Context: an optimization exercise on an open-source flow, tuned for small area and a short achievable clock period. The choices shown serve that exercise and are no tape-out recipe.
At most, simulation tests tie the RTL to the original design; equivalence was not proved.
Not every run is shown, and edits may drop behaviour that the tests do not exercise.
For runs 5 to 8, only the layout was checked, not whether the RTL still works.

File: flow/design.v
`timescale 1ns/1ps
module fir(
	input			clk_100k,
	input			rst_n,
	input 	signed [8:0]	samp_in,
	output 	signed [8:0]	fir_out
);
reg [8:0] x0, x1, x2, x3, x4, x5, x6, x7, x8, x9, x10, x11, x12, x13, x14, x15, x16, x17;
reg rq2_0_0, rq2_0_1, rq2_1_0, rq2_2_0, rq2_2_1, rq2_3_0, rq2_4_0, rq2_5_0, rq2_6_0, rq2_6_1, rq2_7_0, rq2_7_1, rq2_8_0, rq2_8_1, rq2_9_0, rq2_10_0, rq2_10_1, rq2_11_0, rq2_11_1, rq2_12_0, rq2_12_1, rq2_13_0, rq2_13_1, rq2_14_0, rq2_14_1, rq2_15_0, rq2_16_0, rq2_16_1, rq2_17_0, rq2_17_1, rq2_18_0, rq2_18_1, rq2_19_0, rq2_19_1, rq2_20_0, rq2_20_1, rq2_21_0, rq2_21_1, rq2_22_0, rq2_22_1, rq2_23_0, rq2_23_1, rq2_24_0, rq2_24_1, rq1_0_0, rq1_0_1, rq1_1_0, rq1_2_0, rq1_3_0, rq1_3_1, rq1_4_0, rq1_5_0, rq1_5_1, rq1_6_0, rq1_7_0, rq1_8_0, rq1_8_1, rq1_9_0, rq1_9_1, rq1_10_0, rq1_11_0, rq1_12_0, rq1_12_1, rq1_13_0, rq1_13_1, rq1_14_0, rq1_14_1, rq1_15_0, rq1_15_1, rq1_16_0, rq1_16_1, rq1_17_0, rq1_17_1, rq1_18_0, rq1_18_1, rq1_19_0, rq1_20_0, rq1_20_1, rq1_21_0, rq1_21_1, rq1_22_0, rq1_22_1, rq1_23_0, rq1_23_1, rq1_24_0;
wire [9:0] u2_6 = {x3[8],x3} + {x11[8],x11};
wire [9:0] u2_7 = {x4[8],x4} + {x10[8],x10};
wire [9:0] u2_8 = {x5[8],x5} + {x9[8],x9};
wire [9:0] u2_9 = {x6[8],x6} + {x8[8],x8};
wire [9:0] u1_2 = {x0[8],x0} + {x16[8],x16};
wire [9:0] u1_3 = {x1[8],x1} + {x15[8],x15};
wire [9:0] u1_4 = {x2[8],x2} + {x14[8],x14};
wire [9:0] u1_5 = {x3[8],x3} + {x13[8],x13};
wire h2_1_s, h2_1_c;
assign {h2_1_c, h2_1_s} = 1'b1 + x7[0] + u2_7[0];
wire h2_2_s, h2_2_c;
fir_ha h2_2_ha ({~u2_6[0]}, u2_8[0], h2_2_s, h2_2_c);
wire h2_3_s, h2_3_c;
assign {h2_3_c, h2_3_s} = 1'b1 + x7[1] + x17[0];
wire h2_4_s, h2_4_c;
fir_fa h2_4_fa (h2_3_s, u2_7[1], u2_8[1], h2_4_s, h2_4_c);
wire h2_5_s, h2_5_c;
fir_fa h2_5_fa (u2_6[1], u2_9[0], {~h2_2_c}, h2_5_s, h2_5_c);
wire h2_6_s, h2_6_c;
fir_fa h2_6_fa (h2_1_c, h2_4_s, {~h2_5_s}, h2_6_s, h2_6_c);
wire h2_7_s, h2_7_c;
fir_fa h2_7_fa (x7[2], x17[1], h2_3_c, h2_7_s, h2_7_c);
wire h2_8_s, h2_8_c;
fir_fa h2_8_fa (h2_7_s, u2_7[2], u2_8[2], h2_8_s, h2_8_c);
wire h2_9_s, h2_9_c;
fir_fa h2_9_fa (u2_6[2], u2_9[1], {~h2_4_c}, h2_9_s, h2_9_c);
wire h2_10_s, h2_10_c;
fir_fa h2_10_fa ({~h2_8_s}, h2_5_c, h2_9_s, h2_10_s, h2_10_c);
wire h2_11_s, h2_11_c;
fir_fa h2_11_fa (x7[3], x7[0], x17[2], h2_11_s, h2_11_c);
wire h2_12_s, h2_12_c;
fir_fa h2_12_fa ({~x16[0]}, h2_11_s, h2_7_c, h2_12_s, h2_12_c);
wire h2_13_s, h2_13_c;
fir_fa h2_13_fa (u2_6[3], u2_7[0], u2_8[0], h2_13_s, h2_13_c);
wire h2_14_s, h2_14_c;
fir_fa h2_14_fa (u2_7[3], u2_8[3], {~u2_9[2]}, h2_14_s, h2_14_c);
wire h2_15_s, h2_15_c;
fir_fa h2_15_fa (h2_12_s, h2_8_c, h2_14_s, h2_15_s, h2_15_c);
wire h2_16_s, h2_16_c;
fir_fa h2_16_fa (u2_9[0], h2_13_s, h2_9_c, h2_16_s, h2_16_c);
wire h2_17_s, h2_17_c;
fir_fa h2_17_fa ({~h2_15_s}, h2_10_c, h2_16_s, h2_17_s, h2_17_c);
wire h2_18_s, h2_18_c;
fir_fa h2_18_fa (x7[4], x7[1], x17[3], h2_18_s, h2_18_c);
wire h2_19_s, h2_19_c;
fir_fa h2_19_fa (x17[0], h2_11_c, h2_18_s, h2_19_s, h2_19_c);
wire h2_20_s, h2_20_c;
fir_fa h2_20_fa (h2_19_s, u2_7[4], u2_8[4], h2_20_s, h2_20_c);
wire h2_21_s, h2_21_c;
fir_fa h2_21_fa (x16[1], u2_6[4], u2_7[1], h2_21_s, h2_21_c);
wire h2_22_s, h2_22_c;
fir_fa h2_22_fa (u2_8[1], u2_9[3], u2_9[1], h2_22_s, h2_22_c);
wire h2_23_s, h2_23_c;
fir_fa h2_23_fa (h2_12_c, h2_14_c, h2_20_s, h2_23_s, h2_23_c);
wire h2_24_s, h2_24_c;
fir_fa h2_24_fa (h2_13_c, h2_21_s, h2_22_s, h2_24_s, h2_24_c);
wire h2_25_s, h2_25_c;
fir_fa h2_25_fa (h2_15_c, h2_23_s, {~h2_24_s}, h2_25_s, h2_25_c);
wire h2_26_s, h2_26_c;
fir_fa h2_26_fa (h2_16_c, {~h2_25_s}, h2_17_c, h2_26_s, h2_26_c);
wire h2_27_s, h2_27_c;
fir_fa h2_27_fa (x7[5], x7[2], x17[4], h2_27_s, h2_27_c);
wire h2_28_s, h2_28_c;
fir_fa h2_28_fa (x7[0], x16[2], {~x17[1]}, h2_28_s, h2_28_c);
wire h2_29_s, h2_29_c;
fir_fa h2_29_fa (h2_18_c, h2_27_s, {~h2_28_s}, h2_29_s, h2_29_c);
wire h2_30_s, h2_30_c;
fir_fa h2_30_fa (h2_19_c, h2_29_s, u2_6[0], h2_30_s, h2_30_c);
wire h2_31_s, h2_31_c;
fir_fa h2_31_fa (u2_6[5], u2_7[2], u2_8[2], h2_31_s, h2_31_c);
wire h2_32_s, h2_32_c;
fir_fa h2_32_fa (u2_7[5], u2_8[5], {~u2_9[4]}, h2_32_s, h2_32_c);
wire h2_33_s, h2_33_c;
fir_fa h2_33_fa (u2_9[2], h2_21_c, h2_22_c, h2_33_s, h2_33_c);
wire h2_34_s, h2_34_c;
fir_fa h2_34_fa (h2_20_c, h2_30_s, h2_32_s, h2_34_s, h2_34_c);
wire h2_35_s, h2_35_c;
fir_fa h2_35_fa (h2_31_s, h2_24_c, h2_33_s, h2_35_s, h2_35_c);
wire h2_36_s, h2_36_c;
fir_fa h2_36_fa (h2_23_c, h2_34_s, h2_25_c, h2_36_s, h2_36_c);
wire h2_37_s, h2_37_c;
fir_fa h2_37_fa (h2_35_s, {~h2_36_s}, h2_26_c, h2_37_s, h2_37_c);
wire h2_38_s, h2_38_c;
assign {h2_38_c, h2_38_s} = 1'b1 + x7[6] + x7[3];
wire h2_39_s, h2_39_c;
fir_fa h2_39_fa (x7[1], x16[3], {~x17[5]}, h2_39_s, h2_39_c);
wire h2_40_s, h2_40_c;
fir_fa h2_40_fa (x17[2], h2_27_c, h2_38_s, h2_40_s, h2_40_c);
wire h2_41_s, h2_41_c;
fir_fa h2_41_fa (h2_28_c, h2_39_s, {~h2_29_c}, h2_41_s, h2_41_c);
wire h2_42_s, h2_42_c;
fir_fa h2_42_fa (h2_40_s, u2_6[1], u2_7[6], h2_42_s, h2_42_c);
wire h2_43_s, h2_43_c;
fir_fa h2_43_fa (u2_6[6], u2_7[3], u2_8[3], h2_43_s, h2_43_c);
wire h2_44_s, h2_44_c;
fir_fa h2_44_fa (u2_8[6], u2_8[0], {~u2_9[5]}, h2_44_s, h2_44_c);
wire h2_45_s, h2_45_c;
fir_fa h2_45_fa (u2_9[3], h2_41_s, h2_31_c, h2_45_s, h2_45_c);
wire h2_46_s, h2_46_c;
fir_fa h2_46_fa (h2_30_c, h2_32_c, h2_42_s, h2_46_s, h2_46_c);
wire h2_47_s, h2_47_c;
fir_fa h2_47_fa (h2_43_s, h2_33_c, h2_45_s, h2_47_s, h2_47_c);
wire h2_48_s, h2_48_c;
fir_fa h2_48_fa (h2_44_s, h2_34_c, h2_46_s, h2_48_s, h2_48_c);
wire h2_49_s, h2_49_c;
fir_fa h2_49_fa (h2_35_c, h2_47_s, {~h2_48_s}, h2_49_s, h2_49_c);
wire h2_50_s, h2_50_c;
fir_ha h2_50_ha (h2_36_c, {~h2_49_s}, h2_50_s, h2_50_c);
wire h2_51_s, h2_51_c;
assign {h2_51_c, h2_51_s} = 1'b1 + x7[7] + x7[4];
wire h2_52_s, h2_52_c;
fir_fa h2_52_fa (x7[2], x16[4], {~x17[6]}, h2_52_s, h2_52_c);
wire h2_53_s, h2_53_c;
fir_fa h2_53_fa (x17[3], h2_38_c, h2_51_s, h2_53_s, h2_53_c);
wire h2_54_s, h2_54_c;
fir_fa h2_54_fa (h2_39_c, h2_52_s, {~h2_40_c}, h2_54_s, h2_54_c);
wire h2_55_s, h2_55_c;
fir_fa h2_55_fa (h2_53_s, u2_6[2], u2_7[7], h2_55_s, h2_55_c);
wire h2_56_s, h2_56_c;
fir_fa h2_56_fa (u2_6[7], u2_6[0], u2_7[4], h2_56_s, h2_56_c);
wire h2_57_s, h2_57_c;
fir_fa h2_57_fa (u2_8[4], u2_9[6], u2_9[4], h2_57_s, h2_57_c);
wire h2_58_s, h2_58_c;
fir_fa h2_58_fa (u2_8[7], u2_8[1], {~h2_41_c}, h2_58_s, h2_58_c);
wire h2_59_s, h2_59_c;
fir_fa h2_59_fa (h2_42_c, h2_44_c, h2_55_s, h2_59_s, h2_59_c);
wire h2_60_s, h2_60_c;
fir_fa h2_60_fa (h2_54_s, h2_43_c, h2_56_s, h2_60_s, h2_60_c);
wire h2_61_s, h2_61_c;
fir_fa h2_61_fa (h2_57_s, {~h2_58_s}, h2_45_c, h2_61_s, h2_61_c);
wire h2_62_s, h2_62_c;
fir_fa h2_62_fa (h2_46_c, h2_59_s, {~h2_60_s}, h2_62_s, h2_62_c);
wire h2_63_s, h2_63_c;
fir_fa h2_63_fa (h2_47_c, h2_61_s, {~h2_48_c}, h2_63_s, h2_63_c);
wire h2_64_s, h2_64_c;
fir_fa h2_64_fa ({~h2_62_s}, h2_49_c, h2_63_s, h2_64_s, h2_64_c);
wire h2_65_s, h2_65_c;
fir_fa h2_65_fa (x7[5], x7[0], x17[7], h2_65_s, h2_65_c);
wire h2_66_s, h2_66_c;
fir_fa h2_66_fa (x7[8], x7[3], x16[5], h2_66_s, h2_66_c);
wire h2_67_s, h2_67_c;
fir_fa h2_67_fa (x17[4], h2_51_c, h2_65_s, h2_67_s, h2_67_c);
wire h2_68_s, h2_68_c;
fir_fa h2_68_fa (x17[0], h2_52_c, h2_66_s, h2_68_s, h2_68_c);
wire h2_69_s, h2_69_c;
fir_fa h2_69_fa (h2_53_c, h2_67_s, u2_6[3], h2_69_s, h2_69_c);
wire h2_70_s, h2_70_c;
fir_fa h2_70_fa (u2_7[8], u2_7[0], u2_8[8], h2_70_s, h2_70_c);
wire h2_71_s, h2_71_c;
fir_fa h2_71_fa (h2_68_s, u2_6[8], u2_6[1], h2_71_s, h2_71_c);
wire h2_72_s, h2_72_c;
fir_fa h2_72_fa (u2_7[5], u2_8[5], u2_9[7], h2_72_s, h2_72_c);
wire h2_73_s, h2_73_c;
fir_fa h2_73_fa (u2_8[2], u2_8[0], {~u2_9[5]}, h2_73_s, h2_73_c);
wire h2_74_s, h2_74_c;
fir_fa h2_74_fa (h2_54_c, h2_56_c, h2_57_c, h2_74_s, h2_74_c);
wire h2_75_s, h2_75_c;
fir_fa h2_75_fa (h2_55_c, h2_69_s, h2_70_s, h2_75_s, h2_75_c);
wire h2_76_s, h2_76_c;
fir_fa h2_76_fa (h2_71_s, h2_72_s, {~h2_73_s}, h2_76_s, h2_76_c);
wire h2_77_s, h2_77_c;
fir_fa h2_77_fa (h2_58_c, h2_59_c, h2_75_s, h2_77_s, h2_77_c);
wire h2_78_s, h2_78_c;
fir_fa h2_78_fa (h2_60_c, h2_74_s, h2_76_s, h2_78_s, h2_78_c);
wire h2_79_s, h2_79_c;
fir_fa h2_79_fa ({~h2_61_c}, h2_62_c, h2_77_s, h2_79_s, h2_79_c);
wire h2_80_s, h2_80_c;
fir_fa h2_80_fa (h2_78_s, h2_63_c, {~h2_79_s}, h2_80_s, h2_80_c);
wire h2_81_s, h2_81_c;
fir_fa h2_81_fa (x7[6], x7[1], x17[5], h2_81_s, h2_81_c);
wire h2_82_s, h2_82_c;
fir_fa h2_82_fa (x7[4], x16[6], x17[8], h2_82_s, h2_82_c);
wire h2_83_s, h2_83_c;
fir_fa h2_83_fa (x17[1], h2_66_c, h2_82_s, h2_83_s, h2_83_c);
wire h2_84_s, h2_84_c;
fir_fa h2_84_fa (h2_65_c, h2_81_s, h2_67_c, h2_84_s, h2_84_c);
wire h2_85_s, h2_85_c;
fir_fa h2_85_fa (u2_6[9], u2_6[4], u2_7[1], h2_85_s, h2_85_c);
wire h2_86_s, h2_86_c;
fir_fa h2_86_fa (h2_68_c, h2_83_s, u2_6[2], h2_86_s, h2_86_c);
wire h2_87_s, h2_87_c;
fir_fa h2_87_fa (u2_7[9], u2_7[6], u2_8[9], h2_87_s, h2_87_c);
wire h2_88_s, h2_88_c;
fir_fa h2_88_fa (u2_8[6], u2_9[8], u2_9[6], h2_88_s, h2_88_c);
wire h2_89_s, h2_89_c;
fir_fa h2_89_fa (u2_8[3], u2_8[1], h2_84_s, h2_89_s, h2_89_c);
wire h2_90_s, h2_90_c;
fir_fa h2_90_fa (h2_69_c, h2_70_c, h2_73_c, h2_90_s, h2_90_c);
wire h2_91_s, h2_91_c;
fir_fa h2_91_fa (h2_71_c, h2_72_c, h2_86_s, h2_91_s, h2_91_c);
wire h2_92_s, h2_92_c;
fir_fa h2_92_fa ({~h2_85_s}, h2_87_s, h2_88_s, h2_92_s, h2_92_c);
wire h2_93_s, h2_93_c;
fir_fa h2_93_fa (h2_89_s, h2_75_c, h2_90_s, h2_93_s, h2_93_c);
wire h2_94_s, h2_94_c;
fir_fa h2_94_fa (h2_74_c, h2_76_c, h2_91_s, h2_94_s, h2_94_c);
wire h2_95_s, h2_95_c;
fir_fa h2_95_fa (h2_92_s, h2_78_c, h2_94_s, h2_95_s, h2_95_c);
wire h2_96_s, h2_96_c;
fir_fa h2_96_fa (h2_77_c, h2_93_s, h2_79_c, h2_96_s, h2_96_c);
wire h2_97_s, h2_97_c;
fir_fa h2_97_fa (h2_95_s, h2_80_c, {~h2_96_s}, h2_97_s, h2_97_c);
wire h2_98_s, h2_98_c;
fir_fa h2_98_fa (x7[7], x7[2], x16[0], h2_98_s, h2_98_c);
wire h2_99_s, h2_99_c;
fir_fa h2_99_fa (x7[5], x16[7], x17[2], h2_99_s, h2_99_c);
wire h2_100_s, h2_100_c;
fir_fa h2_100_fa (x17[6], x17[0], h2_81_c, h2_100_s, h2_100_c);
wire h2_101_s, h2_101_c;
fir_fa h2_101_fa (h2_82_c, {~h2_98_s}, h2_99_s, h2_101_s, h2_101_c);
wire h2_102_s, h2_102_c;
fir_fa h2_102_fa (h2_100_s, u2_6[5], u2_7[2], h2_102_s, h2_102_c);
wire h2_103_s, h2_103_c;
fir_fa h2_103_fa (u2_8[4], u2_8[2], u2_8[0], h2_103_s, h2_103_c);
wire h2_104_s, h2_104_c;
fir_fa h2_104_fa (h2_83_c, h2_101_s, u2_6[3], h2_104_s, h2_104_c);
wire h2_105_s, h2_105_c;
fir_fa h2_105_fa (u2_6[0], u2_7[7], u2_8[7], h2_105_s, h2_105_c);
wire h2_106_s, h2_106_c;
fir_fa h2_106_fa (u2_9[9], {~u2_9[7]}, h2_84_c, h2_106_s, h2_106_c);
wire h2_107_s, h2_107_c;
fir_fa h2_107_fa (h2_86_c, h2_87_c, h2_88_c, h2_107_s, h2_107_c);
wire h2_108_s, h2_108_c;
fir_fa h2_108_fa (h2_85_c, h2_102_s, h2_103_s, h2_108_s, h2_108_c);
wire h2_109_s, h2_109_c;
fir_fa h2_109_fa (h2_89_c, h2_106_s, h2_90_c, h2_109_s, h2_109_c);
wire h2_110_s, h2_110_c;
fir_fa h2_110_fa (h2_104_s, h2_105_s, h2_91_c, h2_110_s, h2_110_c);
wire h2_111_s, h2_111_c;
fir_fa h2_111_fa (h2_92_c, h2_107_s, {~h2_108_s}, h2_111_s, h2_111_c);
wire h2_112_s, h2_112_c;
fir_fa h2_112_fa (h2_94_c, h2_110_s, h2_111_s, h2_112_s, h2_112_c);
wire h2_113_s, h2_113_c;
fir_fa h2_113_fa (h2_93_c, h2_109_s, {~h2_95_c}, h2_113_s, h2_113_c);
wire h2_114_s, h2_114_c;
fir_fa h2_114_fa ({~h2_112_s}, h2_96_c, h2_113_s, h2_114_s, h2_114_c);
wire h2_115_s, h2_115_c;
assign {h2_115_c, h2_115_s} = 1'b1 + x7[3] + x7[0];
wire h2_116_s, h2_116_c;
fir_fa h2_116_fa (x16[8], x16[1], x17[7], h2_116_s, h2_116_c);
wire h2_117_s, h2_117_c;
fir_fa h2_117_fa (x7[8], x7[6], x17[3], h2_117_s, h2_117_c);
wire h2_118_s, h2_118_c;
fir_fa h2_118_fa (x17[1], h2_98_c, h2_115_s, h2_118_s, h2_118_c);
wire h2_119_s, h2_119_c;
fir_fa h2_119_fa (h2_99_c, {~h2_116_s}, h2_117_s, h2_119_s, h2_119_c);
wire h2_120_s, h2_120_c;
fir_fa h2_120_fa (h2_100_c, h2_118_s, u2_6[6], h2_120_s, h2_120_c);
wire h2_121_s, h2_121_c;
fir_fa h2_121_fa (u2_7[3], u2_8[5], u2_8[3], h2_121_s, h2_121_c);
wire h2_122_s, h2_122_c;
fir_fa h2_122_fa (h2_101_c, h2_119_s, u2_6[4], h2_122_s, h2_122_c);
wire h2_123_s, h2_123_c;
fir_fa h2_123_fa (u2_6[1], u2_7[8], u2_8[8], h2_123_s, h2_123_c);
wire h2_124_s, h2_124_c;
fir_fa h2_124_fa (u2_8[1], {~u2_9[8]}, u2_9[0], h2_124_s, h2_124_c);
wire h2_125_s, h2_125_c;
fir_fa h2_125_fa (h2_102_c, h2_103_c, h2_120_s, h2_125_s, h2_125_c);
wire h2_126_s, h2_126_c;
fir_fa h2_126_fa (h2_104_c, h2_105_c, h2_122_s, h2_126_s, h2_126_c);
wire h2_127_s, h2_127_c;
fir_fa h2_127_fa (h2_121_s, {~h2_123_s}, h2_124_s, h2_127_s, h2_127_c);
wire h2_128_s, h2_128_c;
fir_fa h2_128_fa (h2_106_c, h2_108_c, h2_125_s, h2_128_s, h2_128_c);
wire h2_129_s, h2_129_c;
fir_fa h2_129_fa (h2_107_c, h2_126_s, {~h2_127_s}, h2_129_s, h2_129_c);
wire h2_130_s, h2_130_c;
fir_fa h2_130_fa (h2_110_c, h2_111_c, h2_129_s, h2_130_s, h2_130_c);
wire h2_131_s, h2_131_c;
fir_fa h2_131_fa (h2_109_c, h2_128_s, {~h2_112_c}, h2_131_s, h2_131_c);
wire h2_132_s, h2_132_c;
fir_fa h2_132_fa ({~h2_130_s}, h2_113_c, h2_131_s, h2_132_s, h2_132_c);
wire h2_133_s, h2_133_c;
fir_fa h2_133_fa (x7[4], x7[1], x16[2], h2_133_s, h2_133_c);
wire h2_134_s, h2_134_c;
fir_fa h2_134_fa (x7[7], x17[8], x17[4], h2_134_s, h2_134_c);
wire h2_135_s, h2_135_c;
fir_fa h2_135_fa (x17[2], h2_115_c, h2_116_c, h2_135_s, h2_135_c);
wire h2_136_s, h2_136_c;
fir_fa h2_136_fa (h2_117_c, {~h2_133_s}, h2_134_s, h2_136_s, h2_136_c);
wire h2_137_s, h2_137_c;
fir_fa h2_137_fa (h2_118_c, {~h2_119_c}, h2_135_s, h2_137_s, h2_137_c);
wire h2_138_s, h2_138_c;
fir_fa h2_138_fa (u2_6[7], u2_7[9], u2_7[4], h2_138_s, h2_138_c);
wire h2_139_s, h2_139_c;
fir_fa h2_139_fa (u2_8[9], u2_8[6], u2_8[4], h2_139_s, h2_139_c);
wire h2_140_s, h2_140_c;
fir_fa h2_140_fa (u2_8[2], u2_9[9], u2_9[1], h2_140_s, h2_140_c);
wire h2_141_s, h2_141_c;
fir_fa h2_141_fa (h2_136_s, u2_6[5], u2_6[2], h2_141_s, h2_141_c);
wire h2_142_s, h2_142_c;
fir_fa h2_142_fa (h2_137_s, h2_120_c, h2_121_c, h2_142_s, h2_142_c);
wire h2_143_s, h2_143_c;
fir_fa h2_143_fa (h2_124_c, h2_138_s, h2_139_s, h2_143_s, h2_143_c);
wire h2_144_s, h2_144_c;
fir_fa h2_144_fa (h2_122_c, h2_123_c, h2_141_s, h2_144_s, h2_144_c);
wire h2_145_s, h2_145_c;
fir_fa h2_145_fa (h2_140_s, h2_125_c, h2_127_c, h2_145_s, h2_145_c);
wire h2_146_s, h2_146_c;
fir_fa h2_146_fa ({~h2_126_c}, h2_142_s, h2_143_s, h2_146_s, h2_146_c);
wire h2_147_s, h2_147_c;
fir_fa h2_147_fa (h2_128_c, h2_145_s, h2_146_s, h2_147_s, h2_147_c);
wire h2_148_s, h2_148_c;
fir_fa h2_148_fa (h2_144_s, h2_129_c, h2_130_c, h2_148_s, h2_148_c);
wire h2_149_s, h2_149_c;
fir_fa h2_149_fa (h2_147_s, h2_131_c, {~h2_148_s}, h2_149_s, h2_149_c);
wire h2_150_s, h2_150_c;
fir_fa h2_150_fa (x7[8], x7[5], x7[2], h2_150_s, h2_150_c);
wire h2_151_s, h2_151_c;
fir_fa h2_151_fa (x7[0], x16[3], x17[3], h2_151_s, h2_151_c);
wire h2_152_s, h2_152_c;
fir_fa h2_152_fa (h2_133_c, h2_150_s, h2_151_s, h2_152_s, h2_152_c);
wire h2_153_s, h2_153_c;
fir_fa h2_153_fa (x17[5], h2_134_c, h2_136_c, h2_153_s, h2_153_c);
wire h2_154_s, h2_154_c;
fir_fa h2_154_fa (h2_135_c, h2_152_s, u2_6[8], h2_154_s, h2_154_c);
wire h2_155_s, h2_155_c;
fir_fa h2_155_fa (u2_6[0], u2_7[5], u2_7[0], h2_155_s, h2_155_c);
wire h2_156_s, h2_156_c;
fir_fa h2_156_fa (u2_8[7], u2_8[5], u2_8[3], h2_156_s, h2_156_c);
wire h2_157_s, h2_157_c;
fir_fa h2_157_fa (u2_8[0], u2_9[2], u2_9[0], h2_157_s, h2_157_c);
wire h2_158_s, h2_158_c;
fir_fa h2_158_fa (u2_6[6], u2_6[3], h2_153_s, h2_158_s, h2_158_c);
wire h2_159_s, h2_159_c;
fir_fa h2_159_fa (h2_137_c, h2_138_c, h2_139_c, h2_159_s, h2_159_c);
wire h2_160_s, h2_160_c;
fir_fa h2_160_fa (h2_140_c, h2_154_s, h2_155_s, h2_160_s, h2_160_c);
wire h2_161_s, h2_161_c;
fir_fa h2_161_fa ({~h2_141_c}, h2_156_s, h2_157_s, h2_161_s, h2_161_c);
wire h2_162_s, h2_162_c;
fir_fa h2_162_fa (h2_142_c, h2_143_c, h2_159_s, h2_162_s, h2_162_c);
wire h2_163_s, h2_163_c;
fir_fa h2_163_fa (h2_158_s, h2_144_c, {~h2_160_s}, h2_163_s, h2_163_c);
wire h2_164_s, h2_164_c;
fir_fa h2_164_fa (h2_161_s, h2_145_c, h2_146_c, h2_164_s, h2_164_c);
wire h2_165_s, h2_165_c;
fir_fa h2_165_fa (h2_162_s, h2_147_c, h2_164_s, h2_165_s, h2_165_c);
wire h2_166_s, h2_166_c;
fir_fa h2_166_fa (h2_163_s, h2_148_c, {~h2_165_s}, h2_166_s, h2_166_c);
wire h2_167_s, h2_167_c;
assign {h2_167_c, h2_167_s} = 1'b1 + x7[6] + x7[3];
wire h2_168_s, h2_168_c;
fir_fa h2_168_fa (x7[1], x16[4], x17[4], h2_168_s, h2_168_c);
wire h2_169_s, h2_169_c;
fir_fa h2_169_fa (h2_150_c, h2_151_c, h2_167_s, h2_169_s, h2_169_c);
wire h2_170_s, h2_170_c;
fir_fa h2_170_fa (h2_168_s, h2_152_c, h2_169_s, h2_170_s, h2_170_c);
wire h2_171_s, h2_171_c;
fir_fa h2_171_fa (u2_6[1], u2_7[6], u2_7[1], h2_171_s, h2_171_c);
wire h2_172_s, h2_172_c;
fir_fa h2_172_fa (u2_8[8], u2_8[6], u2_8[4], h2_172_s, h2_172_c);
wire h2_173_s, h2_173_c;
fir_fa h2_173_fa (u2_8[1], u2_9[3], u2_9[1], h2_173_s, h2_173_c);
wire h2_174_s, h2_174_c;
fir_fa h2_174_fa (x17[6], u2_6[9], u2_6[7], h2_174_s, h2_174_c);
wire h2_175_s, h2_175_c;
fir_fa h2_175_fa (h2_170_s, h2_154_c, h2_155_c, h2_175_s, h2_175_c);
wire h2_176_s, h2_176_c;
fir_fa h2_176_fa (h2_156_c, h2_157_c, h2_171_s, h2_176_s, h2_176_c);
wire h2_177_s, h2_177_c;
fir_fa h2_177_fa (u2_6[4], h2_153_c, h2_174_s, h2_177_s, h2_177_c);
wire h2_178_s, h2_178_c;
fir_fa h2_178_fa (h2_172_s, h2_173_s, h2_159_c, h2_178_s, h2_178_c);
wire h2_179_s, h2_179_c;
fir_fa h2_179_fa (h2_160_c, h2_161_c, h2_175_s, h2_179_s, h2_179_c);
wire h2_180_s, h2_180_c;
fir_fa h2_180_fa (h2_158_c, {~h2_176_s}, h2_177_s, h2_180_s, h2_180_c);
wire h2_181_s, h2_181_c;
fir_fa h2_181_fa (h2_162_c, h2_178_s, h2_179_s, h2_181_s, h2_181_c);
wire h2_182_s, h2_182_c;
fir_fa h2_182_fa (h2_163_c, h2_180_s, {~h2_164_c}, h2_182_s, h2_182_c);
wire h2_183_s, h2_183_c;
fir_fa h2_183_fa (h2_181_s, h2_165_c, {~h2_182_s}, h2_183_s, h2_183_c);
wire h2_184_s, h2_184_c;
assign {h2_184_c, h2_184_s} = 1'b1 + x7[7] + x7[4];
wire h2_185_s, h2_185_c;
fir_fa h2_185_fa (x7[2], x16[5], x17[5], h2_185_s, h2_185_c);
wire h2_186_s, h2_186_c;
fir_fa h2_186_fa (h2_167_c, h2_168_c, h2_184_s, h2_186_s, h2_186_c);
wire h2_187_s, h2_187_c;
fir_fa h2_187_fa (h2_185_s, h2_169_c, h2_186_s, h2_187_s, h2_187_c);
wire h2_188_s, h2_188_c;
fir_fa h2_188_fa (u2_6[2], u2_7[7], u2_7[2], h2_188_s, h2_188_c);
wire h2_189_s, h2_189_c;
fir_fa h2_189_fa (u2_8[7], u2_8[5], u2_8[2], h2_189_s, h2_189_c);
wire h2_190_s, h2_190_c;
fir_fa h2_190_fa (x17[7], u2_6[8], u2_6[5], h2_190_s, h2_190_c);
wire h2_191_s, h2_191_c;
fir_fa h2_191_fa ({~u2_8[9]}, u2_9[4], u2_9[2], h2_191_s, h2_191_c);
wire h2_192_s, h2_192_c;
fir_fa h2_192_fa (h2_170_c, h2_187_s, h2_171_c, h2_192_s, h2_192_c);
wire h2_193_s, h2_193_c;
fir_fa h2_193_fa (h2_172_c, h2_173_c, h2_188_s, h2_193_s, h2_193_c);
wire h2_194_s, h2_194_c;
fir_fa h2_194_fa (h2_174_c, {~h2_189_s}, h2_190_s, h2_194_s, h2_194_c);
wire h2_195_s, h2_195_c;
fir_fa h2_195_fa (h2_191_s, h2_175_c, h2_176_c, h2_195_s, h2_195_c);
wire h2_196_s, h2_196_c;
fir_fa h2_196_fa ({~h2_177_c}, h2_192_s, h2_193_s, h2_196_s, h2_196_c);
wire h2_197_s, h2_197_c;
fir_fa h2_197_fa (h2_178_c, h2_179_c, h2_195_s, h2_197_s, h2_197_c);
wire h2_198_s, h2_198_c;
fir_fa h2_198_fa (h2_194_s, h2_180_c, {~h2_196_s}, h2_198_s, h2_198_c);
wire h2_199_s, h2_199_c;
fir_fa h2_199_fa (h2_181_c, h2_197_s, {~h2_198_s}, h2_199_s, h2_199_c);
wire h2_200_s, h2_200_c;
fir_fa h2_200_fa ({~h2_182_c}, h2_199_s, h2_183_c, h2_200_s, h2_200_c);
wire h2_201_s, h2_201_c;
assign {h2_201_c, h2_201_s} = 1'b1 + x7[5] + x7[3];
wire h2_202_s, h2_202_c;
fir_fa h2_202_fa (x16[6], x17[8], x17[6], h2_202_s, h2_202_c);
wire h2_203_s, h2_203_c;
fir_fa h2_203_fa (h2_184_c, h2_185_c, h2_201_s, h2_203_s, h2_203_c);
wire h2_204_s, h2_204_c;
fir_fa h2_204_fa (h2_202_s, h2_186_c, h2_203_s, h2_204_s, h2_204_c);
wire h2_205_s, h2_205_c;
fir_fa h2_205_fa (u2_6[9], u2_6[3], u2_7[8], h2_205_s, h2_205_c);
wire h2_206_s, h2_206_c;
fir_fa h2_206_fa (u2_7[3], u2_8[8], u2_8[6], h2_206_s, h2_206_c);
wire h2_207_s, h2_207_c;
fir_fa h2_207_fa (u2_8[3], u2_9[5], u2_9[3], h2_207_s, h2_207_c);
wire h2_208_s, h2_208_c;
fir_fa h2_208_fa (h2_187_c, h2_204_s, h2_188_c, h2_208_s, h2_208_c);
wire h2_209_s, h2_209_c;
fir_fa h2_209_fa (x7[8], u2_6[6], h2_190_c, h2_209_s, h2_209_c);
wire h2_210_s, h2_210_c;
fir_fa h2_210_fa (h2_189_c, h2_191_c, h2_205_s, h2_210_s, h2_210_c);
wire h2_211_s, h2_211_c;
fir_fa h2_211_fa (h2_206_s, h2_207_s, h2_192_c, h2_211_s, h2_211_c);
wire h2_212_s, h2_212_c;
fir_fa h2_212_fa (h2_193_c, h2_208_s, h2_210_s, h2_212_s, h2_212_c);
wire h2_213_s, h2_213_c;
fir_fa h2_213_fa (h2_195_c, h2_211_s, h2_196_c, h2_213_s, h2_213_c);
wire h2_214_s, h2_214_c;
fir_fa h2_214_fa (h2_194_c, h2_209_s, {~h2_212_s}, h2_214_s, h2_214_c);
wire h2_215_s, h2_215_c;
fir_fa h2_215_fa (h2_197_c, {~h2_198_c}, h2_213_s, h2_215_s, h2_215_c);
wire h2_216_s, h2_216_c;
fir_fa h2_216_fa ({~h2_214_s}, h2_199_c, h2_215_s, h2_216_s, h2_216_c);
wire h2_217_s, h2_217_c;
assign {h2_217_c, h2_217_s} = 1'b1 + x7[6] + x7[4];
wire h2_218_s, h2_218_c;
fir_fa h2_218_fa (x16[7], x17[7], h2_201_c, h2_218_s, h2_218_c);
wire h2_219_s, h2_219_c;
fir_fa h2_219_fa (h2_202_c, h2_217_s, h2_203_c, h2_219_s, h2_219_c);
wire h2_220_s, h2_220_c;
fir_fa h2_220_fa (h2_218_s, u2_6[4], u2_7[4], h2_220_s, h2_220_c);
wire h2_221_s, h2_221_c;
fir_fa h2_221_fa (u2_8[7], u2_8[4], u2_9[6], h2_221_s, h2_221_c);
wire h2_222_s, h2_222_c;
fir_fa h2_222_fa (u2_6[7], u2_7[9], u2_8[9], h2_222_s, h2_222_c);
wire h2_223_s, h2_223_c;
fir_fa h2_223_fa (u2_9[4], h2_219_s, h2_204_c, h2_223_s, h2_223_c);
wire h2_224_s, h2_224_c;
fir_fa h2_224_fa (h2_205_c, h2_206_c, h2_207_c, h2_224_s, h2_224_c);
wire h2_225_s, h2_225_c;
fir_fa h2_225_fa (h2_220_s, h2_221_s, {~h2_222_s}, h2_225_s, h2_225_c);
wire h2_226_s, h2_226_c;
fir_fa h2_226_fa (h2_223_s, h2_208_c, h2_210_c, h2_226_s, h2_226_c);
wire h2_227_s, h2_227_c;
fir_fa h2_227_fa ({~h2_209_c}, h2_224_s, h2_225_s, h2_227_s, h2_227_c);
wire h2_228_s, h2_228_c;
fir_fa h2_228_fa (h2_211_c, h2_212_c, h2_226_s, h2_228_s, h2_228_c);
wire h2_229_s, h2_229_c;
fir_fa h2_229_fa (h2_227_s, h2_213_c, h2_228_s, h2_229_s, h2_229_c);
wire h2_230_s, h2_230_c;
fir_fa h2_230_fa ({~h2_214_c}, h2_215_c, h2_229_s, h2_230_s, h2_230_c);
wire h2_231_s, h2_231_c;
assign {h2_231_c, h2_231_s} = 1'b1 + x7[7] + x7[5];
wire h2_232_s, h2_232_c;
fir_fa h2_232_fa (x16[8], x17[8], {~h2_217_c}, h2_232_s, h2_232_c);
wire h2_233_s, h2_233_c;
fir_fa h2_233_fa (h2_231_s, h2_218_c, {~h2_232_s}, h2_233_s, h2_233_c);
wire h2_234_s, h2_234_c;
fir_fa h2_234_fa (u2_6[5], u2_7[5], u2_8[8], h2_234_s, h2_234_c);
wire h2_235_s, h2_235_c;
fir_fa h2_235_fa (u2_8[5], u2_9[7], u2_9[5], h2_235_s, h2_235_c);
wire h2_236_s, h2_236_c;
fir_fa h2_236_fa (h2_219_c, h2_233_s, h2_220_c, h2_236_s, h2_236_c);
wire h2_237_s, h2_237_c;
fir_fa h2_237_fa (h2_221_c, h2_234_s, h2_235_s, h2_237_s, h2_237_c);
wire h2_238_s, h2_238_c;
fir_fa h2_238_fa (u2_6[8], h2_222_c, {~h2_223_c}, h2_238_s, h2_238_c);
wire h2_239_s, h2_239_c;
fir_fa h2_239_fa (h2_224_c, h2_225_c, h2_236_s, h2_239_s, h2_239_c);
wire h2_240_s, h2_240_c;
fir_fa h2_240_fa (h2_237_s, h2_226_c, h2_227_c, h2_240_s, h2_240_c);
wire h2_241_s, h2_241_c;
fir_fa h2_241_fa (h2_239_s, h2_228_c, h2_240_s, h2_241_s, h2_241_c);
wire h2_242_s, h2_242_c;
fir_fa h2_242_fa ({~h2_238_s}, h2_229_c, h2_241_s, h2_242_s, h2_242_c);
wire h2_243_s, h2_243_c;
fir_fa h2_243_fa ({~x7[8]}, x7[6], h2_231_c, h2_243_s, h2_243_c);
wire h2_244_s, h2_244_c;
fir_fa h2_244_fa (h2_243_s, u2_6[9], u2_6[6], h2_244_s, h2_244_c);
wire h2_245_s, h2_245_c;
fir_fa h2_245_fa (u2_7[6], u2_8[6], u2_9[8], h2_245_s, h2_245_c);
wire h2_246_s, h2_246_c;
fir_fa h2_246_fa (h2_232_c, u2_8[9], {~u2_9[6]}, h2_246_s, h2_246_c);
wire h2_247_s, h2_247_c;
fir_fa h2_247_fa (h2_233_c, h2_234_c, h2_235_c, h2_247_s, h2_247_c);
wire h2_248_s, h2_248_c;
fir_fa h2_248_fa (h2_244_s, h2_245_s, {~h2_246_s}, h2_248_s, h2_248_c);
wire h2_249_s, h2_249_c;
fir_fa h2_249_fa (h2_236_c, h2_237_c, h2_247_s, h2_249_s, h2_249_c);
wire h2_250_s, h2_250_c;
fir_fa h2_250_fa (h2_248_s, h2_239_c, h2_249_s, h2_250_s, h2_250_c);
wire h2_251_s, h2_251_c;
fir_fa h2_251_fa ({~h2_238_c}, h2_240_c, h2_250_s, h2_251_s, h2_251_c);
wire h2_252_s, h2_252_c;
fir_ha h2_252_ha (h2_241_c, h2_251_s, h2_252_s, h2_252_c);
wire h2_253_s, h2_253_c;
fir_fa h2_253_fa (x7[7], h2_243_c, u2_6[7], h2_253_s, h2_253_c);
wire h2_254_s, h2_254_c;
fir_fa h2_254_fa (u2_7[7], u2_8[7], u2_9[7], h2_254_s, h2_254_c);
wire h2_255_s, h2_255_c;
fir_fa h2_255_fa (h2_244_c, h2_245_c, h2_253_s, h2_255_s, h2_255_c);
wire h2_256_s, h2_256_c;
fir_fa h2_256_fa (u2_9[9], h2_246_c, {~h2_254_s}, h2_256_s, h2_256_c);
wire h2_257_s, h2_257_c;
fir_fa h2_257_fa (h2_247_c, h2_248_c, h2_255_s, h2_257_s, h2_257_c);
wire h2_258_s, h2_258_c;
fir_fa h2_258_fa ({~h2_256_s}, h2_249_c, h2_257_s, h2_258_s, h2_258_c);
wire h2_259_s, h2_259_c;
fir_fa h2_259_fa (h2_250_c, h2_258_s, h2_251_c, h2_259_s, h2_259_c);
wire h2_260_s, h2_260_c;
assign {h2_260_c, h2_260_s} = 1'b1 + u2_6[8] + u2_7[8];
wire h2_261_s, h2_261_c;
fir_fa h2_261_fa ({~x7[8]}, u2_8[8], u2_9[8], h2_261_s, h2_261_c);
wire h2_262_s, h2_262_c;
fir_fa h2_262_fa (h2_253_c, h2_254_c, h2_260_s, h2_262_s, h2_262_c);
wire h2_263_s, h2_263_c;
fir_fa h2_263_fa (h2_261_s, h2_255_c, h2_262_s, h2_263_s, h2_263_c);
wire h2_264_s, h2_264_c;
fir_fa h2_264_fa ({~h2_256_c}, h2_257_c, h2_263_s, h2_264_s, h2_264_c);
wire h2_265_s, h2_265_c;
fir_ha h2_265_ha (h2_258_c, h2_264_s, h2_265_s, h2_265_c);
wire h2_266_s, h2_266_c;
fir_fa h2_266_fa (u2_6[9], u2_7[9], u2_8[9], h2_266_s, h2_266_c);
wire h2_267_s, h2_267_c;
fir_fa h2_267_fa ({~u2_9[9]}, h2_260_c, h2_261_c, h2_267_s, h2_267_c);
wire h2_268_s, h2_268_c;
fir_fa h2_268_fa ({~h2_266_s}, h2_262_c, h2_267_s, h2_268_s, h2_268_c);
wire h2_269_s, h2_269_c;
fir_fa h2_269_fa (h2_263_c, h2_268_s, h2_264_c, h2_269_s, h2_269_c);
wire h2_270_s, h2_270_c;
assign {h2_270_c, h2_270_s} = 1'b1 + {~h2_266_c} + h2_267_c;
wire h2_271_s, h2_271_c;
fir_ha h2_271_ha (h2_268_c, h2_270_s, h2_271_s, h2_271_c);
wire h1_1_s, h1_1_c;
fir_ha h1_1_ha (rq2_0_0, rq2_0_1, h1_1_s, h1_1_c);
wire h1_2_s, h1_2_c;
assign {h1_2_c, h1_2_s} = 1'b1 + rq2_1_0 + h1_1_c;
wire h1_3_s, h1_3_c;
fir_fa h1_3_fa (h1_2_s, u1_3[1], {~u1_4[0]}, h1_3_s, h1_3_c);
wire h1_4_s, h1_4_c;
fir_fa h1_4_fa (rq2_2_0, {~rq2_2_1}, h1_2_c, h1_4_s, h1_4_c);
wire h1_5_s, h1_5_c;
fir_fa h1_5_fa (u1_3[0], u1_4[1], u1_5[0], h1_5_s, h1_5_c);
wire h1_6_s, h1_6_c;
fir_fa h1_6_fa (u1_2[0], u1_3[2], h1_4_s, h1_6_s, h1_6_c);
wire h1_7_s, h1_7_c;
fir_fa h1_7_fa (h1_3_c, {~h1_5_s}, h1_6_s, h1_7_s, h1_7_c);
wire h1_8_s, h1_8_c;
assign {h1_8_c, h1_8_s} = 1'b1 + u1_2[1] + u1_3[3];
wire h1_9_s, h1_9_c;
fir_fa h1_9_fa (rq2_3_0, u1_3[1], u1_4[2], h1_9_s, h1_9_c);
wire h1_10_s, h1_10_c;
fir_fa h1_10_fa (u1_4[0], {~u1_5[1]}, h1_4_c, h1_10_s, h1_10_c);
wire h1_11_s, h1_11_c;
fir_fa h1_11_fa (h1_8_s, h1_6_c, h1_10_s, h1_11_s, h1_11_c);
wire h1_12_s, h1_12_c;
fir_fa h1_12_fa (h1_5_c, h1_9_s, {~h1_7_c}, h1_12_s, h1_12_c);
wire h1_13_s, h1_13_c;
assign {h1_13_c, h1_13_s} = 1'b1 + u1_2[2] + u1_2[0];
wire h1_14_s, h1_14_c;
fir_fa h1_14_fa (rq2_4_0, u1_3[2], u1_3[0], h1_14_s, h1_14_c);
wire h1_15_s, h1_15_c;
fir_fa h1_15_fa (u1_3[4], {~u1_4[3]}, u1_4[1], h1_15_s, h1_15_c);
wire h1_16_s, h1_16_c;
fir_fa h1_16_fa (h1_8_c, h1_10_c, h1_13_s, h1_16_s, h1_16_c);
wire h1_17_s, h1_17_c;
fir_fa h1_17_fa (u1_5[2], h1_9_c, h1_14_s, h1_17_s, h1_17_c);
wire h1_18_s, h1_18_c;
fir_fa h1_18_fa (h1_15_s, h1_11_c, h1_16_s, h1_18_s, h1_18_c);
wire h1_19_s, h1_19_c;
fir_fa h1_19_fa (h1_17_s, h1_12_c, {~h1_18_s}, h1_19_s, h1_19_c);
wire h1_20_s, h1_20_c;
assign {h1_20_c, h1_20_s} = 1'b1 + u1_2[3] + u1_2[1];
wire h1_21_s, h1_21_c;
fir_fa h1_21_fa (rq2_5_0, u1_3[3], u1_3[1], h1_21_s, h1_21_c);
wire h1_22_s, h1_22_c;
fir_fa h1_22_fa (u1_4[4], u1_4[0], u1_5[3], h1_22_s, h1_22_c);
wire h1_23_s, h1_23_c;
fir_fa h1_23_fa (u1_3[5], u1_4[2], h1_13_c, h1_23_s, h1_23_c);
wire h1_24_s, h1_24_c;
fir_fa h1_24_fa (h1_14_c, h1_21_s, h1_22_s, h1_24_s, h1_24_c);
wire h1_25_s, h1_25_c;
fir_fa h1_25_fa (h1_15_c, h1_20_s, h1_16_c, h1_25_s, h1_25_c);
wire h1_26_s, h1_26_c;
fir_fa h1_26_fa (h1_17_c, {~h1_23_s}, h1_24_s, h1_26_s, h1_26_c);
wire h1_27_s, h1_27_c;
fir_fa h1_27_fa (h1_18_c, h1_25_s, {~h1_26_s}, h1_27_s, h1_27_c);
wire h1_28_s, h1_28_c;
fir_fa h1_28_fa (rq2_6_0, u1_2[4], u1_2[2], h1_28_s, h1_28_c);
wire h1_29_s, h1_29_c;
fir_fa h1_29_fa (rq2_6_1, u1_3[4], u1_3[2], h1_29_s, h1_29_c);
wire h1_30_s, h1_30_c;
fir_fa h1_30_fa (u1_3[0], u1_4[5], u1_4[1], h1_30_s, h1_30_c);
wire h1_31_s, h1_31_c;
fir_fa h1_31_fa (u1_3[6], u1_4[3], {~u1_5[4]}, h1_31_s, h1_31_c);
wire h1_32_s, h1_32_c;
fir_fa h1_32_fa (u1_5[0], h1_21_c, h1_22_c, h1_32_s, h1_32_c);
wire h1_33_s, h1_33_c;
fir_fa h1_33_fa (h1_20_c, h1_28_s, h1_31_s, h1_33_s, h1_33_c);
wire h1_34_s, h1_34_c;
fir_fa h1_34_fa (h1_29_s, h1_30_s, h1_24_c, h1_34_s, h1_34_c);
wire h1_35_s, h1_35_c;
fir_fa h1_35_fa (h1_23_c, {~h1_32_s}, h1_33_s, h1_35_s, h1_35_c);
wire h1_36_s, h1_36_c;
fir_fa h1_36_fa ({~h1_25_c}, h1_26_c, h1_34_s, h1_36_s, h1_36_c);
wire h1_37_s, h1_37_c;
fir_fa h1_37_fa (h1_35_s, h1_27_c, {~h1_36_s}, h1_37_s, h1_37_c);
wire h1_38_s, h1_38_c;
assign {h1_38_c, h1_38_s} = 1'b1 + rq2_7_0 + {~rq2_7_1};
wire h1_39_s, h1_39_c;
fir_fa h1_39_fa (h1_38_s, u1_2[5], u1_2[3], h1_39_s, h1_39_c);
wire h1_40_s, h1_40_c;
fir_fa h1_40_fa (u1_2[0], u1_3[7], u1_4[4], h1_40_s, h1_40_c);
wire h1_41_s, h1_41_c;
fir_fa h1_41_fa (u1_3[5], u1_3[3], u1_3[1], h1_41_s, h1_41_c);
wire h1_42_s, h1_42_c;
fir_fa h1_42_fa (u1_4[6], u1_4[2], u1_5[5], h1_42_s, h1_42_c);
wire h1_43_s, h1_43_c;
fir_fa h1_43_fa (u1_5[1], h1_29_c, h1_30_c, h1_43_s, h1_43_c);
wire h1_44_s, h1_44_c;
fir_fa h1_44_fa (h1_28_c, h1_31_c, h1_39_s, h1_44_s, h1_44_c);
wire h1_45_s, h1_45_c;
fir_fa h1_45_fa ({~h1_40_s}, h1_41_s, h1_42_s, h1_45_s, h1_45_c);
wire h1_46_s, h1_46_c;
fir_fa h1_46_fa (h1_32_c, h1_43_s, h1_45_s, h1_46_s, h1_46_c);
wire h1_47_s, h1_47_c;
fir_fa h1_47_fa (h1_33_c, h1_44_s, h1_35_c, h1_47_s, h1_47_c);
wire h1_48_s, h1_48_c;
fir_fa h1_48_fa (h1_34_c, h1_46_s, h1_36_c, h1_48_s, h1_48_c);
wire h1_49_s, h1_49_c;
fir_fa h1_49_fa (h1_47_s, h1_37_c, {~h1_48_s}, h1_49_s, h1_49_c);
wire h1_50_s, h1_50_c;
assign {h1_50_c, h1_50_s} = 1'b0 + rq2_8_0 + rq2_8_1;
wire h1_51_s, h1_51_c;
fir_fa h1_51_fa (h1_38_c, u1_2[6], u1_2[4], h1_51_s, h1_51_c);
wire h1_52_s, h1_52_c;
fir_fa h1_52_fa (u1_2[1], u1_3[8], u1_4[5], h1_52_s, h1_52_c);
wire h1_53_s, h1_53_c;
fir_fa h1_53_fa (h1_50_s, u1_3[6], u1_3[4], h1_53_s, h1_53_c);
wire h1_54_s, h1_54_c;
fir_fa h1_54_fa (u1_3[2], u1_3[0], u1_4[7], h1_54_s, h1_54_c);
wire h1_55_s, h1_55_c;
fir_fa h1_55_fa (u1_4[3], u1_5[6], u1_5[2], h1_55_s, h1_55_c);
wire h1_56_s, h1_56_c;
fir_fa h1_56_fa (h1_39_c, h1_40_c, h1_51_s, h1_56_s, h1_56_c);
wire h1_57_s, h1_57_c;
fir_fa h1_57_fa (h1_41_c, h1_42_c, h1_53_s, h1_57_s, h1_57_c);
wire h1_58_s, h1_58_c;
fir_fa h1_58_fa ({~h1_52_s}, h1_54_s, h1_55_s, h1_58_s, h1_58_c);
wire h1_59_s, h1_59_c;
fir_fa h1_59_fa (h1_43_c, h1_45_c, h1_57_s, h1_59_s, h1_59_c);
wire h1_60_s, h1_60_c;
fir_fa h1_60_fa (h1_44_c, h1_56_s, {~h1_58_s}, h1_60_s, h1_60_c);
wire h1_61_s, h1_61_c;
fir_fa h1_61_fa (h1_46_c, h1_59_s, {~h1_60_s}, h1_61_s, h1_61_c);
wire h1_62_s, h1_62_c;
fir_fa h1_62_fa ({~h1_47_c}, h1_61_s, h1_48_c, h1_62_s, h1_62_c);
wire h1_63_s, h1_63_c;
assign {h1_63_c, h1_63_s} = 1'b0 + rq2_9_0 + h1_50_c;
wire h1_64_s, h1_64_c;
fir_fa h1_64_fa (u1_2[7], u1_2[5], u1_2[2], h1_64_s, h1_64_c);
wire h1_65_s, h1_65_c;
fir_fa h1_65_fa (h1_63_s, u1_2[0], u1_3[9], h1_65_s, h1_65_c);
wire h1_66_s, h1_66_c;
fir_fa h1_66_fa (u1_3[7], u1_3[5], u1_3[3], h1_66_s, h1_66_c);
wire h1_67_s, h1_67_c;
fir_fa h1_67_fa (u1_3[1], u1_4[8], u1_4[4], h1_67_s, h1_67_c);
wire h1_68_s, h1_68_c;
fir_fa h1_68_fa (u1_5[7], u1_5[3], u1_5[0], h1_68_s, h1_68_c);
wire h1_69_s, h1_69_c;
fir_fa h1_69_fa (u1_4[6], h1_51_c, h1_52_c, h1_69_s, h1_69_c);
wire h1_70_s, h1_70_c;
fir_fa h1_70_fa (h1_53_c, h1_54_c, h1_55_c, h1_70_s, h1_70_c);
wire h1_71_s, h1_71_c;
fir_fa h1_71_fa (h1_65_s, h1_66_s, h1_67_s, h1_71_s, h1_71_c);
wire h1_72_s, h1_72_c;
fir_fa h1_72_fa (h1_64_s, h1_56_c, h1_69_s, h1_72_s, h1_72_c);
wire h1_73_s, h1_73_c;
fir_fa h1_73_fa (h1_68_s, h1_57_c, h1_58_c, h1_73_s, h1_73_c);
wire h1_74_s, h1_74_c;
fir_fa h1_74_fa (h1_70_s, h1_71_s, h1_59_c, h1_74_s, h1_74_c);
wire h1_75_s, h1_75_c;
fir_fa h1_75_fa (h1_60_c, h1_72_s, {~h1_73_s}, h1_75_s, h1_75_c);
wire h1_76_s, h1_76_c;
fir_fa h1_76_fa (h1_61_c, h1_74_s, {~h1_75_s}, h1_76_s, h1_76_c);
wire h1_77_s, h1_77_c;
fir_fa h1_77_fa (rq2_10_0, {~rq2_10_1}, h1_63_c, h1_77_s, h1_77_c);
wire h1_78_s, h1_78_c;
fir_fa h1_78_fa (u1_2[8], u1_2[6], u1_2[3], h1_78_s, h1_78_c);
wire h1_79_s, h1_79_c;
fir_fa h1_79_fa (u1_2[1], u1_3[8], u1_3[6], h1_79_s, h1_79_c);
wire h1_80_s, h1_80_c;
fir_fa h1_80_fa (u1_3[4], u1_3[2], u1_3[0], h1_80_s, h1_80_c);
wire h1_81_s, h1_81_c;
fir_fa h1_81_fa (u1_4[5], u1_5[8], u1_5[4], h1_81_s, h1_81_c);
wire h1_82_s, h1_82_c;
fir_fa h1_82_fa (u1_4[9], u1_4[7], {~u1_5[1]}, h1_82_s, h1_82_c);
wire h1_83_s, h1_83_c;
fir_fa h1_83_fa (h1_77_s, h1_65_c, h1_66_c, h1_83_s, h1_83_c);
wire h1_84_s, h1_84_c;
fir_fa h1_84_fa (h1_64_c, h1_78_s, h1_82_s, h1_84_s, h1_84_c);
wire h1_85_s, h1_85_c;
fir_fa h1_85_fa (h1_67_c, h1_68_c, h1_79_s, h1_85_s, h1_85_c);
wire h1_86_s, h1_86_c;
fir_fa h1_86_fa (h1_80_s, h1_81_s, h1_70_c, h1_86_s, h1_86_c);
wire h1_87_s, h1_87_c;
fir_fa h1_87_fa (h1_71_c, h1_83_s, h1_85_s, h1_87_s, h1_87_c);
wire h1_88_s, h1_88_c;
fir_fa h1_88_fa (h1_69_c, h1_84_s, h1_72_c, h1_88_s, h1_88_c);
wire h1_89_s, h1_89_c;
fir_fa h1_89_fa (h1_73_c, h1_86_s, h1_87_s, h1_89_s, h1_89_c);
wire h1_90_s, h1_90_c;
fir_fa h1_90_fa ({~h1_74_c}, h1_75_c, h1_88_s, h1_90_s, h1_90_c);
wire h1_91_s, h1_91_c;
fir_fa h1_91_fa (h1_89_s, h1_76_c, {~h1_90_s}, h1_91_s, h1_91_c);
wire h1_92_s, h1_92_c;
fir_fa h1_92_fa (rq2_11_0, rq2_11_1, u1_2[7], h1_92_s, h1_92_c);
wire h1_93_s, h1_93_c;
fir_fa h1_93_fa (u1_2[4], u1_2[0], u1_3[9], h1_93_s, h1_93_c);
wire h1_94_s, h1_94_c;
fir_fa h1_94_fa (u1_2[9], u1_2[2], u1_3[7], h1_94_s, h1_94_c);
wire h1_95_s, h1_95_c;
fir_fa h1_95_fa (u1_3[5], u1_3[3], u1_3[1], h1_95_s, h1_95_c);
wire h1_96_s, h1_96_c;
fir_fa h1_96_fa (u1_4[6], u1_5[5], u1_5[2], h1_96_s, h1_96_c);
wire h1_97_s, h1_97_c;
fir_fa h1_97_fa (u1_4[8], u1_5[9], {~u1_5[0]}, h1_97_s, h1_97_c);
wire h1_98_s, h1_98_c;
fir_fa h1_98_fa (h1_77_c, h1_79_c, h1_80_c, h1_98_s, h1_98_c);
wire h1_99_s, h1_99_c;
fir_fa h1_99_fa (h1_78_c, h1_82_c, h1_92_s, h1_99_s, h1_99_c);
wire h1_100_s, h1_100_c;
fir_fa h1_100_fa (h1_81_c, h1_94_s, h1_95_s, h1_100_s, h1_100_c);
wire h1_101_s, h1_101_c;
fir_fa h1_101_fa (h1_93_s, {~h1_96_s}, h1_97_s, h1_101_s, h1_101_c);
wire h1_102_s, h1_102_c;
fir_fa h1_102_fa (h1_83_c, h1_85_c, h1_98_s, h1_102_s, h1_102_c);
wire h1_103_s, h1_103_c;
fir_fa h1_103_fa (h1_84_c, h1_99_s, h1_101_s, h1_103_s, h1_103_c);
wire h1_104_s, h1_104_c;
fir_fa h1_104_fa (h1_100_s, h1_86_c, h1_87_c, h1_104_s, h1_104_c);
wire h1_105_s, h1_105_c;
fir_fa h1_105_fa ({~h1_102_s}, h1_103_s, h1_88_c, h1_105_s, h1_105_c);
wire h1_106_s, h1_106_c;
fir_fa h1_106_fa (h1_89_c, h1_104_s, {~h1_90_c}, h1_106_s, h1_106_c);
wire h1_107_s, h1_107_c;
fir_fa h1_107_fa ({~h1_105_s}, h1_91_c, h1_106_s, h1_107_s, h1_107_c);
wire h1_108_s, h1_108_c;
fir_fa h1_108_fa (rq2_12_0, rq2_12_1, u1_2[8], h1_108_s, h1_108_c);
wire h1_109_s, h1_109_c;
fir_fa h1_109_fa (u1_2[5], u1_2[1], u1_3[0], h1_109_s, h1_109_c);
wire h1_110_s, h1_110_c;
fir_fa h1_110_fa (u1_2[3], u1_3[8], u1_3[6], h1_110_s, h1_110_c);
wire h1_111_s, h1_111_c;
fir_fa h1_111_fa (u1_3[4], u1_3[2], u1_4[9], h1_111_s, h1_111_c);
wire h1_112_s, h1_112_c;
fir_fa h1_112_fa (u1_4[7], u1_5[6], u1_5[3], h1_112_s, h1_112_c);
wire h1_113_s, h1_113_c;
fir_fa h1_113_fa (u1_4[0], h1_92_c, h1_93_c, h1_113_s, h1_113_c);
wire h1_114_s, h1_114_c;
fir_fa h1_114_fa (u1_5[1], h1_94_c, h1_95_c, h1_114_s, h1_114_c);
wire h1_115_s, h1_115_c;
fir_fa h1_115_fa (h1_97_c, h1_108_s, h1_109_s, h1_115_s, h1_115_c);
wire h1_116_s, h1_116_c;
fir_fa h1_116_fa (h1_96_c, h1_110_s, h1_111_s, h1_116_s, h1_116_c);
wire h1_117_s, h1_117_c;
fir_fa h1_117_fa (h1_99_c, h1_101_c, h1_113_s, h1_117_s, h1_117_c);
wire h1_118_s, h1_118_c;
fir_fa h1_118_fa (h1_112_s, h1_98_c, h1_100_c, h1_118_s, h1_118_c);
wire h1_119_s, h1_119_c;
fir_fa h1_119_fa (h1_114_s, {~h1_115_s}, h1_116_s, h1_119_s, h1_119_c);
wire h1_120_s, h1_120_c;
fir_fa h1_120_fa (h1_102_c, h1_118_s, h1_119_s, h1_120_s, h1_120_c);
wire h1_121_s, h1_121_c;
fir_fa h1_121_fa (h1_103_c, h1_117_s, {~h1_104_c}, h1_121_s, h1_121_c);
wire h1_122_s, h1_122_c;
fir_fa h1_122_fa ({~h1_120_s}, h1_105_c, h1_121_s, h1_122_s, h1_122_c);
wire h1_123_s, h1_123_c;
fir_ha h1_123_ha ({~h1_106_c}, h1_122_s, h1_123_s, h1_123_c);
wire h1_124_s, h1_124_c;
assign {h1_124_c, h1_124_s} = 1'b1 + rq2_13_0 + {~rq2_13_1};
wire h1_125_s, h1_125_c;
fir_fa h1_125_fa (h1_124_s, u1_2[6], u1_2[2], h1_125_s, h1_125_c);
wire h1_126_s, h1_126_c;
fir_fa h1_126_fa (u1_3[9], u1_3[1], u1_4[1], h1_126_s, h1_126_c);
wire h1_127_s, h1_127_c;
fir_fa h1_127_fa (u1_2[9], u1_2[4], u1_3[7], h1_127_s, h1_127_c);
wire h1_128_s, h1_128_c;
fir_fa h1_128_fa (u1_3[5], u1_3[3], u1_4[8], h1_128_s, h1_128_c);
wire h1_129_s, h1_129_c;
fir_fa h1_129_fa (u1_5[7], u1_5[4], u1_5[2], h1_129_s, h1_129_c);
wire h1_130_s, h1_130_c;
fir_fa h1_130_fa (u1_5[0], h1_108_c, h1_109_c, h1_130_s, h1_130_c);
wire h1_131_s, h1_131_c;
fir_fa h1_131_fa (h1_110_c, h1_111_c, h1_112_c, h1_131_s, h1_131_c);
wire h1_132_s, h1_132_c;
fir_fa h1_132_fa (h1_127_s, h1_128_s, h1_129_s, h1_132_s, h1_132_c);
wire h1_133_s, h1_133_c;
fir_fa h1_133_fa (h1_125_s, h1_126_s, h1_113_c, h1_133_s, h1_133_c);
wire h1_134_s, h1_134_c;
fir_fa h1_134_fa (h1_114_c, h1_116_c, h1_131_s, h1_134_s, h1_134_c);
wire h1_135_s, h1_135_c;
fir_fa h1_135_fa (h1_115_c, h1_130_s, {~h1_132_s}, h1_135_s, h1_135_c);
wire h1_136_s, h1_136_c;
fir_fa h1_136_fa (h1_118_c, h1_119_c, h1_134_s, h1_136_s, h1_136_c);
wire h1_137_s, h1_137_c;
fir_fa h1_137_fa (h1_117_c, h1_133_s, h1_135_s, h1_137_s, h1_137_c);
wire h1_138_s, h1_138_c;
fir_fa h1_138_fa (h1_120_c, h1_136_s, {~h1_137_s}, h1_138_s, h1_138_c);
wire h1_139_s, h1_139_c;
fir_fa h1_139_fa (h1_121_c, {~h1_138_s}, h1_122_c, h1_139_s, h1_139_c);
wire h1_140_s, h1_140_c;
assign {h1_140_c, h1_140_s} = 1'b1 + {~rq2_14_0} + rq2_14_1;
wire h1_141_s, h1_141_c;
fir_fa h1_141_fa (h1_124_c, h1_140_s, u1_2[7], h1_141_s, h1_141_c);
wire h1_142_s, h1_142_c;
fir_fa h1_142_fa (u1_2[3], u1_3[2], u1_4[9], h1_142_s, h1_142_c);
wire h1_143_s, h1_143_c;
fir_fa h1_143_fa (u1_2[5], u1_3[8], u1_3[6], h1_143_s, h1_143_c);
wire h1_144_s, h1_144_c;
fir_fa h1_144_fa (u1_3[4], u1_5[8], u1_5[5], h1_144_s, h1_144_c);
wire h1_145_s, h1_145_c;
fir_fa h1_145_fa (u1_4[2], {~u1_5[3]}, u1_5[1], h1_145_s, h1_145_c);
wire h1_146_s, h1_146_c;
fir_fa h1_146_fa (h1_127_c, h1_128_c, h1_129_c, h1_146_s, h1_146_c);
wire h1_147_s, h1_147_c;
fir_fa h1_147_fa (h1_125_c, h1_126_c, h1_141_s, h1_147_s, h1_147_c);
wire h1_148_s, h1_148_c;
fir_fa h1_148_fa ({~h1_142_s}, h1_143_s, h1_144_s, h1_148_s, h1_148_c);
wire h1_149_s, h1_149_c;
fir_fa h1_149_fa (h1_131_c, h1_132_c, h1_146_s, h1_149_s, h1_149_c);
wire h1_150_s, h1_150_c;
fir_fa h1_150_fa (h1_145_s, h1_130_c, h1_147_s, h1_150_s, h1_150_c);
wire h1_151_s, h1_151_c;
fir_fa h1_151_fa (h1_148_s, h1_134_c, h1_149_s, h1_151_s, h1_151_c);
wire h1_152_s, h1_152_c;
fir_fa h1_152_fa (h1_133_c, h1_135_c, h1_150_s, h1_152_s, h1_152_c);
wire h1_153_s, h1_153_c;
fir_fa h1_153_fa (h1_136_c, {~h1_137_c}, h1_151_s, h1_153_s, h1_153_c);
wire h1_154_s, h1_154_c;
fir_fa h1_154_fa ({~h1_152_s}, h1_138_c, h1_153_s, h1_154_s, h1_154_c);
wire h1_155_s, h1_155_c;
fir_fa h1_155_fa (rq2_15_0, h1_140_c, u1_2[8], h1_155_s, h1_155_c);
wire h1_156_s, h1_156_c;
fir_fa h1_156_fa (u1_2[4], u1_3[9], u1_3[3], h1_156_s, h1_156_c);
wire h1_157_s, h1_157_c;
fir_fa h1_157_fa (u1_4[3], u1_5[9], u1_5[2], h1_157_s, h1_157_c);
wire h1_158_s, h1_158_c;
fir_fa h1_158_fa (u1_2[6], u1_3[7], u1_3[5], h1_158_s, h1_158_c);
wire h1_159_s, h1_159_c;
fir_fa h1_159_fa (h1_141_c, h1_142_c, h1_145_c, h1_159_s, h1_159_c);
wire h1_160_s, h1_160_c;
fir_fa h1_160_fa (u1_5[6], u1_5[4], h1_143_c, h1_160_s, h1_160_c);
wire h1_161_s, h1_161_c;
fir_fa h1_161_fa (h1_155_s, h1_156_s, h1_157_s, h1_161_s, h1_161_c);
wire h1_162_s, h1_162_c;
fir_fa h1_162_fa (h1_144_c, h1_158_s, h1_146_c, h1_162_s, h1_162_c);
wire h1_163_s, h1_163_c;
fir_fa h1_163_fa (h1_147_c, h1_159_s, h1_161_s, h1_163_s, h1_163_c);
wire h1_164_s, h1_164_c;
fir_fa h1_164_fa (h1_148_c, h1_160_s, h1_149_c, h1_164_s, h1_164_c);
wire h1_165_s, h1_165_c;
fir_fa h1_165_fa ({~h1_162_s}, h1_150_c, h1_163_s, h1_165_s, h1_165_c);
wire h1_166_s, h1_166_c;
fir_fa h1_166_fa (h1_151_c, h1_164_s, {~h1_152_c}, h1_166_s, h1_166_c);
wire h1_167_s, h1_167_c;
fir_fa h1_167_fa ({~h1_165_s}, h1_153_c, h1_166_s, h1_167_s, h1_167_c);
wire h1_168_s, h1_168_c;
assign {h1_168_c, h1_168_s} = 1'b1 + rq2_16_0 + rq2_16_1;
wire h1_169_s, h1_169_c;
fir_fa h1_169_fa (h1_168_s, u1_2[5], u1_3[4], h1_169_s, h1_169_c);
wire h1_170_s, h1_170_c;
fir_fa h1_170_fa (u1_2[9], u1_2[7], u1_3[8], h1_170_s, h1_170_c);
wire h1_171_s, h1_171_c;
fir_fa h1_171_fa (u1_3[6], u1_5[7], u1_5[5], h1_171_s, h1_171_c);
wire h1_172_s, h1_172_c;
fir_fa h1_172_fa (u1_4[4], u1_5[3], h1_155_c, h1_172_s, h1_172_c);
wire h1_173_s, h1_173_c;
fir_fa h1_173_fa (h1_156_c, h1_157_c, h1_169_s, h1_173_s, h1_173_c);
wire h1_174_s, h1_174_c;
fir_fa h1_174_fa (h1_158_c, h1_170_s, h1_171_s, h1_174_s, h1_174_c);
wire h1_175_s, h1_175_c;
fir_fa h1_175_fa (h1_159_c, h1_161_c, h1_172_s, h1_175_s, h1_175_c);
wire h1_176_s, h1_176_c;
fir_fa h1_176_fa (h1_160_c, {~h1_173_s}, h1_174_s, h1_176_s, h1_176_c);
wire h1_177_s, h1_177_c;
fir_fa h1_177_fa ({~h1_162_c}, h1_163_c, h1_175_s, h1_177_s, h1_177_c);
wire h1_178_s, h1_178_c;
fir_fa h1_178_fa (h1_176_s, h1_164_c, {~h1_165_c}, h1_178_s, h1_178_c);
wire h1_179_s, h1_179_c;
fir_fa h1_179_fa ({~h1_177_s}, h1_166_c, h1_178_s, h1_179_s, h1_179_c);
wire h1_180_s, h1_180_c;
assign {h1_180_c, h1_180_s} = 1'b1 + rq2_17_0 + rq2_17_1;
wire h1_181_s, h1_181_c;
fir_fa h1_181_fa (h1_168_c, h1_180_s, u1_2[6], h1_181_s, h1_181_c);
wire h1_182_s, h1_182_c;
fir_fa h1_182_fa (u1_3[9], u1_3[5], u1_4[5], h1_182_s, h1_182_c);
wire h1_183_s, h1_183_c;
fir_fa h1_183_fa (u1_2[8], u1_3[7], u1_5[8], h1_183_s, h1_183_c);
wire h1_184_s, h1_184_c;
fir_fa h1_184_fa (u1_5[6], h1_170_c, h1_171_c, h1_184_s, h1_184_c);
wire h1_185_s, h1_185_c;
fir_fa h1_185_fa (u1_5[4], h1_169_c, h1_181_s, h1_185_s, h1_185_c);
wire h1_186_s, h1_186_c;
fir_fa h1_186_fa (h1_182_s, h1_172_c, h1_173_c, h1_186_s, h1_186_c);
wire h1_187_s, h1_187_c;
fir_fa h1_187_fa (h1_183_s, h1_174_c, h1_184_s, h1_187_s, h1_187_c);
wire h1_188_s, h1_188_c;
fir_fa h1_188_fa (h1_185_s, h1_175_c, h1_186_s, h1_188_s, h1_188_c);
wire h1_189_s, h1_189_c;
fir_fa h1_189_fa (h1_176_c, h1_187_s, {~h1_177_c}, h1_189_s, h1_189_c);
wire h1_190_s, h1_190_c;
fir_fa h1_190_fa ({~h1_188_s}, h1_178_c, h1_189_s, h1_190_s, h1_190_c);
wire h1_191_s, h1_191_c;
fir_fa h1_191_fa (rq2_18_0, rq2_18_1, h1_180_c, h1_191_s, h1_191_c);
wire h1_192_s, h1_192_c;
fir_fa h1_192_fa (h1_191_s, u1_2[9], u1_2[7], h1_192_s, h1_192_c);
wire h1_193_s, h1_193_c;
fir_fa h1_193_fa (u1_3[6], u1_4[6], u1_5[9], h1_193_s, h1_193_c);
wire h1_194_s, h1_194_c;
fir_fa h1_194_fa (u1_3[8], u1_5[7], {~u1_5[5]}, h1_194_s, h1_194_c);
wire h1_195_s, h1_195_c;
fir_fa h1_195_fa (h1_181_c, h1_182_c, h1_192_s, h1_195_s, h1_195_c);
wire h1_196_s, h1_196_c;
fir_fa h1_196_fa (h1_183_c, {~h1_193_s}, h1_194_s, h1_196_s, h1_196_c);
wire h1_197_s, h1_197_c;
fir_fa h1_197_fa ({~h1_184_c}, h1_185_c, h1_195_s, h1_197_s, h1_197_c);
wire h1_198_s, h1_198_c;
fir_fa h1_198_fa (h1_196_s, {~h1_186_c}, h1_187_c, h1_198_s, h1_198_c);
wire h1_199_s, h1_199_c;
fir_fa h1_199_fa (h1_197_s, h1_188_c, {~h1_198_s}, h1_199_s, h1_199_c);
wire h1_200_s, h1_200_c;
fir_ha h1_200_ha ({~h1_189_c}, h1_199_s, h1_200_s, h1_200_c);
wire h1_201_s, h1_201_c;
assign {h1_201_c, h1_201_s} = 1'b1 + rq2_19_0 + rq2_19_1;
wire h1_202_s, h1_202_c;
fir_fa h1_202_fa (h1_201_s, h1_191_c, u1_2[8], h1_202_s, h1_202_c);
wire h1_203_s, h1_203_c;
fir_fa h1_203_fa (u1_3[9], u1_3[7], u1_4[7], h1_203_s, h1_203_c);
wire h1_204_s, h1_204_c;
fir_fa h1_204_fa (u1_5[6], h1_192_c, h1_193_c, h1_204_s, h1_204_c);
wire h1_205_s, h1_205_c;
fir_fa h1_205_fa (u1_5[8], h1_194_c, {~h1_202_s}, h1_205_s, h1_205_c);
wire h1_206_s, h1_206_c;
fir_fa h1_206_fa (h1_203_s, h1_195_c, h1_204_s, h1_206_s, h1_206_c);
wire h1_207_s, h1_207_c;
fir_fa h1_207_fa (h1_196_c, h1_205_s, {~h1_197_c}, h1_207_s, h1_207_c);
wire h1_208_s, h1_208_c;
fir_fa h1_208_fa ({~h1_206_s}, h1_198_c, h1_207_s, h1_208_s, h1_208_c);
wire h1_209_s, h1_209_c;
fir_fa h1_209_fa (h1_199_c, {~h1_208_s}, h1_200_c, h1_209_s, h1_209_c);
wire h1_210_s, h1_210_c;
fir_fa h1_210_fa (rq2_20_0, rq2_20_1, h1_201_c, h1_210_s, h1_210_c);
wire h1_211_s, h1_211_c;
fir_fa h1_211_fa (h1_210_s, u1_3[8], u1_4[8], h1_211_s, h1_211_c);
wire h1_212_s, h1_212_c;
fir_fa h1_212_fa ({~u1_2[9]}, u1_5[9], u1_5[7], h1_212_s, h1_212_c);
wire h1_213_s, h1_213_c;
fir_fa h1_213_fa (h1_202_c, h1_203_c, h1_211_s, h1_213_s, h1_213_c);
wire h1_214_s, h1_214_c;
fir_fa h1_214_fa (h1_212_s, h1_204_c, h1_213_s, h1_214_s, h1_214_c);
wire h1_215_s, h1_215_c;
fir_fa h1_215_fa ({~h1_205_c}, h1_206_c, h1_214_s, h1_215_s, h1_215_c);
wire h1_216_s, h1_216_c;
fir_fa h1_216_fa (h1_207_c, {~h1_215_s}, h1_208_c, h1_216_s, h1_216_c);
wire h1_217_s, h1_217_c;
fir_fa h1_217_fa (rq2_21_0, rq2_21_1, h1_210_c, h1_217_s, h1_217_c);
wire h1_218_s, h1_218_c;
fir_fa h1_218_fa (u1_3[9], u1_4[9], {~u1_5[8]}, h1_218_s, h1_218_c);
wire h1_219_s, h1_219_c;
fir_fa h1_219_fa (h1_217_s, h1_211_c, h1_212_c, h1_219_s, h1_219_c);
wire h1_220_s, h1_220_c;
fir_fa h1_220_fa ({~h1_218_s}, h1_213_c, h1_219_s, h1_220_s, h1_220_c);
wire h1_221_s, h1_221_c;
fir_fa h1_221_fa (h1_214_c, h1_220_s, h1_215_c, h1_221_s, h1_221_c);
wire h1_222_s, h1_222_c;
assign {h1_222_c, h1_222_s} = 1'b1 + rq2_22_0 + rq2_22_1;
wire h1_223_s, h1_223_c;
fir_fa h1_223_fa (h1_222_s, {~u1_5[9]}, h1_217_c, h1_223_s, h1_223_c);
wire h1_224_s, h1_224_c;
fir_fa h1_224_fa ({~h1_218_c}, h1_223_s, h1_219_c, h1_224_s, h1_224_c);
wire h1_225_s, h1_225_c;
fir_ha h1_225_ha (h1_220_c, h1_224_s, h1_225_s, h1_225_c);
wire h1_226_s, h1_226_c;
fir_fa h1_226_fa (rq2_23_0, rq2_23_1, h1_222_c, h1_226_s, h1_226_c);
wire h1_227_s, h1_227_c;
fir_fa h1_227_fa (h1_226_s, h1_223_c, h1_224_c, h1_227_s, h1_227_c);
wire h1_228_s = 1'b1 ^ rq2_24_0 ^ rq2_24_1;
wire h1_229_s = h1_228_s ^ h1_226_c ^ h1_227_c;
wire h0_1_s, h0_1_c;
assign {h0_1_c, h0_1_s} = 1'b0 + x0[0] + rq1_3_1;
wire h0_2_s, h0_2_c;
fir_ha h0_2_ha (rq1_3_0, {~h0_1_s}, h0_2_s, h0_2_c);
wire h0_3_s, h0_3_c;
fir_fa h0_3_fa (x0[1], rq1_4_0, h0_1_c, h0_3_s, h0_3_c);
wire h0_4_s, h0_4_c;
fir_fa h0_4_fa (h0_2_c, samp_in[3], samp_in[0], h0_4_s, h0_4_c);
wire h0_5_s, h0_5_c;
fir_fa h0_5_fa (x0[2], rq1_5_0, {~rq1_5_1}, h0_5_s, h0_5_c);
wire h0_6_s, h0_6_c;
fir_fa h0_6_fa (h0_5_s, h0_3_c, {~samp_in[4]}, h0_6_s, h0_6_c);
wire h0_7_s, h0_7_c;
fir_fa h0_7_fa (samp_in[1], h0_4_c, {~h0_6_s}, h0_7_s, h0_7_c);
wire h0_8_s, h0_8_c;
fir_fa h0_8_fa (x0[3], {~rq1_6_0}, h0_5_c, h0_8_s, h0_8_c);
wire h0_9_s, h0_9_c;
fir_fa h0_9_fa ({~h0_8_s}, samp_in[5], samp_in[2], h0_9_s, h0_9_c);
wire h0_10_s, h0_10_c;
fir_ha h0_10_ha ({~h0_6_c}, h0_9_s, h0_10_s, h0_10_c);
wire h0_11_s, h0_11_c;
fir_fa h0_11_fa (x0[4], {~rq1_7_0}, h0_8_c, h0_11_s, h0_11_c);
wire h0_12_s, h0_12_c;
fir_fa h0_12_fa ({~h0_11_s}, samp_in[6], samp_in[3], h0_12_s, h0_12_c);
wire h0_13_s, h0_13_c;
fir_fa h0_13_fa (h0_9_c, h0_12_s, h0_10_c, h0_13_s, h0_13_c);
wire h0_14_s, h0_14_c;
assign {h0_14_c, h0_14_s} = 1'b0 + x0[5] + rq1_8_1;
wire h0_15_s, h0_15_c;
fir_fa h0_15_fa ({~rq1_8_0}, h0_14_s, h0_11_c, h0_15_s, h0_15_c);
wire h0_16_s, h0_16_c;
fir_fa h0_16_fa ({~h0_15_s}, samp_in[7], samp_in[4], h0_16_s, h0_16_c);
wire h0_17_s, h0_17_c;
fir_fa h0_17_fa ({~samp_in[0]}, h0_12_c, h0_16_s, h0_17_s, h0_17_c);
wire h0_18_s, h0_18_c;
assign {h0_18_c, h0_18_s} = 1'b0 + x0[6] + rq1_9_0;
wire h0_19_s, h0_19_c;
fir_fa h0_19_fa (rq1_9_1, h0_14_c, h0_18_s, h0_19_s, h0_19_c);
wire h0_20_s, h0_20_c;
fir_fa h0_20_fa (h0_19_s, h0_15_c, samp_in[8], h0_20_s, h0_20_c);
wire h0_21_s, h0_21_c;
fir_fa h0_21_fa (samp_in[5], {~samp_in[1]}, h0_16_c, h0_21_s, h0_21_c);
wire h0_22_s, h0_22_c;
fir_fa h0_22_fa ({~h0_20_s}, h0_17_c, h0_21_s, h0_22_s, h0_22_c);
wire h0_23_s, h0_23_c;
assign {h0_23_c, h0_23_s} = 1'b0 + x0[7] + rq1_10_0;
wire h0_24_s, h0_24_c;
fir_fa h0_24_fa ({~x0[0]}, h0_18_c, h0_23_s, h0_24_s, h0_24_c);
wire h0_25_s, h0_25_c;
fir_fa h0_25_fa (h0_19_c, h0_24_s, samp_in[2], h0_25_s, h0_25_c);
wire h0_26_s, h0_26_c;
fir_fa h0_26_fa (samp_in[6], samp_in[0], {~h0_20_c}, h0_26_s, h0_26_c);
wire h0_27_s, h0_27_c;
fir_fa h0_27_fa ({~h0_25_s}, h0_21_c, h0_26_s, h0_27_s, h0_27_c);
wire h0_28_s, h0_28_c;
fir_fa h0_28_fa (x0[8], x0[1], {~rq1_11_0}, h0_28_s, h0_28_c);
wire h0_29_s, h0_29_c;
fir_fa h0_29_fa (h0_23_c, {~h0_28_s}, h0_24_c, h0_29_s, h0_29_c);
wire h0_30_s, h0_30_c;
fir_fa h0_30_fa (h0_29_s, {~samp_in[7]}, samp_in[3], h0_30_s, h0_30_c);
wire h0_31_s, h0_31_c;
fir_fa h0_31_fa ({~samp_in[1]}, h0_25_c, h0_30_s, h0_31_s, h0_31_c);
wire h0_32_s, h0_32_c;
fir_ha h0_32_ha (h0_26_c, {~h0_31_s}, h0_32_s, h0_32_c);
wire h0_33_s, h0_33_c;
fir_fa h0_33_fa (x0[2], rq1_12_0, {~rq1_12_1}, h0_33_s, h0_33_c);
wire h0_34_s, h0_34_c;
fir_fa h0_34_fa (h0_28_c, h0_33_s, {~h0_29_c}, h0_34_s, h0_34_c);
wire h0_35_s, h0_35_c;
fir_fa h0_35_fa ({~h0_34_s}, samp_in[8], samp_in[4], h0_35_s, h0_35_c);
wire h0_36_s, h0_36_c;
fir_fa h0_36_fa ({~samp_in[2]}, h0_30_c, h0_35_s, h0_36_s, h0_36_c);
wire h0_37_s, h0_37_c;
fir_fa h0_37_fa (h0_31_c, h0_36_s, {~h0_32_c}, h0_37_s, h0_37_c);
wire h0_38_s, h0_38_c;
assign {h0_38_c, h0_38_s} = 1'b1 + x0[3] + rq1_13_0;
wire h0_39_s, h0_39_c;
fir_fa h0_39_fa (rq1_13_1, h0_33_c, h0_38_s, h0_39_s, h0_39_c);
wire h0_40_s, h0_40_c;
fir_fa h0_40_fa (h0_39_s, h0_34_c, samp_in[3], h0_40_s, h0_40_c);
wire h0_41_s, h0_41_c;
fir_fa h0_41_fa (samp_in[5], h0_35_c, {~h0_40_s}, h0_41_s, h0_41_c);
wire h0_42_s, h0_42_c;
fir_ha h0_42_ha ({~h0_36_c}, {~h0_41_s}, h0_42_s, h0_42_c);
wire h0_43_s, h0_43_c;
assign {h0_43_c, h0_43_s} = 1'b1 + x0[4] + rq1_14_1;
wire h0_44_s, h0_44_c;
fir_fa h0_44_fa ({~rq1_14_0}, h0_38_c, h0_43_s, h0_44_s, h0_44_c);
wire h0_45_s, h0_45_c;
fir_fa h0_45_fa (h0_39_c, h0_44_s, samp_in[4], h0_45_s, h0_45_c);
wire h0_46_s, h0_46_c;
fir_fa h0_46_fa ({~samp_in[6]}, h0_40_c, h0_45_s, h0_46_s, h0_46_c);
wire h0_47_s, h0_47_c;
fir_fa h0_47_fa ({~h0_41_c}, h0_46_s, h0_42_c, h0_47_s, h0_47_c);
wire h0_48_s, h0_48_c;
assign {h0_48_c, h0_48_s} = 1'b0 + rq1_15_0 + rq1_15_1;
wire h0_49_s, h0_49_c;
fir_fa h0_49_fa (x0[5], h0_43_c, {~h0_48_s}, h0_49_s, h0_49_c);
wire h0_50_s, h0_50_c;
fir_fa h0_50_fa (h0_44_c, h0_49_s, samp_in[5], h0_50_s, h0_50_c);
wire h0_51_s, h0_51_c;
fir_fa h0_51_fa ({~samp_in[7]}, h0_45_c, h0_50_s, h0_51_s, h0_51_c);
wire h0_52_s, h0_52_c;
fir_ha h0_52_ha (h0_46_c, h0_51_s, h0_52_s, h0_52_c);
wire h0_53_s, h0_53_c;
fir_fa h0_53_fa ({~x0[6]}, rq1_16_0, rq1_16_1, h0_53_s, h0_53_c);
wire h0_54_s, h0_54_c;
fir_fa h0_54_fa (h0_48_c, h0_53_s, {~h0_49_c}, h0_54_s, h0_54_c);
wire h0_55_s, h0_55_c;
fir_fa h0_55_fa ({~h0_54_s}, samp_in[8], samp_in[6], h0_55_s, h0_55_c);
wire h0_56_s, h0_56_c;
fir_fa h0_56_fa (h0_50_c, h0_55_s, h0_51_c, h0_56_s, h0_56_c);
wire h0_57_s, h0_57_c;
assign {h0_57_c, h0_57_s} = 1'b0 + rq1_17_0 + rq1_17_1;
wire h0_58_s, h0_58_c;
fir_fa h0_58_fa ({~x0[7]}, h0_53_c, h0_57_s, h0_58_s, h0_58_c);
wire h0_59_s, h0_59_c;
fir_fa h0_59_fa (h0_58_s, h0_54_c, {~samp_in[7]}, h0_59_s, h0_59_c);
wire h0_60_s, h0_60_c;
fir_ha h0_60_ha (h0_55_c, {~h0_59_s}, h0_60_s, h0_60_c);
wire h0_61_s, h0_61_c;
assign {h0_61_c, h0_61_s} = 1'b0 + x0[8] + rq1_18_1;
wire h0_62_s, h0_62_c;
fir_fa h0_62_fa ({~rq1_18_0}, h0_57_c, h0_61_s, h0_62_s, h0_62_c);
wire h0_63_s, h0_63_c;
fir_fa h0_63_fa (h0_58_c, h0_62_s, samp_in[8], h0_63_s, h0_63_c);
wire h0_64_s, h0_64_c;
fir_fa h0_64_fa (h0_59_c, h0_63_s, {~h0_60_c}, h0_64_s, h0_64_c);
wire h0_65_s, h0_65_c;
fir_fa h0_65_fa ({~rq1_19_0}, h0_61_c, h0_62_c, h0_65_s, h0_65_c);
wire h0_66_s, h0_66_c;
fir_ha h0_66_ha ({~h0_65_s}, {~h0_63_c}, h0_66_s, h0_66_c);
wire h0_67_s, h0_67_c;
assign {h0_67_c, h0_67_s} = 1'b1 + {~rq1_20_0} + rq1_20_1;
wire h0_68_s, h0_68_c;
fir_ha h0_68_ha (h0_67_s, {~h0_65_c}, h0_68_s, h0_68_c);
wire h0_69_s, h0_69_c;
assign {h0_69_c, h0_69_s} = 1'b1 + rq1_21_0 + {~rq1_21_1};
wire h0_70_s, h0_70_c;
fir_ha h0_70_ha (h0_67_c, h0_69_s, h0_70_s, h0_70_c);
wire h0_71_s, h0_71_c;
assign {h0_71_c, h0_71_s} = 1'b1 + rq1_22_0 + rq1_22_1;
wire h0_72_s, h0_72_c;
fir_fa h0_72_fa (h0_69_c, h0_71_s, h0_70_c, h0_72_s, h0_72_c);
wire h0_73_s, h0_73_c;
assign {h0_73_c, h0_73_s} = 1'b1 + rq1_23_0 + rq1_23_1;
wire h0_74_s, h0_74_c;
fir_ha h0_74_ha (h0_71_c, h0_73_s, h0_74_s, h0_74_c);
wire h0_75_s = 1'b1 ^ rq1_24_0 ^ h0_73_c;
wire [24:0] fa = {h0_74_c, h0_74_s, h0_72_s, h0_70_s, h0_68_s, h0_66_s, {~h0_64_s}, h0_60_s, h0_52_c, h0_52_s, h0_47_s, h0_42_s, {~h0_37_s}, h0_32_s, h0_22_c, h0_22_s, h0_17_s, h0_13_s, h0_10_s, h0_7_s, {~h0_3_s}, h0_2_s, rq1_2_0, rq1_1_0, rq1_0_0};
wire [24:0] fb = {h0_75_s, h0_72_c, 1'b0, h0_68_c, h0_66_c, {~h0_64_c}, 1'b0, h0_56_c, h0_56_s, h0_47_c, 1'b0, {~h0_37_c}, 1'b0, h0_27_c, h0_27_s, 1'b0, h0_13_c, 1'b0, h0_7_c, 1'b0, h0_4_s, samp_in[2], samp_in[1], samp_in[0], rq1_0_1};
wire [16:0] lo = {1'b0, fa[15:0]} + {1'b0, fb[15:0]};
wire [8:0] hs = fa[24:16] + fb[24:16];
reg [8:0] oh;
reg oc;
always @(posedge clk_100k or negedge rst_n) begin
	if (!rst_n) begin
		x0 <= 9'd0; x1 <= 9'd0; x2 <= 9'd0; x3 <= 9'd0; x4 <= 9'd0; x5 <= 9'd0; x6 <= 9'd0; x7 <= 9'd0; x8 <= 9'd0; x9 <= 9'd0; x10 <= 9'd0; x11 <= 9'd0; x12 <= 9'd0; x13 <= 9'd0; x14 <= 9'd0; x15 <= 9'd0; x16 <= 9'd0; x17 <= 9'd0;
		rq2_0_0 <= 1'b0;
		rq2_0_1 <= 1'b0;
		rq2_1_0 <= 1'b0;
		rq2_2_0 <= 1'b0;
		rq2_2_1 <= 1'b1;
		rq2_3_0 <= 1'b1;
		rq2_4_0 <= 1'b1;
		rq2_5_0 <= 1'b1;
		rq2_6_0 <= 1'b0;
		rq2_6_1 <= 1'b1;
		rq2_7_0 <= 1'b0;
		rq2_7_1 <= 1'b1;
		rq2_8_0 <= 1'b1;
		rq2_8_1 <= 1'b1;
		rq2_9_0 <= 1'b1;
		rq2_10_0 <= 1'b1;
		rq2_10_1 <= 1'b0;
		rq2_11_0 <= 1'b0;
		rq2_11_1 <= 1'b0;
		rq2_12_0 <= 1'b0;
		rq2_12_1 <= 1'b0;
		rq2_13_0 <= 1'b0;
		rq2_13_1 <= 1'b1;
		rq2_14_0 <= 1'b1;
		rq2_14_1 <= 1'b0;
		rq2_15_0 <= 1'b0;
		rq2_16_0 <= 1'b0;
		rq2_16_1 <= 1'b0;
		rq2_17_0 <= 1'b0;
		rq2_17_1 <= 1'b0;
		rq2_18_0 <= 1'b0;
		rq2_18_1 <= 1'b0;
		rq2_19_0 <= 1'b0;
		rq2_19_1 <= 1'b0;
		rq2_20_0 <= 1'b0;
		rq2_20_1 <= 1'b0;
		rq2_21_0 <= 1'b0;
		rq2_21_1 <= 1'b0;
		rq2_22_0 <= 1'b0;
		rq2_22_1 <= 1'b0;
		rq2_23_0 <= 1'b0;
		rq2_23_1 <= 1'b0;
		rq2_24_0 <= 1'b0;
		rq2_24_1 <= 1'b0;
		rq1_0_0 <= 1'b0;
		rq1_0_1 <= 1'b0;
		rq1_1_0 <= 1'b0;
		rq1_2_0 <= 1'b0;
		rq1_3_0 <= 1'b0;
		rq1_3_1 <= 1'b1;
		rq1_4_0 <= 1'b1;
		rq1_5_0 <= 1'b1;
		rq1_5_1 <= 1'b0;
		rq1_6_0 <= 1'b0;
		rq1_7_0 <= 1'b0;
		rq1_8_0 <= 1'b0;
		rq1_8_1 <= 1'b1;
		rq1_9_0 <= 1'b1;
		rq1_9_1 <= 1'b1;
		rq1_10_0 <= 1'b1;
		rq1_11_0 <= 1'b1;
		rq1_12_0 <= 1'b0;
		rq1_12_1 <= 1'b1;
		rq1_13_0 <= 1'b0;
		rq1_13_1 <= 1'b0;
		rq1_14_0 <= 1'b1;
		rq1_14_1 <= 1'b0;
		rq1_15_0 <= 1'b1;
		rq1_15_1 <= 1'b1;
		rq1_16_0 <= 1'b1;
		rq1_16_1 <= 1'b1;
		rq1_17_0 <= 1'b1;
		rq1_17_1 <= 1'b1;
		rq1_18_0 <= 1'b0;
		rq1_18_1 <= 1'b1;
		rq1_19_0 <= 1'b0;
		rq1_20_0 <= 1'b1;
		rq1_20_1 <= 1'b0;
		rq1_21_0 <= 1'b0;
		rq1_21_1 <= 1'b1;
		rq1_22_0 <= 1'b0;
		rq1_22_1 <= 1'b0;
		rq1_23_0 <= 1'b0;
		rq1_23_1 <= 1'b0;
		rq1_24_0 <= 1'b0;
		oh <= 9'd0; oc <= 1'b0;
	end else begin
		x0 <= samp_in; x1 <= x0; x2 <= x1; x3 <= x2; x4 <= x3; x5 <= x4; x6 <= x5; x7 <= x6; x8 <= x7; x9 <= x8; x10 <= x9; x11 <= x10; x12 <= x11; x13 <= x12; x14 <= x13; x15 <= x14; x16 <= x15; x17 <= x16;
		rq2_0_0 <= h2_2_s;
		rq2_0_1 <= h2_1_s;
		rq2_1_0 <= h2_6_s;
		rq2_2_0 <= h2_6_c;
		rq2_2_1 <= h2_10_s;
		rq2_3_0 <= h2_17_s;
		rq2_4_0 <= h2_26_s;
		rq2_5_0 <= h2_37_s;
		rq2_6_0 <= h2_50_s;
		rq2_6_1 <= h2_37_c;
		rq2_7_0 <= h2_50_c;
		rq2_7_1 <= h2_64_s;
		rq2_8_0 <= h2_64_c;
		rq2_8_1 <= h2_80_s;
		rq2_9_0 <= h2_97_s;
		rq2_10_0 <= h2_97_c;
		rq2_10_1 <= h2_114_s;
		rq2_11_0 <= h2_114_c;
		rq2_11_1 <= h2_132_s;
		rq2_12_0 <= h2_132_c;
		rq2_12_1 <= h2_149_s;
		rq2_13_0 <= h2_149_c;
		rq2_13_1 <= h2_166_s;
		rq2_14_0 <= h2_166_c;
		rq2_14_1 <= h2_183_s;
		rq2_15_0 <= h2_200_s;
		rq2_16_0 <= h2_216_s;
		rq2_16_1 <= h2_200_c;
		rq2_17_0 <= h2_216_c;
		rq2_17_1 <= h2_230_s;
		rq2_18_0 <= h2_230_c;
		rq2_18_1 <= h2_242_s;
		rq2_19_0 <= h2_252_s;
		rq2_19_1 <= h2_242_c;
		rq2_20_0 <= h2_252_c;
		rq2_20_1 <= h2_259_s;
		rq2_21_0 <= h2_265_s;
		rq2_21_1 <= h2_259_c;
		rq2_22_0 <= h2_265_c;
		rq2_22_1 <= h2_269_s;
		rq2_23_0 <= h2_271_s;
		rq2_23_1 <= h2_269_c;
		rq2_24_0 <= h2_270_c;
		rq2_24_1 <= h2_271_c;
		rq1_0_0 <= h1_1_s;
		rq1_0_1 <= u1_3[0];
		rq1_1_0 <= h1_3_s;
		rq1_2_0 <= h1_7_s;
		rq1_3_0 <= h1_11_s;
		rq1_3_1 <= h1_12_s;
		rq1_4_0 <= h1_19_s;
		rq1_5_0 <= h1_19_c;
		rq1_5_1 <= h1_27_s;
		rq1_6_0 <= h1_37_s;
		rq1_7_0 <= h1_49_s;
		rq1_8_0 <= h1_49_c;
		rq1_8_1 <= h1_62_s;
		rq1_9_0 <= h1_76_s;
		rq1_9_1 <= h1_62_c;
		rq1_10_0 <= h1_91_s;
		rq1_11_0 <= h1_107_s;
		rq1_12_0 <= h1_123_s;
		rq1_12_1 <= h1_107_c;
		rq1_13_0 <= h1_123_c;
		rq1_13_1 <= h1_139_s;
		rq1_14_0 <= h1_154_s;
		rq1_14_1 <= h1_139_c;
		rq1_15_0 <= h1_154_c;
		rq1_15_1 <= h1_167_s;
		rq1_16_0 <= h1_167_c;
		rq1_16_1 <= h1_179_s;
		rq1_17_0 <= h1_179_c;
		rq1_17_1 <= h1_190_s;
		rq1_18_0 <= h1_200_s;
		rq1_18_1 <= h1_190_c;
		rq1_19_0 <= h1_209_s;
		rq1_20_0 <= h1_216_s;
		rq1_20_1 <= h1_209_c;
		rq1_21_0 <= h1_221_s;
		rq1_21_1 <= h1_216_c;
		rq1_22_0 <= h1_225_s;
		rq1_22_1 <= h1_221_c;
		rq1_23_0 <= h1_225_c;
		rq1_23_1 <= h1_227_s;
		rq1_24_0 <= h1_229_s;
		oh <= hs; oc <= lo[16];
	end
end
wire [8:0] s = oh + {{8{1'b0}}, oc};
assign fir_out = s[8:0];
endmodule
module fir_fa(input a, input b, input c, output s, output co);
assign {co, s} = a + b + c;
endmodule
module fir_ha(input a, input b, output s, output co);
assign {co, s} = a + b;
endmodule
File: flow/flow/run.sh
#!/bin/bash
# The standard layout (standard.sh), with repair_timing asked to keep a setup margin:
# the constraints are unchanged, the margin only makes the timing repair work harder.
set -euo pipefail
MARGIN=${MARGIN:-11}
sed "s|\"\${@:-finish}\"|SETUP_SLACK_MARGIN=$MARGIN \"\${@:-finish}\"|" standard.sh > margin.sh
grep -q "SETUP_SLACK_MARGIN=$MARGIN" margin.sh
bash margin.sh > layout.log 2>&1
File: flow/standard.sh
#!/bin/bash
# synth_recipe.tcl (not shown) runs the flow's synth.tcl, then flattens the netlist and writes it again
# the make line also repeats each setting of config.mk as NAME=value (left out here)
make -C /OpenROAD-flow-scripts/flow DESIGN_CONFIG=/design/flow/config.mk WORK_HOME=/design/flow/orfs CLKGATE_MAP_FILE= SYNTH_SCRIPT=/design/flow/synth_recipe.tcl "${@:-finish}"
File: flow/config.mk
export PLATFORM = sky130hd
export DESIGN_NAME = fir
export DESIGN_NICKNAME = fir
export VERILOG_FILES = /design/flow/design.v
export SDC_FILE = /design/flow/constraint.sdc
export NUM_CORES = 4
export LEC_CHECK = 0
export CAP_MARGIN = 20
export CORE_MARGIN = 2
export CORE_UTILIZATION = 65
export CTS_BUF_LIST = sky130_fd_sc_hd__clkbuf_8 sky130_fd_sc_hd__clkbuf_16
export CTS_CLUSTER_DIAMETER = 60
export CTS_CLUSTER_SIZE = 20
export SLEW_MARGIN = 20
export SYNTH_HIERARCHICAL = 1
export SYNTH_MINIMUM_KEEP_SIZE = 0
export TNS_END_PERCENT = 10
File: flow/constraint.sdc
create_clock -name core_clock -period 16.0 [get_ports {clk_100k}]
set_input_delay 3.2000 -clock core_clock [delete_from_list [all_inputs] [get_ports {clk_100k}]]
set_output_delay 3.2000 -clock core_clock [all_outputs]
set_load 0.01 [all_outputs]
==> results.tsv, run 1 <==
stage	metric	value	unit
worst_setup_path	r2r_start	x3[0]	
worst_setup_path	ff2ff_path_depth	15	
hold_path	min_to	x13[6]	
logic_synthesis	async_flop_share	100	%
worst_setup_path	reg2reg_slack	10.58	ns
layout	layout_commonest_cell	fa_1	
sta	finalMaxSlewViolations	0	
sta	tightest_slew	1.16	ns
global_route	grt_overflow	0	
routing	first_iter_violations	594	
logic_synthesis	yosys.area.top_type	fa_1	
sta	maxSlewHeadroom	22.2	%
layout	layout_common_cells	fa_1 (470), inv_1 (287), dfrtp_1 (218)	
worst_setup_path	startpoint_type	flop	
layout	syn2layout_area_growth	13.3	%
clock_tree	clkSinkCount	257	
sta	timing.final.crit_period	5.42	ns
logic_synthesis	netlist.area_leader.share	47.6	%
placement	pre_cts_ws	9.24	ns
clock_tree	cts_tree	built	
logic_synthesis	synth_edf_count	0	
layout	antennaDiodeCount	0	
sta	hold_viol	0	
clock_tree	cts_buffers	23	
routing	viasPerCell	5.66	
sta	tns	0	ns
layout	drive_gt1_share	19.0	%
logic_synthesis	ys_types	42	
routing	ant_nets	0	
worst_setup_path	crit_required	16.41	ns
global_route	grt_pass1_vias	14306	
floorplanning	die_area	35400	sq um
worst_setup_path	arrival	5.83	ns
logic_synthesis	yosys_warnings	7	
sta	setup_viol	0	
placement	place_area	23100	sq um
placement	dp_hpwl	44000	um
clock_tree	htreeDepth	1	
sta	fin_ws	10.58	ns
floorplanning	core-area	33400	sq um
global_route	grt_pass1_wl	82400	um
floorplanning	rows	67	
logic_synthesis	syn_inst	1558	
logic_synthesis	synthFlopType	dfrtp_1	
clock_tree	clk_path_buf_depth	3	
hold_path	holdCritStartpoint	x12[6]	
sta	worst_clock_skew	0.0212	ns
run	maxCapViolations	0	
global_route	antenna_found_initial	1	
clock_tree	clock_latency	0.54	ns
outcome	status	no timing/DRC/antenna violations	
hold_path	whs_path_depth	0	
routing	drc_errors	0	
logic_synthesis	synth-seq-area-share	29.4	%
sta	timing.fmax	185	MHz
logic_synthesis	avgSynthCellArea	14.1	sq um
hold_path	hp-class	reg2reg	
layout	fin_area	25000	sq um
logic_synthesis	yosys-top-cells-area	fa_1 (48%), dfrtp_1 (26%), ha_1 (8.2%), inv_1 (5.1%), dfstp_2 (3.7%)	
worst_setup_path	crit_fanout	3	
worst_setup_path	r2r-end	rq2_11_1	
worst_setup_path	end_kind	flop	
floorplanning	pin_count	20	
placement	place.gp.congestion	1.05	
layout	final_nets	2371	
clock_tree	cts_root_buffer	clkbuf_16	
clock_tree	clk_pin_slew	0.08	ns
floorplanning	initial_core_util	65.9	%
sta	post-route-period-util	33.9	%
sta	rsz0062_at_grt	true	
sta	timing.hold.ws	0.351	ns
global_route	grt_max_degree	168	
routing	first_pass_iters	5	
worst_setup_path	criticalPathCategory	reg2reg	
logic_synthesis	synth_area	22000	sq um
logic_synthesis	ys_ff_latch	257	
run 1: metrics by stage:
stage                     instances  utilization (%)
after floorplan                1558                -
after CTS                      2120             72.8
after global routing           2155             74.7
after global placement         2060             69.0
after detailed placement       2060             69.0
final                          2155             74.7
run 1: layer usage:
layer | GRT usage (%) | wire length, um | up-vias
met5 | 0 | 0 | -
met4 | 16.3 | 3300 | 0
met3 | 4.51 | 2690 | 157
met2 | 56.7 | 27700 | 395
met1 | 40.0 | 19800 | 6581
li1 | - | - | 5075
run 1: layout make-up:
cell class              count  area [sq um]
clock buffers              24           589
inverters                 300          1130
flip-flops and latches    257          6480
fillers                  2078          8470
repair buffers            108           921
clock inverters            17           170
multi-input cells        1001         15100
well taps                 448           561
run 1: timing repair:
item                       CTS  global route
gates cloned                 0             0
resized for setup          128            85
hold buffers                 0             0
setup endpoints to repair   67            61
pin swaps                   37            50
buffers inserted            19            35
run 1: cells by family after synthesis:
family                   count (synthesis)  synth area share, %
adder cells (fa/ha/maj)                669                 55.8
buffers and inverters                  300                 5.11
flip-flops                             257                 29.4
AND/OR/NAND/NOR                        135                 2.84
AO/OA/AOI/OAI                          122                 3.87
XOR/XNOR                                75                 2.98
run 1: synthesized netlist by cell type, drive strengths merged, types with 4 or more instances:
master / count
fa: 524
inv: 300
dfrtp: 226
ha: 145
xnor2: 53
nor2: 48
a21oi: 35
dfstp: 31
nand3: 26
nand2: 22
xor2: 22
o21ai: 14
a21o: 12
nor3: 12
and3: 11
o211ai: 11
o21bai: 9
nor2b: 8
a211oi: 6
a31oi: 6
o21a: 6
o22ai: 5
o41ai: 4
run 1: worst max-delay path, cell delays in order, from the launching register on:
cell and delay [ns]:
dfrtp_1 0.44, ha_2 0.22, fa_2 0.35, a21oi_2 0.17, o211ai_1 0.30, or3_4 0.43
a31oi_4 0.25, xnor2_4 0.19, buf_4 0.17, fa_1 0.44, fa_1 0.46, fa_1 0.46
fa_1 0.44, inv_1 0.08, fa_1 0.43, fa_1 0.45
run 1: Yosys stat by module, one instance, submodules excluded:
module | times used | cell area [sq um] | cells
fir | 1 | 11500 | 1024
fir_fa | 515 | 20.0 | 1
fir_ha | 19 | 12.5 | 1
run 1: worst max path at each step:
stage,slack (ns),cells past startpoint,end,startpoint
after detailed placement,9.24,12,oh[8],samp_in[5]
after CTS,10.48,17,rq1_13_1,x2[0]
after floorplan,10.18,11,oh[8],samp_in[5]
after global placement,9.27,12,oh[8],samp_in[5]
final,10.58,15,rq2_11_1,x3[0]
after global routing,10.49,12,oh[6],samp_in[5]
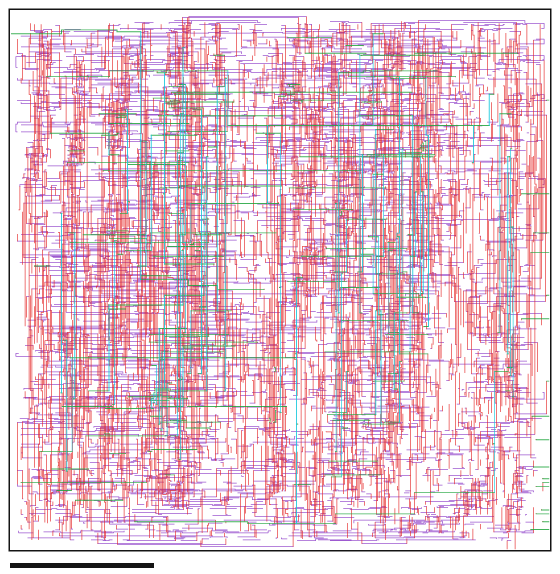
**Above:** run 1 (metal layers overlaid).
Scale bar: 50 um.
met2 -> red  # wire length 27.7 mm
met1 -> purple  # wire length 19800 um
met4 -> cyan  # wire length 3300 um
met3 -> green  # wire length 2690 um
post-detailed-routing wire length: 53500 um
GR Util All Layers: 32.4%
Via Count: 12208
Avg WL per Cell: 24.8 um

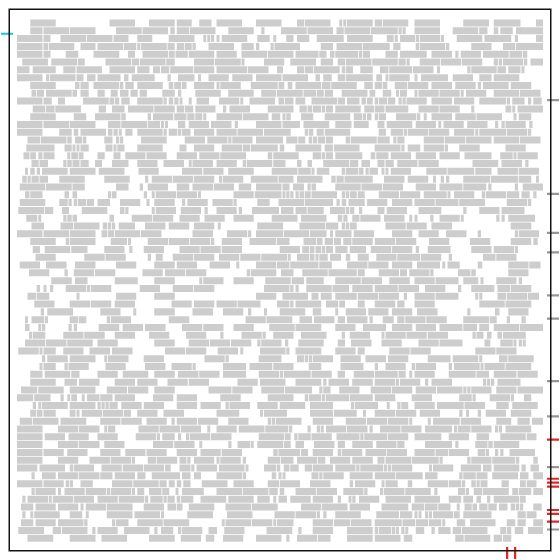
**Above:** run 1 (pin map).
Pins as bars across the die edge, other pins in gray.
fir_out -> red  # pins 9, direction output, edge 7 right, 2 bottom
clk_100k -> cyan  # pins 1, direction input, edge left
all pins by edge = 17 right, 2 bottom, 1 left
IO buf count: 19
floorplan die height: 188 um
die width: 188 um

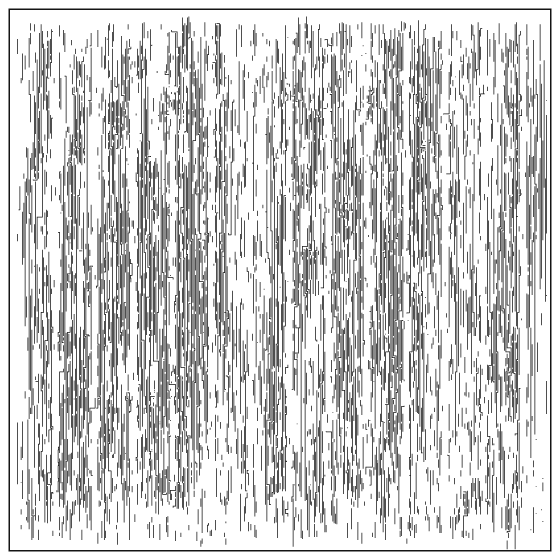
**Above:** run 1 (metal 2).
share of all routed wire = 52%
longest straight run = 93.8 um
nets with wire on the layer = 2100
main direction = vertical
wire length on this layer = 27.7 mm

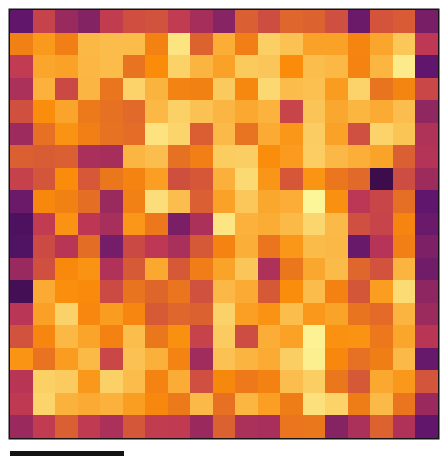
**Above:** run 1 (placement density heat map).
Scale bar: 50 um. The die is cut into 19 by 19 equal tiles; black is low, pale yellow is high, 0 to 100% covered.
tiles over 75% full = 45%
fullest tile = 98%
mean over tiles = 69%

--- run 2 (diff from run 1) ---
--- a/flow/config.mk
+++ b/flow/config.mk
@@ -11,4 +11,4 @@
 export CTS_BUF_LIST = sky130_fd_sc_hd__clkbuf_8 sky130_fd_sc_hd__clkbuf_16
-export CTS_CLUSTER_DIAMETER = 60
-export CTS_CLUSTER_SIZE = 20
+export CTS_CLUSTER_DIAMETER = 80
+export CTS_CLUSTER_SIZE = 30
 export SLEW_MARGIN = 20
@@ -16,2 +16 @@
 export SYNTH_MINIMUM_KEEP_SIZE = 0
-export TNS_END_PERCENT = 10
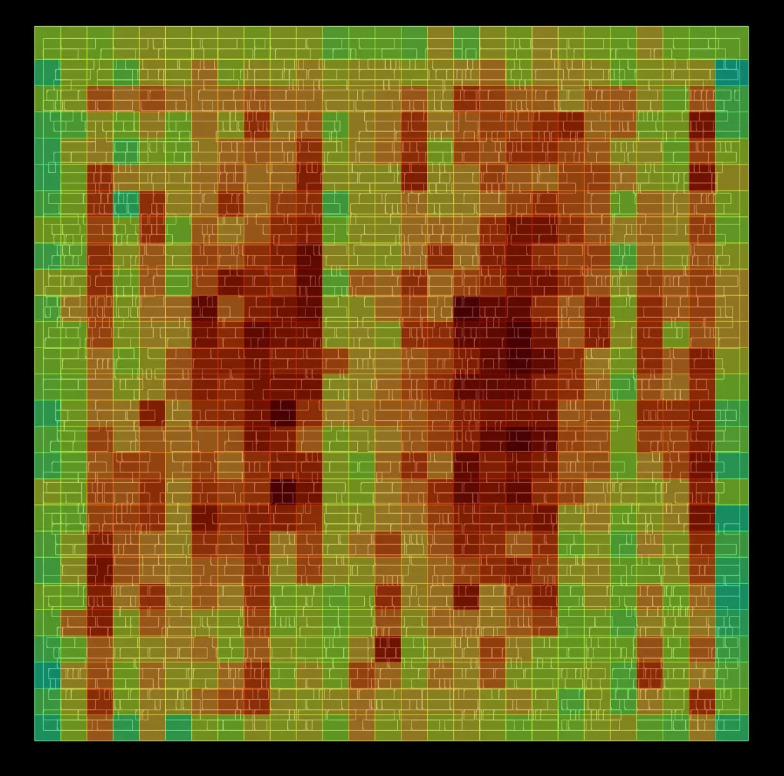
**Above:** run 2 (congestion heat map).
GR Util All Layers: 32.9%
met1 GRT Util: 40.6%
Top Usage Layer GRT: met2

==> results.tsv, run 2 <==
stage	metric	value	unit
outcome	status	no timing/DRC/antenna violations	
worst_setup_path	crit_chain	buf_12, fa_1, fa_2, fa_1, ha_2, inv_2, fa_2, nor2_4, a2111oi_4, nor3_2, a31oi_1, xnor2_1	
routing	viasPerCell	5.74	
placement	portBuffers	19	
logic_synthesis	netlist.area_leader.share	47.6	%
run	maxCapViolations	0	
sta	hold_viol	0	
sta	setup_viol	0	
placement	dp_hpwl	43900	um
clock_tree	clk_pin_slew	0.10	ns
worst_setup_path	end_kind	flop	
routing	first_iter_violations	681	
worst_setup_path	cpMaxStageDelayCell	fa_1	
layout	multi_input_area	15600	sq um
floorplanning	die_width	188	um
worst_setup_path	reg2reg_slack	10.61	ns
layout	layout_commonest_cell	fa_1	
clock_tree	cts_tree	built	
global_route	grt_pass1_vias	14273	
global_route	grt_overflow	0	
clock_tree	cts_buffers	19	
routing	drc_errors	0	
worst_setup_path	critical-path-max-stage-delay	0.49	ns
sta	rsz0062_at_grt	true	
logic_synthesis	synth_area	22000	sq um
layout	layout_common_cells	fa_1 (410), inv_1 (274), dfrtp_1 (216)	
layout	syn2layout_area_growth	16.9	%
global_route	grt_pass1_wl	83900	um
logic_synthesis	async_flop_share	100	%
floorplanning	die_height	188	um
sta	maxSlewHeadroom	36.2	%
sta	tns	0	ns
floorplanning	die_area	35400	sq um
logic_synthesis	ys_ff_latch	257	
routing	ant_nets	0	
layout	fill_cells	2021	
logic_synthesis	synth_edf_count	0	
hold_path	hp-class	reg2reg	
sta	worst_clock_skew	0.0365	ns
worst_setup_path	criticalPathCategory	in2reg	
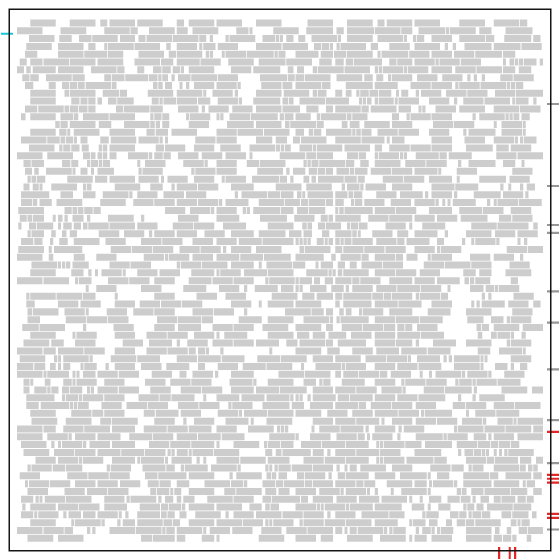
**Above:** run 2 (pin map).
Pins as bars across the die edge, other pins in gray.
clk_100k -> cyan  # pins 1, direction input, edge left
fir_out -> red  # pins 9, direction output, edge 6 right, 3 bottom

==> run 2: cell counts after synthesis <==
Identical to the previous run, type by type.
==> run 2: per-layer routing <==
layer | routed length, um | GRT usage, % | vias to the layer above
met1 | 19800 | 40.6 | 6794
met4 | 3700 | 15.1 | 0
li1 | - | - | 5142
met2 | 28400 | 58.6 | 434
met3 | 2610 | 3.93 | 185
met5 | 0 | 0 | -
==> run 2: per-stage QoR <==
stage	std cells	util [%]	cell area [sq um]	setup WS [ns]
after floorplan	1558	-	22200	10.18
after global routing	2187	77.0	25800	10.48
final	2188	77.0	25800	10.60
after CTS	2147	75.5	25300	10.54
after detailed placement	2056	69.4	23200	9.24
after global placement	2056	69.4	23200	9.27
==> run 2: final timing paths <==
| check | startpoint | cells past startpoint | endpoint |
|---|---|---|---|
| max in group asynchronous | rst_n | 3 | x17[4] |
| min in group asynchronous | rst_n | 1 | oh[7] |
| hold / removal | x12[8] | 0 | x13[8] |
| setup / recovery | samp_in[5] | 12 | oh[8] |
| hold reg to reg | x12[8] | 0 | x13[8] |
| setup reg to reg | x3[0] | 15 | rq2_15_0 |
==> run 2: Yosys stat by module (local to each module, per instance) <==
module  flops+latches  area (sq um)  cells inside  copies in the design
fir               257         11500          1024                     1
fir_fa              0          20.0             1                   515
fir_ha              0          12.5             1                    19
==> run 2: timing repair <==
action                                  4_1_cts  5_1_grt
resized for setup                           285       53
endpoints found under the setup margin       68       55
buffers inserted                             58       40
pin swaps                                   123       83
==> run 2: layout make-up <==
cell class / instances / share of cell area, %
sequential: 257 / 25.2
clock buffer: 19 / 1.85
multi-input combinational: 1001 / 60.7
antenna: 1 / 0.00971
tap: 448 / 2.18
timing repair buffer: 148 / 4.86
clock inverter: 14 / 0.845
inverter: 300 / 4.39
==> run 2: kinds of logic (layout without fill, tap and decap cells) <==
group | after synthesis | in the layout | synth area share, %
other | 0 | 1 | 0
AOI/OAI and AO/OA | 122 | 122 | 3.87
DFF | 257 | 257 | 29.4
adders and majority gates | 669 | 669 | 55.8
buffers and inverters | 300 | 481 | 5.11
and+or+nand+nor | 135 | 135 | 2.84
xor gates and xnor gates | 75 | 75 | 2.98
==> run 2: worst max-delay path: cells and delay by family <==
family,cells,cell delay (ns)
xor+xnor,1,0.14
compound gates,2,0.20
buf+inv,2,0.14
simple gates,2,0.30
fa+ha+maj,5,1.84
--- run 3 (diff from run 2) ---
--- a/flow/config.mk
+++ b/flow/config.mk
@@ -10,5 +10,3 @@
 export CORE_UTILIZATION = 65
-export CTS_BUF_LIST = sky130_fd_sc_hd__clkbuf_8 sky130_fd_sc_hd__clkbuf_16
-export CTS_CLUSTER_DIAMETER = 80
-export CTS_CLUSTER_SIZE = 30
+export CTS_BUF_LIST = sky130_fd_sc_hd__clkbuf_4 sky130_fd_sc_hd__clkbuf_8
 export SLEW_MARGIN = 20
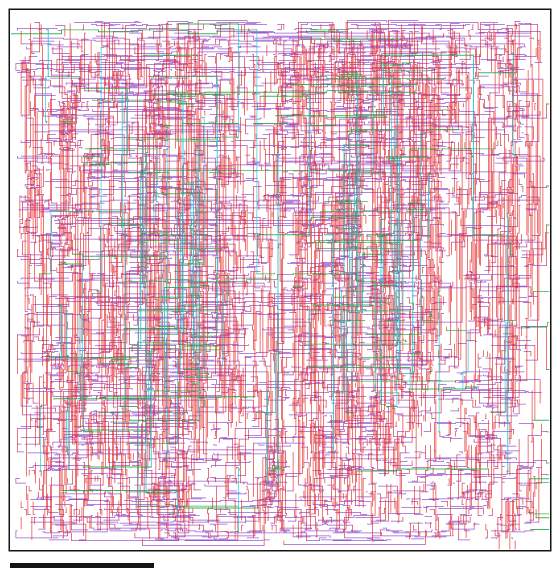
**Above:** run 3 (metal layers overlaid).
Scale bar: 50 um.
met3 -> green  # wire length 2720 um
met2 -> red  # wire length 28.9 mm
met4 -> cyan  # wire length 3530 um
met1 -> purple  # wire length 20.1 mm
GR Util All Layers: 33.5%
Via Count: 12656
Avg WL per Cell: 24.7 um

==> results.tsv, run 3 <==
stage	metric	value	unit
floorplanning	die_area	35400	sq um
worst_setup_path	crit_start	x3[1]	
logic_synthesis	ys_types	42	
logic_synthesis	yosys-top-cells-area	fa_1 (48%), dfrtp_1 (26%), ha_1 (8.2%), inv_1 (5.1%), dfstp_2 (3.7%)	
routing	first_iter_violations	630	
global_route	grt_pass1_vias	14706	
routing	drc_errors	0	
worst_setup_path	r2r_start	x3[1]	
global_route	grt_overflow	0	
sta	hold_viol	0	
global_route	antenna_found_initial	0	
worst_setup_path	cpMaxStageDelayCell	fa_2	
logic_synthesis	avgSynthCellArea	14.1	sq um
worst_setup_path	cp_top_family	adder cells	
sta	worst_clock_skew	0.0297	ns
sta	fin_ws	10.65	ns
routing	ant_nets	0	
sta	timing.fmax	187	MHz
layout	fin_area	26100	sq um
clock_tree	cts_tree	built	
layout	final_nets	2434	
routing	first_pass_iters	4	
logic_synthesis	synthFlopType	dfrtp_1	
sta	timing.final.crit_period	5.35	ns
clock_tree	postCtsHoldBufs	0	
worst_setup_path	criticalPathCategory	reg2reg	
floorplanning	rows	67	
sta	tns	0	ns
layout	layout_commonest_cell	fa_1	
worst_setup_path	ff2ff_path_depth	15	
worst_setup_path	arrival	5.91	ns
sta	rsz0062_at_grt	true	
clock_tree	cts_buffers	47	
floorplanning	pin_count	20	
worst_setup_path	crit_required	16.56	ns
placement	portBuffers	19	
global_route	grt_pass1_wl	84600	um
placement	place.gp.congestion	0.996	
clock_tree	clock_latency	0.64	ns
worst_setup_path	end_kind	flop	
clock_tree	clkSinkCount	257	
sta	tightest_slew	0.999	ns
layout	syn2layout_area_growth	18.3	%
sta	post-route-period-util	33.5	%
logic_synthesis	synth_edf_count	0	
routing	routed_wl	55300	um
layout	layout_common_cells	fa_1 (416), inv_1 (274), dfrtp_1 (215)	
worst_setup_path	startpoint_type	flop	
logic_synthesis	synth_area	22000	sq um
placement	place_area	23200	sq um
clock_tree	cts_root_buffer	clkbuf_8	
logic_synthesis	synth.most_common_cell	fa_1	
floorplanning	die_height	188	um
logic_synthesis	yosys.area.top_type	fa_1	
logic_synthesis	netlist.area_leader.share	47.6	%
worst_setup_path	crit_chain	buf_6, fa_2, a21oi_2, o211ai_1, or3_4, a31oi_4, xnor2_4, fa_2, fa_2, inv_2, fa_2, fa_1, inv_1, fa_2, fa_2	
logic_synthesis	synth_common_cells	fa_1 (524), inv_1 (300), dfrtp_1 (226)	
hold_path	hp-class	reg2reg	
clock_tree	clk_path_buf_depth	3	
sta	finalMaxSlewViolations	0	
outcome	status	no timing/DRC/antenna violations	
worst_setup_path	crit_fanout	5	
worst_setup_path	cp.depth	15	
logic_synthesis	synth-seq-area-share	29.4	%
hold_path	whs_path_depth	0	
worst_setup_path	crit_path_frequent_cell	fa_2	
logic_synthesis	yosys_warnings	7	
layout	drive_gt1_share	28.6	%
worst_setup_path	critPathBufInv	3	
routing	viasPerCell	5.66	
placement	pre_cts_ws	9.24	ns
clock_tree	htreeDepth	2	
floorplanning	die_width	188	um
placement	dp_hpwl	43900	um
hold_path	holdCritStartpoint	x12[8]	
logic_synthesis	async_flop_share	100	%
logic_synthesis	ys_ff_latch	257	
worst_setup_path	critical-path-max-stage-delay	0.54	ns
run	maxCapViolations	0	
logic_synthesis	syn_inst	1558	
clock_tree	clk_pin_slew	0.07	ns
sta	setup_viol	0	
sta	maxSlewHeadroom	33.2	%
global_route	grt_max_degree	80	
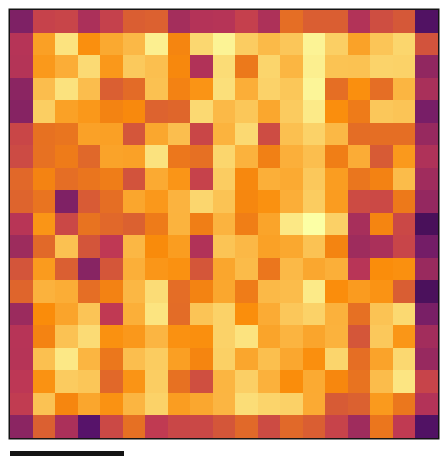
**Above:** run 3 (placement density heat map).
Scale bar: 50 um. The die is cut into 19 by 19 equal tiles; black is low, pale yellow is high, 0 to 100% covered.
tiles over 75% full = 54%
fullest tile = 100%
mean over tiles = 72%
Starting Density: 65.9%
final core occ: 77.9%
Core Footprint: 33400 sq um

-- run 3: cell counts after synthesis --
Identical to the previous run, type by type.
-- run 3: final cells by class --
| type | count | area [sq um] |
|---|---|---|
| Clock buffer | 72 | 916 |
| Antenna cell | 1 | 2.50 |
| Clock inverter | 12 | 144 |
| Fill cell | 1991 | 7390 |
| Timing Repair Buffer | 147 | 1190 |
| Inverter | 300 | 1130 |
| Tap cell | 448 | 561 |
| Multi-Input combinational cell | 1001 | 15600 |
| Sequential cell | 257 | 6480 |
-- run 3: worst reg2reg max path: stages (launching register included) --
cell and delay (ns):
dfrtp_2 0.49, buf_6 0.16, fa_2 0.40, a21oi_2 0.17
o211ai_1 0.28, or3_4 0.43, a31oi_4 0.26, xnor2_4 0.19
fa_2 0.51, fa_2 0.54, inv_2 0.04, fa_2 0.34
fa_1 0.54, inv_1 0.05, fa_2 0.34, fa_2 0.53
-- run 3: worst paths after layout --
kind	slack (ns)	to
setup / recovery	10.65	rq2_15_0
hold / removal	0.34	x13[8]
setup reg to reg	10.65	rq2_15_0
hold reg to reg	0.34	x13[8]
max in group asynchronous	11.66	x6[3]
min in group asynchronous	2.47	oh[7]
-- run 3: Yosys stat by module, one instance, submodules excluded --
module  cells  flip-flops and latches
fir_ha      1                       0
fir_fa      1                       0
fir      1024                     257
-- run 3: logic make-up (layout without fill, tap and decap cells) --
family                     after synthesis  count (layout)  synth area share, %
adders and majority gates              669             669                 55.8
buffers and inverters                  300             531                 5.11
DFF                                    257             257                 29.4
and+or+nand+nor                        135             135                 2.84
AOI/OAI and AO/OA                      122             122                 3.87
xor gates and xnor gates                75              75                 2.98
other                                    0               1                    0
-- run 3: layer usage --
metal  GRT usage [%]  wire length, um
met1            40.2            20100
met2            58.0            28900
met3            5.41             2720
met4            19.1             3530
met5               0                0
-- run 3: per-stage QoR --
step                std cells  hold slack [ns]  utilization, %
floorplan                1558            0.331               -
global placement         2056            0.332            69.4
detailed placement       2056            0.336            69.4
CTS                      2200            0.339            76.3
global route             2237            0.352            77.9
finish                   2238            0.337            77.9
-- run 3: timing repair --
item | in CTS | in global routing
endpoints found under the setup margin | 69 | 55
setup buffers | 60 | 37
gates resized for setup | 263 | 66
pin swaps | 110 | 88
--- run 4 (diff from run 3) ---
--- a/flow/flow/run.sh
+++ b/flow/flow/run.sh
@@ -4,3 +4,3 @@
 set -euo pipefail
-MARGIN=${MARGIN:-11}
+MARGIN=${MARGIN:-11.5}
 sed "s|\"\${@:-finish}\"|SETUP_SLACK_MARGIN=$MARGIN \"\${@:-finish}\"|" standard.sh > margin.sh
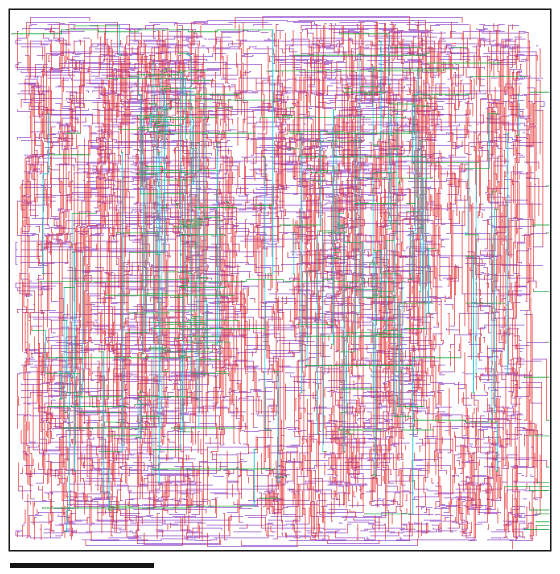
**Above:** run 4 (metal layers overlaid).
Scale bar: 50 um.
met2 -> red  # wire length 29.5 mm
met3 -> green  # wire length 2580 um
met4 -> cyan  # wire length 4380 um
met1 -> purple  # wire length 20.3 mm

==> results.tsv, run 4 <==
stage	metric	value	unit
outcome	status	no timing/DRC/antenna violations	
clock_tree	cts_root_buffer	clkbuf_8	
routing	first_iter_violations	813	
worst_setup_path	crit_fanout	2	
logic_synthesis	synth_top_family_by_area	adder cells	
logic_synthesis	synth_mux_area_share	0	%
worst_setup_path	critical-path-max-stage-delay	0.49	ns
placement	place.gp.congestion	0.987	
clock_tree	cts_buffers	47	
routing	first_pass_iters	5	
clock_tree	clk_pin_slew	0.06	ns
layout	syn2layout_area_growth	20.4	%
sta	rsz0062_at_grt	true	
worst_setup_path	crit_chain	buf_12, fa_1, fa_2, fa_1, ha_2, inv_2, fa_2, nor2_4, a2111oi_4, nor3_2, buf_4, a31oi_2, xnor2_1	
layout	fin_area	26500	sq um
placement	place_area	23600	sq um
routing	wl_per_cell	25.5	um
routing	routed_wl	56800	um
floorplanning	die_height	188	um
logic_synthesis	synth_compound_area_share	3.87	%
logic_synthesis	synth-seq-area-share	29.4	%
layout	regArea	6480	sq um
clock_tree	htreeDepth	2	
logic_synthesis	yosys_warnings	7	
clock_tree	clk_path_buf_depth	3	
worst_setup_path	critPathBufInv	3	
global_route	grt_pass1_wl	87500	um
routing	drc_errors	0	
sta	post-route-period-util	33.9	%
sta	hold_viol	0	
clock_tree	postCtsHoldBufs	0	
logic_synthesis	synthFlopType	dfrtp_1	
layout	layout_commonest_cell	fa_1	
floorplanning	die_width	188	um
logic_synthesis	yosys-top-cells-area	fa_1 (48%), dfrtp_1 (26%), ha_1 (8.2%), inv_1 (5.1%), dfstp_2 (3.7%)	
worst_setup_path	end_kind	flop	
logic_synthesis	syn_inst	1558	
logic_synthesis	synth_edf_count	0	
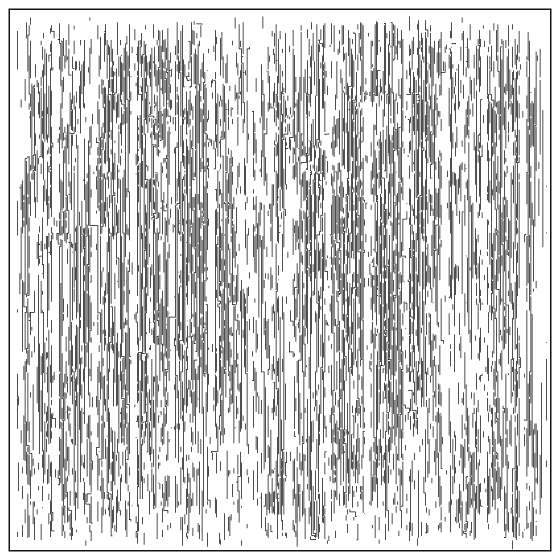
**Above:** run 4 (metal 2).
longest straight run = 103 um
share of all routed wire = 52%
grt met2 use: 59.3%
Via Count: 12650

[run 4: cell count changes in the layout (fill, tap and decap cells not counted), moves of 7 or more]
cell	previous run	this run
xnor2_1	37	28
buf_4	114	82
buf_6	16	33
fa_1	416	382
fa_2	108	142
inv_2	25	39
ha_4	19	26
inv_1	274	260
[run 4: worst register-to-register path, stage by stage, from the launching register on]
cell and delay, ns:
dfrtp_1 0.42, ha_4 0.18, fa_2 0.37, a21oi_4 0.15, o211ai_1 0.15, o41ai_2 0.52
xor2_1 0.28, inv_2 0.13, fa_1 0.54, inv_2 0.04, fa_2 0.53, inv_2 0.04
fa_1 0.45, fa_2 0.35, fa_2 0.54, inv_2 0.04, fa_2 0.50
[run 4: path summary, 6_finish.rpt]
kind / startpoint / end / slack (ns) / depth (start not counted)
min in group asynchronous: rst_n / oh[8] / 2.51 / 1
hold / removal: x12[0] / x13[0] / 0.35 / 0
setup reg to reg: x4[0] / rq2_12_1 / 10.67 / 16
max in group asynchronous: rst_n / x3[3] / 11.92 / 3
setup / recovery: samp_in[5] / oh[8] / 10.58 / 13
hold reg to reg: x12[0] / x13[0] / 0.35 / 0
[run 4: cell families (layout without fill, tap and decap cells)]
group | after synthesis | count (layout)
AND/OR/NAND/NOR | 135 | 135
AO/OA/AOI/OAI | 122 | 122
XOR/XNOR | 75 | 75
buffers and inverters | 300 | 522
flip-flops | 257 | 257
adder cells (fa/ha/maj) | 669 | 669
[run 4: repair_timing]
item / 4_1_cts / 5_1_grt
gates resized for setup: 271 / 56
pin swaps: 129 / 73
setup endpoints to repair: 131 / 133
setup buffers: 66 / 28
endpoints found under the hold margin: 0 / 0
[run 4: per-layer routing]
metal,vias up,part of all wire (%),global-route usage (%)
met3,214,4.5,5.24
met4,0,7.7,22.4
met2,449,52,59.3
met1,6784,36,41.6
met5,-,0,0
li1,5203,-,-
[run 4: stage by stage]
step,std cells,hold WS [ns]
5_1_grt,2228,0.364
4_1_cts,2200,0.349
2_1_floorplan,1558,0.331
3_3_place_gp,2046,0.332
6_report,2228,0.353
3_5_place_dp,2046,0.336
[run 4: layout make-up]
class	instances	share of cell area (%)
repair buffers	134	4.46
clock inverters	17	0.613
well taps	448	2.11
multi-input cells	1001	60.6
inverters	300	4.26
clock buffers	71	3.52
flip-flops and latches	257	24.4
[run 4: modules after synthesis (local to each module, per instance)]
module	area [sq um]	flip-flops and latches	cells
fir_ha	12.5	0	1
fir	11500	257	1024
fir_fa	20.0	0	1
--- run 5 (diff from run 4) ---
--- a/flow/design.v
+++ b/flow/design.v
@@ -18,3 +18,3 @@
 wire h2_1_s, h2_1_c;
-assign {h2_1_c, h2_1_s} = 1'b1 + x7[0] + u2_7[0];
+fir_fa h2_1_fa (1'b1, x7[0], u2_7[0], h2_1_s, h2_1_c);
 wire h2_2_s, h2_2_c;
@@ -22,3 +22,3 @@
 wire h2_3_s, h2_3_c;
-assign {h2_3_c, h2_3_s} = 1'b1 + x7[1] + x17[0];
+fir_fa h2_3_fa (1'b1, x7[1], x17[0], h2_3_s, h2_3_c);
 wire h2_4_s, h2_4_c;
@@ -92,3 +92,3 @@
 wire h2_38_s, h2_38_c;
-assign {h2_38_c, h2_38_s} = 1'b1 + x7[6] + x7[3];
+fir_fa h2_38_fa (1'b1, x7[6], x7[3], h2_38_s, h2_38_c);
 wire h2_39_s, h2_39_c;
@@ -118,3 +118,3 @@
 wire h2_51_s, h2_51_c;
-assign {h2_51_c, h2_51_s} = 1'b1 + x7[7] + x7[4];
+fir_fa h2_51_fa (1'b1, x7[7], x7[4], h2_51_s, h2_51_c);
 wire h2_52_s, h2_52_c;
@@ -246,3 +246,3 @@
 wire h2_115_s, h2_115_c;
-assign {h2_115_c, h2_115_s} = 1'b1 + x7[3] + x7[0];
+fir_fa h2_115_fa (1'b1, x7[3], x7[0], h2_115_s, h2_115_c);
 wire h2_116_s, h2_116_c;
@@ -350,3 +350,3 @@
 wire h2_167_s, h2_167_c;
-assign {h2_167_c, h2_167_s} = 1'b1 + x7[6] + x7[3];
+fir_fa h2_167_fa (1'b1, x7[6], x7[3], h2_167_s, h2_167_c);
 wire h2_168_s, h2_168_c;
@@ -384,3 +384,3 @@
 wire h2_184_s, h2_184_c;
-assign {h2_184_c, h2_184_s} = 1'b1 + x7[7] + x7[4];
+fir_fa h2_184_fa (1'b1, x7[7], x7[4], h2_184_s, h2_184_c);
 wire h2_185_s, h2_185_c;
@@ -418,3 +418,3 @@
 wire h2_201_s, h2_201_c;
-assign {h2_201_c, h2_201_s} = 1'b1 + x7[5] + x7[3];
+fir_fa h2_201_fa (1'b1, x7[5], x7[3], h2_201_s, h2_201_c);
 wire h2_202_s, h2_202_c;
@@ -450,3 +450,3 @@
 wire h2_217_s, h2_217_c;
-assign {h2_217_c, h2_217_s} = 1'b1 + x7[6] + x7[4];
+fir_fa h2_217_fa (1'b1, x7[6], x7[4], h2_217_s, h2_217_c);
 wire h2_218_s, h2_218_c;
@@ -478,3 +478,3 @@
 wire h2_231_s, h2_231_c;
-assign {h2_231_c, h2_231_s} = 1'b1 + x7[7] + x7[5];
+fir_fa h2_231_fa (1'b1, x7[7], x7[5], h2_231_s, h2_231_c);
 wire h2_232_s, h2_232_c;
@@ -536,3 +536,3 @@
 wire h2_260_s, h2_260_c;
-assign {h2_260_c, h2_260_s} = 1'b1 + u2_6[8] + u2_7[8];
+fir_fa h2_260_fa (1'b1, u2_6[8], u2_7[8], h2_260_s, h2_260_c);
 wire h2_261_s, h2_261_c;
@@ -556,3 +556,3 @@
 wire h2_270_s, h2_270_c;
-assign {h2_270_c, h2_270_s} = 1'b1 + {~h2_266_c} + h2_267_c;
+fir_fa h2_270_fa (1'b1, {~h2_266_c}, h2_267_c, h2_270_s, h2_270_c);
 wire h2_271_s, h2_271_c;
@@ -562,3 +562,3 @@
 wire h1_2_s, h1_2_c;
-assign {h1_2_c, h1_2_s} = 1'b1 + rq2_1_0 + h1_1_c;
+fir_fa h1_2_fa (1'b1, rq2_1_0, h1_1_c, h1_2_s, h1_2_c);
 wire h1_3_s, h1_3_c;
@@ -574,3 +574,3 @@
 wire h1_8_s, h1_8_c;
-assign {h1_8_c, h1_8_s} = 1'b1 + u1_2[1] + u1_3[3];
+fir_fa h1_8_fa (1'b1, u1_2[1], u1_3[3], h1_8_s, h1_8_c);
 wire h1_9_s, h1_9_c;
@@ -584,3 +584,3 @@
 wire h1_13_s, h1_13_c;
-assign {h1_13_c, h1_13_s} = 1'b1 + u1_2[2] + u1_2[0];
+fir_fa h1_13_fa (1'b1, u1_2[2], u1_2[0], h1_13_s, h1_13_c);
 wire h1_14_s, h1_14_c;
@@ -598,3 +598,3 @@
 wire h1_20_s, h1_20_c;
-assign {h1_20_c, h1_20_s} = 1'b1 + u1_2[3] + u1_2[1];
+fir_fa h1_20_fa (1'b1, u1_2[3], u1_2[1], h1_20_s, h1_20_c);
 wire h1_21_s, h1_21_c;
@@ -634,3 +634,3 @@
 wire h1_38_s, h1_38_c;
-assign {h1_38_c, h1_38_s} = 1'b1 + rq2_7_0 + {~rq2_7_1};
+fir_fa h1_38_fa (1'b1, rq2_7_0, {~rq2_7_1}, h1_38_s, h1_38_c);
 wire h1_39_s, h1_39_c;
@@ -658,3 +658,3 @@
 wire h1_50_s, h1_50_c;
-assign {h1_50_c, h1_50_s} = 1'b0 + rq2_8_0 + rq2_8_1;
+fir_fa h1_50_fa (1'b0, rq2_8_0, rq2_8_1, h1_50_s, h1_50_c);
 wire h1_51_s, h1_51_c;
@@ -684,3 +684,3 @@
 wire h1_63_s, h1_63_c;
-assign {h1_63_c, h1_63_s} = 1'b0 + rq2_9_0 + h1_50_c;
+fir_fa h1_63_fa (1'b0, rq2_9_0, h1_50_c, h1_63_s, h1_63_c);
 wire h1_64_s, h1_64_c;
@@ -806,3 +806,3 @@
 wire h1_124_s, h1_124_c;
-assign {h1_124_c, h1_124_s} = 1'b1 + rq2_13_0 + {~rq2_13_1};
+fir_fa h1_124_fa (1'b1, rq2_13_0, {~rq2_13_1}, h1_124_s, h1_124_c);
 wire h1_125_s, h1_125_c;
@@ -838,3 +838,3 @@
 wire h1_140_s, h1_140_c;
-assign {h1_140_c, h1_140_s} = 1'b1 + {~rq2_14_0} + rq2_14_1;
+fir_fa h1_140_fa (1'b1, {~rq2_14_0}, rq2_14_1, h1_140_s, h1_140_c);
 wire h1_141_s, h1_141_c;
@@ -894,3 +894,3 @@
 wire h1_168_s, h1_168_c;
-assign {h1_168_c, h1_168_s} = 1'b1 + rq2_16_0 + rq2_16_1;
+fir_fa h1_168_fa (1'b1, rq2_16_0, rq2_16_1, h1_168_s, h1_168_c);
 wire h1_169_s, h1_169_c;
@@ -918,3 +918,3 @@
 wire h1_180_s, h1_180_c;
-assign {h1_180_c, h1_180_s} = 1'b1 + rq2_17_0 + rq2_17_1;
+fir_fa h1_180_fa (1'b1, rq2_17_0, rq2_17_1, h1_180_s, h1_180_c);
 wire h1_181_s, h1_181_c;
@@ -960,3 +960,3 @@
 wire h1_201_s, h1_201_c;
-assign {h1_201_c, h1_201_s} = 1'b1 + rq2_19_0 + rq2_19_1;
+fir_fa h1_201_fa (1'b1, rq2_19_0, rq2_19_1, h1_201_s, h1_201_c);
 wire h1_202_s, h1_202_c;
@@ -1002,3 +1002,3 @@
 wire h1_222_s, h1_222_c;
-assign {h1_222_c, h1_222_s} = 1'b1 + rq2_22_0 + rq2_22_1;
+fir_fa h1_222_fa (1'b1, rq2_22_0, rq2_22_1, h1_222_s, h1_222_c);
 wire h1_223_s, h1_223_c;
@@ -1016,3 +1016,3 @@
 wire h0_1_s, h0_1_c;
-assign {h0_1_c, h0_1_s} = 1'b0 + x0[0] + rq1_3_1;
+fir_fa h0_1_fa (1'b0, x0[0], rq1_3_1, h0_1_s, h0_1_c);
 wire h0_2_s, h0_2_c;
@@ -1042,3 +1042,3 @@
 wire h0_14_s, h0_14_c;
-assign {h0_14_c, h0_14_s} = 1'b0 + x0[5] + rq1_8_1;
+fir_fa h0_14_fa (1'b0, x0[5], rq1_8_1, h0_14_s, h0_14_c);
 wire h0_15_s, h0_15_c;
@@ -1050,3 +1050,3 @@
 wire h0_18_s, h0_18_c;
-assign {h0_18_c, h0_18_s} = 1'b0 + x0[6] + rq1_9_0;
+fir_fa h0_18_fa (1'b0, x0[6], rq1_9_0, h0_18_s, h0_18_c);
 wire h0_19_s, h0_19_c;
@@ -1060,3 +1060,3 @@
 wire h0_23_s, h0_23_c;
-assign {h0_23_c, h0_23_s} = 1'b0 + x0[7] + rq1_10_0;
+fir_fa h0_23_fa (1'b0, x0[7], rq1_10_0, h0_23_s, h0_23_c);
 wire h0_24_s, h0_24_c;
@@ -1090,3 +1090,3 @@
 wire h0_38_s, h0_38_c;
-assign {h0_38_c, h0_38_s} = 1'b1 + x0[3] + rq1_13_0;
+fir_fa h0_38_fa (1'b1, x0[3], rq1_13_0, h0_38_s, h0_38_c);
 wire h0_39_s, h0_39_c;
@@ -1100,3 +1100,3 @@
 wire h0_43_s, h0_43_c;
-assign {h0_43_c, h0_43_s} = 1'b1 + x0[4] + rq1_14_1;
+fir_fa h0_43_fa (1'b1, x0[4], rq1_14_1, h0_43_s, h0_43_c);
 wire h0_44_s, h0_44_c;
@@ -1110,3 +1110,3 @@
 wire h0_48_s, h0_48_c;
-assign {h0_48_c, h0_48_s} = 1'b0 + rq1_15_0 + rq1_15_1;
+fir_fa h0_48_fa (1'b0, rq1_15_0, rq1_15_1, h0_48_s, h0_48_c);
 wire h0_49_s, h0_49_c;
@@ -1128,3 +1128,3 @@
 wire h0_57_s, h0_57_c;
-assign {h0_57_c, h0_57_s} = 1'b0 + rq1_17_0 + rq1_17_1;
+fir_fa h0_57_fa (1'b0, rq1_17_0, rq1_17_1, h0_57_s, h0_57_c);
 wire h0_58_s, h0_58_c;
@@ -1136,3 +1136,3 @@
 wire h0_61_s, h0_61_c;
-assign {h0_61_c, h0_61_s} = 1'b0 + x0[8] + rq1_18_1;
+fir_fa h0_61_fa (1'b0, x0[8], rq1_18_1, h0_61_s, h0_61_c);
 wire h0_62_s, h0_62_c;
@@ -1148,3 +1148,3 @@
 wire h0_67_s, h0_67_c;
-assign {h0_67_c, h0_67_s} = 1'b1 + {~rq1_20_0} + rq1_20_1;
+fir_fa h0_67_fa (1'b1, {~rq1_20_0}, rq1_20_1, h0_67_s, h0_67_c);
 wire h0_68_s, h0_68_c;
@@ -1152,3 +1152,3 @@
 wire h0_69_s, h0_69_c;
-assign {h0_69_c, h0_69_s} = 1'b1 + rq1_21_0 + {~rq1_21_1};
+fir_fa h0_69_fa (1'b1, rq1_21_0, {~rq1_21_1}, h0_69_s, h0_69_c);
 wire h0_70_s, h0_70_c;
@@ -1156,3 +1156,3 @@
 wire h0_71_s, h0_71_c;
-assign {h0_71_c, h0_71_s} = 1'b1 + rq1_22_0 + rq1_22_1;
+fir_fa h0_71_fa (1'b1, rq1_22_0, rq1_22_1, h0_71_s, h0_71_c);
 wire h0_72_s, h0_72_c;
@@ -1160,3 +1160,3 @@
 wire h0_73_s, h0_73_c;
-assign {h0_73_c, h0_73_s} = 1'b1 + rq1_23_0 + rq1_23_1;
+fir_fa h0_73_fa (1'b1, rq1_23_0, rq1_23_1, h0_73_s, h0_73_c);
 wire h0_74_s, h0_74_c;
@@ -1166,5 +1166,4 @@
 wire [24:0] fb = {h0_75_s, h0_72_c, 1'b0, h0_68_c, h0_66_c, {~h0_64_c}, 1'b0, h0_56_c, h0_56_s, h0_47_c, 1'b0, {~h0_37_c}, 1'b0, h0_27_c, h0_27_s, 1'b0, h0_13_c, 1'b0, h0_7_c, 1'b0, h0_4_s, samp_in[2], samp_in[1], samp_in[0], rq1_0_1};
-wire [16:0] lo = {1'b0, fa[15:0]} + {1'b0, fb[15:0]};
-wire [8:0] hs = fa[24:16] + fb[24:16];
-reg [8:0] oh;
+wire [8:0] lo = {1'b0, fa[7:0]} + {1'b0, fb[7:0]};
+reg [16:0] oa, ob;
 reg oc;
@@ -1258,3 +1257,3 @@
 		rq1_24_0 <= 1'b0;
-		oh <= 9'd0; oc <= 1'b0;
+		oa <= 17'd0; ob <= 17'd0; oc <= 1'b0;
 	end else begin
@@ -1346,7 +1345,7 @@
 		rq1_24_0 <= h1_229_s;
-		oh <= hs; oc <= lo[16];
+		oa <= fa[24:8]; ob <= fb[24:8]; oc <= lo[8];
 	end
 end
-wire [8:0] s = oh + {{8{1'b0}}, oc};
-assign fir_out = s[8:0];
+wire [16:0] s = oa + ob + {{16{1'b0}}, oc};
+assign fir_out = s[16:8];
 endmodule
==> flow/run.sh (new file) <==
#!/bin/bash
# synth_recipe.tcl (not shown) runs the flow's synth.tcl, then flattens the netlist and writes it again
# the make line also repeats each setting of config.mk as NAME=value (left out here)
make -C /OpenROAD-flow-scripts/flow DESIGN_CONFIG=/design/flow/config.mk WORK_HOME=/design/flow/orfs CLKGATE_MAP_FILE= SYNTH_SCRIPT=/design/flow/synth_recipe.tcl finish
--- a/flow/config.mk
+++ b/flow/config.mk
@@ -10,3 +10,2 @@
 export CORE_UTILIZATION = 65
-export CTS_BUF_LIST = sky130_fd_sc_hd__clkbuf_4 sky130_fd_sc_hd__clkbuf_8
 export SLEW_MARGIN = 20
removed: flow/flow/run.sh
removed: flow/standard.sh
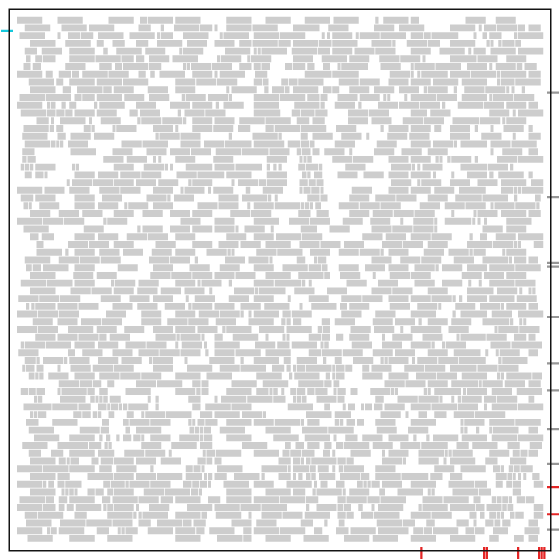
**Above:** run 5 (pin map).
Pins as bars across the die edge, other pins in gray.
clk_100k -> cyan  # pins 1, direction input, edge left
fir_out -> red  # pins 9, direction output, edge 7 bottom, 2 right
all pins by edge = 12 right, 7 bottom, 1 left
die width: 190 um
floorplan die height: 190 um

==> results.tsv, run 5 <==
stage	metric	value	unit
hold_path	hp-class	reg2reg	
placement	portBuffers	19	
logic_synthesis	synth_compound_area_share	4.71	%
clock_tree	postCtsHoldBufs	0	
outcome	status	no timing/DRC/antenna violations	
logic_synthesis	ys_ff_latch	277	
clock_tree	cts_buffers	34	
worst_setup_path	crit_start	oa[0]	
logic_synthesis	synth_top_family_by_area	adder cells	
hold_path	min_to	x13[5]	
sta	finalMaxSlewViolations	0	
logic_synthesis	ys_types	48	
floorplanning	pin_count	20	
sta	post-route-period-util	38.5	%
worst_setup_path	end_kind	output port	
logic_synthesis	avgSynthCellArea	15.4	sq um
logic_synthesis	yosys.area_share.simple	2.36	%
logic_synthesis	async_flop_share	100	%
logic_synthesis	yosys_warnings	7	
layout	antennaDiodeCount	0	
logic_synthesis	synth-xor-area-share	2.61	%
logic_synthesis	synth_adder_area_share	56.0	%
global_route	grt_overflow	0	
layout	drive_gt1_share	9.37	%
logic_synthesis	synth_common_cells	fa_1 (561), dfrtp_1 (246), inv_1 (196)	
layout	layout_common_cells	fa_1 (561), dfrtp_1 (246), inv_1 (196)	
routing	drc_errors	0	
logic_synthesis	syn_inst	1462	
clock_tree	cts_tree	built	
logic_synthesis	synth_area	22500	sq um
clock_tree	cts_resized	0	
worst_setup_path	crit_fanout	5	
hold_path	whs_path_depth	0	
worst_setup_path	startpoint_type	flop	
sta	timing.final.crit_period	6.16	ns
placement	dp_hpwl	43800	um
sta	rsz0062_at_grt	false	
layout	syn2layout_area_growth	10.5	%
routing	route.vias.total	11774	
clock_tree	htreeDepth	2	
clock_tree	post_cts.repair.setup_buffers	0	
logic_synthesis	synth_edf_count	0	
logic_synthesis	synth.most_common_cell	fa_1	
hold_path	holdCritStartpoint	x12[5]	
sta	tns	0	ns
global_route	grt_pass1_vias	14127	
floorplanning	initial_core_util	65.5	%
clock_tree	clkSinkCount	277	
sta	setup_viol	0	
clock_tree	clk_path_buf_depth	3	
layout	layout_commonest_cell	fa_1	
clock_tree	clk_pin_slew	0.06	ns
global_route	grt_max_degree	106	
logic_synthesis	synthFlopType	dfrtp_1	
logic_synthesis	yosys-top-cells-area	fa_1 (50%), dfrtp_1 (27%), ha_1 (6.0%), dfstp_2 (3.6%), inv_1 (3.3%)	
run	maxCapViolations	0	
layout	final_nets	2267	
floorplanning	core-area	34300	sq um
logic_synthesis	synth_mux_area_share	0	%
worst_setup_path	ff2ff_path_depth	13	
floorplanning	die_area	36100	sq um
clock_tree	cts_root_buffer	clkbuf_16	
sta	maxSlewHeadroom	23.5	%
worst_setup_path	arrival	2.96	ns
placement	place_area	23600	sq um
worst_setup_path	reg2reg_slack	10.03	ns
routing	viasPerCell	5.70	
sta	timing.fmax	162	MHz
floorplanning	rows	68	
global_route	grt_pass1_wl	82900	um
routing	first_iter_violations	570	
layout	fin_area	24800	sq um
logic_synthesis	synth-seq-area-share	31.0	%
sta	tightest_slew	1.14	ns
logic_synthesis	netlist.area_leader.share	50.0	%
placement	place.gp.congestion	1.00	
worst_setup_path	r2r-end	rq2_15_0	
routing	first_pass_iters	5	
sta	hold_viol	0	
routing	ant_nets	0	
clock_tree	clock_latency	0.55	ns
worst_setup_path	criticalPathCategory	reg2out	
logic_synthesis	yosys.area.top_type	fa_1	
worst_setup_path	crit_required	12.80	ns
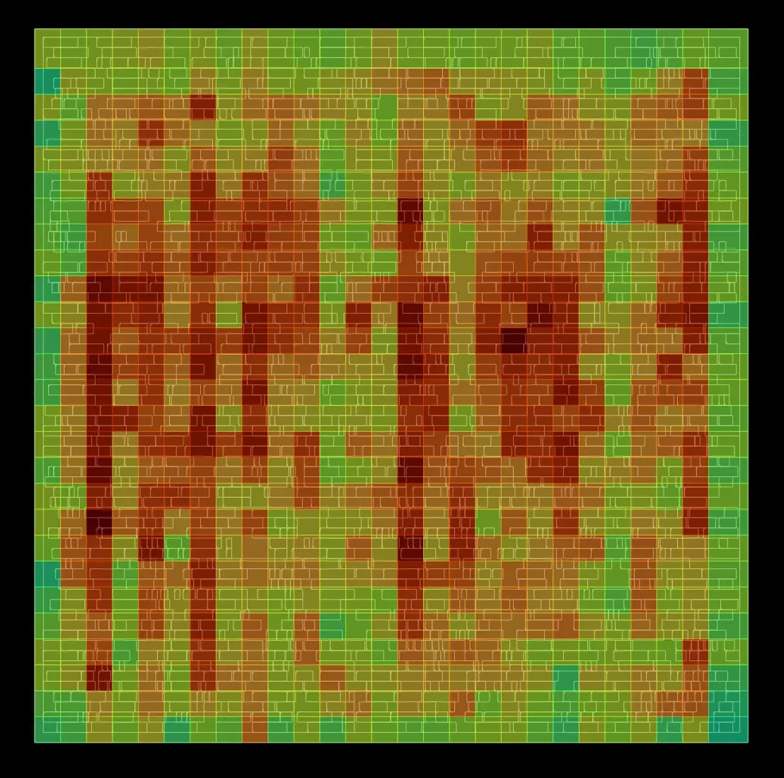
**Above:** run 5 (congestion heat map).
Avg WL per Cell: 25.8 um
grt met2 use: 55.7%
GR Util All Layers: 32.6%

-- run 5: changes by cell type after synthesis, sizes merged, moves of 10 or more --
cell,change
nand3,-23
and3,-10
inv,-104
o211ai,-10
ha,-38
dfrtp,+20
fa,+37
-- run 5: per-module statistics from Yosys (local to each module, per instance) --
module | times used | flops+latches | cell area (sq um) | cells inside
fir_ha | 19 | 0 | 12.5 | 1
fir | 1 | 277 | 11200 | 890
fir_fa | 553 | 0 | 20.0 | 1
-- run 5: worst max path at each step --
stage	endpoint	slack (ns)	cells after the start
2_1_floorplan	rq1_11_0	10.28	14
6_report	fir_out[8]	9.84	7
4_1_cts	fir_out[8]	9.78	7
3_5_place_dp	rq1_11_0	10.15	15
3_3_place_gp	rq1_11_0	10.20	13
5_1_grt	fir_out[8]	9.71	7
-- run 5: cell families (layout without fill, tap and decap cells) --
kind of cell | after synthesis | after routing
other | 2 | 38
DFF | 277 | 277
xor gates and xnor gates | 67 | 67
adders and majority gates | 668 | 668
buffers and inverters | 197 | 311
AOI/OAI and AO/OA | 135 | 135
and+or+nand+nor | 116 | 116
-- run 5: final cells by class --
class / count / area [sq um]
clock buffer: 43 / 915
clock inverter: 17 / 268
fill: 2268 / 9480
inverter: 196 / 736
multi-input combinational: 1024 / 14900
sequential: 277 / 6970
tap: 455 / 569
timing repair buffer: 55 / 465
-- run 5: stage by stage --
| stage | hold WS, ns | instances | utilization (%) | worst slack [ns] |
|---|---|---|---|---|
| floorplan | 0.331 | 1498 | - | 10.28 |
| global placement | 0.332 | 2007 | 68.9 | 10.20 |
| detailed placement | 0.338 | 2007 | 68.9 | 10.15 |
| CTS | 0.351 | 2067 | 72.4 | 9.78 |
| global route | 0.354 | 2067 | 72.4 | 9.71 |
| finish | 0.349 | 2067 | 72.4 | 9.84 |
-- run 5: routing by layer --
metal | GRT usage (%) | part of all wire, %
met1 | 40.2 | 38
met2 | 55.7 | 51
met3 | 6.42 | 5.0
met4 | 16.0 | 5.8
met5 | 0 | 0
-- run 5: critical path, cell delays in order (launching register included) --
cell and delay, ns:
dfrtp_1 0.36, ha_1 0.30, a211oi_2 0.36, o31ai_4 0.17, a2111oi_2 0.38, nor3_1 0.12, xnor2_1 0.16, clkdlybuf4s50_1 0.56
--- run 6 (diff from run 5) ---
==> flow/flow/run.sh (new file) <==
#!/bin/bash
# The standard layout (standard.sh), with repair_timing asked to keep a setup margin:
# the constraints are unchanged, the margin only makes the timing repair work harder.
set -euo pipefail
MARGIN=${MARGIN:-11}
sed "s|\"\${@:-finish}\"|SETUP_SLACK_MARGIN=$MARGIN \"\${@:-finish}\"|" standard.sh > margin.sh
grep -q "SETUP_SLACK_MARGIN=$MARGIN" margin.sh
bash margin.sh > layout.log 2>&1
==> flow/standard.sh (new file) <==
#!/bin/bash
# synth_recipe.tcl (not shown) runs the flow's synth.tcl, then flattens the netlist and writes it again
# the make line also repeats each setting of config.mk as NAME=value (left out here)
make -C /OpenROAD-flow-scripts/flow DESIGN_CONFIG=/design/flow/config.mk WORK_HOME=/design/flow/orfs CLKGATE_MAP_FILE= SYNTH_SCRIPT=/design/flow/synth_recipe.tcl "${@:-finish}"
removed: flow/run.sh
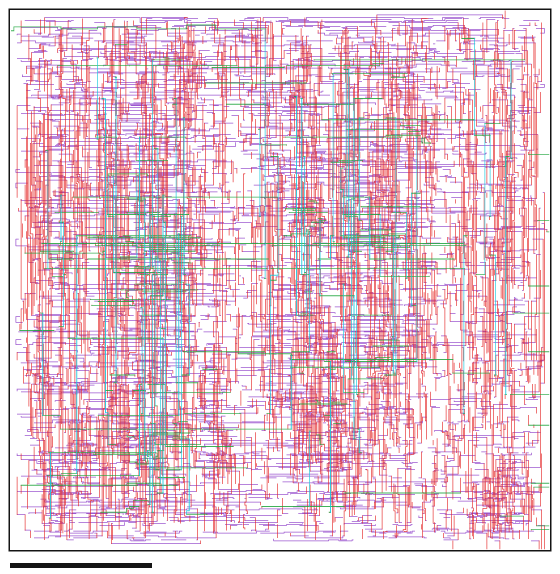
**Above:** run 6 (metal layers overlaid).
Scale bar: 50 um.
met3 -> green  # wire length 2990 um
met4 -> cyan  # wire length 3490 um
met2 -> red  # wire length 27.9 mm
met1 -> purple  # wire length 20.5 mm
post-detailed-routing wire length: 54900 um
Via Count: 12132

==> results.tsv, run 6 <==
stage	metric	value	unit
worst_setup_path	end_kind	output port	
worst_setup_path	criticalPathCategory	reg2out	
logic_synthesis	netlist.area_leader.share	50.0	%
sta	rsz0062_at_grt	true	
layout	final_util	77.2	%
placement	place.gp.congestion	1.02	
floorplanning	pin_count	20	
clock_tree	cts_tree	built	
global_route	grt_pass1_wl	84200	um
routing	ant_nets	0	
worst_setup_path	cp_top_family	compound AO/OA/AOI/OAI gates	
sta	setup_viol	0	
routing	first_iter_violations	665	
floorplanning	die_height	190	um
layout	antennaDiodeCount	0	
floorplanning	core-area	34300	sq um
sta	timing.final.crit_period	5.59	ns
logic_synthesis	synth-seq-area-share	31.0	%
clock_tree	clk_pin_slew	0.06	ns
logic_synthesis	synthFlopType	dfrtp_1	
sta	post-route-period-util	34.9	%
sta	timing.hold.ws	0.348	ns
layout	fill_cells	1997	
clock_tree	cts_root_buffer	clkbuf_16	
worst_setup_path	crit_chain	ha_1, a211oi_2, o31ai_4, buf_6, a2111oi_4, nor3_2, xnor2_1, buf_2	
outcome	status	no timing/DRC/antenna violations	
sta	fin_ws	10.41	ns
clock_tree	htreeDepth	1	
worst_setup_path	cp.depth	8	
hold_path	min_to	x13[5]	
sta	maxSlewHeadroom	28.6	%
worst_setup_path	arrival	2.39	ns
worst_setup_path	r2r-end	rq1_11_0	
hold_path	holdCritStartpoint	x12[5]	
sta	timing.fmax	179	MHz
clock_tree	clkSinkCount	277	
worst_setup_path	reg2reg_slack	10.59	ns
logic_synthesis	ys_types	48	
worst_setup_path	critical-path-max-stage-delay	0.36	ns
clock_tree	cts_buffers	29	
floorplanning	rows	68	
routing	wl_per_cell	25.9	um
placement	portBuffers	19	
run	maxCapViolations	0	
routing	first_pass_iters	7	
sta	tightest_slew	1.06	ns
logic_synthesis	yosys-top-cells-area	fa_1 (50%), dfrtp_1 (27%), ha_1 (6.0%), dfstp_2 (3.6%), inv_1 (3.3%)	
worst_setup_path	startpoint_type	flop	
logic_synthesis	yosys_warnings	7	
sta	hold_viol	0	
worst_setup_path	ff2ff_path_depth	17	
layout	drive_gt1_share	28.0	%
logic_synthesis	synth_area	22500	sq um
global_route	grt_max_degree	178	
global_route	antenna_found_initial	2	
layout	final_nets	2326	
clock_tree	clk_path_buf_depth	3	
logic_synthesis	synth_common_cells	fa_1 (561), dfrtp_1 (246), inv_1 (196)	
hold_path	whs_path_depth	0	
placement	dp_hpwl	43700	um
logic_synthesis	ys_ff_latch	277	
hold_path	hp-class	reg2reg	
sta	worst_clock_skew	0.0473	ns
global_route	grt_pass1_vias	14349	
logic_synthesis	yosys.area.top_type	fa_1	
floorplanning	initial_core_util	65.5	%
layout	layout_common_cells	fa_1 (447), dfrtp_1 (241), inv_1 (177)	
worst_setup_path	critPathBufInv	2	
logic_synthesis	async_flop_share	100	%
worst_setup_path	crit_start	ob[0]	
routing	drc_errors	0	
global_route	track_usage	32.8	%
placement	pre_cts_ws	10.24	ns
logic_synthesis	synth_edf_count	0	
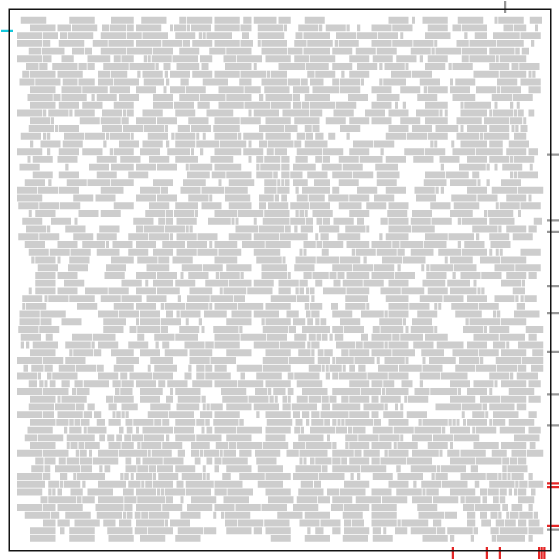
**Above:** run 6 (pin map).
Pins as bars across the die edge, other pins in gray.
fir_out -> red  # pins 9, direction output, edge 6 bottom, 3 right
clk_100k -> cyan  # pins 1, direction input, edge left
all pins by edge = 12 right, 6 bottom, 1 left, 1 top

run 6: cell count changes in the layout (fill, tap and decap cells not counted), moves of 12 or more:
cell / change
clkdlybuf4s50_1: -15
buf_4: +48
nor2_1: -13
fa_2: +114
ha_1: -17
fa_1: -114
inv_2: +19
xnor2_2: +12
inv_1: -19
xnor2_1: -23
a21oi_1: -13
run 6: final cells by class:
| type | count | area (sq um) | share of cell area (%) |
|---|---|---|---|
| multi-input combinational | 1024 | 16200 | 61.3 |
| sequential | 277 | 6980 | 26.4 |
| timing repair buffer | 119 | 1000 | 3.79 |
| clock buffer | 38 | 800 | 3.02 |
| inverter | 196 | 736 | 2.78 |
| tap | 455 | 569 | 2.15 |
| clock inverter | 16 | 168 | 0.634 |
run 6: worst max-delay path by stage:
stage                      end
floorplan             rq1_11_0
global placement         oa[6]
detailed placement       oa[6]
CTS                 fir_out[8]
global route        fir_out[8]
finish              fir_out[8]
run 6: timing repair:
action	CTS	global route
setup buffers	50	28
setup endpoints to repair	62	53
resized for setup	261	59
hold buffers	0	0
pin swaps	100	55
run 6: cells by family after synthesis:
kind of cell | synth area share, %
XOR/XNOR | 2.61
AO/OA/AOI/OAI | 4.71
AND/OR/NAND/NOR | 2.36
other | 0.0334
buffers and inverters | 3.30
adder cells (fa/ha/maj) | 56.0
flip-flops | 31.0
run 6: per-layer routing:
layer	GRT usage, %	wire, um	vias to the layer above
met2	55.8	27900	431
met3	5.28	2990	162
met1	41.2	20500	6601
met5	0	0	-
li1	-	-	4938
met4	16.8	3490	0
run 6: through the flow:
| step | area, sq um | cells |
|---|---|---|
| 2_1_floorplan | 22700 | 1498 |
| 3_3_place_gp | 23700 | 1993 |
| 3_5_place_dp | 23700 | 1993 |
| 4_1_cts | 26000 | 2097 |
| 5_1_grt | 26500 | 2125 |
| 6_report | 26500 | 2125 |
run 6: Yosys stat by module (local to each module, per instance):
module,cells inside,flip-flops and latches,cell area (sq um),times used
fir,890,277,11200,1
fir_fa,1,0,20.0,553
fir_ha,1,0,12.5,19
--- run 7 (diff from run 6) ---
--- a/flow/design.v
+++ b/flow/design.v
@@ -18,3 +18,3 @@
 wire h2_1_s, h2_1_c;
-fir_fa h2_1_fa (1'b1, x7[0], u2_7[0], h2_1_s, h2_1_c);
+assign {h2_1_c, h2_1_s} = 1'b1 + x7[0] + u2_7[0];
 wire h2_2_s, h2_2_c;
@@ -22,3 +22,3 @@
 wire h2_3_s, h2_3_c;
-fir_fa h2_3_fa (1'b1, x7[1], x17[0], h2_3_s, h2_3_c);
+assign {h2_3_c, h2_3_s} = 1'b1 + x7[1] + x17[0];
 wire h2_4_s, h2_4_c;
@@ -92,3 +92,3 @@
 wire h2_38_s, h2_38_c;
-fir_fa h2_38_fa (1'b1, x7[6], x7[3], h2_38_s, h2_38_c);
+assign {h2_38_c, h2_38_s} = 1'b1 + x7[6] + x7[3];
 wire h2_39_s, h2_39_c;
@@ -118,3 +118,3 @@
 wire h2_51_s, h2_51_c;
-fir_fa h2_51_fa (1'b1, x7[7], x7[4], h2_51_s, h2_51_c);
+assign {h2_51_c, h2_51_s} = 1'b1 + x7[7] + x7[4];
 wire h2_52_s, h2_52_c;
@@ -246,3 +246,3 @@
 wire h2_115_s, h2_115_c;
-fir_fa h2_115_fa (1'b1, x7[3], x7[0], h2_115_s, h2_115_c);
+assign {h2_115_c, h2_115_s} = 1'b1 + x7[3] + x7[0];
 wire h2_116_s, h2_116_c;
@@ -350,3 +350,3 @@
 wire h2_167_s, h2_167_c;
-fir_fa h2_167_fa (1'b1, x7[6], x7[3], h2_167_s, h2_167_c);
+assign {h2_167_c, h2_167_s} = 1'b1 + x7[6] + x7[3];
 wire h2_168_s, h2_168_c;
@@ -384,3 +384,3 @@
 wire h2_184_s, h2_184_c;
-fir_fa h2_184_fa (1'b1, x7[7], x7[4], h2_184_s, h2_184_c);
+assign {h2_184_c, h2_184_s} = 1'b1 + x7[7] + x7[4];
 wire h2_185_s, h2_185_c;
@@ -418,3 +418,3 @@
 wire h2_201_s, h2_201_c;
-fir_fa h2_201_fa (1'b1, x7[5], x7[3], h2_201_s, h2_201_c);
+assign {h2_201_c, h2_201_s} = 1'b1 + x7[5] + x7[3];
 wire h2_202_s, h2_202_c;
@@ -450,3 +450,3 @@
 wire h2_217_s, h2_217_c;
-fir_fa h2_217_fa (1'b1, x7[6], x7[4], h2_217_s, h2_217_c);
+assign {h2_217_c, h2_217_s} = 1'b1 + x7[6] + x7[4];
 wire h2_218_s, h2_218_c;
@@ -478,3 +478,3 @@
 wire h2_231_s, h2_231_c;
-fir_fa h2_231_fa (1'b1, x7[7], x7[5], h2_231_s, h2_231_c);
+assign {h2_231_c, h2_231_s} = 1'b1 + x7[7] + x7[5];
 wire h2_232_s, h2_232_c;
@@ -536,3 +536,3 @@
 wire h2_260_s, h2_260_c;
-fir_fa h2_260_fa (1'b1, u2_6[8], u2_7[8], h2_260_s, h2_260_c);
+assign {h2_260_c, h2_260_s} = 1'b1 + u2_6[8] + u2_7[8];
 wire h2_261_s, h2_261_c;
@@ -556,3 +556,3 @@
 wire h2_270_s, h2_270_c;
-fir_fa h2_270_fa (1'b1, {~h2_266_c}, h2_267_c, h2_270_s, h2_270_c);
+assign {h2_270_c, h2_270_s} = 1'b1 + {~h2_266_c} + h2_267_c;
 wire h2_271_s, h2_271_c;
@@ -562,3 +562,3 @@
 wire h1_2_s, h1_2_c;
-fir_fa h1_2_fa (1'b1, rq2_1_0, h1_1_c, h1_2_s, h1_2_c);
+assign {h1_2_c, h1_2_s} = 1'b1 + rq2_1_0 + h1_1_c;
 wire h1_3_s, h1_3_c;
@@ -574,3 +574,3 @@
 wire h1_8_s, h1_8_c;
-fir_fa h1_8_fa (1'b1, u1_2[1], u1_3[3], h1_8_s, h1_8_c);
+assign {h1_8_c, h1_8_s} = 1'b1 + u1_2[1] + u1_3[3];
 wire h1_9_s, h1_9_c;
@@ -584,3 +584,3 @@
 wire h1_13_s, h1_13_c;
-fir_fa h1_13_fa (1'b1, u1_2[2], u1_2[0], h1_13_s, h1_13_c);
+assign {h1_13_c, h1_13_s} = 1'b1 + u1_2[2] + u1_2[0];
 wire h1_14_s, h1_14_c;
@@ -598,3 +598,3 @@
 wire h1_20_s, h1_20_c;
-fir_fa h1_20_fa (1'b1, u1_2[3], u1_2[1], h1_20_s, h1_20_c);
+assign {h1_20_c, h1_20_s} = 1'b1 + u1_2[3] + u1_2[1];
 wire h1_21_s, h1_21_c;
@@ -634,3 +634,3 @@
 wire h1_38_s, h1_38_c;
-fir_fa h1_38_fa (1'b1, rq2_7_0, {~rq2_7_1}, h1_38_s, h1_38_c);
+assign {h1_38_c, h1_38_s} = 1'b1 + rq2_7_0 + {~rq2_7_1};
 wire h1_39_s, h1_39_c;
@@ -658,3 +658,3 @@
 wire h1_50_s, h1_50_c;
-fir_fa h1_50_fa (1'b0, rq2_8_0, rq2_8_1, h1_50_s, h1_50_c);
+assign {h1_50_c, h1_50_s} = 1'b0 + rq2_8_0 + rq2_8_1;
 wire h1_51_s, h1_51_c;
@@ -684,3 +684,3 @@
 wire h1_63_s, h1_63_c;
-fir_fa h1_63_fa (1'b0, rq2_9_0, h1_50_c, h1_63_s, h1_63_c);
+assign {h1_63_c, h1_63_s} = 1'b0 + rq2_9_0 + h1_50_c;
 wire h1_64_s, h1_64_c;
@@ -806,3 +806,3 @@
 wire h1_124_s, h1_124_c;
-fir_fa h1_124_fa (1'b1, rq2_13_0, {~rq2_13_1}, h1_124_s, h1_124_c);
+assign {h1_124_c, h1_124_s} = 1'b1 + rq2_13_0 + {~rq2_13_1};
 wire h1_125_s, h1_125_c;
@@ -838,3 +838,3 @@
 wire h1_140_s, h1_140_c;
-fir_fa h1_140_fa (1'b1, {~rq2_14_0}, rq2_14_1, h1_140_s, h1_140_c);
+assign {h1_140_c, h1_140_s} = 1'b1 + {~rq2_14_0} + rq2_14_1;
 wire h1_141_s, h1_141_c;
@@ -894,3 +894,3 @@
 wire h1_168_s, h1_168_c;
-fir_fa h1_168_fa (1'b1, rq2_16_0, rq2_16_1, h1_168_s, h1_168_c);
+assign {h1_168_c, h1_168_s} = 1'b1 + rq2_16_0 + rq2_16_1;
 wire h1_169_s, h1_169_c;
@@ -918,3 +918,3 @@
 wire h1_180_s, h1_180_c;
-fir_fa h1_180_fa (1'b1, rq2_17_0, rq2_17_1, h1_180_s, h1_180_c);
+assign {h1_180_c, h1_180_s} = 1'b1 + rq2_17_0 + rq2_17_1;
 wire h1_181_s, h1_181_c;
@@ -960,3 +960,3 @@
 wire h1_201_s, h1_201_c;
-fir_fa h1_201_fa (1'b1, rq2_19_0, rq2_19_1, h1_201_s, h1_201_c);
+assign {h1_201_c, h1_201_s} = 1'b1 + rq2_19_0 + rq2_19_1;
 wire h1_202_s, h1_202_c;
@@ -1002,3 +1002,3 @@
 wire h1_222_s, h1_222_c;
-fir_fa h1_222_fa (1'b1, rq2_22_0, rq2_22_1, h1_222_s, h1_222_c);
+assign {h1_222_c, h1_222_s} = 1'b1 + rq2_22_0 + rq2_22_1;
 wire h1_223_s, h1_223_c;
@@ -1016,154 +1016,165 @@
 wire h0_1_s, h0_1_c;
-fir_fa h0_1_fa (1'b0, x0[0], rq1_3_1, h0_1_s, h0_1_c);
+assign {h0_1_c, h0_1_s} = 1'b0 + x0[0] + rq1_3_1;
 wire h0_2_s, h0_2_c;
-fir_ha h0_2_ha (rq1_3_0, {~h0_1_s}, h0_2_s, h0_2_c);
+fir_ha h0_2_ha ({~x0[1]}, {~rq1_4_0}, h0_2_s, h0_2_c);
 wire h0_3_s, h0_3_c;
-fir_fa h0_3_fa (x0[1], rq1_4_0, h0_1_c, h0_3_s, h0_3_c);
+fir_fa h0_3_fa (x0[2], rq1_5_0, {~rq1_5_1}, h0_3_s, h0_3_c);
 wire h0_4_s, h0_4_c;
-fir_fa h0_4_fa (h0_2_c, samp_in[3], samp_in[0], h0_4_s, h0_4_c);
+fir_ha h0_4_ha ({~x0[3]}, rq1_6_0, h0_4_s, h0_4_c);
 wire h0_5_s, h0_5_c;
-fir_fa h0_5_fa (x0[2], rq1_5_0, {~rq1_5_1}, h0_5_s, h0_5_c);
+fir_fa h0_5_fa ({~x0[4]}, rq1_7_0, h0_4_c, h0_5_s, h0_5_c);
 wire h0_6_s, h0_6_c;
-fir_fa h0_6_fa (h0_5_s, h0_3_c, {~samp_in[4]}, h0_6_s, h0_6_c);
+fir_fa h0_6_fa (x0[5], {~rq1_8_0}, rq1_8_1, h0_6_s, h0_6_c);
 wire h0_7_s, h0_7_c;
-fir_fa h0_7_fa (samp_in[1], h0_4_c, {~h0_6_s}, h0_7_s, h0_7_c);
+fir_fa h0_7_fa (x0[6], rq1_9_0, rq1_9_1, h0_7_s, h0_7_c);
 wire h0_8_s, h0_8_c;
-fir_fa h0_8_fa (x0[3], {~rq1_6_0}, h0_5_c, h0_8_s, h0_8_c);
+fir_fa h0_8_fa (x0[7], {~x0[0]}, rq1_10_0, h0_8_s, h0_8_c);
 wire h0_9_s, h0_9_c;
-fir_fa h0_9_fa ({~h0_8_s}, samp_in[5], samp_in[2], h0_9_s, h0_9_c);
+assign {h0_9_c, h0_9_s} = 1'b1 + x0[8] + x0[1];
 wire h0_10_s, h0_10_c;
-fir_ha h0_10_ha ({~h0_6_c}, h0_9_s, h0_10_s, h0_10_c);
+fir_fa h0_10_fa (rq1_11_0, h0_8_c, {~h0_9_s}, h0_10_s, h0_10_c);
 wire h0_11_s, h0_11_c;
-fir_fa h0_11_fa (x0[4], {~rq1_7_0}, h0_8_c, h0_11_s, h0_11_c);
+assign {h0_11_c, h0_11_s} = 1'b1 + x0[2] + rq1_12_0;
 wire h0_12_s, h0_12_c;
-fir_fa h0_12_fa ({~h0_11_s}, samp_in[6], samp_in[3], h0_12_s, h0_12_c);
+fir_fa h0_12_fa ({~rq1_12_1}, h0_9_c, h0_11_s, h0_12_s, h0_12_c);
 wire h0_13_s, h0_13_c;
-fir_fa h0_13_fa (h0_9_c, h0_12_s, h0_10_c, h0_13_s, h0_13_c);
+assign {h0_13_c, h0_13_s} = 1'b1 + x0[3] + rq1_13_0;
 wire h0_14_s, h0_14_c;
-fir_fa h0_14_fa (1'b0, x0[5], rq1_8_1, h0_14_s, h0_14_c);
+fir_fa h0_14_fa (rq1_13_1, h0_11_c, h0_13_s, h0_14_s, h0_14_c);
 wire h0_15_s, h0_15_c;
-fir_fa h0_15_fa ({~rq1_8_0}, h0_14_s, h0_11_c, h0_15_s, h0_15_c);
+assign {h0_15_c, h0_15_s} = 1'b1 + x0[4] + rq1_14_1;
 wire h0_16_s, h0_16_c;
-fir_fa h0_16_fa ({~h0_15_s}, samp_in[7], samp_in[4], h0_16_s, h0_16_c);
+fir_fa h0_16_fa ({~rq1_14_0}, h0_13_c, h0_15_s, h0_16_s, h0_16_c);
 wire h0_17_s, h0_17_c;
-fir_fa h0_17_fa ({~samp_in[0]}, h0_12_c, h0_16_s, h0_17_s, h0_17_c);
+assign {h0_17_c, h0_17_s} = 1'b0 + rq1_15_0 + rq1_15_1;
 wire h0_18_s, h0_18_c;
-fir_fa h0_18_fa (1'b0, x0[6], rq1_9_0, h0_18_s, h0_18_c);
+fir_fa h0_18_fa (x0[5], h0_15_c, {~h0_17_s}, h0_18_s, h0_18_c);
 wire h0_19_s, h0_19_c;
-fir_fa h0_19_fa (rq1_9_1, h0_14_c, h0_18_s, h0_19_s, h0_19_c);
+assign {h0_19_c, h0_19_s} = 1'b0 + rq1_16_0 + rq1_16_1;
 wire h0_20_s, h0_20_c;
-fir_fa h0_20_fa (h0_19_s, h0_15_c, samp_in[8], h0_20_s, h0_20_c);
+fir_fa h0_20_fa ({~x0[6]}, h0_17_c, h0_19_s, h0_20_s, h0_20_c);
 wire h0_21_s, h0_21_c;
-fir_fa h0_21_fa (samp_in[5], {~samp_in[1]}, h0_16_c, h0_21_s, h0_21_c);
+assign {h0_21_c, h0_21_s} = 1'b0 + rq1_17_0 + rq1_17_1;
 wire h0_22_s, h0_22_c;
-fir_fa h0_22_fa ({~h0_20_s}, h0_17_c, h0_21_s, h0_22_s, h0_22_c);
+fir_fa h0_22_fa ({~x0[7]}, h0_19_c, h0_21_s, h0_22_s, h0_22_c);
 wire h0_23_s, h0_23_c;
-fir_fa h0_23_fa (1'b0, x0[7], rq1_10_0, h0_23_s, h0_23_c);
+fir_fa h0_23_fa (x0[8], {~rq1_18_0}, rq1_18_1, h0_23_s, h0_23_c);
 wire h0_24_s, h0_24_c;
-fir_fa h0_24_fa ({~x0[0]}, h0_18_c, h0_23_s, h0_24_s, h0_24_c);
+fir_ha h0_24_ha ({~h0_21_c}, {~h0_23_s}, h0_24_s, h0_24_c);
 wire h0_25_s, h0_25_c;
-fir_fa h0_25_fa (h0_19_c, h0_24_s, samp_in[2], h0_25_s, h0_25_c);
+assign {h0_25_c, h0_25_s} = 1'b1 + rq1_19_0 + {~h0_23_c};
 wire h0_26_s, h0_26_c;
-fir_fa h0_26_fa (samp_in[6], samp_in[0], {~h0_20_c}, h0_26_s, h0_26_c);
+assign {h0_26_c, h0_26_s} = 1'b1 + {~rq1_20_0} + rq1_20_1;
 wire h0_27_s, h0_27_c;
-fir_fa h0_27_fa ({~h0_25_s}, h0_21_c, h0_26_s, h0_27_s, h0_27_c);
+assign {h0_27_c, h0_27_s} = 1'b1 + rq1_21_0 + {~rq1_21_1};
 wire h0_28_s, h0_28_c;
-fir_fa h0_28_fa (x0[8], x0[1], {~rq1_11_0}, h0_28_s, h0_28_c);
+assign {h0_28_c, h0_28_s} = 1'b1 + rq1_22_0 + rq1_22_1;
 wire h0_29_s, h0_29_c;
-fir_fa h0_29_fa (h0_23_c, {~h0_28_s}, h0_24_c, h0_29_s, h0_29_c);
-wire h0_30_s, h0_30_c;
-fir_fa h0_30_fa (h0_29_s, {~samp_in[7]}, samp_in[3], h0_30_s, h0_30_c);
-wire h0_31_s, h0_31_c;
-fir_fa h0_31_fa ({~samp_in[1]}, h0_25_c, h0_30_s, h0_31_s, h0_31_c);
-wire h0_32_s, h0_32_c;
-fir_ha h0_32_ha (h0_26_c, {~h0_31_s}, h0_32_s, h0_32_c);
-wire h0_33_s, h0_33_c;
-fir_fa h0_33_fa (x0[2], rq1_12_0, {~rq1_12_1}, h0_33_s, h0_33_c);
-wire h0_34_s, h0_34_c;
-fir_fa h0_34_fa (h0_28_c, h0_33_s, {~h0_29_c}, h0_34_s, h0_34_c);
-wire h0_35_s, h0_35_c;
-fir_fa h0_35_fa ({~h0_34_s}, samp_in[8], samp_in[4], h0_35_s, h0_35_c);
-wire h0_36_s, h0_36_c;
-fir_fa h0_36_fa ({~samp_in[2]}, h0_30_c, h0_35_s, h0_36_s, h0_36_c);
-wire h0_37_s, h0_37_c;
-fir_fa h0_37_fa (h0_31_c, h0_36_s, {~h0_32_c}, h0_37_s, h0_37_c);
-wire h0_38_s, h0_38_c;
-fir_fa h0_38_fa (1'b1, x0[3], rq1_13_0, h0_38_s, h0_38_c);
-wire h0_39_s, h0_39_c;
-fir_fa h0_39_fa (rq1_13_1, h0_33_c, h0_38_s, h0_39_s, h0_39_c);
-wire h0_40_s, h0_40_c;
-fir_fa h0_40_fa (h0_39_s, h0_34_c, samp_in[3], h0_40_s, h0_40_c);
-wire h0_41_s, h0_41_c;
-fir_fa h0_41_fa (samp_in[5], h0_35_c, {~h0_40_s}, h0_41_s, h0_41_c);
-wire h0_42_s, h0_42_c;
-fir_ha h0_42_ha ({~h0_36_c}, {~h0_41_s}, h0_42_s, h0_42_c);
-wire h0_43_s, h0_43_c;
-fir_fa h0_43_fa (1'b1, x0[4], rq1_14_1, h0_43_s, h0_43_c);
-wire h0_44_s, h0_44_c;
-fir_fa h0_44_fa ({~rq1_14_0}, h0_38_c, h0_43_s, h0_44_s, h0_44_c);
-wire h0_45_s, h0_45_c;
-fir_fa h0_45_fa (h0_39_c, h0_44_s, samp_in[4], h0_45_s, h0_45_c);
-wire h0_46_s, h0_46_c;
-fir_fa h0_46_fa ({~samp_in[6]}, h0_40_c, h0_45_s, h0_46_s, h0_46_c);
-wire h0_47_s, h0_47_c;
-fir_fa h0_47_fa ({~h0_41_c}, h0_46_s, h0_42_c, h0_47_s, h0_47_c);
-wire h0_48_s, h0_48_c;
-fir_fa h0_48_fa (1'b0, rq1_15_0, rq1_15_1, h0_48_s, h0_48_c);
-wire h0_49_s, h0_49_c;
-fir_fa h0_49_fa (x0[5], h0_43_c, {~h0_48_s}, h0_49_s, h0_49_c);
-wire h0_50_s, h0_50_c;
-fir_fa h0_50_fa (h0_44_c, h0_49_s, samp_in[5], h0_50_s, h0_50_c);
-wire h0_51_s, h0_51_c;
-fir_fa h0_51_fa ({~samp_in[7]}, h0_45_c, h0_50_s, h0_51_s, h0_51_c);
-wire h0_52_s, h0_52_c;
-fir_ha h0_52_ha (h0_46_c, h0_51_s, h0_52_s, h0_52_c);
-wire h0_53_s, h0_53_c;
-fir_fa h0_53_fa ({~x0[6]}, rq1_16_0, rq1_16_1, h0_53_s, h0_53_c);
-wire h0_54_s, h0_54_c;
-fir_fa h0_54_fa (h0_48_c, h0_53_s, {~h0_49_c}, h0_54_s, h0_54_c);
-wire h0_55_s, h0_55_c;
-fir_fa h0_55_fa ({~h0_54_s}, samp_in[8], samp_in[6], h0_55_s, h0_55_c);
-wire h0_56_s, h0_56_c;
-fir_fa h0_56_fa (h0_50_c, h0_55_s, h0_51_c, h0_56_s, h0_56_c);
-wire h0_57_s, h0_57_c;
-fir_fa h0_57_fa (1'b0, rq1_17_0, rq1_17_1, h0_57_s, h0_57_c);
-wire h0_58_s, h0_58_c;
-fir_fa h0_58_fa ({~x0[7]}, h0_53_c, h0_57_s, h0_58_s, h0_58_c);
-wire h0_59_s, h0_59_c;
-fir_fa h0_59_fa (h0_58_s, h0_54_c, {~samp_in[7]}, h0_59_s, h0_59_c);
-wire h0_60_s, h0_60_c;
-fir_ha h0_60_ha (h0_55_c, {~h0_59_s}, h0_60_s, h0_60_c);
-wire h0_61_s, h0_61_c;
-fir_fa h0_61_fa (1'b0, x0[8], rq1_18_1, h0_61_s, h0_61_c);
-wire h0_62_s, h0_62_c;
-fir_fa h0_62_fa ({~rq1_18_0}, h0_57_c, h0_61_s, h0_62_s, h0_62_c);
-wire h0_63_s, h0_63_c;
-fir_fa h0_63_fa (h0_58_c, h0_62_s, samp_in[8], h0_63_s, h0_63_c);
-wire h0_64_s, h0_64_c;
-fir_fa h0_64_fa (h0_59_c, h0_63_s, {~h0_60_c}, h0_64_s, h0_64_c);
-wire h0_65_s, h0_65_c;
-fir_fa h0_65_fa ({~rq1_19_0}, h0_61_c, h0_62_c, h0_65_s, h0_65_c);
-wire h0_66_s, h0_66_c;
-fir_ha h0_66_ha ({~h0_65_s}, {~h0_63_c}, h0_66_s, h0_66_c);
-wire h0_67_s, h0_67_c;
-fir_fa h0_67_fa (1'b1, {~rq1_20_0}, rq1_20_1, h0_67_s, h0_67_c);
-wire h0_68_s, h0_68_c;
-fir_ha h0_68_ha (h0_67_s, {~h0_65_c}, h0_68_s, h0_68_c);
-wire h0_69_s, h0_69_c;
-fir_fa h0_69_fa (1'b1, rq1_21_0, {~rq1_21_1}, h0_69_s, h0_69_c);
-wire h0_70_s, h0_70_c;
-fir_ha h0_70_ha (h0_67_c, h0_69_s, h0_70_s, h0_70_c);
-wire h0_71_s, h0_71_c;
-fir_fa h0_71_fa (1'b1, rq1_22_0, rq1_22_1, h0_71_s, h0_71_c);
-wire h0_72_s, h0_72_c;
-fir_fa h0_72_fa (h0_69_c, h0_71_s, h0_70_c, h0_72_s, h0_72_c);
-wire h0_73_s, h0_73_c;
-fir_fa h0_73_fa (1'b1, rq1_23_0, rq1_23_1, h0_73_s, h0_73_c);
-wire h0_74_s, h0_74_c;
-fir_ha h0_74_ha (h0_71_c, h0_73_s, h0_74_s, h0_74_c);
-wire h0_75_s = 1'b1 ^ rq1_24_0 ^ h0_73_c;
-wire [24:0] fa = {h0_74_c, h0_74_s, h0_72_s, h0_70_s, h0_68_s, h0_66_s, {~h0_64_s}, h0_60_s, h0_52_c, h0_52_s, h0_47_s, h0_42_s, {~h0_37_s}, h0_32_s, h0_22_c, h0_22_s, h0_17_s, h0_13_s, h0_10_s, h0_7_s, {~h0_3_s}, h0_2_s, rq1_2_0, rq1_1_0, rq1_0_0};
-wire [24:0] fb = {h0_75_s, h0_72_c, 1'b0, h0_68_c, h0_66_c, {~h0_64_c}, 1'b0, h0_56_c, h0_56_s, h0_47_c, 1'b0, {~h0_37_c}, 1'b0, h0_27_c, h0_27_s, 1'b0, h0_13_c, 1'b0, h0_7_c, 1'b0, h0_4_s, samp_in[2], samp_in[1], samp_in[0], rq1_0_1};
-wire [8:0] lo = {1'b0, fa[7:0]} + {1'b0, fb[7:0]};
-reg [16:0] oa, ob;
+assign {h0_29_c, h0_29_s} = 1'b1 + rq1_23_0 + rq1_23_1;
+wire h0_30_s = 1'b1 ^ rq1_24_0 ^ h0_29_c;
+wire [24:0] e0 = {h0_30_s, h0_28_c, h0_27_c, h0_26_c, h0_26_s, h0_24_c, h0_24_s, {~h0_20_c}, h0_18_c, h0_16_c, h0_14_c, h0_12_c, {~h0_10_c}, {~h0_10_s}, {~h0_7_c}, {~h0_6_c}, {~h0_6_s}, h0_5_s, h0_4_s, h0_2_c, h0_2_s, rq1_3_0, rq1_2_0, rq1_1_0, rq1_0_0} + {1'b0, h0_29_s, h0_28_s, h0_27_s, h0_25_c, h0_25_s, {~h0_22_c}, {~h0_22_s}, {~h0_20_s}, h0_18_s, h0_16_s, h0_14_s, h0_12_s, 1'b0, {~h0_8_s}, {~h0_7_s}, h0_5_c, 1'b0, {~h0_3_c}, {~h0_3_s}, {~h0_1_c}, {~h0_1_s}, 1'b0, 1'b0, rq1_0_1};
+reg [13:0] tl;
+always @* begin
+	case (samp_in[3:0])
+	4'd0: tl = 14'd0;
+	4'd1: tl = 14'd786;
+	4'd2: tl = 14'd1572;
+	4'd3: tl = 14'd2358;
+	4'd4: tl = 14'd3144;
+	4'd5: tl = 14'd3930;
+	4'd6: tl = 14'd4716;
+	4'd7: tl = 14'd5502;
+	4'd8: tl = 14'd6288;
+	4'd9: tl = 14'd7074;
+	4'd10: tl = 14'd7860;
+	4'd11: tl = 14'd8646;
+	4'd12: tl = 14'd9432;
+	4'd13: tl = 14'd10218;
+	4'd14: tl = 14'd11004;
+	4'd15: tl = 14'd11790;
+	endcase
+end
+reg [14:0] th;
+always @* begin
+	case (samp_in[8:4])
+	5'd0: th = 15'd0;
+	5'd1: th = 15'd786;
+	5'd2: th = 15'd1572;
+	5'd3: th = 15'd2358;
+	5'd4: th = 15'd3144;
+	5'd5: th = 15'd3930;
+	5'd6: th = 15'd4716;
+	5'd7: th = 15'd5502;
+	5'd8: th = 15'd6288;
+	5'd9: th = 15'd7074;
+	5'd10: th = 15'd7860;
+	5'd11: th = 15'd8646;
+	5'd12: th = 15'd9432;
+	5'd13: th = 15'd10218;
+	5'd14: th = 15'd11004;
+	5'd15: th = 15'd11790;
+	5'd16: th = 15'd20192;
+	5'd17: th = 15'd20978;
+	5'd18: th = 15'd21764;
+	5'd19: th = 15'd22550;
+	5'd20: th = 15'd23336;
+	5'd21: th = 15'd24122;
+	5'd22: th = 15'd24908;
+	5'd23: th = 15'd25694;
+	5'd24: th = 15'd26480;
+	5'd25: th = 15'd27266;
+	5'd26: th = 15'd28052;
+	5'd27: th = 15'd28838;
+	5'd28: th = 15'd29624;
+	5'd29: th = 15'd30410;
+	5'd30: th = 15'd31196;
+	5'd31: th = 15'd31982;
+	endcase
+end
+wire g_1_s, g_1_c;
+fir_fa g_1_fa (e0[4], tl[4], th[0], g_1_s, g_1_c);
+wire g_2_s, g_2_c;
+fir_fa g_2_fa (e0[5], tl[5], th[1], g_2_s, g_2_c);
+wire g_3_s, g_3_c;
+fir_fa g_3_fa (e0[6], tl[6], th[2], g_3_s, g_3_c);
+wire g_4_s, g_4_c;
+fir_fa g_4_fa (e0[7], tl[7], th[3], g_4_s, g_4_c);
+wire g_5_s, g_5_c;
+fir_fa g_5_fa (e0[8], tl[8], th[4], g_5_s, g_5_c);
+wire g_6_s, g_6_c;
+fir_fa g_6_fa (e0[9], tl[9], th[5], g_6_s, g_6_c);
+wire g_7_s, g_7_c;
+fir_fa g_7_fa (e0[10], tl[10], th[6], g_7_s, g_7_c);
+wire g_8_s, g_8_c;
+fir_fa g_8_fa (e0[11], tl[11], th[7], g_8_s, g_8_c);
+wire g_9_s, g_9_c;
+fir_fa g_9_fa (e0[12], tl[12], th[8], g_9_s, g_9_c);
+wire g_10_s, g_10_c;
+fir_fa g_10_fa (e0[13], tl[13], th[9], g_10_s, g_10_c);
+wire g_11_s, g_11_c;
+fir_ha g_11_ha (e0[14], th[10], g_11_s, g_11_c);
+wire g_12_s, g_12_c;
+fir_fa g_12_fa (e0[15], th[11], g_11_c, g_12_s, g_12_c);
+wire g_13_s, g_13_c;
+fir_ha g_13_ha (e0[16], th[12], g_13_s, g_13_c);
+wire g_14_s, g_14_c;
+fir_fa g_14_fa (e0[17], th[13], g_13_c, g_14_s, g_14_c);
+wire g_15_s, g_15_c;
+assign {g_15_c, g_15_s} = 1'b1 + e0[18] + {~th[14]};
+wire g_16_s, g_16_c;
+assign {g_16_c, g_16_s} = 1'b1 + e0[19];
+wire g_17_s, g_17_c;
+assign {g_17_c, g_17_s} = 1'b1 + e0[20] + g_16_c;
+wire g_18_s, g_18_c;
+assign {g_18_c, g_18_s} = 1'b1 + e0[21];
+wire g_19_s, g_19_c;
+assign {g_19_c, g_19_s} = 1'b1 + e0[22] + g_18_c;
+wire g_20_s, g_20_c;
+assign {g_20_c, g_20_s} = 1'b1 + e0[23];
+wire g_21_s = 1'b1 ^ e0[24] ^ g_20_c;
+wire [24:0] fa = {g_21_s, g_20_s, g_19_s, g_18_s, g_17_s, g_16_s, g_15_s, g_14_s, g_13_s, g_12_s, g_11_s, g_9_c, g_8_c, g_7_c, g_6_c, g_5_c, g_4_c, g_3_c, g_2_c, g_1_c, g_1_s, e0[3], e0[2], e0[1], e0[0]};
+wire [24:0] fb = {1'b0, g_19_c, 1'b0, g_17_c, 1'b0, g_15_c, g_14_c, 1'b0, g_12_c, 1'b0, g_10_c, g_10_s, g_9_s, g_8_s, g_7_s, g_6_s, g_5_s, g_4_s, g_3_s, g_2_s, 1'b0, tl[3], tl[2], tl[1], tl[0]};
+wire [16:0] lo = {1'b0, fa[15:0]} + {1'b0, fb[15:0]};
+wire [8:0] hs = fa[24:16] + fb[24:16];
+reg [8:0] oh;
 reg oc;
@@ -1257,3 +1268,3 @@
 		rq1_24_0 <= 1'b0;
-		oa <= 17'd0; ob <= 17'd0; oc <= 1'b0;
+		oh <= 9'd0; oc <= 1'b0;
 	end else begin
@@ -1345,7 +1356,7 @@
 		rq1_24_0 <= h1_229_s;
-		oa <= fa[24:8]; ob <= fb[24:8]; oc <= lo[8];
+		oh <= hs; oc <= lo[16];
 	end
 end
-wire [16:0] s = oa + ob + {{16{1'b0}}, oc};
-assign fir_out = s[16:8];
+wire [8:0] s = oh + {{8{1'b0}}, oc};
+assign fir_out = s[8:0];
 endmodule
--- a/flow/config.mk
+++ b/flow/config.mk
@@ -10,2 +10,5 @@
 export CORE_UTILIZATION = 65
+export CTS_BUF_LIST = sky130_fd_sc_hd__clkbuf_8 sky130_fd_sc_hd__clkbuf_16
+export CTS_CLUSTER_DIAMETER = 80
+export CTS_CLUSTER_SIZE = 30
 export SLEW_MARGIN = 20
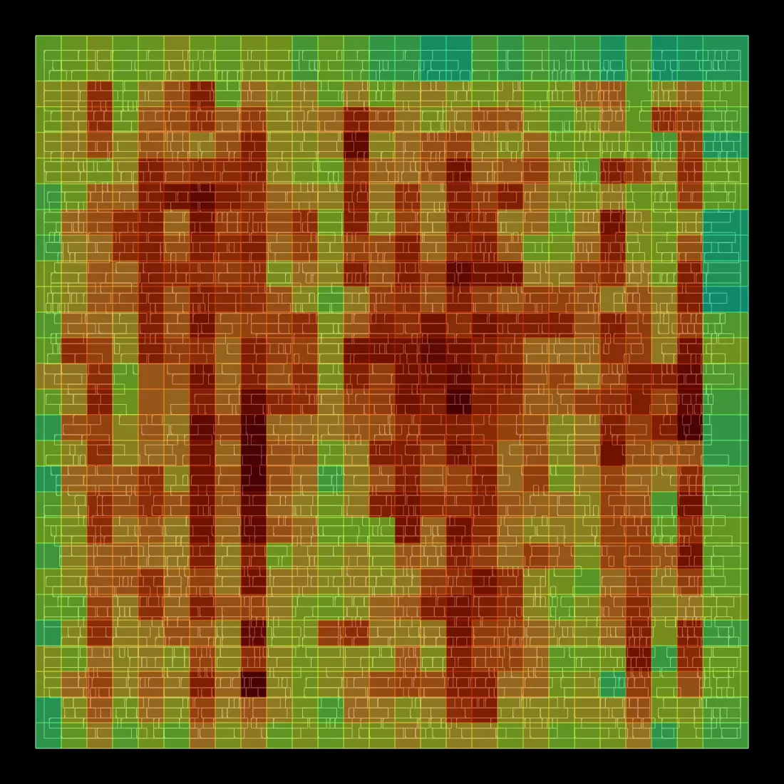
**Above:** run 7 (congestion heat map).
met1 GRT Util: 42.0%
GR Util All Layers: 34.4%
Avg WL per Cell: 24.7 um
final core occ: 79.3%

==> results.tsv, run 7 <==
stage	metric	value	unit
logic_synthesis	yosys_warnings	7	
placement	place.gp.congestion	0.978	
layout	regArea	6480	sq um
placement	portBuffers	19	
layout	final_nets	2627	
placement	pre_cts_ws	9.27	ns
worst_setup_path	cpMaxStageDelayCell	fa_1	
worst_setup_path	startpoint_type	flop	
worst_setup_path	end_kind	flop	
placement	dp_cells	2214	
logic_synthesis	yosys.area.top_type	fa_1	
layout	layout_commonest_cell	fa_1	
global_route	grt_pass1_wl	90500	um
layout	layout_common_cells	fa_1 (387), inv_1 (314), dfrtp_1 (217)	
clock_tree	cts_buffers	18	
worst_setup_path	crit_fanout	4	
sta	setup_viol	0	
clock_tree	clkSinkCount	257	
placement	dp_hpwl	44000	um
global_route	grt_pass1_vias	15779	
placement	place_area	24200	sq um
clock_tree	clock_latency	0.57	ns
floorplanning	die_area	36700	sq um
sta	hold_viol	0	
outcome	status	no timing/DRC/antenna violations	
sta	worst_clock_skew	0.0645	ns
logic_synthesis	synthFlopType	dfrtp_1	
global_route	grt_max_degree	124	
floorplanning	die_height	192	um
sta	finalMaxSlewViolations	0	
layout	fin_area	27500	sq um
clock_tree	clk_pin_slew	0.11	ns
sta	rsz0062_at_grt	true	
sta	fin_ws	10.56	ns
clock_tree	htreeDepth	1	
worst_setup_path	crit_required	16.40	ns
sta	post-route-period-util	34.0	%
layout	fill_cells	1917	
routing	ant_nets	0	
logic_synthesis	synth_area	22900	sq um
layout	multi_input_area	16600	sq um
layout	drive_gt1_share	30.6	%
run	maxCapViolations	0	
logic_synthesis	yosys-top-cells-area	fa_1 (43%), dfrtp_1 (25%), ha_1 (9.8%), inv_1 (5.7%), dfstp_2 (3.6%)	
floorplanning	rows	68	
sta	timing.final.crit_period	5.44	ns
worst_setup_path	critical-path-max-stage-delay	0.49	ns
clock_tree	clk_path_buf_depth	3	
routing	drc_errors	0	
logic_synthesis	avgSynthCellArea	13.3	sq um
sta	tightest_slew	1.36	ns
logic_synthesis	synth.most_common_cell	fa_1	
layout	antennaDiodeCount	0	
logic_synthesis	netlist.area_leader.share	43.5	%
logic_synthesis	async_flop_share	100	%
sta	maxSlewHeadroom	6.89	%
routing	viasPerCell	5.68	
worst_setup_path	criticalPathCategory	reg2reg	
sta	tns	0	ns
worst_setup_path	crit_chain	ha_4, inv_2, fa_2, inv_2, a21oi_2, o21bai_2, a21oi_2, o21bai_2, a21o_1, a21oi_4, xnor2_4, buf_4, buf_6, buf_6, fa_2, fa_2, fa_2, fa_1, inv_1, fa_1, ha_2, fa_1	
logic_synthesis	ys_ff_latch	257	
sta	timing.fmax	184	MHz
floorplanning	die_width	192	um
logic_synthesis	ys_types	59	
routing	first_iter_violations	628	
logic_synthesis	synth-seq-area-share	28.3	%
logic_synthesis	syn_inst	1717	
global_route	antenna_found_initial	0	
clock_tree	cts_tree	built	
global_route	grt_overflow	0	
clock_tree	postCtsHoldBufs	0	
logic_synthesis	synth_edf_count	0	
worst_setup_path	crit_path_frequent_cell	fa_2	
layout	layout.cells.non_filler	2406	
hold_path	hp-class	reg2reg	
worst_setup_path	arrival	5.84	ns
floorplanning	pin_count	20	
layout	syn2layout_area_growth	20.0	%
routing	route.vias.total	13655	
routing	first_pass_iters	5	
clock_tree	cts_root_buffer	clkbuf_16	
routing	routed_wl	59500	um
logic_synthesis	synth_common_cells	fa_1 (497), inv_1 (347), dfrtp_1 (226)	
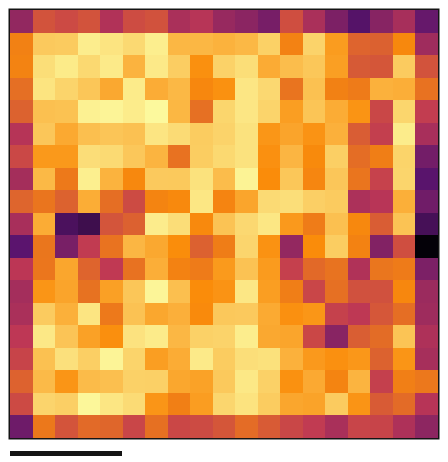
**Above:** run 7 (placement density heat map).
Scale bar: 50 um. The die is cut into 19 by 19 equal tiles; black is low, pale yellow is high, 0 to 100% covered.
mean over tiles = 73%
fullest tile = 99%
tiles over 75% full = 55%
nearly empty tiles = 0.30%
Starting Density: 66.1%
Core Footprint: 34600 sq um

run 7: cell types whose count changed after synthesis, sizes merged, moves of 12 or more:
cell    previous run  this run
a21oi             27        74
dfrtp            246       226
fa               561       497
ha               107       180
inv              196       347
nor2              53        25
o21ai             18        30
o21bai             3        30
xnor2             50        69
xor2              17        31
run 7: logic make-up after synthesis:
logic type | count (synthesis) | share of synthesized area (%)
DFF | 257 | 28.3
and+or+nand+nor | 109 | 2.39
buffers and inverters | 354 | 5.81
muxes | 11 | 0.509
AOI/OAI and AO/OA | 208 | 5.85
xor gates and xnor gates | 100 | 3.83
other | 1 | 0.0164
adders and majority gates | 677 | 53.3
run 7: per-module statistics from Yosys (local to each module, per instance):
module	flip-flops and latches	copies in the design
fir	257	1
fir_fa	0	489
fir_ha	0	14
run 7: final timing paths:
path	cells past startpoint	slack, ns	startpoint	endpoint
setup / recovery	22	10.56	x1[0]	rq1_19_0
hold / removal	0	0.36	x12[6]	x13[6]
setup reg to reg	22	10.56	x1[0]	rq1_19_0
hold reg to reg	0	0.36	x12[6]	x13[6]
max in group asynchronous	2	11.75	rst_n	x1[6]
min in group asynchronous	1	2.72	rst_n	x0[0]
run 7: metal layers:
layer / global-route usage, % / wire [um] / vias to the layer above
li1: - / - / 5772
met5: 0 / 0 / -
met2: 61.2 / 30900 / 473
met3: 4.33 / 2700 / 214
met4: 16.4 / 3910 / 0
met1: 42.0 / 21900 / 7196
run 7: area by class of cell:
type / instances / area share, %
clock buffers: 18 / 1.64
well taps: 455 / 2.07
repair buffers: 209 / 6.49
multi-input cells: 1106 / 60.5
inverters: 347 / 4.79
clock inverters: 14 / 0.875
flip-flops and latches: 257 / 23.6
run 7: through the flow:
step | utilization [%] | hold WS [ns]
2_1_floorplan | - | 0.331
3_3_place_gp | 69.8 | 0.331
3_5_place_dp | 69.8 | 0.335
4_1_cts | 76.9 | 0.360
5_1_grt | 79.3 | 0.367
6_report | 79.3 | 0.359
run 7: critical path, delay by kind of cell (launching register included):
kind | cells | cell delay [ns]
compound gates | 6 | 0.80
xor+xnor | 1 | 0.28
fa+ha+maj | 9 | 3.26
buf+inv | 6 | 0.52
flops | 1 | 0.42
run 7: what timing repair did:
item                                    4_1_cts  5_1_grt
endpoints found under the hold margin         0        0
resized for setup                           289      117
buffers inserted                            106       53
gates cloned                                  1        0
pin swaps                                   120      104
endpoints found under the setup margin       75       57
--- run 8 (diff from run 7) ---
--- a/flow/design.v
+++ b/flow/design.v
@@ -1060,7 +1060,7 @@
 wire h0_23_s, h0_23_c;
-fir_fa h0_23_fa (x0[8], {~rq1_18_0}, rq1_18_1, h0_23_s, h0_23_c);
+assign {h0_23_c, h0_23_s} = 1'b0 + x0[8] + rq1_18_1;
 wire h0_24_s, h0_24_c;
-fir_ha h0_24_ha ({~h0_21_c}, {~h0_23_s}, h0_24_s, h0_24_c);
+fir_fa h0_24_fa ({~rq1_18_0}, h0_21_c, h0_23_s, h0_24_s, h0_24_c);
 wire h0_25_s, h0_25_c;
-assign {h0_25_c, h0_25_s} = 1'b1 + rq1_19_0 + {~h0_23_c};
+fir_ha h0_25_ha (rq1_19_0, {~h0_23_c}, h0_25_s, h0_25_c);
 wire h0_26_s, h0_26_c;
@@ -1074,3 +1074,3 @@
 wire h0_30_s = 1'b1 ^ rq1_24_0 ^ h0_29_c;
-wire [24:0] e0 = {h0_30_s, h0_28_c, h0_27_c, h0_26_c, h0_26_s, h0_24_c, h0_24_s, {~h0_20_c}, h0_18_c, h0_16_c, h0_14_c, h0_12_c, {~h0_10_c}, {~h0_10_s}, {~h0_7_c}, {~h0_6_c}, {~h0_6_s}, h0_5_s, h0_4_s, h0_2_c, h0_2_s, rq1_3_0, rq1_2_0, rq1_1_0, rq1_0_0} + {1'b0, h0_29_s, h0_28_s, h0_27_s, h0_25_c, h0_25_s, {~h0_22_c}, {~h0_22_s}, {~h0_20_s}, h0_18_s, h0_16_s, h0_14_s, h0_12_s, 1'b0, {~h0_8_s}, {~h0_7_s}, h0_5_c, 1'b0, {~h0_3_c}, {~h0_3_s}, {~h0_1_c}, {~h0_1_s}, 1'b0, 1'b0, rq1_0_1};
+wire [24:0] e0 = {h0_30_s, h0_28_c, h0_27_c, h0_26_c, h0_26_s, h0_25_s, {~h0_22_c}, {~h0_20_c}, h0_18_c, h0_16_c, h0_14_c, h0_12_c, {~h0_10_c}, {~h0_10_s}, {~h0_7_c}, {~h0_6_c}, {~h0_6_s}, h0_5_s, h0_4_s, h0_2_c, h0_2_s, rq1_3_0, rq1_2_0, rq1_1_0, rq1_0_0} + {1'b0, h0_29_s, h0_28_s, h0_27_s, h0_25_c, {~h0_24_c}, {~h0_24_s}, {~h0_22_s}, {~h0_20_s}, h0_18_s, h0_16_s, h0_14_s, h0_12_s, 1'b0, {~h0_8_s}, {~h0_7_s}, h0_5_c, 1'b0, {~h0_3_c}, {~h0_3_s}, {~h0_1_c}, {~h0_1_s}, 1'b0, 1'b0, rq1_0_1};
 reg [13:0] tl;
@@ -1099,79 +1099,68 @@
 	case (samp_in[8:4])
-	5'd0: th = 15'd0;
-	5'd1: th = 15'd786;
-	5'd2: th = 15'd1572;
-	5'd3: th = 15'd2358;
-	5'd4: th = 15'd3144;
-	5'd5: th = 15'd3930;
-	5'd6: th = 15'd4716;
-	5'd7: th = 15'd5502;
-	5'd8: th = 15'd6288;
-	5'd9: th = 15'd7074;
-	5'd10: th = 15'd7860;
-	5'd11: th = 15'd8646;
-	5'd12: th = 15'd9432;
-	5'd13: th = 15'd10218;
-	5'd14: th = 15'd11004;
-	5'd15: th = 15'd11790;
-	5'd16: th = 15'd20192;
-	5'd17: th = 15'd20978;
-	5'd18: th = 15'd21764;
-	5'd19: th = 15'd22550;
-	5'd20: th = 15'd23336;
-	5'd21: th = 15'd24122;
-	5'd22: th = 15'd24908;
-	5'd23: th = 15'd25694;
-	5'd24: th = 15'd26480;
-	5'd25: th = 15'd27266;
-	5'd26: th = 15'd28052;
-	5'd27: th = 15'd28838;
-	5'd28: th = 15'd29624;
-	5'd29: th = 15'd30410;
-	5'd30: th = 15'd31196;
-	5'd31: th = 15'd31982;
+	5'd0: th = 15'd16384;
+	5'd1: th = 15'd17170;
+	5'd2: th = 15'd17956;
+	5'd3: th = 15'd18742;
+	5'd4: th = 15'd19528;
+	5'd5: th = 15'd20314;
+	5'd6: th = 15'd21100;
+	5'd7: th = 15'd21886;
+	5'd8: th = 15'd22672;
+	5'd9: th = 15'd23458;
+	5'd10: th = 15'd24244;
+	5'd11: th = 15'd25030;
+	5'd12: th = 15'd25816;
+	5'd13: th = 15'd26602;
+	5'd14: th = 15'd27388;
+	5'd15: th = 15'd28174;
+	5'd16: th = 15'd3808;
+	5'd17: th = 15'd4594;
+	5'd18: th = 15'd5380;
+	5'd19: th = 15'd6166;
+	5'd20: th = 15'd6952;
+	5'd21: th = 15'd7738;
+	5'd22: th = 15'd8524;
+	5'd23: th = 15'd9310;
+	5'd24: th = 15'd10096;
+	5'd25: th = 15'd10882;
+	5'd26: th = 15'd11668;
+	5'd27: th = 15'd12454;
+	5'd28: th = 15'd13240;
+	5'd29: th = 15'd14026;
+	5'd30: th = 15'd14812;
+	5'd31: th = 15'd15598;
 	endcase
 end
-wire g_1_s, g_1_c;
-fir_fa g_1_fa (e0[4], tl[4], th[0], g_1_s, g_1_c);
-wire g_2_s, g_2_c;
-fir_fa g_2_fa (e0[5], tl[5], th[1], g_2_s, g_2_c);
-wire g_3_s, g_3_c;
-fir_fa g_3_fa (e0[6], tl[6], th[2], g_3_s, g_3_c);
 wire g_4_s, g_4_c;
-fir_fa g_4_fa (e0[7], tl[7], th[3], g_4_s, g_4_c);
+fir_fa g_4_fa (e0[4], tl[4], th[0], g_4_s, g_4_c);
 wire g_5_s, g_5_c;
-fir_fa g_5_fa (e0[8], tl[8], th[4], g_5_s, g_5_c);
+fir_fa g_5_fa (e0[5], tl[5], th[1], g_5_s, g_5_c);
 wire g_6_s, g_6_c;
-fir_fa g_6_fa (e0[9], tl[9], th[5], g_6_s, g_6_c);
+fir_fa g_6_fa (e0[6], tl[6], th[2], g_6_s, g_6_c);
 wire g_7_s, g_7_c;
-fir_fa g_7_fa (e0[10], tl[10], th[6], g_7_s, g_7_c);
+fir_fa g_7_fa (e0[7], tl[7], th[3], g_7_s, g_7_c);
 wire g_8_s, g_8_c;
-fir_fa g_8_fa (e0[11], tl[11], th[7], g_8_s, g_8_c);
+fir_fa g_8_fa (e0[8], tl[8], th[4], g_8_s, g_8_c);
 wire g_9_s, g_9_c;
-fir_fa g_9_fa (e0[12], tl[12], th[8], g_9_s, g_9_c);
+fir_fa g_9_fa (e0[9], tl[9], th[5], g_9_s, g_9_c);
 wire g_10_s, g_10_c;
-fir_fa g_10_fa (e0[13], tl[13], th[9], g_10_s, g_10_c);
+fir_fa g_10_fa (e0[10], tl[10], th[6], g_10_s, g_10_c);
 wire g_11_s, g_11_c;
-fir_ha g_11_ha (e0[14], th[10], g_11_s, g_11_c);
+fir_fa g_11_fa (e0[11], tl[11], th[7], g_11_s, g_11_c);
 wire g_12_s, g_12_c;
-fir_fa g_12_fa (e0[15], th[11], g_11_c, g_12_s, g_12_c);
+fir_fa g_12_fa (e0[12], tl[12], th[8], g_12_s, g_12_c);
 wire g_13_s, g_13_c;
-fir_ha g_13_ha (e0[16], th[12], g_13_s, g_13_c);
+fir_fa g_13_fa (e0[13], tl[13], th[9], g_13_s, g_13_c);
 wire g_14_s, g_14_c;
-fir_fa g_14_fa (e0[17], th[13], g_13_c, g_14_s, g_14_c);
+fir_ha g_14_ha (e0[14], th[10], g_14_s, g_14_c);
 wire g_15_s, g_15_c;
-assign {g_15_c, g_15_s} = 1'b1 + e0[18] + {~th[14]};
+fir_ha g_15_ha (e0[15], th[11], g_15_s, g_15_c);
 wire g_16_s, g_16_c;
-assign {g_16_c, g_16_s} = 1'b1 + e0[19];
+fir_ha g_16_ha (e0[16], th[12], g_16_s, g_16_c);
 wire g_17_s, g_17_c;
-assign {g_17_c, g_17_s} = 1'b1 + e0[20] + g_16_c;
+fir_ha g_17_ha (e0[17], th[13], g_17_s, g_17_c);
 wire g_18_s, g_18_c;
-assign {g_18_c, g_18_s} = 1'b1 + e0[21];
-wire g_19_s, g_19_c;
-assign {g_19_c, g_19_s} = 1'b1 + e0[22] + g_18_c;
-wire g_20_s, g_20_c;
-assign {g_20_c, g_20_s} = 1'b1 + e0[23];
-wire g_21_s = 1'b1 ^ e0[24] ^ g_20_c;
-wire [24:0] fa = {g_21_s, g_20_s, g_19_s, g_18_s, g_17_s, g_16_s, g_15_s, g_14_s, g_13_s, g_12_s, g_11_s, g_9_c, g_8_c, g_7_c, g_6_c, g_5_c, g_4_c, g_3_c, g_2_c, g_1_c, g_1_s, e0[3], e0[2], e0[1], e0[0]};
-wire [24:0] fb = {1'b0, g_19_c, 1'b0, g_17_c, 1'b0, g_15_c, g_14_c, 1'b0, g_12_c, 1'b0, g_10_c, g_10_s, g_9_s, g_8_s, g_7_s, g_6_s, g_5_s, g_4_s, g_3_s, g_2_s, 1'b0, tl[3], tl[2], tl[1], tl[0]};
+fir_ha g_18_ha (e0[18], th[14], g_18_s, g_18_c);
+wire [24:0] fa = {e0[24], e0[23], e0[22], e0[21], e0[20], e0[19], g_18_s, g_17_s, g_16_s, g_15_s, g_14_s, g_13_s, g_12_s, g_11_s, g_10_s, g_9_s, g_8_s, g_7_s, g_6_s, g_5_s, g_4_s, e0[3], e0[2], e0[1], e0[0]};
+wire [24:0] fb = {1'b0, 1'b0, 1'b0, 1'b0, 1'b0, g_18_c, g_17_c, g_16_c, g_15_c, g_14_c, g_13_c, g_12_c, g_11_c, g_10_c, g_9_c, g_8_c, g_7_c, g_6_c, g_5_c, g_4_c, 1'b0, tl[3], tl[2], tl[1], tl[0]};
 wire [16:0] lo = {1'b0, fa[15:0]} + {1'b0, fb[15:0]};
--- a/flow/config.mk
+++ b/flow/config.mk
@@ -11,4 +11,4 @@
 export CTS_BUF_LIST = sky130_fd_sc_hd__clkbuf_8 sky130_fd_sc_hd__clkbuf_16
-export CTS_CLUSTER_DIAMETER = 80
-export CTS_CLUSTER_SIZE = 30
+export CTS_CLUSTER_DIAMETER = 60
+export CTS_CLUSTER_SIZE = 20
 export SLEW_MARGIN = 20
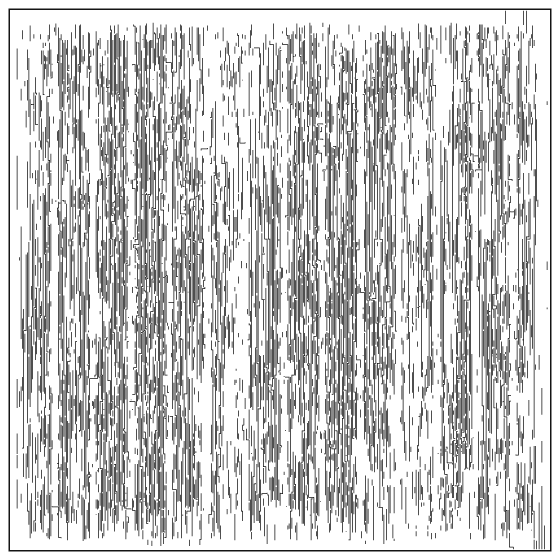
**Above:** run 8 (metal 2).
share of all routed wire = 53%
main direction = vertical
wire length on this layer = 31.2 mm
longest straight run = 94.2 um

==> results.tsv, run 8 <==
stage	metric	value	unit
layout	layout_commonest_cell	fa_1	
sta	finalMaxSlewViolations	0	
global_route	antenna_found_initial	2	
logic_synthesis	yosys-top-cells-area	fa_1 (43%), dfrtp_1 (25%), ha_1 (9.8%), inv_1 (5.7%), dfstp_2 (3.6%)	
sta	rsz0062_at_grt	true	
global_route	grt_pass1_wl	90100	um
sta	timing.fmax	181	MHz
clock_tree	cts_tree	built	
layout	syn2layout_area_growth	18.0	%
sta	worst_clock_skew	0.0192	ns
placement	portBuffers	19	
run	maxCapViolations	0	
layout	layout_common_cells	fa_1 (379), inv_1 (309), dfrtp_1 (218)	
logic_synthesis	synth-seq-area-share	28.2	%
floorplanning	die_height	192	um
routing	first_pass_iters	5	
global_route	track_usage	34.0	%
logic_synthesis	yosys.area.top_type	fa_1	
routing	first_iter_violations	855	
clock_tree	postCtsHoldBufs	0	
layout	fill_cells	1966	
logic_synthesis	netlist.area_leader.share	43.3	%
sta	hold_viol	0	
global_route	grt_pass1_vias	15776	
routing	routed_wl	59300	um
routing	viasPerCell	5.73	
floorplanning	pin_count	20	
sta	timing.final.crit_period	5.51	ns
worst_setup_path	reg2reg_slack	10.49	ns
clock_tree	clkSinkCount	257	
outcome	status	no timing/DRC/antenna violations	
routing	route.vias.total	13712	
worst_setup_path	arrival	6.02	ns
sta	tns	0	ns
worst_setup_path	startpoint_type	flop	
floorplanning	core-area	34600	sq um
routing	drc_errors	0	
hold_path	hp-class	reg2reg	
layout	drive_gt1_share	28.6	%
global_route	grt_overflow	0	
clock_tree	htreeDepth	1	
clock_tree	clk_path_buf_depth	3	
routing	ant_nets	0	
logic_synthesis	async_flop_share	100	%
logic_synthesis	synth.most_common_cell	fa_1	
layout	final_nets	2606	
logic_synthesis	synth_edf_count	0	
logic_synthesis	synth_common_cells	fa_1 (496), inv_1 (347), dfrtp_1 (226)	
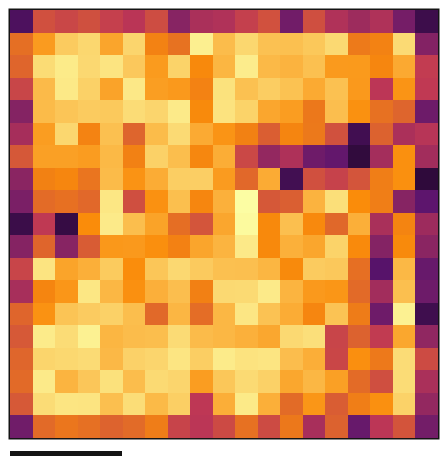
**Above:** run 8 (placement density heat map).
Scale bar: 50 um. The die is cut into 19 by 19 equal tiles; black is low, pale yellow is high, 0 to 100% covered.
tiles over 75% full = 55%
fullest tile = 100%
mean over tiles = 72%
final core occ: 78.0%
Starting Density: 66.2%

==> run 8: worst paths after layout <==
path	from	to	cells past startpoint
worst max-delay path	x16[3]	rq1_11_0	13
worst min-delay path	x12[2]	x13[2]	0
worst max register to register	x16[3]	rq1_11_0	13
worst min register to register	x12[2]	x13[2]	0
max in group asynchronous	rst_n	x16[1]	2
min in group asynchronous	rst_n	oh[8]	1
==> run 8: critical path: stages (launching register included) <==
cell and delay, ns:
dfrtp_1 0.52, ha_1 0.39, inv_1 0.06, nor2_1 0.10
nor2_1 0.07, xnor2_1 0.87, fa_1 0.60, fa_1 0.43
fa_1 0.52, fa_2 0.56, inv_2 0.04, fa_2 0.40
fa_2 0.36, fa_2 0.53
==> run 8: timing repair <==
action / 4_1_cts / 5_1_grt
pin swaps: 129 / 76
gates resized for setup: 308 / 62
buffers inserted: 87 / 35
setup endpoints to repair: 78 / 60
==> run 8: cell families (layout without fill, tap and decap cells) <==
group                    count (synthesis)  in the layout  share of synthesized area [%]
XOR/XNOR                               101            101                           3.89
buffers and inverters                  358            568                           5.88
flip-flops                             257            257                           28.2
multiplexers                             9              9                          0.415
AO/OA/AOI/OAI                          207            207                           5.87
AND/OR/NAND/NOR                        120            120                           2.51
adder cells (fa/ha/maj)                676            676                           53.2
other                                    1              1                         0.0164
==> run 8: final cells by class <==
class	count	area, sq um	share of cell area [%]
Tap cell	455	569	2.11
Clock inverter	20	235	0.870
Sequential cell	257	6480	24.0
Inverter	347	1310	4.83
Clock buffer	29	703	2.60
Multi-Input combinational cell	1114	16300	60.2
Timing Repair Buffer	172	1470	5.44
==> run 8: per-layer routing <==
layer / track usage, % / up-vias / wire (um)
li1: - / 5740 / -
met1: 40.9 / 7353 / 21900
met2: 60.3 / 429 / 31200
met3: 5.06 / 190 / 2610
met4: 17.0 / 0 / 3630
met5: 0 / - / 0
==> run 8: per-stage QoR <==
stage	utilization [%]	setup slack [ns]	std cells	hold slack (ns)
6_report	78.0	10.49	2394	0.349
4_1_cts	76.8	10.48	2358	0.352
5_1_grt	78.0	10.35	2394	0.356
3_5_place_dp	69.7	9.23	2222	0.336
2_1_floorplan	-	10.63	1729	0.331
3_3_place_gp	69.7	9.26	2222	0.333
==> run 8: per-module statistics from Yosys, one instance, submodules excluded <==
module | cells | area [sq um]
fir | 1225 | 12900
fir_fa | 1 | 20.0
fir_ha | 1 | 12.5
--- run 9: outline of the changes from run 8 ---
flow/design.v: 1357 -> 1346 lines; modules unchanged: 2
  fir: edited, 1350 -> 1339 lines
--- a/flow/config.mk
+++ b/flow/config.mk
@@ -9,5 +9,5 @@
 export CORE_MARGIN = 2
 export CORE_UTILIZATION = 65
-export CTS_BUF_LIST = sky130_fd_sc_hd__clkbuf_8 sky130_fd_sc_hd__clkbuf_16
+export CTS_BUF_LIST = sky130_fd_sc_hd__clkbuf_8
 export CTS_CLUSTER_DIAMETER = 60
 export CTS_CLUSTER_SIZE = 20
@@ -15,2 +15,3 @@
 export SYNTH_HIERARCHICAL = 1
 export SYNTH_MINIMUM_KEEP_SIZE = 0
+export TNS_END_PERCENT = 10
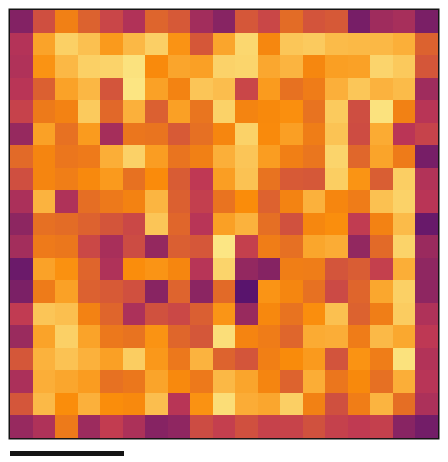
**Above:** run 9 (placement density heat map).
Scale bar: 50 um. The die is cut into 19 by 19 equal tiles; black is low, pale yellow is high, 0 to 100% covered.
tiles over 75% full = 38%
fullest tile = 95%
mean over tiles = 68%

==> results.tsv, run 9 <==
stage	metric	value	unit
outcome	status	no timing/DRC/antenna violations	
logic_synthesis	yosys.area_share.simple	2.87	%
floorplanning	rows	67	
layout	drive_gt1_share	16.1	%
floorplanning	initial_core_util	65.6	%
placement	portBuffers	19	
sta	post-route-period-util	33.6	%
logic_synthesis	synth_compound_area_share	4.24	%
worst_setup_path	critical-path-max-stage-delay	0.49	ns
placement	place.gp.congestion	0.981	
logic_synthesis	yosys_warnings	7	
placement	dp_cells	2051	
logic_synthesis	async_flop_share	100	%
layout	fill_cells	2258	
logic_synthesis	synth_area	21900	sq um
sta	tightest_slew	1.10	ns
routing	first_iter_violations	655	
logic_synthesis	avgSynthCellArea	14.2	sq um
global_route	grt_pass1_wl	84200	um
global_route	antenna_found_initial	1	
layout	syn2layout_area_growth	11.9	%
logic_synthesis	synth_common_cells	fa_1 (523), inv_1 (276), dfrtp_1 (227)	
logic_synthesis	syn_inst	1543	
placement	dp_hpwl	44700	um
sta	hold_viol	0	
logic_synthesis	ys_types	40	
floorplanning	core-area	33400	sq um
sta	finalMaxSlewViolations	0	
layout	antennaDiodeCount	0	
logic_synthesis	synth_edf_count	0	
run	maxCapViolations	0	
clock_tree	cts_tree	built	
layout	layout.cells.non_filler	2152	
sta	worst_clock_skew	0.0352	ns
clock_tree	clock_latency	0.64	ns
logic_synthesis	synth_adder_area_share	56.0	%
logic_synthesis	synth.most_common_cell	fa_1	
worst_setup_path	crit_fanout	2	
sta	timing.hold.ws	0.357	ns
logic_synthesis	synth_mux_area_share	0	%
clock_tree	clk_pin_slew	0.10	ns
logic_synthesis	synth_top_family_by_area	adder cells	
global_route	track_usage	33.4	%
layout	layout_common_cells	fa_1 (491), inv_1 (274), dfrtp_1 (219)	
routing	first_pass_iters	4	
worst_setup_path	crit_required	16.51	ns
worst_setup_path	arrival	5.89	ns
worst_setup_path	crit_chain	buf_12, fa_1, inv_2, fa_2, fa_1, ha_2, fa_2, a211oi_2, o21bai_1, a21oi_2, o21bai_1, xnor2_1	
global_route	grt_overflow	0	
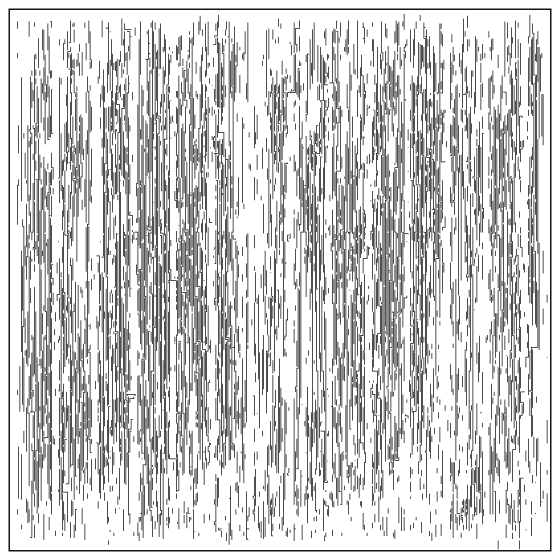
**Above:** run 9 (metal 2).
longest straight run = 97.2 um
main direction = vertical
wire length on this layer = 28.3 mm
nets with wire on the layer = 2107
post-detailed-routing wire length: 54600 um
Via Count: 12235

-- run 9: final timing paths --
check                           end  depth (start not counted)        from  slack [ns]
max                           oh[8]                         12  samp_in[7]       10.62
min                          x13[7]                          0      x12[7]        0.36
max reg2reg                rq1_11_0                         12       x0[0]       10.71
min reg2reg                  x13[7]                          0      x12[7]        0.36
max in group asynchronous    x16[8]                          2       rst_n       11.80
min in group asynchronous     oh[8]                          1       rst_n        2.56
-- run 9: worst max-delay path, delay by kind of cell --
kind / cells / cell delay, ns
XOR/XNOR: 1 / 0.13
AO/OA/AOI/OAI: 4 / 0.55
buffers and inverters: 2 / 0.14
adder cells (fa/ha/maj): 5 / 1.87
-- run 9: kinds of logic after synthesis --
family | after synthesis
AND/OR/NAND/NOR | 135
XOR/XNOR | 74
adder cells (fa/ha/maj) | 666
AO/OA/AOI/OAI | 138
buffers and inverters | 276
flip-flops | 254
-- run 9: repair_timing --
action,CTS,global route
cloned,0,0
setup endpoints to repair,55,56
setup buffers,35,12
gates resized for setup,94,52
pin swaps,35,23
-- run 9: area by class of cell --
cell class              instances  area (sq um)  area share, %
clock buffers                  30           413           1.69
clock inverters                24           251           1.03
inverters                     276          1050           4.29
multi-input cells            1013         14900           61.0
flip-flops and latches        254          6400           26.1
well taps                     448           561           2.29
repair buffers                107           886           3.62
-- run 9: stage by stage --
step / area (sq um) / setup slack (ns)
2_1_floorplan: 21900 / 10.17
3_3_place_gp: 23000 / 9.39
3_5_place_dp: 23000 / 9.32
4_1_cts: 24200 / 10.63
5_1_grt: 24500 / 10.53
6_report: 24500 / 10.62
-- run 9: Yosys stat by module (local to each module, per instance) --
module  cell area [sq um]  flops+latches
fir_ha               12.5              0
fir_fa               20.0              0
fir                 11400            254
-- run 9: layer usage --
metal | global-route usage, % | part of all wire (%) | vias to the layer above
met5 | 0 | 0.033 | -
met4 | 16.2 | 5.6 | 2
met3 | 3.82 | 4.4 | 147
met2 | 57.7 | 52 | 362
met1 | 42.9 | 38 | 6657
li1 | - | - | 5067
--- run 10 (diff from run 9) ---
--- a/flow/config.mk
+++ b/flow/config.mk
@@ -9,3 +9,3 @@
 export CORE_MARGIN = 2
-export CORE_UTILIZATION = 65
+export CORE_UTILIZATION = 75
 export CTS_BUF_LIST = sky130_fd_sc_hd__clkbuf_8
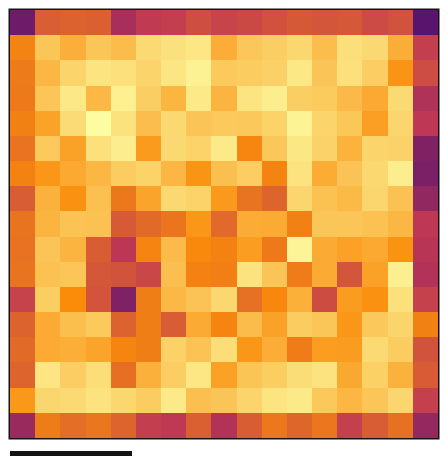
**Above:** run 10 (placement density heat map).
Scale bar: 50 um. The die is cut into 17 by 17 equal tiles; black is low, pale yellow is high, 0 to 100% covered.
fullest tile = 100%
mean over tiles = 78%
tiles over 75% full = 65%

==> results.tsv, run 10 <==
stage	metric	value	unit
clock_tree	cts_buffers	27	
clock_tree	clock_latency	0.63	ns
clock_tree	clkSinkCount	254	
routing	viasPerCell	6.22	
global_route	grt_pass1_vias	15639	
logic_synthesis	netlist.area_leader.share	47.8	%
layout	multi_input_area	14900	sq um
layout	layout_commonest_cell	fa_1	
worst_setup_path	critical-path-max-stage-delay	0.49	ns
logic_synthesis	async_flop_share	100	%
floorplanning	pin_count	20	
logic_synthesis	avgSynthCellArea	14.2	sq um
clock_tree	clk_path_buf_depth	3	
sta	rsz0062_at_grt	true	
logic_synthesis	synth_common_cells	fa_1 (523), inv_1 (276), dfrtp_1 (227)	
placement	place.gp.congestion	1.06	
sta	tns	0	ns
clock_tree	clk_pin_slew	0.11	ns
outcome	status	no timing/DRC/antenna violations	
worst_setup_path	criticalPathCategory	in2reg	
layout	fin_area	24300	sq um
worst_setup_path	crit_path_frequent_cell	fa_2	
worst_setup_path	startpoint_type	input port	
placement	portBuffers	19	
logic_synthesis	yosys-top-cells-area	fa_1 (48%), dfrtp_1 (26%), ha_1 (8.2%), inv_1 (4.7%), dfstp_2 (3.2%)	
routing	ant_nets	0	
logic_synthesis	synth.most_common_cell	fa_1	
placement	place_area	22800	sq um
worst_setup_path	critPathBufInv	2	
worst_setup_path	crit_required	16.50	ns
clock_tree	htreeDepth	1	
clock_tree	cts_root_buffer	clkbuf_8	
worst_setup_path	end_kind	flop	
logic_synthesis	ys_ff_latch	254	
hold_path	holdCritStartpoint	x12[2]	
global_route	antenna_found_initial	1	
clock_tree	postCtsHoldBufs	0	
logic_synthesis	synth_area	21900	sq um
worst_setup_path	crit_fanout	2	
hold_path	whs_path_depth	0	
layout	drive_gt1_share	15.2	%
hold_path	min_to	x13[2]	
sta	post-route-period-util	33.7	%
floorplanning	die_height	175	um
run	maxCapViolations	0	
worst_setup_path	arrival	5.89	ns
worst_setup_path	r2r-end	rq1_18_0	
floorplanning	die_width	175	um
sta	hold_viol	0	
routing	wl_per_cell	27.8	um
routing	drc_errors	0	
layout	syn2layout_area_growth	11.2	%
global_route	grt_max_degree	113	
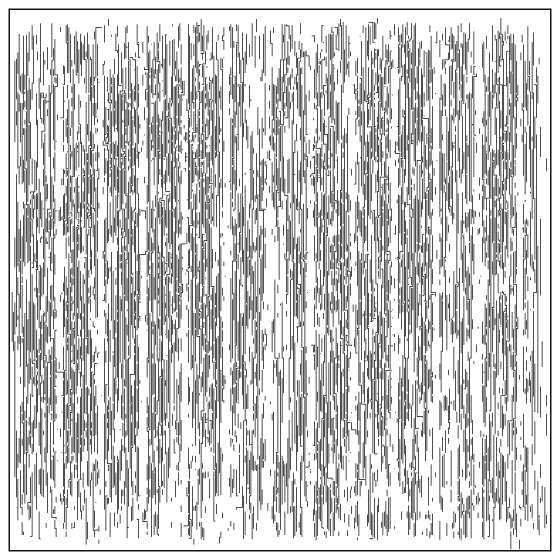
**Above:** run 10 (metal 2).
wire length on this layer = 29.4 mm
nets with wire on the layer = 2145
share of all routed wire = 51%
longest straight run = 93.8 um
post-detailed-routing wire length: 57700 um
grt met2 use: 69.6%
Via Count: 12905

[run 10: cell types whose count changed in the layout (fill, tap and decap cells not counted), sizes merged]
cell           delta
clkinvlp          -2
dlygate4sd2       +3
buf              -10
clkbuf            -5
clkdlybuf4s15     -1
dlymetal6s2s      -1
clkinv            -1
clkdlybuf4s50     +3
[run 10: worst register-to-register path: cells and delay by family, from the launching register on]
family	cells	cell delay [ns]
fa+ha+maj	10	4.28
flops	1	0.40
buf+inv	2	0.31
xor+xnor	1	0.21
[run 10: Yosys stat by module (local to each module, per instance)]
module	cell area [sq um]	cells inside	times used	flip-flops and latches
fir	11400	1013	1	254
fir_fa	20.0	1	514	0
fir_ha	12.5	1	16	0
[run 10: through the flow]
stage	hold slack, ns	cells	util [%]
after CTS	0.352	2070	84.6
after detailed placement	0.335	1981	79.6
after global placement	0.332	1980	79.6
after floorplan	0.331	1543	-
after global routing	0.360	2074	84.8
final	0.358	2074	84.8
[run 10: logic make-up (layout without fill, tap and decap cells)]
| kind of cell | Yosys count | count (layout) | share of synthesized area, % |
|---|---|---|---|
| fa+ha+maj | 666 | 666 | 56.0 |
| compound gates | 138 | 138 | 4.24 |
| flops | 254 | 254 | 29.2 |
| buf+inv | 276 | 423 | 4.73 |
| xor+xnor | 74 | 74 | 2.96 |
| simple gates | 135 | 135 | 2.87 |
[run 10: how the worst max path moves through the flow]
| stage | startpoint | endpoint | slack, ns | cells past startpoint |
|---|---|---|---|---|
| after floorplan | samp_in[7] | oh[8] | 10.17 | 11 |
| after global placement | samp_in[7] | oh[8] | 9.38 | 12 |
| after detailed placement | samp_in[7] | oh[8] | 9.30 | 12 |
| after CTS | oc | fir_out[2] | 10.60 | 4 |
| after global routing | samp_in[7] | oh[8] | 10.53 | 12 |
| final | samp_in[7] | oh[8] | 10.61 | 12 |
[run 10: what timing repair did]
action	in CTS	in global routing
setup buffers	40	4
pin swaps	49	12
resized for setup	122	8
endpoints found under the setup margin	68	57
[run 10: metal layers]
metal	global-route usage [%]	vias up	share of wire (%)
li1	-	5049	-
met1	48.6	6898	34
met2	69.6	674	51
met3	7.14	284	6.9
met4	26.2	0	8.3
met5	0	-	0
[run 10: layout make-up]
| type | instances | area share, % |
|---|---|---|
| flip-flops and latches | 254 | 26.3 |
| clock inverters | 21 | 1.10 |
| repair buffers | 98 | 3.37 |
| well taps | 384 | 1.97 |
| inverters | 276 | 4.30 |
| multi-input cells | 1013 | 61.4 |
| clock buffers | 28 | 1.58 |
--- run 11 (diff from run 10) ---
--- a/flow/flow/run.sh
+++ b/flow/flow/run.sh
@@ -4,3 +4,3 @@
 set -euo pipefail
-MARGIN=${MARGIN:-11}
+MARGIN=${MARGIN:-10.5}
 sed "s|\"\${@:-finish}\"|SETUP_SLACK_MARGIN=$MARGIN \"\${@:-finish}\"|" standard.sh > margin.sh
--- a/flow/config.mk
+++ b/flow/config.mk
@@ -9,6 +9,6 @@
 export CORE_MARGIN = 2
-export CORE_UTILIZATION = 75
+export CORE_UTILIZATION = 65
 export CTS_BUF_LIST = sky130_fd_sc_hd__clkbuf_8
 export CTS_CLUSTER_DIAMETER = 60
-export CTS_CLUSTER_SIZE = 20
+export CTS_CLUSTER_SIZE = 16
 export SLEW_MARGIN = 20
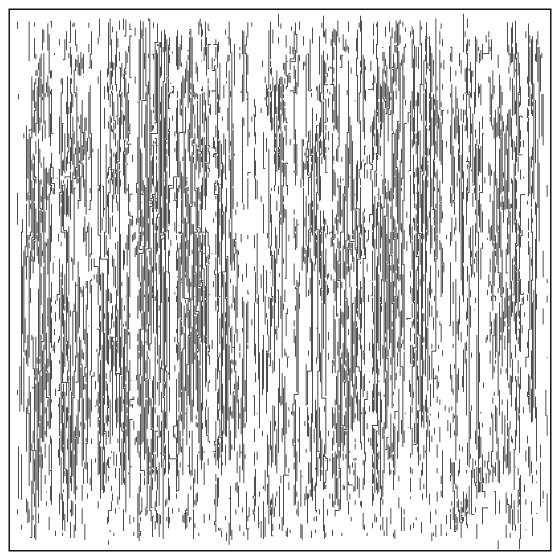
**Above:** run 11 (metal 2).
wire length on this layer = 27.5 mm
longest straight run = 92.5 um
nets with wire on the layer = 2058
main direction = vertical
share of all routed wire = 51%

==> results.tsv, run 11 <==
stage	metric	value	unit
placement	dp_hpwl	44700	um
worst_setup_path	crit_fanout	5	
logic_synthesis	synth_mux_area_share	0	%
logic_synthesis	synth_compound_area_share	4.24	%
logic_synthesis	yosys_warnings	7	
sta	timing.final.crit_period	5.59	ns
logic_synthesis	yosys.area_share.simple	2.87	%
layout	drive_gt1_share	9.12	%
layout	fin_area	23800	sq um
sta	setup_viol	0	
worst_setup_path	crit_required	16.49	ns
logic_synthesis	synth.most_common_cell	fa_1	
worst_setup_path	criticalPathCategory	reg2reg	
logic_synthesis	synth_common_cells	fa_1 (523), inv_1 (276), dfrtp_1 (227)	
sta	maxSlewHeadroom	27.0	%
clock_tree	htreeDepth	1	
routing	routed_wl	53400	um
logic_synthesis	yosys.area.top_type	fa_1	
routing	first_iter_violations	674	
floorplanning	die_height	188	um
clock_tree	postCtsHoldBufs	0	
routing	first_pass_iters	5	
layout	final_util	71.3	%
layout	antennaDiodeCount	0	
placement	place.gp.congestion	0.981	
layout	syn2layout_area_growth	8.69	%
clock_tree	cts_root_buffer	clkbuf_8	
logic_synthesis	yosys-top-cells-area	fa_1 (48%), dfrtp_1 (26%), ha_1 (8.2%), inv_1 (4.7%), dfstp_2 (3.2%)	
floorplanning	initial_core_util	65.6	%
placement	place_area	23000	sq um
logic_synthesis	synth_edf_count	0	
logic_synthesis	syn_inst	1543	
layout	layout_commonest_cell	fa_1	
logic_synthesis	synth-seq-area-share	29.2	%
logic_synthesis	synth_area	21900	sq um
clock_tree	clk_pin_slew	0.09	ns
sta	rsz0062_at_grt	true	
global_route	grt_overflow	0	
layout	layout_common_cells	fa_1 (520), inv_1 (279), dfrtp_1 (224)	
placement	portBuffers	19	
logic_synthesis	synth_adder_area_share	56.0	%
clock_tree	cts_tree	built	
layout	final_nets	2312	
logic_synthesis	synthFlopType	dfrtp_1	
floorplanning	rows	67	
sta	timing.fmax	179	MHz
worst_setup_path	arrival	6.08	ns
floorplanning	die_width	188	um
logic_synthesis	ys_ff_latch	254	
clock_tree	clock_latency	0.63	ns
floorplanning	core-area	33400	sq um
run	maxCapViolations	0	
routing	viasPerCell	5.73	
logic_synthesis	synth-xor-area-share	2.96	%
sta	post-route-period-util	34.9	%
logic_synthesis	ys_types	40	
routing	ant_nets	0	
clock_tree	cts_buffers	29	
global_route	grt_max_degree	109	
worst_setup_path	startpoint_type	flop	
routing	drc_errors	0	
clock_tree	clk_path_buf_depth	3	
sta	tightest_slew	1.09	ns
routing	wl_per_cell	25.4	um
global_route	antenna_found_initial	1	
routing	route.vias.total	12058	
global_route	grt_pass1_wl	82700	um
global_route	track_usage	32.8	%
global_route	grt_pass1_vias	14042	
floorplanning	pin_count	20	
sta	hold_viol	0	
outcome	status	no timing/DRC/antenna violations	
logic_synthesis	netlist.area_leader.share	47.8	%
sta	worst_clock_skew	0.0251	ns
floorplanning	die_area	35200	sq um
sta	tns	0	ns
clock_tree	clkSinkCount	254	
logic_synthesis	synth_top_family_by_area	adder cells	
hold_path	hp-class	reg2reg	
logic_synthesis	async_flop_share	100	%
sta	finalMaxSlewViolations	0	
worst_setup_path	end_kind	flop	
logic_synthesis	avgSynthCellArea	14.2	sq um
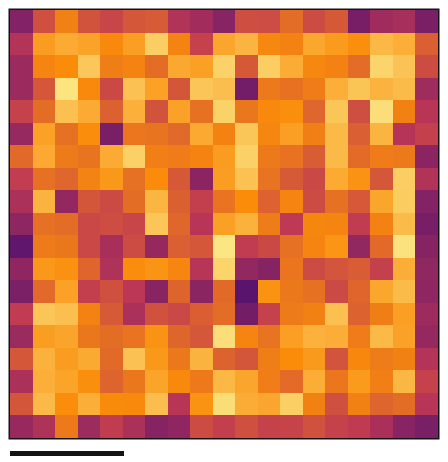
**Above:** run 11 (placement density heat map).
Scale bar: 50 um. The die is cut into 19 by 19 equal tiles; black is low, pale yellow is high, 0 to 100% covered.
fullest tile = 95%
mean over tiles = 66%
tiles over 75% full = 32%

-- run 11: cell counts after synthesis --
No cell type changed its count.
-- run 11: layer usage --
layer / vias up / GRT usage (%) / wire [um]
met5: - / 0 / 0
met4: 0 / 15.7 / 3080
met3: 152 / 3.97 / 2230
met2: 355 / 56.3 / 27500
met1: 6567 / 42.3 / 20600
li1: 4984 / - / -
-- run 11: critical path, stage by stage (launching register included) --
cell	delay [ns]
dfrtp_1	0.52
ha_1	0.31
fa_1	0.69
fa_1	0.53
fa_1	0.54
fa_1	0.46
fa_1	0.44
fa_1	0.52
inv_1	0.05
fa_1	0.48
inv_1	0.05
fa_1	0.42
fa_1	0.45
-- run 11: stage by stage --
| step | hold WS (ns) | cells | worst slack [ns] |
|---|---|---|---|
| floorplan | 0.331 | 1543 | 10.17 |
| global placement | 0.331 | 2051 | 9.39 |
| detailed placement | 0.335 | 2051 | 9.32 |
| CTS | 0.357 | 2103 | 10.33 |
| global route | 0.363 | 2104 | 10.31 |
| finish | 0.356 | 2104 | 10.41 |
-- run 11: layout make-up --
| class | count | area, sq um |
|---|---|---|
| clock buffer | 32 | 440 |
| clock inverter | 20 | 249 |
| fill | 2340 | 9570 |
| inverter | 276 | 1040 |
| multi-input combinational | 1013 | 14600 |
| sequential | 254 | 6390 |
| tap | 448 | 561 |
| timing repair buffer | 61 | 517 |
-- run 11: what timing repair did --
item	in CTS	in global routing
buffers inserted	0	1
cloned	0	0
setup endpoints to repair	15	23
gates resized for setup	5	18
pin swaps	0	1
-- run 11: cells by family (layout without fill, tap and decap cells) --
family | after synthesis | in the layout
and+or+nand+nor | 135 | 135
AOI/OAI and AO/OA | 138 | 138
DFF | 254 | 254
xor gates and xnor gates | 74 | 74
adders and majority gates | 666 | 666
buffers and inverters | 276 | 389
-- run 11: worst paths after layout --
path / from / endpoint / slack, ns / depth (start not counted)
max in group asynchronous: rst_n / x16[8] / 11.81 / 2
hold reg to reg: x12[3] / x13[3] / 0.36 / 0
setup reg to reg: x0[0] / rq1_11_0 / 10.41 / 12
min in group asynchronous: rst_n / oh[8] / 2.58 / 1
hold / removal: x12[3] / x13[3] / 0.36 / 0
setup / recovery: x0[0] / rq1_11_0 / 10.41 / 12
-- run 11: per-module statistics from Yosys, one instance, submodules excluded --
| module | cells | copies in the design |
|---|---|---|
| fir_fa | 1 | 514 |
| fir_ha | 1 | 16 |
| fir | 1013 | 1 |
--- run 12 (diff from run 11) ---
--- a/flow/flow/run.sh
+++ b/flow/flow/run.sh
@@ -4,3 +4,3 @@
 set -euo pipefail
-MARGIN=${MARGIN:-10.5}
+MARGIN=${MARGIN:-11.3}
 sed "s|\"\${@:-finish}\"|SETUP_SLACK_MARGIN=$MARGIN \"\${@:-finish}\"|" standard.sh > margin.sh
--- a/flow/config.mk
+++ b/flow/config.mk
@@ -7,2 +7,3 @@
 export LEC_CHECK = 0
+export ABC_AREA = 1
 export CAP_MARGIN = 20
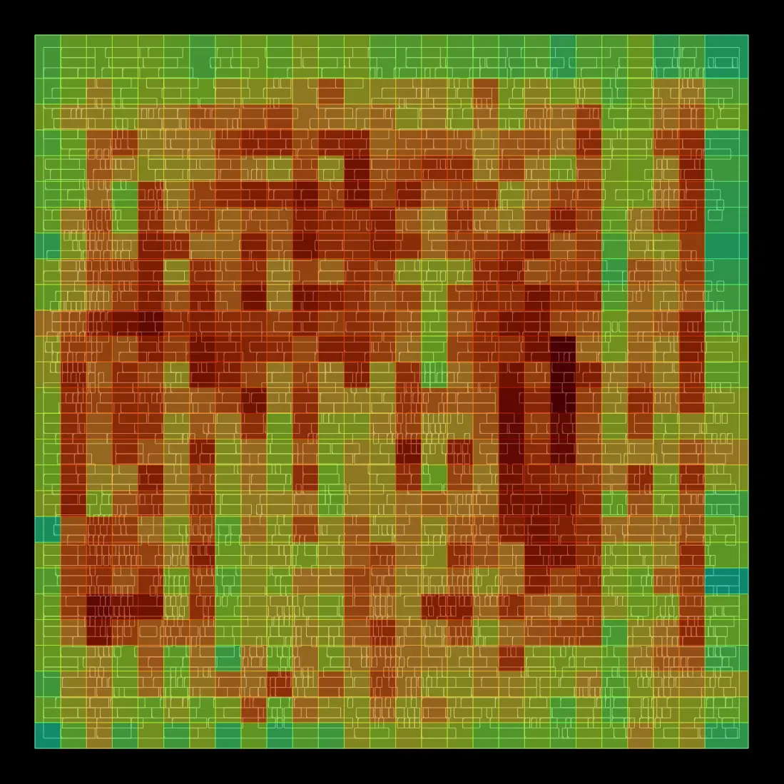
**Above:** run 12 (congestion heat map).
GR Util All Layers: 33.9%
Avg WL per Cell: 23.4 um
met3 Track Usage GR: 6.55%
final core occ: 73.2%

==> results.tsv, run 12 <==
stage	metric	value	unit
outcome	status	no timing/DRC/antenna violations	
floorplanning	core-area	34500	sq um
worst_setup_path	crit_start	x15[0]	
routing	first_iter_violations	798	
logic_synthesis	synth.most_common_cell	fa_1	
floorplanning	die_height	191	um
sta	tns	0	ns
sta	timing.fmax	190	MHz
layout	layout_common_cells	fa_1 (470), inv_1 (359), nand2_1 (308)	
logic_synthesis	synth_common_cells	fa_1 (523), inv_1 (361), nand2_1 (314)	
global_route	grt_overflow	0	
worst_setup_path	cp_top_family	adder cells	
sta	setup_viol	0	
routing	viasPerCell	5.58	
logic_synthesis	synth_mux_area_share	0	%
logic_synthesis	synth-xor-area-share	2.04	%
placement	place.gp.congestion	0.959	
worst_setup_path	end_kind	flop	
logic_synthesis	synth_top_family_by_area	adder cells	
routing	route.vias.total	13602	
sta	timing.final.crit_period	5.26	ns
worst_setup_path	cpMaxStageDelayCell	fa_2	
floorplanning	initial_core_util	66.0	%
sta	worst_clock_skew	0.0642	ns
routing	first_pass_iters	7	
clock_tree	cts_buffers	27	
layout	syn2layout_area_growth	10.9	%
global_route	use_met2	59.7	%
sta	maxSlewHeadroom	38.2	%
logic_synthesis	yosys.area_share.simple	8.54	%
layout	final_nets	2638	
worst_setup_path	criticalPathCategory	reg2reg	
sta	finalMaxSlewViolations	0	
logic_synthesis	synth_area	22700	sq um
layout	drive_gt1_share	13.7	%
placement	dp_hpwl	48000	um
floorplanning	rows	68	
logic_synthesis	syn_inst	1854	
logic_synthesis	netlist.area_leader.share	46.1	%
sta	hold_viol	0	
logic_synthesis	yosys-top-cells-area	fa_1 (46%), dfrtp_1 (25%), ha_1 (7.9%), inv_1 (6.0%), nand2_1 (5.2%)	
worst_setup_path	critical-path-max-stage-delay	0.62	ns
clock_tree	postCtsHoldBufs	0	
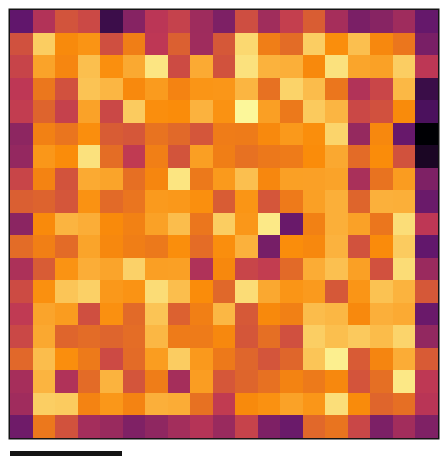
**Above:** run 12 (placement density heat map).
Scale bar: 50 um. The die is cut into 19 by 19 equal tiles; black is low, pale yellow is high, 0 to 100% covered.
mean over tiles = 68%
fullest tile = 98%
nearly empty tiles = 0.30%
tiles over 75% full = 39%

-- run 12: cell count changes in the layout (fill, tap and decap cells not counted), moves of 11 or more --
cell      change
xor2_4       +14
inv_1        +80
o21ai_0      -24
nand4_1      +14
fa_2         +50
a21o_1       -13
fa_1         -50
xnor2_1      -37
nand2_1     +281
nand3_1      +53
o211ai_1     -11
-- run 12: Yosys stat by module, one instance, submodules excluded --
module / cells / times used
fir_ha: 1 / 16
fir: 1324 / 1
fir_fa: 1 / 514
-- run 12: cell families after synthesis --
kind of cell / after synthesis
adders and majority gates: 666
DFF: 254
AOI/OAI and AO/OA: 52
xor gates and xnor gates: 53
buffers and inverters: 362
and+or+nand+nor: 467
-- run 12: cell type report --
class	instances	area (sq um)
multi-input cells	1238	15600
fillers	2389	9250
flip-flops and latches	254	6400
inverters	362	1370
repair buffers	78	634
well taps	455	569
clock buffers	30	413
clock inverters	19	215
-- run 12: through the flow --
stage / cells / setup WS (ns)
detailed placement: 2345 / 9.64
CTS: 2425 / 10.66
finish: 2436 / 10.74
floorplan: 1854 / 10.47
global route: 2436 / 10.65
global placement: 2345 / 9.69
-- run 12: what timing repair did --
| action | 4_1_cts | 5_1_grt |
|---|---|---|
| resized for setup | 122 | 58 |
| pin swaps | 36 | 25 |
| setup endpoints to repair | 79 | 72 |
| buffers inserted | 31 | 11 |
-- run 12: final timing paths --
| path | to | slack (ns) | cells past startpoint |
|---|---|---|---|
| worst max register to register | rq1_11_0 | 10.74 | 14 |
| worst min register to register | x13[3] | 0.35 | 0 |
| max in group asynchronous | x0[3] | 11.85 | 2 |
| min in group asynchronous | oh[6] | 2.65 | 1 |
| worst min-delay path | x13[3] | 0.35 | 0 |
| worst max-delay path | rq1_11_0 | 10.74 | 14 |
-- run 12: layer usage --
layer	routed length, um	part of all wire (%)
met4	3710	6.5
met2	29700	52
met5	0	0
met3	3270	5.7
met1	20200	35
-- run 12: worst reg2reg max path: stages, from the launching register on --
cell and delay, ns:
dfrtp_1 0.41, ha_4 0.20, inv_2 0.05, fa_2 0.62, clkinvlp_4 0.20, buf_6 0.17
fa_2 0.58, fa_2 0.45, fa_2 0.36, fa_1 0.41, inv_2 0.07, fa_1 0.44
fa_2 0.37, fa_2 0.37, fa_1 0.45
--- run 13 (diff from run 12) ---
--- a/flow/config.mk
+++ b/flow/config.mk
@@ -7,3 +7,2 @@
 export LEC_CHECK = 0
-export ABC_AREA = 1
 export CAP_MARGIN = 20
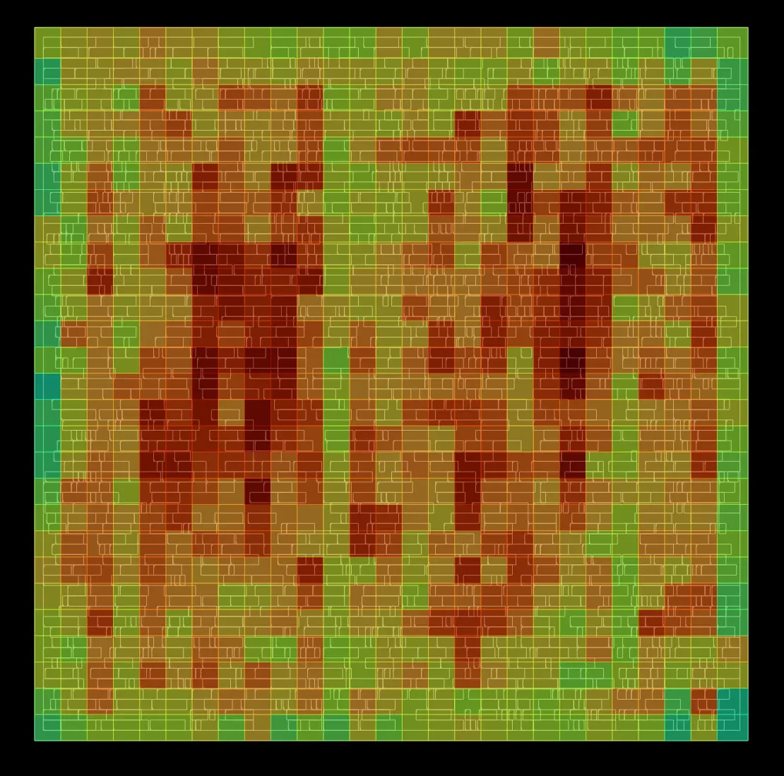
**Above:** run 13 (congestion heat map).
final core occ: 73.8%
met1 GRT Util: 42.4%
GR Util All Layers: 33.7%
grt met2 use: 59.1%
met3 Track Usage GR: 4.53%

==> results.tsv, run 13 <==
stage	metric	value	unit
outcome	status	no timing/DRC/antenna violations	
hold_path	holdCritStartpoint	x12[3]	
sta	tns	0	ns
hold_path	min_to	x13[3]	
sta	timing.final.crit_period	5.33	ns
floorplanning	core-area	33400	sq um
logic_synthesis	yosys-top-cells-area	fa_1 (48%), dfrtp_1 (26%), ha_1 (8.2%), inv_1 (4.7%), dfstp_2 (3.2%)	
placement	place_area	23000	sq um
logic_synthesis	synth_edf_count	0	
hold_path	hp-class	reg2reg	
worst_setup_path	crit_required	16.50	ns
floorplanning	pin_count	20	
sta	maxSlewHeadroom	36.4	%
logic_synthesis	avgSynthCellArea	14.2	sq um
layout	layout_common_cells	fa_1 (471), inv_1 (272), dfrtp_1 (218)	
global_route	grt_pass1_vias	14320	
global_route	antenna_found_initial	1	
routing	first_pass_iters	5	
worst_setup_path	ff2ff_path_depth	18	
worst_setup_path	criticalPathCategory	in2reg	
logic_synthesis	netlist.area_leader.share	47.8	%
worst_setup_path	reg2reg_slack	10.75	ns
sta	setup_viol	0	
sta	finalMaxSlewViolations	0	
global_route	grt_max_degree	109	
global_route	grt_overflow	0	
routing	wl_per_cell	25.7	um
floorplanning	die_width	188	um
logic_synthesis	synthFlopType	dfrtp_1	
logic_synthesis	ys_types	40	
floorplanning	rows	67	
layout	final_nets	2361	
logic_synthesis	synth-seq-area-share	29.2	%
layout	fill_cells	2212	
clock_tree	cts_root_buffer	clkbuf_8	
logic_synthesis	async_flop_share	100	%
global_route	grt_pass1_wl	84700	um
run	maxCapViolations	0	
clock_tree	clk_path_buf_depth	3	
clock_tree	htreeDepth	1	
logic_synthesis	yosys_warnings	7	
worst_setup_path	end_kind	flop	
placement	dp_hpwl	45100	um
clock_tree	cts_tree	built	
worst_setup_path	startpoint_type	input port	
sta	timing.fmax	188	MHz
logic_synthesis	ys_ff_latch	254	
layout	drive_gt1_share	18.2	%
logic_synthesis	yosys.area.top_type	fa_1	
worst_setup_path	r2r_start	x1[0]	
sta	tightest_slew	0.951	ns
sta	post-route-period-util	33.3	%
worst_setup_path	arrival	5.82	ns
placement	place.gp.congestion	0.968	
sta	hold_viol	0	
logic_synthesis	synth_common_cells	fa_1 (523), inv_1 (276), dfrtp_1 (227)	
routing	ant_nets	0	
sta	fin_ws	10.67	ns
placement	dp_cells	2051	
placement	portBuffers	19	
sta	worst_clock_skew	0.0497	ns
floorplanning	initial_core_util	65.6	%
logic_synthesis	syn_inst	1543	
logic_synthesis	synth.most_common_cell	fa_1	
clock_tree	clock_latency	0.64	ns
sta	rsz0062_at_grt	true	
routing	viasPerCell	5.72	
routing	routed_wl	55400	um
placement	pre_cts_ws	9.37	ns
clock_tree	clkSinkCount	254	
worst_setup_path	r2r-end	rq1_11_0	
routing	route.vias.total	12315	
clock_tree	postCtsHoldBufs	0	
floorplanning	die_height	188	um
layout	layout.cells.non_filler	2154	
clock_tree	cts_buffers	27	
layout	syn2layout_area_growth	12.6	%
worst_setup_path	crit_fanout	2	
routing	drc_errors	0	
layout	layout_commonest_cell	fa_1	
layout	fin_area	24600	sq um
logic_synthesis	synth_area	21900	sq um
routing	first_iter_violations	697	
hold_path	whs_path_depth	0	
clock_tree	clk_pin_slew	0.09	ns
floorplanning	die_area	35200	sq um
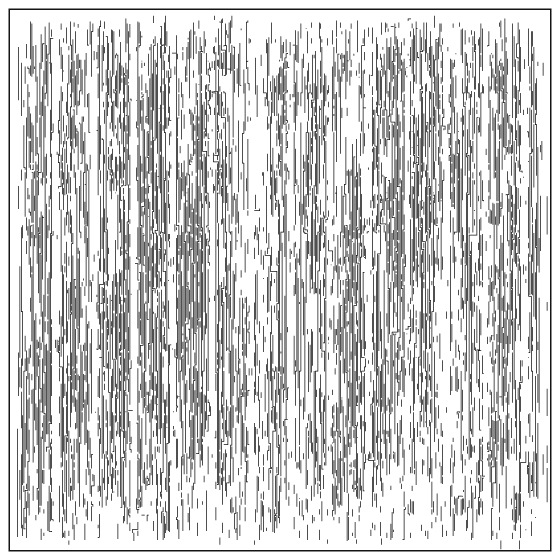
**Above:** run 13 (metal 2).
wire length on this layer = 28.8 mm
nets with wire on the layer = 2109

==> run 13: cell types whose count changed after synthesis, moves of 14 or more <==
| cell | previous run | this run |
|---|---|---|
| nand3_1 | 74 | 18 |
| nand4_1 | 16 | 2 |
| o21ai_0 | 0 | 25 |
| xor2_1 | 39 | 19 |
| nand2_1 | 314 | 27 |
| inv_1 | 361 | 276 |
| xnor2_1 | 14 | 55 |
==> run 13: logic make-up after synthesis <==
kind of cell    share of synthesized area (%)
xor+xnor                                 2.96
compound gates                           4.24
buf+inv                                  4.73
simple gates                             2.87
fa+ha+maj                                56.0
flops                                    29.2
==> run 13: Yosys stat by module, one instance, submodules excluded <==
module,cell area [sq um],cells inside,times used,flip-flops and latches
fir,11400,1013,1,254
fir_ha,12.5,1,16,0
fir_fa,20.0,1,514,0
==> run 13: per-stage QoR <==
stage,util [%],hold WS [ns]
3_5_place_dp,68.9,0.335
6_report,73.8,0.355
4_1_cts,72.6,0.351
2_1_floorplan,-,0.331
5_1_grt,73.8,0.361
3_3_place_gp,68.9,0.331
==> run 13: critical path: stages <==
cell and delay, ns:
buf_12 0.10, fa_1 0.47, inv_1 0.05, fa_2 0.34, fa_2 0.44, ha_4 0.18, fa_2 0.35, a211oi_2 0.19
o21bai_1 0.11, a21oi_2 0.17, o21bai_1 0.09, xnor2_1 0.12
==> run 13: layer usage <==
metal	global-route usage, %	vias up	share of wire, %
met1	42.4	6690	37
li1	-	5085	-
met2	59.1	395	52
met5	0	-	0
met3	4.53	145	5.0
met4	15.2	0	5.9
==> run 13: cell type report <==
cell class	count	area, sq um	share of cell area [%]
Clock buffer	30	413	1.68
Clock inverter	20	229	0.929
Antenna cell	1	2.50	0.0102
Tap cell	448	561	2.28
Timing Repair Buffer	112	923	3.75
Inverter	276	1050	4.28
Sequential cell	254	6400	26.0
Multi-Input combinational cell	1013	15100	61.1
==> run 13: worst max path at each step <==
stage,start,to,slack (ns),cells after the start
global route,samp_in[7],oh[8],10.59,12
global placement,samp_in[7],oh[8],9.39,12
floorplan,samp_in[7],oh[8],10.17,11
detailed placement,samp_in[7],oh[8],9.37,12
finish,samp_in[7],oh[8],10.67,12
CTS,oc,fir_out[3],10.62,4
==> run 13: what timing repair did <==
action / 4_1_cts / 5_1_grt
buffers inserted: 29 / 23
hold endpoints to repair: 0 / 0
endpoints found under the setup margin: 75 / 72
pin swaps: 42 / 35
resized for setup: 121 / 74
--- run 14 (diff from run 13) ---
--- a/flow/config.mk
+++ b/flow/config.mk
@@ -16,2 +16,2 @@
 export SYNTH_MINIMUM_KEEP_SIZE = 0
-export TNS_END_PERCENT = 10
+export TNS_END_PERCENT = 5
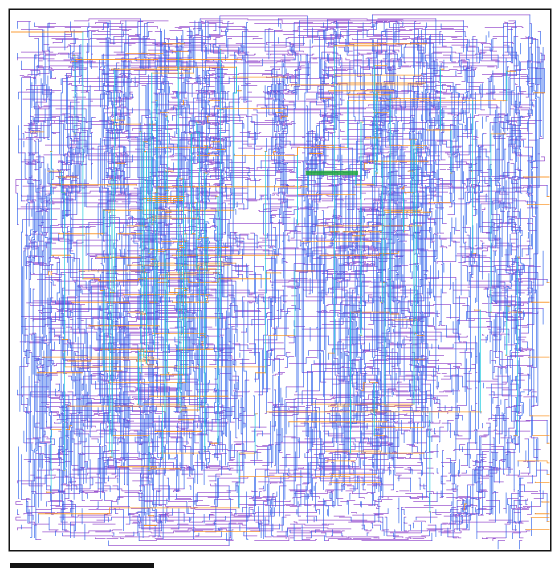
**Above:** run 14 (metal layers overlaid).
Scale bar: 50 um.
met5 -> green  # wire length 16.6 um
met4 -> cyan  # wire length 3120 um
met3 -> orange  # wire length 2560 um
met1 -> purple  # wire length 20.6 mm
met2 -> blue  # wire length 28.1 mm
GR Util All Layers: 32.9%
Avg WL per Cell: 25.3 um

==> results.tsv, run 14 <==
stage	metric	value	unit
logic_synthesis	synth_edf_count	0	
clock_tree	clk_path_buf_depth	3	
layout	drive_gt1_share	15.6	%
placement	pre_cts_ws	9.32	ns
worst_setup_path	reg2reg_slack	10.68	ns
clock_tree	cts_buffers	29	
placement	dp_hpwl	44700	um
floorplanning	die_width	188	um
routing	viasPerCell	5.74	
worst_setup_path	cp_top_family	adder cells	
logic_synthesis	synth_area	21900	sq um
worst_setup_path	criticalPathCategory	in2reg	
logic_synthesis	ys_ff_latch	254	
placement	place.gp.congestion	0.981	
logic_synthesis	avgSynthCellArea	14.2	sq um
layout	layout_commonest_cell	fa_1	
worst_setup_path	startpoint_type	input port	
routing	route.vias.total	12330	
logic_synthesis	yosys.area_share.simple	2.87	%
clock_tree	cts_root_buffer	clkbuf_8	
sta	rsz0062_at_grt	true	
worst_setup_path	arrival	5.87	ns
global_route	grt_overflow	0	
floorplanning	die_height	188	um
layout	syn2layout_area_growth	11.9	%
clock_tree	cts_tree	built	
routing	drc_errors	0	
worst_setup_path	crit_required	16.51	ns
sta	maxSlewHeadroom	23.8	%
global_route	grt_pass1_wl	83000	um
worst_setup_path	end_kind	flop	
sta	post-route-period-util	33.5	%
logic_synthesis	synth-seq-area-share	29.2	%
logic_synthesis	netlist.area_leader.share	47.8	%
global_route	grt_pass1_vias	14110	
logic_synthesis	synth_mux_area_share	0	%
logic_synthesis	yosys.area.top_type	fa_1	
clock_tree	clock_latency	0.64	ns
logic_synthesis	syn_inst	1543	
worst_setup_path	cpMaxStageDelayCell	fa_1	
sta	hold_viol	0	
worst_setup_path	crit_fanout	2	
sta	timing.final.crit_period	5.36	ns
sta	finalMaxSlewViolations	0	
layout	fin_area	24500	sq um
layout	multi_input_area	14900	sq um
worst_setup_path	critical-path-max-stage-delay	0.48	ns
worst_setup_path	critPathBufInv	2	
global_route	antenna_found_initial	1	
hold_path	hp-class	reg2reg	
logic_synthesis	synth_adder_area_share	56.0	%
clock_tree	clkSinkCount	254	
floorplanning	pin_count	20	
clock_tree	clk_pin_slew	0.09	ns
global_route	grt_max_degree	109	
logic_synthesis	async_flop_share	100	%
routing	first_iter_violations	694	
worst_setup_path	crit_chain	buf_12, fa_1, inv_1, fa_2, fa_1, ha_2, fa_2, a211oi_2, o21bai_1, a21oi_2, o21bai_1, xnor2_1	
floorplanning	die_area	35200	sq um
sta	tightest_slew	1.14	ns
logic_synthesis	synth_top_family_by_area	adder cells	
routing	routed_wl	54400	um
logic_synthesis	synth.most_common_cell	fa_1	
sta	tns	0	ns
layout	regArea	6400	sq um
logic_synthesis	synthFlopType	dfrtp_1	
run	maxCapViolations	0	
outcome	status	no timing/DRC/antenna violations	
sta	fin_ws	10.64	ns
logic_synthesis	ys_types	40	
placement	place_area	23000	sq um
sta	worst_clock_skew	0.0320	ns
placement	portBuffers	19	
layout	fill_cells	2265	
logic_synthesis	synth_common_cells	fa_1 (523), inv_1 (276), dfrtp_1 (227)	
layout	antennaDiodeCount	0	
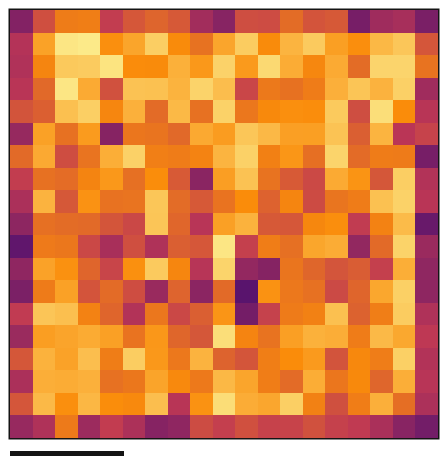
**Above:** run 14 (placement density heat map).
Scale bar: 50 um. The die is cut into 19 by 19 equal tiles; black is low, pale yellow is high, 0 to 100% covered.
mean over tiles = 68%
tiles over 75% full = 39%
fullest tile = 96%
Core Footprint: 33400 sq um
final core occ: 73.4%
Starting Density: 65.6%

[run 14: cell counts after synthesis]
Identical to the previous run, type by type.
[run 14: cell families (layout without fill, tap and decap cells)]
family	Yosys count	in the layout
adders and majority gates	666	666
and+or+nand+nor	135	135
xor gates and xnor gates	74	74
buffers and inverters	276	434
DFF	254	254
AOI/OAI and AO/OA	138	138
[run 14: Yosys stat by module (local to each module, per instance)]
module	area (sq um)	cells	flops+latches	copies in the design
fir_fa	20.0	1	0	514
fir	11400	1013	254	1
fir_ha	12.5	1	0	16
[run 14: final timing paths]
kind                                  from        to  cells past startpoint
worst max-delay path            samp_in[7]     oh[8]                     12
min in group asynchronous            rst_n     oh[8]                      1
worst min register to register      x12[3]    x13[3]                      0
max in group asynchronous            rst_n    x16[8]                      2
worst max register to register       x3[0]  rq2_15_0                     13
worst min-delay path                x12[3]    x13[3]                      0
[run 14: worst reg2reg max path, delay by kind of cell, from the launching register on]
family / cells / cell delay (ns)
adder cells (fa/ha/maj): 10 / 4.44
buffers and inverters: 3 / 0.30
flip-flops: 1 / 0.44
[run 14: timing repair]
item	4_1_cts	5_1_grt
hold buffers	0	0
endpoints found under the setup margin	73	70
pin swaps	10	44
buffers inserted	12	34
gates resized for setup	54	87
[run 14: area by class of cell]
| cell class | count | area share (%) |
|---|---|---|
| inverter | 276 | 4.26 |
| clock buffer | 32 | 1.80 |
| sequential | 254 | 26.1 |
| timing repair buffer | 106 | 3.61 |
| clock inverter | 20 | 1.02 |
| tap | 448 | 2.29 |
| multi-input combinational | 1013 | 60.9 |
[run 14: through the flow]
stage,instances,hold WS (ns),utilization (%)
4_1_cts,2115,0.357,71.7
5_1_grt,2149,0.363,73.4
6_report,2149,0.355,73.4
3_5_place_dp,2051,0.335,68.9
2_1_floorplan,1543,0.331,-
3_3_place_gp,2051,0.331,68.9
[run 14: per-layer routing]
metal | vias up | part of all wire (%) | track usage [%]
li1 | 5057 | - | -
met1 | 6700 | 38 | 42.7
met2 | 410 | 52 | 56.7
met3 | 161 | 4.7 | 3.63
met4 | 2 | 5.7 | 15.5
met5 | - | 0.029 | 0
--- run 15 (diff from run 14) ---
==> flow/run.sh (new file) <==
#!/bin/bash
# synth_recipe.tcl (not shown) runs the flow's synth.tcl, then flattens the netlist and writes it again
# the make line also repeats each setting of config.mk as NAME=value (left out here)
make -C /OpenROAD-flow-scripts/flow DESIGN_CONFIG=/design/flow/config.mk WORK_HOME=/design/flow/orfs CLKGATE_MAP_FILE= SYNTH_SCRIPT=/design/flow/synth_recipe.tcl finish
--- a/flow/config.mk
+++ b/flow/config.mk
@@ -16,2 +16,2 @@
 export SYNTH_MINIMUM_KEEP_SIZE = 0
-export TNS_END_PERCENT = 5
+export TNS_END_PERCENT = 10
removed: flow/flow/run.sh
removed: flow/standard.sh
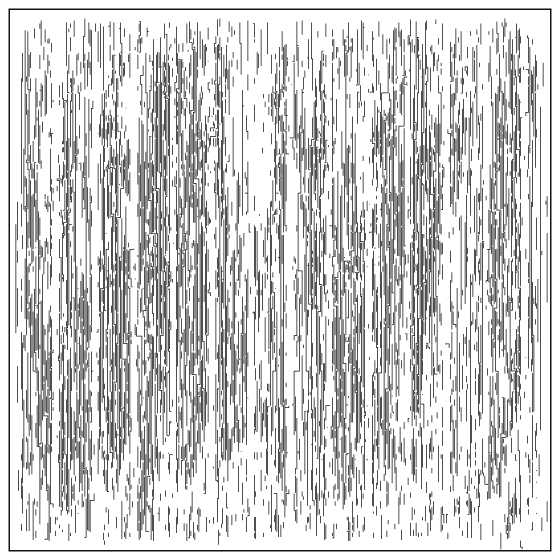
**Above:** run 15 (metal 2).
longest straight run = 112 um
main direction = vertical
Via Count: 11904
post-detailed-routing wire length: 52500 um
grt met2 use: 56.9%

==> results.tsv, run 15 <==
stage	metric	value	unit
worst_setup_path	crit_required	16.52	ns
routing	ant_nets	0	
clock_tree	cts_buffers	26	
clock_tree	post_cts.repair.setup_buffers	0	
hold_path	hp-class	reg2reg	
worst_setup_path	r2r_start	x16[0]	
outcome	status	no timing/DRC/antenna violations	
logic_synthesis	synth_common_cells	fa_1 (523), inv_1 (276), dfrtp_1 (227)	
logic_synthesis	synth.most_common_cell	fa_1	
logic_synthesis	ys_ff_latch	254	
run	maxCapViolations	0	
hold_path	whs_path_depth	0	
clock_tree	cts_resized	0	
clock_tree	clkSinkCount	254	
clock_tree	clk_pin_slew	0.09	ns
routing	first_pass_iters	5	
global_route	grt_max_degree	105	
worst_setup_path	ff2ff_path_depth	13	
logic_synthesis	synthFlopType	dfrtp_1	
worst_setup_path	critical-path-max-stage-delay	0.58	ns
logic_synthesis	yosys.area.top_type	fa_1	
logic_synthesis	syn_inst	1543	
logic_synthesis	synth_mux_area_share	0	%
logic_synthesis	synth-xor-area-share	2.96	%
clock_tree	cts_tree	built	
clock_tree	clk_path_buf_depth	3	
placement	pre_cts_ws	9.17	ns
worst_setup_path	r2r-end	rq1_11_0	
global_route	antenna_found_initial	0	
clock_tree	clock_latency	0.63	ns
sta	tightest_slew	1.16	ns
layout	drive_gt1_share	7.69	%
worst_setup_path	crit_chain	clkdlybuf4s50_1, fa_1, inv_1, fa_1, fa_1, ha_1, fa_1, a211oi_1, o21bai_1, a21oi_1, o21bai_1, xnor2_1	
layout	layout_common_cells	fa_1 (523), inv_1 (280), dfrtp_1 (227)	
logic_synthesis	yosys_warnings	7	
placement	dp_cells	2052	
routing	wl_per_cell	25.0	um
sta	finalMaxSlewViolations	0	
hold_path	holdCritStartpoint	x12[3]	
sta	setup_viol	0	
logic_synthesis	synth-seq-area-share	29.2	%
placement	dp_hpwl	44200	um
sta	post-route-period-util	38.5	%
floorplanning	core-area	33400	sq um
logic_synthesis	yosys-top-cells-area	fa_1 (48%), dfrtp_1 (26%), ha_1 (8.2%), inv_1 (4.7%), dfstp_2 (3.2%)	
global_route	grt_overflow	0	
placement	portBuffers	19	
sta	maxSlewHeadroom	21.8	%
worst_setup_path	critPathBufInv	2	
logic_synthesis	async_flop_share	100	%
sta	worst_clock_skew	0.0334	ns
worst_setup_path	crit_fanout	5	
global_route	grt_pass1_vias	14028	
sta	timing.final.crit_period	6.16	ns
sta	timing.fmax	162	MHz
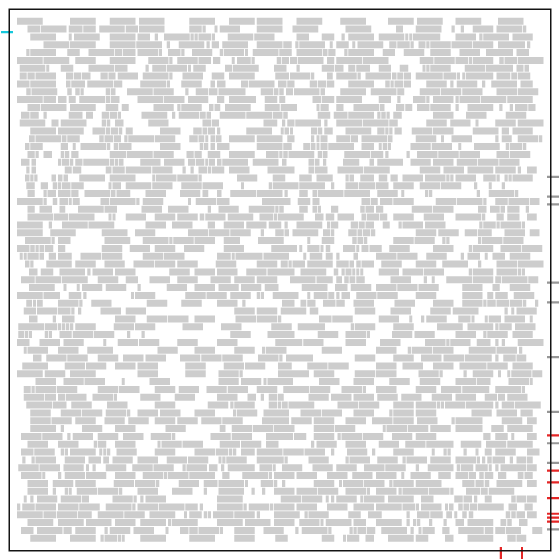
**Above:** run 15 (pin map).
Pins as bars across the die edge, other pins in gray.
fir_out -> red  # pins 9, direction output, edge 7 right, 2 bottom
clk_100k -> cyan  # pins 1, direction input, edge left
all pins by edge = 17 right, 2 bottom, 1 left
floorplan die height: 188 um
die width: 188 um

-- run 15: cell counts after synthesis --
Identical to the previous run, type by type.
-- run 15: worst max-delay path by stage --
stage	slack (ns)	depth (start not counted)	startpoint	end
finish	9.84	12	samp_in[7]	oh[8]
global route	9.74	12	samp_in[7]	oh[8]
CTS	9.85	12	samp_in[7]	oh[8]
detailed placement	9.17	12	samp_in[7]	oh[8]
global placement	9.18	12	samp_in[7]	oh[8]
floorplan	10.03	11	samp_in[7]	oh[8]
-- run 15: area by class of cell --
type / instances / area (sq um) / share of cell area [%]
clock buffers: 30 / 413 / 1.75
inverters: 276 / 1040 / 4.39
clock inverters: 18 / 184 / 0.780
diodes: 1 / 2.50 / 0.0106
multi-input cells: 1013 / 14500 / 61.4
flip-flops and latches: 254 / 6390 / 27.1
well taps: 448 / 561 / 2.38
repair buffers: 61 / 510 / 2.16
-- run 15: metrics by stage --
stage                     utilization [%]  instance area, sq um
final                                70.7                 23600
after global routing                 70.7                 23600
after CTS                            70.7                 23600
after detailed placement             68.9                 23000
after global placement               68.8                 23000
after floorplan                         -                 21900
-- run 15: logic make-up after synthesis --
family / Yosys count
xor+xnor: 74
simple gates: 135
compound gates: 138
flops: 254
buf+inv: 276
fa+ha+maj: 666
-- run 15: per-layer routing --
metal	share of wire (%)	vias up	wire, um	track usage (%)
met1	38	6467	20000	41.6
met2	52	329	27200	56.9
li1	-	4976	-	-
met4	5.2	0	2730	14.5
met5	0	-	0	0
met3	5.0	132	2620	5.32
-- run 15: per-module statistics from Yosys, one instance, submodules excluded --
module	copies in the design	flops+latches
fir	1	254
fir_fa	514	0
fir_ha	16	0
-- run 15: worst register-to-register path: cells and delay by family, from the launching register on --
| family | cells | cell delay, ns |
|---|---|---|
| DFF | 1 | 0.57 |
| xor gates and xnor gates | 1 | 0.85 |
| buffers and inverters | 2 | 0.24 |
| adders and majority gates | 10 | 4.20 |

re-timing with driven ports:
Ports are ideal in the flow. The routed layouts listed here were re-timed in OpenROAD. Step 1 sets driving cells, clkbuf_16 on the clock port and buf_2 on the other inputs (assumed; they add their load-dependent delay and slew). Step 2 times the ports against the registers' clock, not the clock port: input delays grow and output delays shrink by t, the midpoint of the rising clock arrivals with the driver on. a / b / c = ideal / step 1 / step 2; a / b = the first two.
run	t (ns)	slack for setup (ns)	worst hold slack (ns)	slew at the worst register clock pin (ns)	worst data-port slew with drivers (ns)
run 1	0.589	10.580 / 10.580 / 10.016	0.351 / 0.351 / 0.351	0.08 / 0.08	0.07
run 2	0.580	10.597 / 10.600 / 10.020	0.355 / 0.355 / 0.355	0.11 / 0.11	0.07
run 3	0.676	10.646 / 10.646 / 10.042	0.337 / 0.337 / 0.337	0.07 / 0.07	0.07
run 4	0.680	10.579 / 10.580 / 9.900	0.353 / 0.353 / 0.353	0.07 / 0.07	0.06
run 5	0.599	9.842 / 9.785 / 10.027	0.349 / 0.349 / 0.349	0.07 / 0.07	0.05
run 6	0.625	10.414 / 10.357 / 10.497	0.348 / 0.348 / 0.348	0.07 / 0.07	0.05
run 7	0.599	10.555 / 10.555 / 10.236	0.359 / 0.359 / 0.359	0.12 / 0.12	0.16
run 8	0.621	10.488 / 10.488 / 10.288	0.349 / 0.349 / 0.349	0.08 / 0.08	0.07
run 9	0.675	10.625 / 10.623 / 9.948	0.357 / 0.357 / 0.357	0.11 / 0.11	0.06
run 10	0.651	10.606 / 10.604 / 9.953	0.358 / 0.358 / 0.358	0.12 / 0.12	0.06
run 11	0.671	10.411 / 10.411 / 9.794	0.356 / 0.356 / 0.356	0.10 / 0.10	0.05
run 12	0.675	10.741 / 10.740 / 10.112	0.349 / 0.349 / 0.349	0.10 / 0.10	0.05
run 13	0.664	10.674 / 10.678 / 10.014	0.355 / 0.355 / 0.355	0.10 / 0.10	0.06
run 14	0.673	10.639 / 10.640 / 9.967	0.355 / 0.355 / 0.355	0.10 / 0.10	0.06
run 15	0.664	9.836 / 9.862 / 9.198	0.354 / 0.354 / 0.354	0.11 / 0.11	0.05
After both steps setup and hold are still met in every run listed. The setup slack of run 4, which loses most, moves by +0.001 ns with the drivers and by -0.679 ns with both steps.
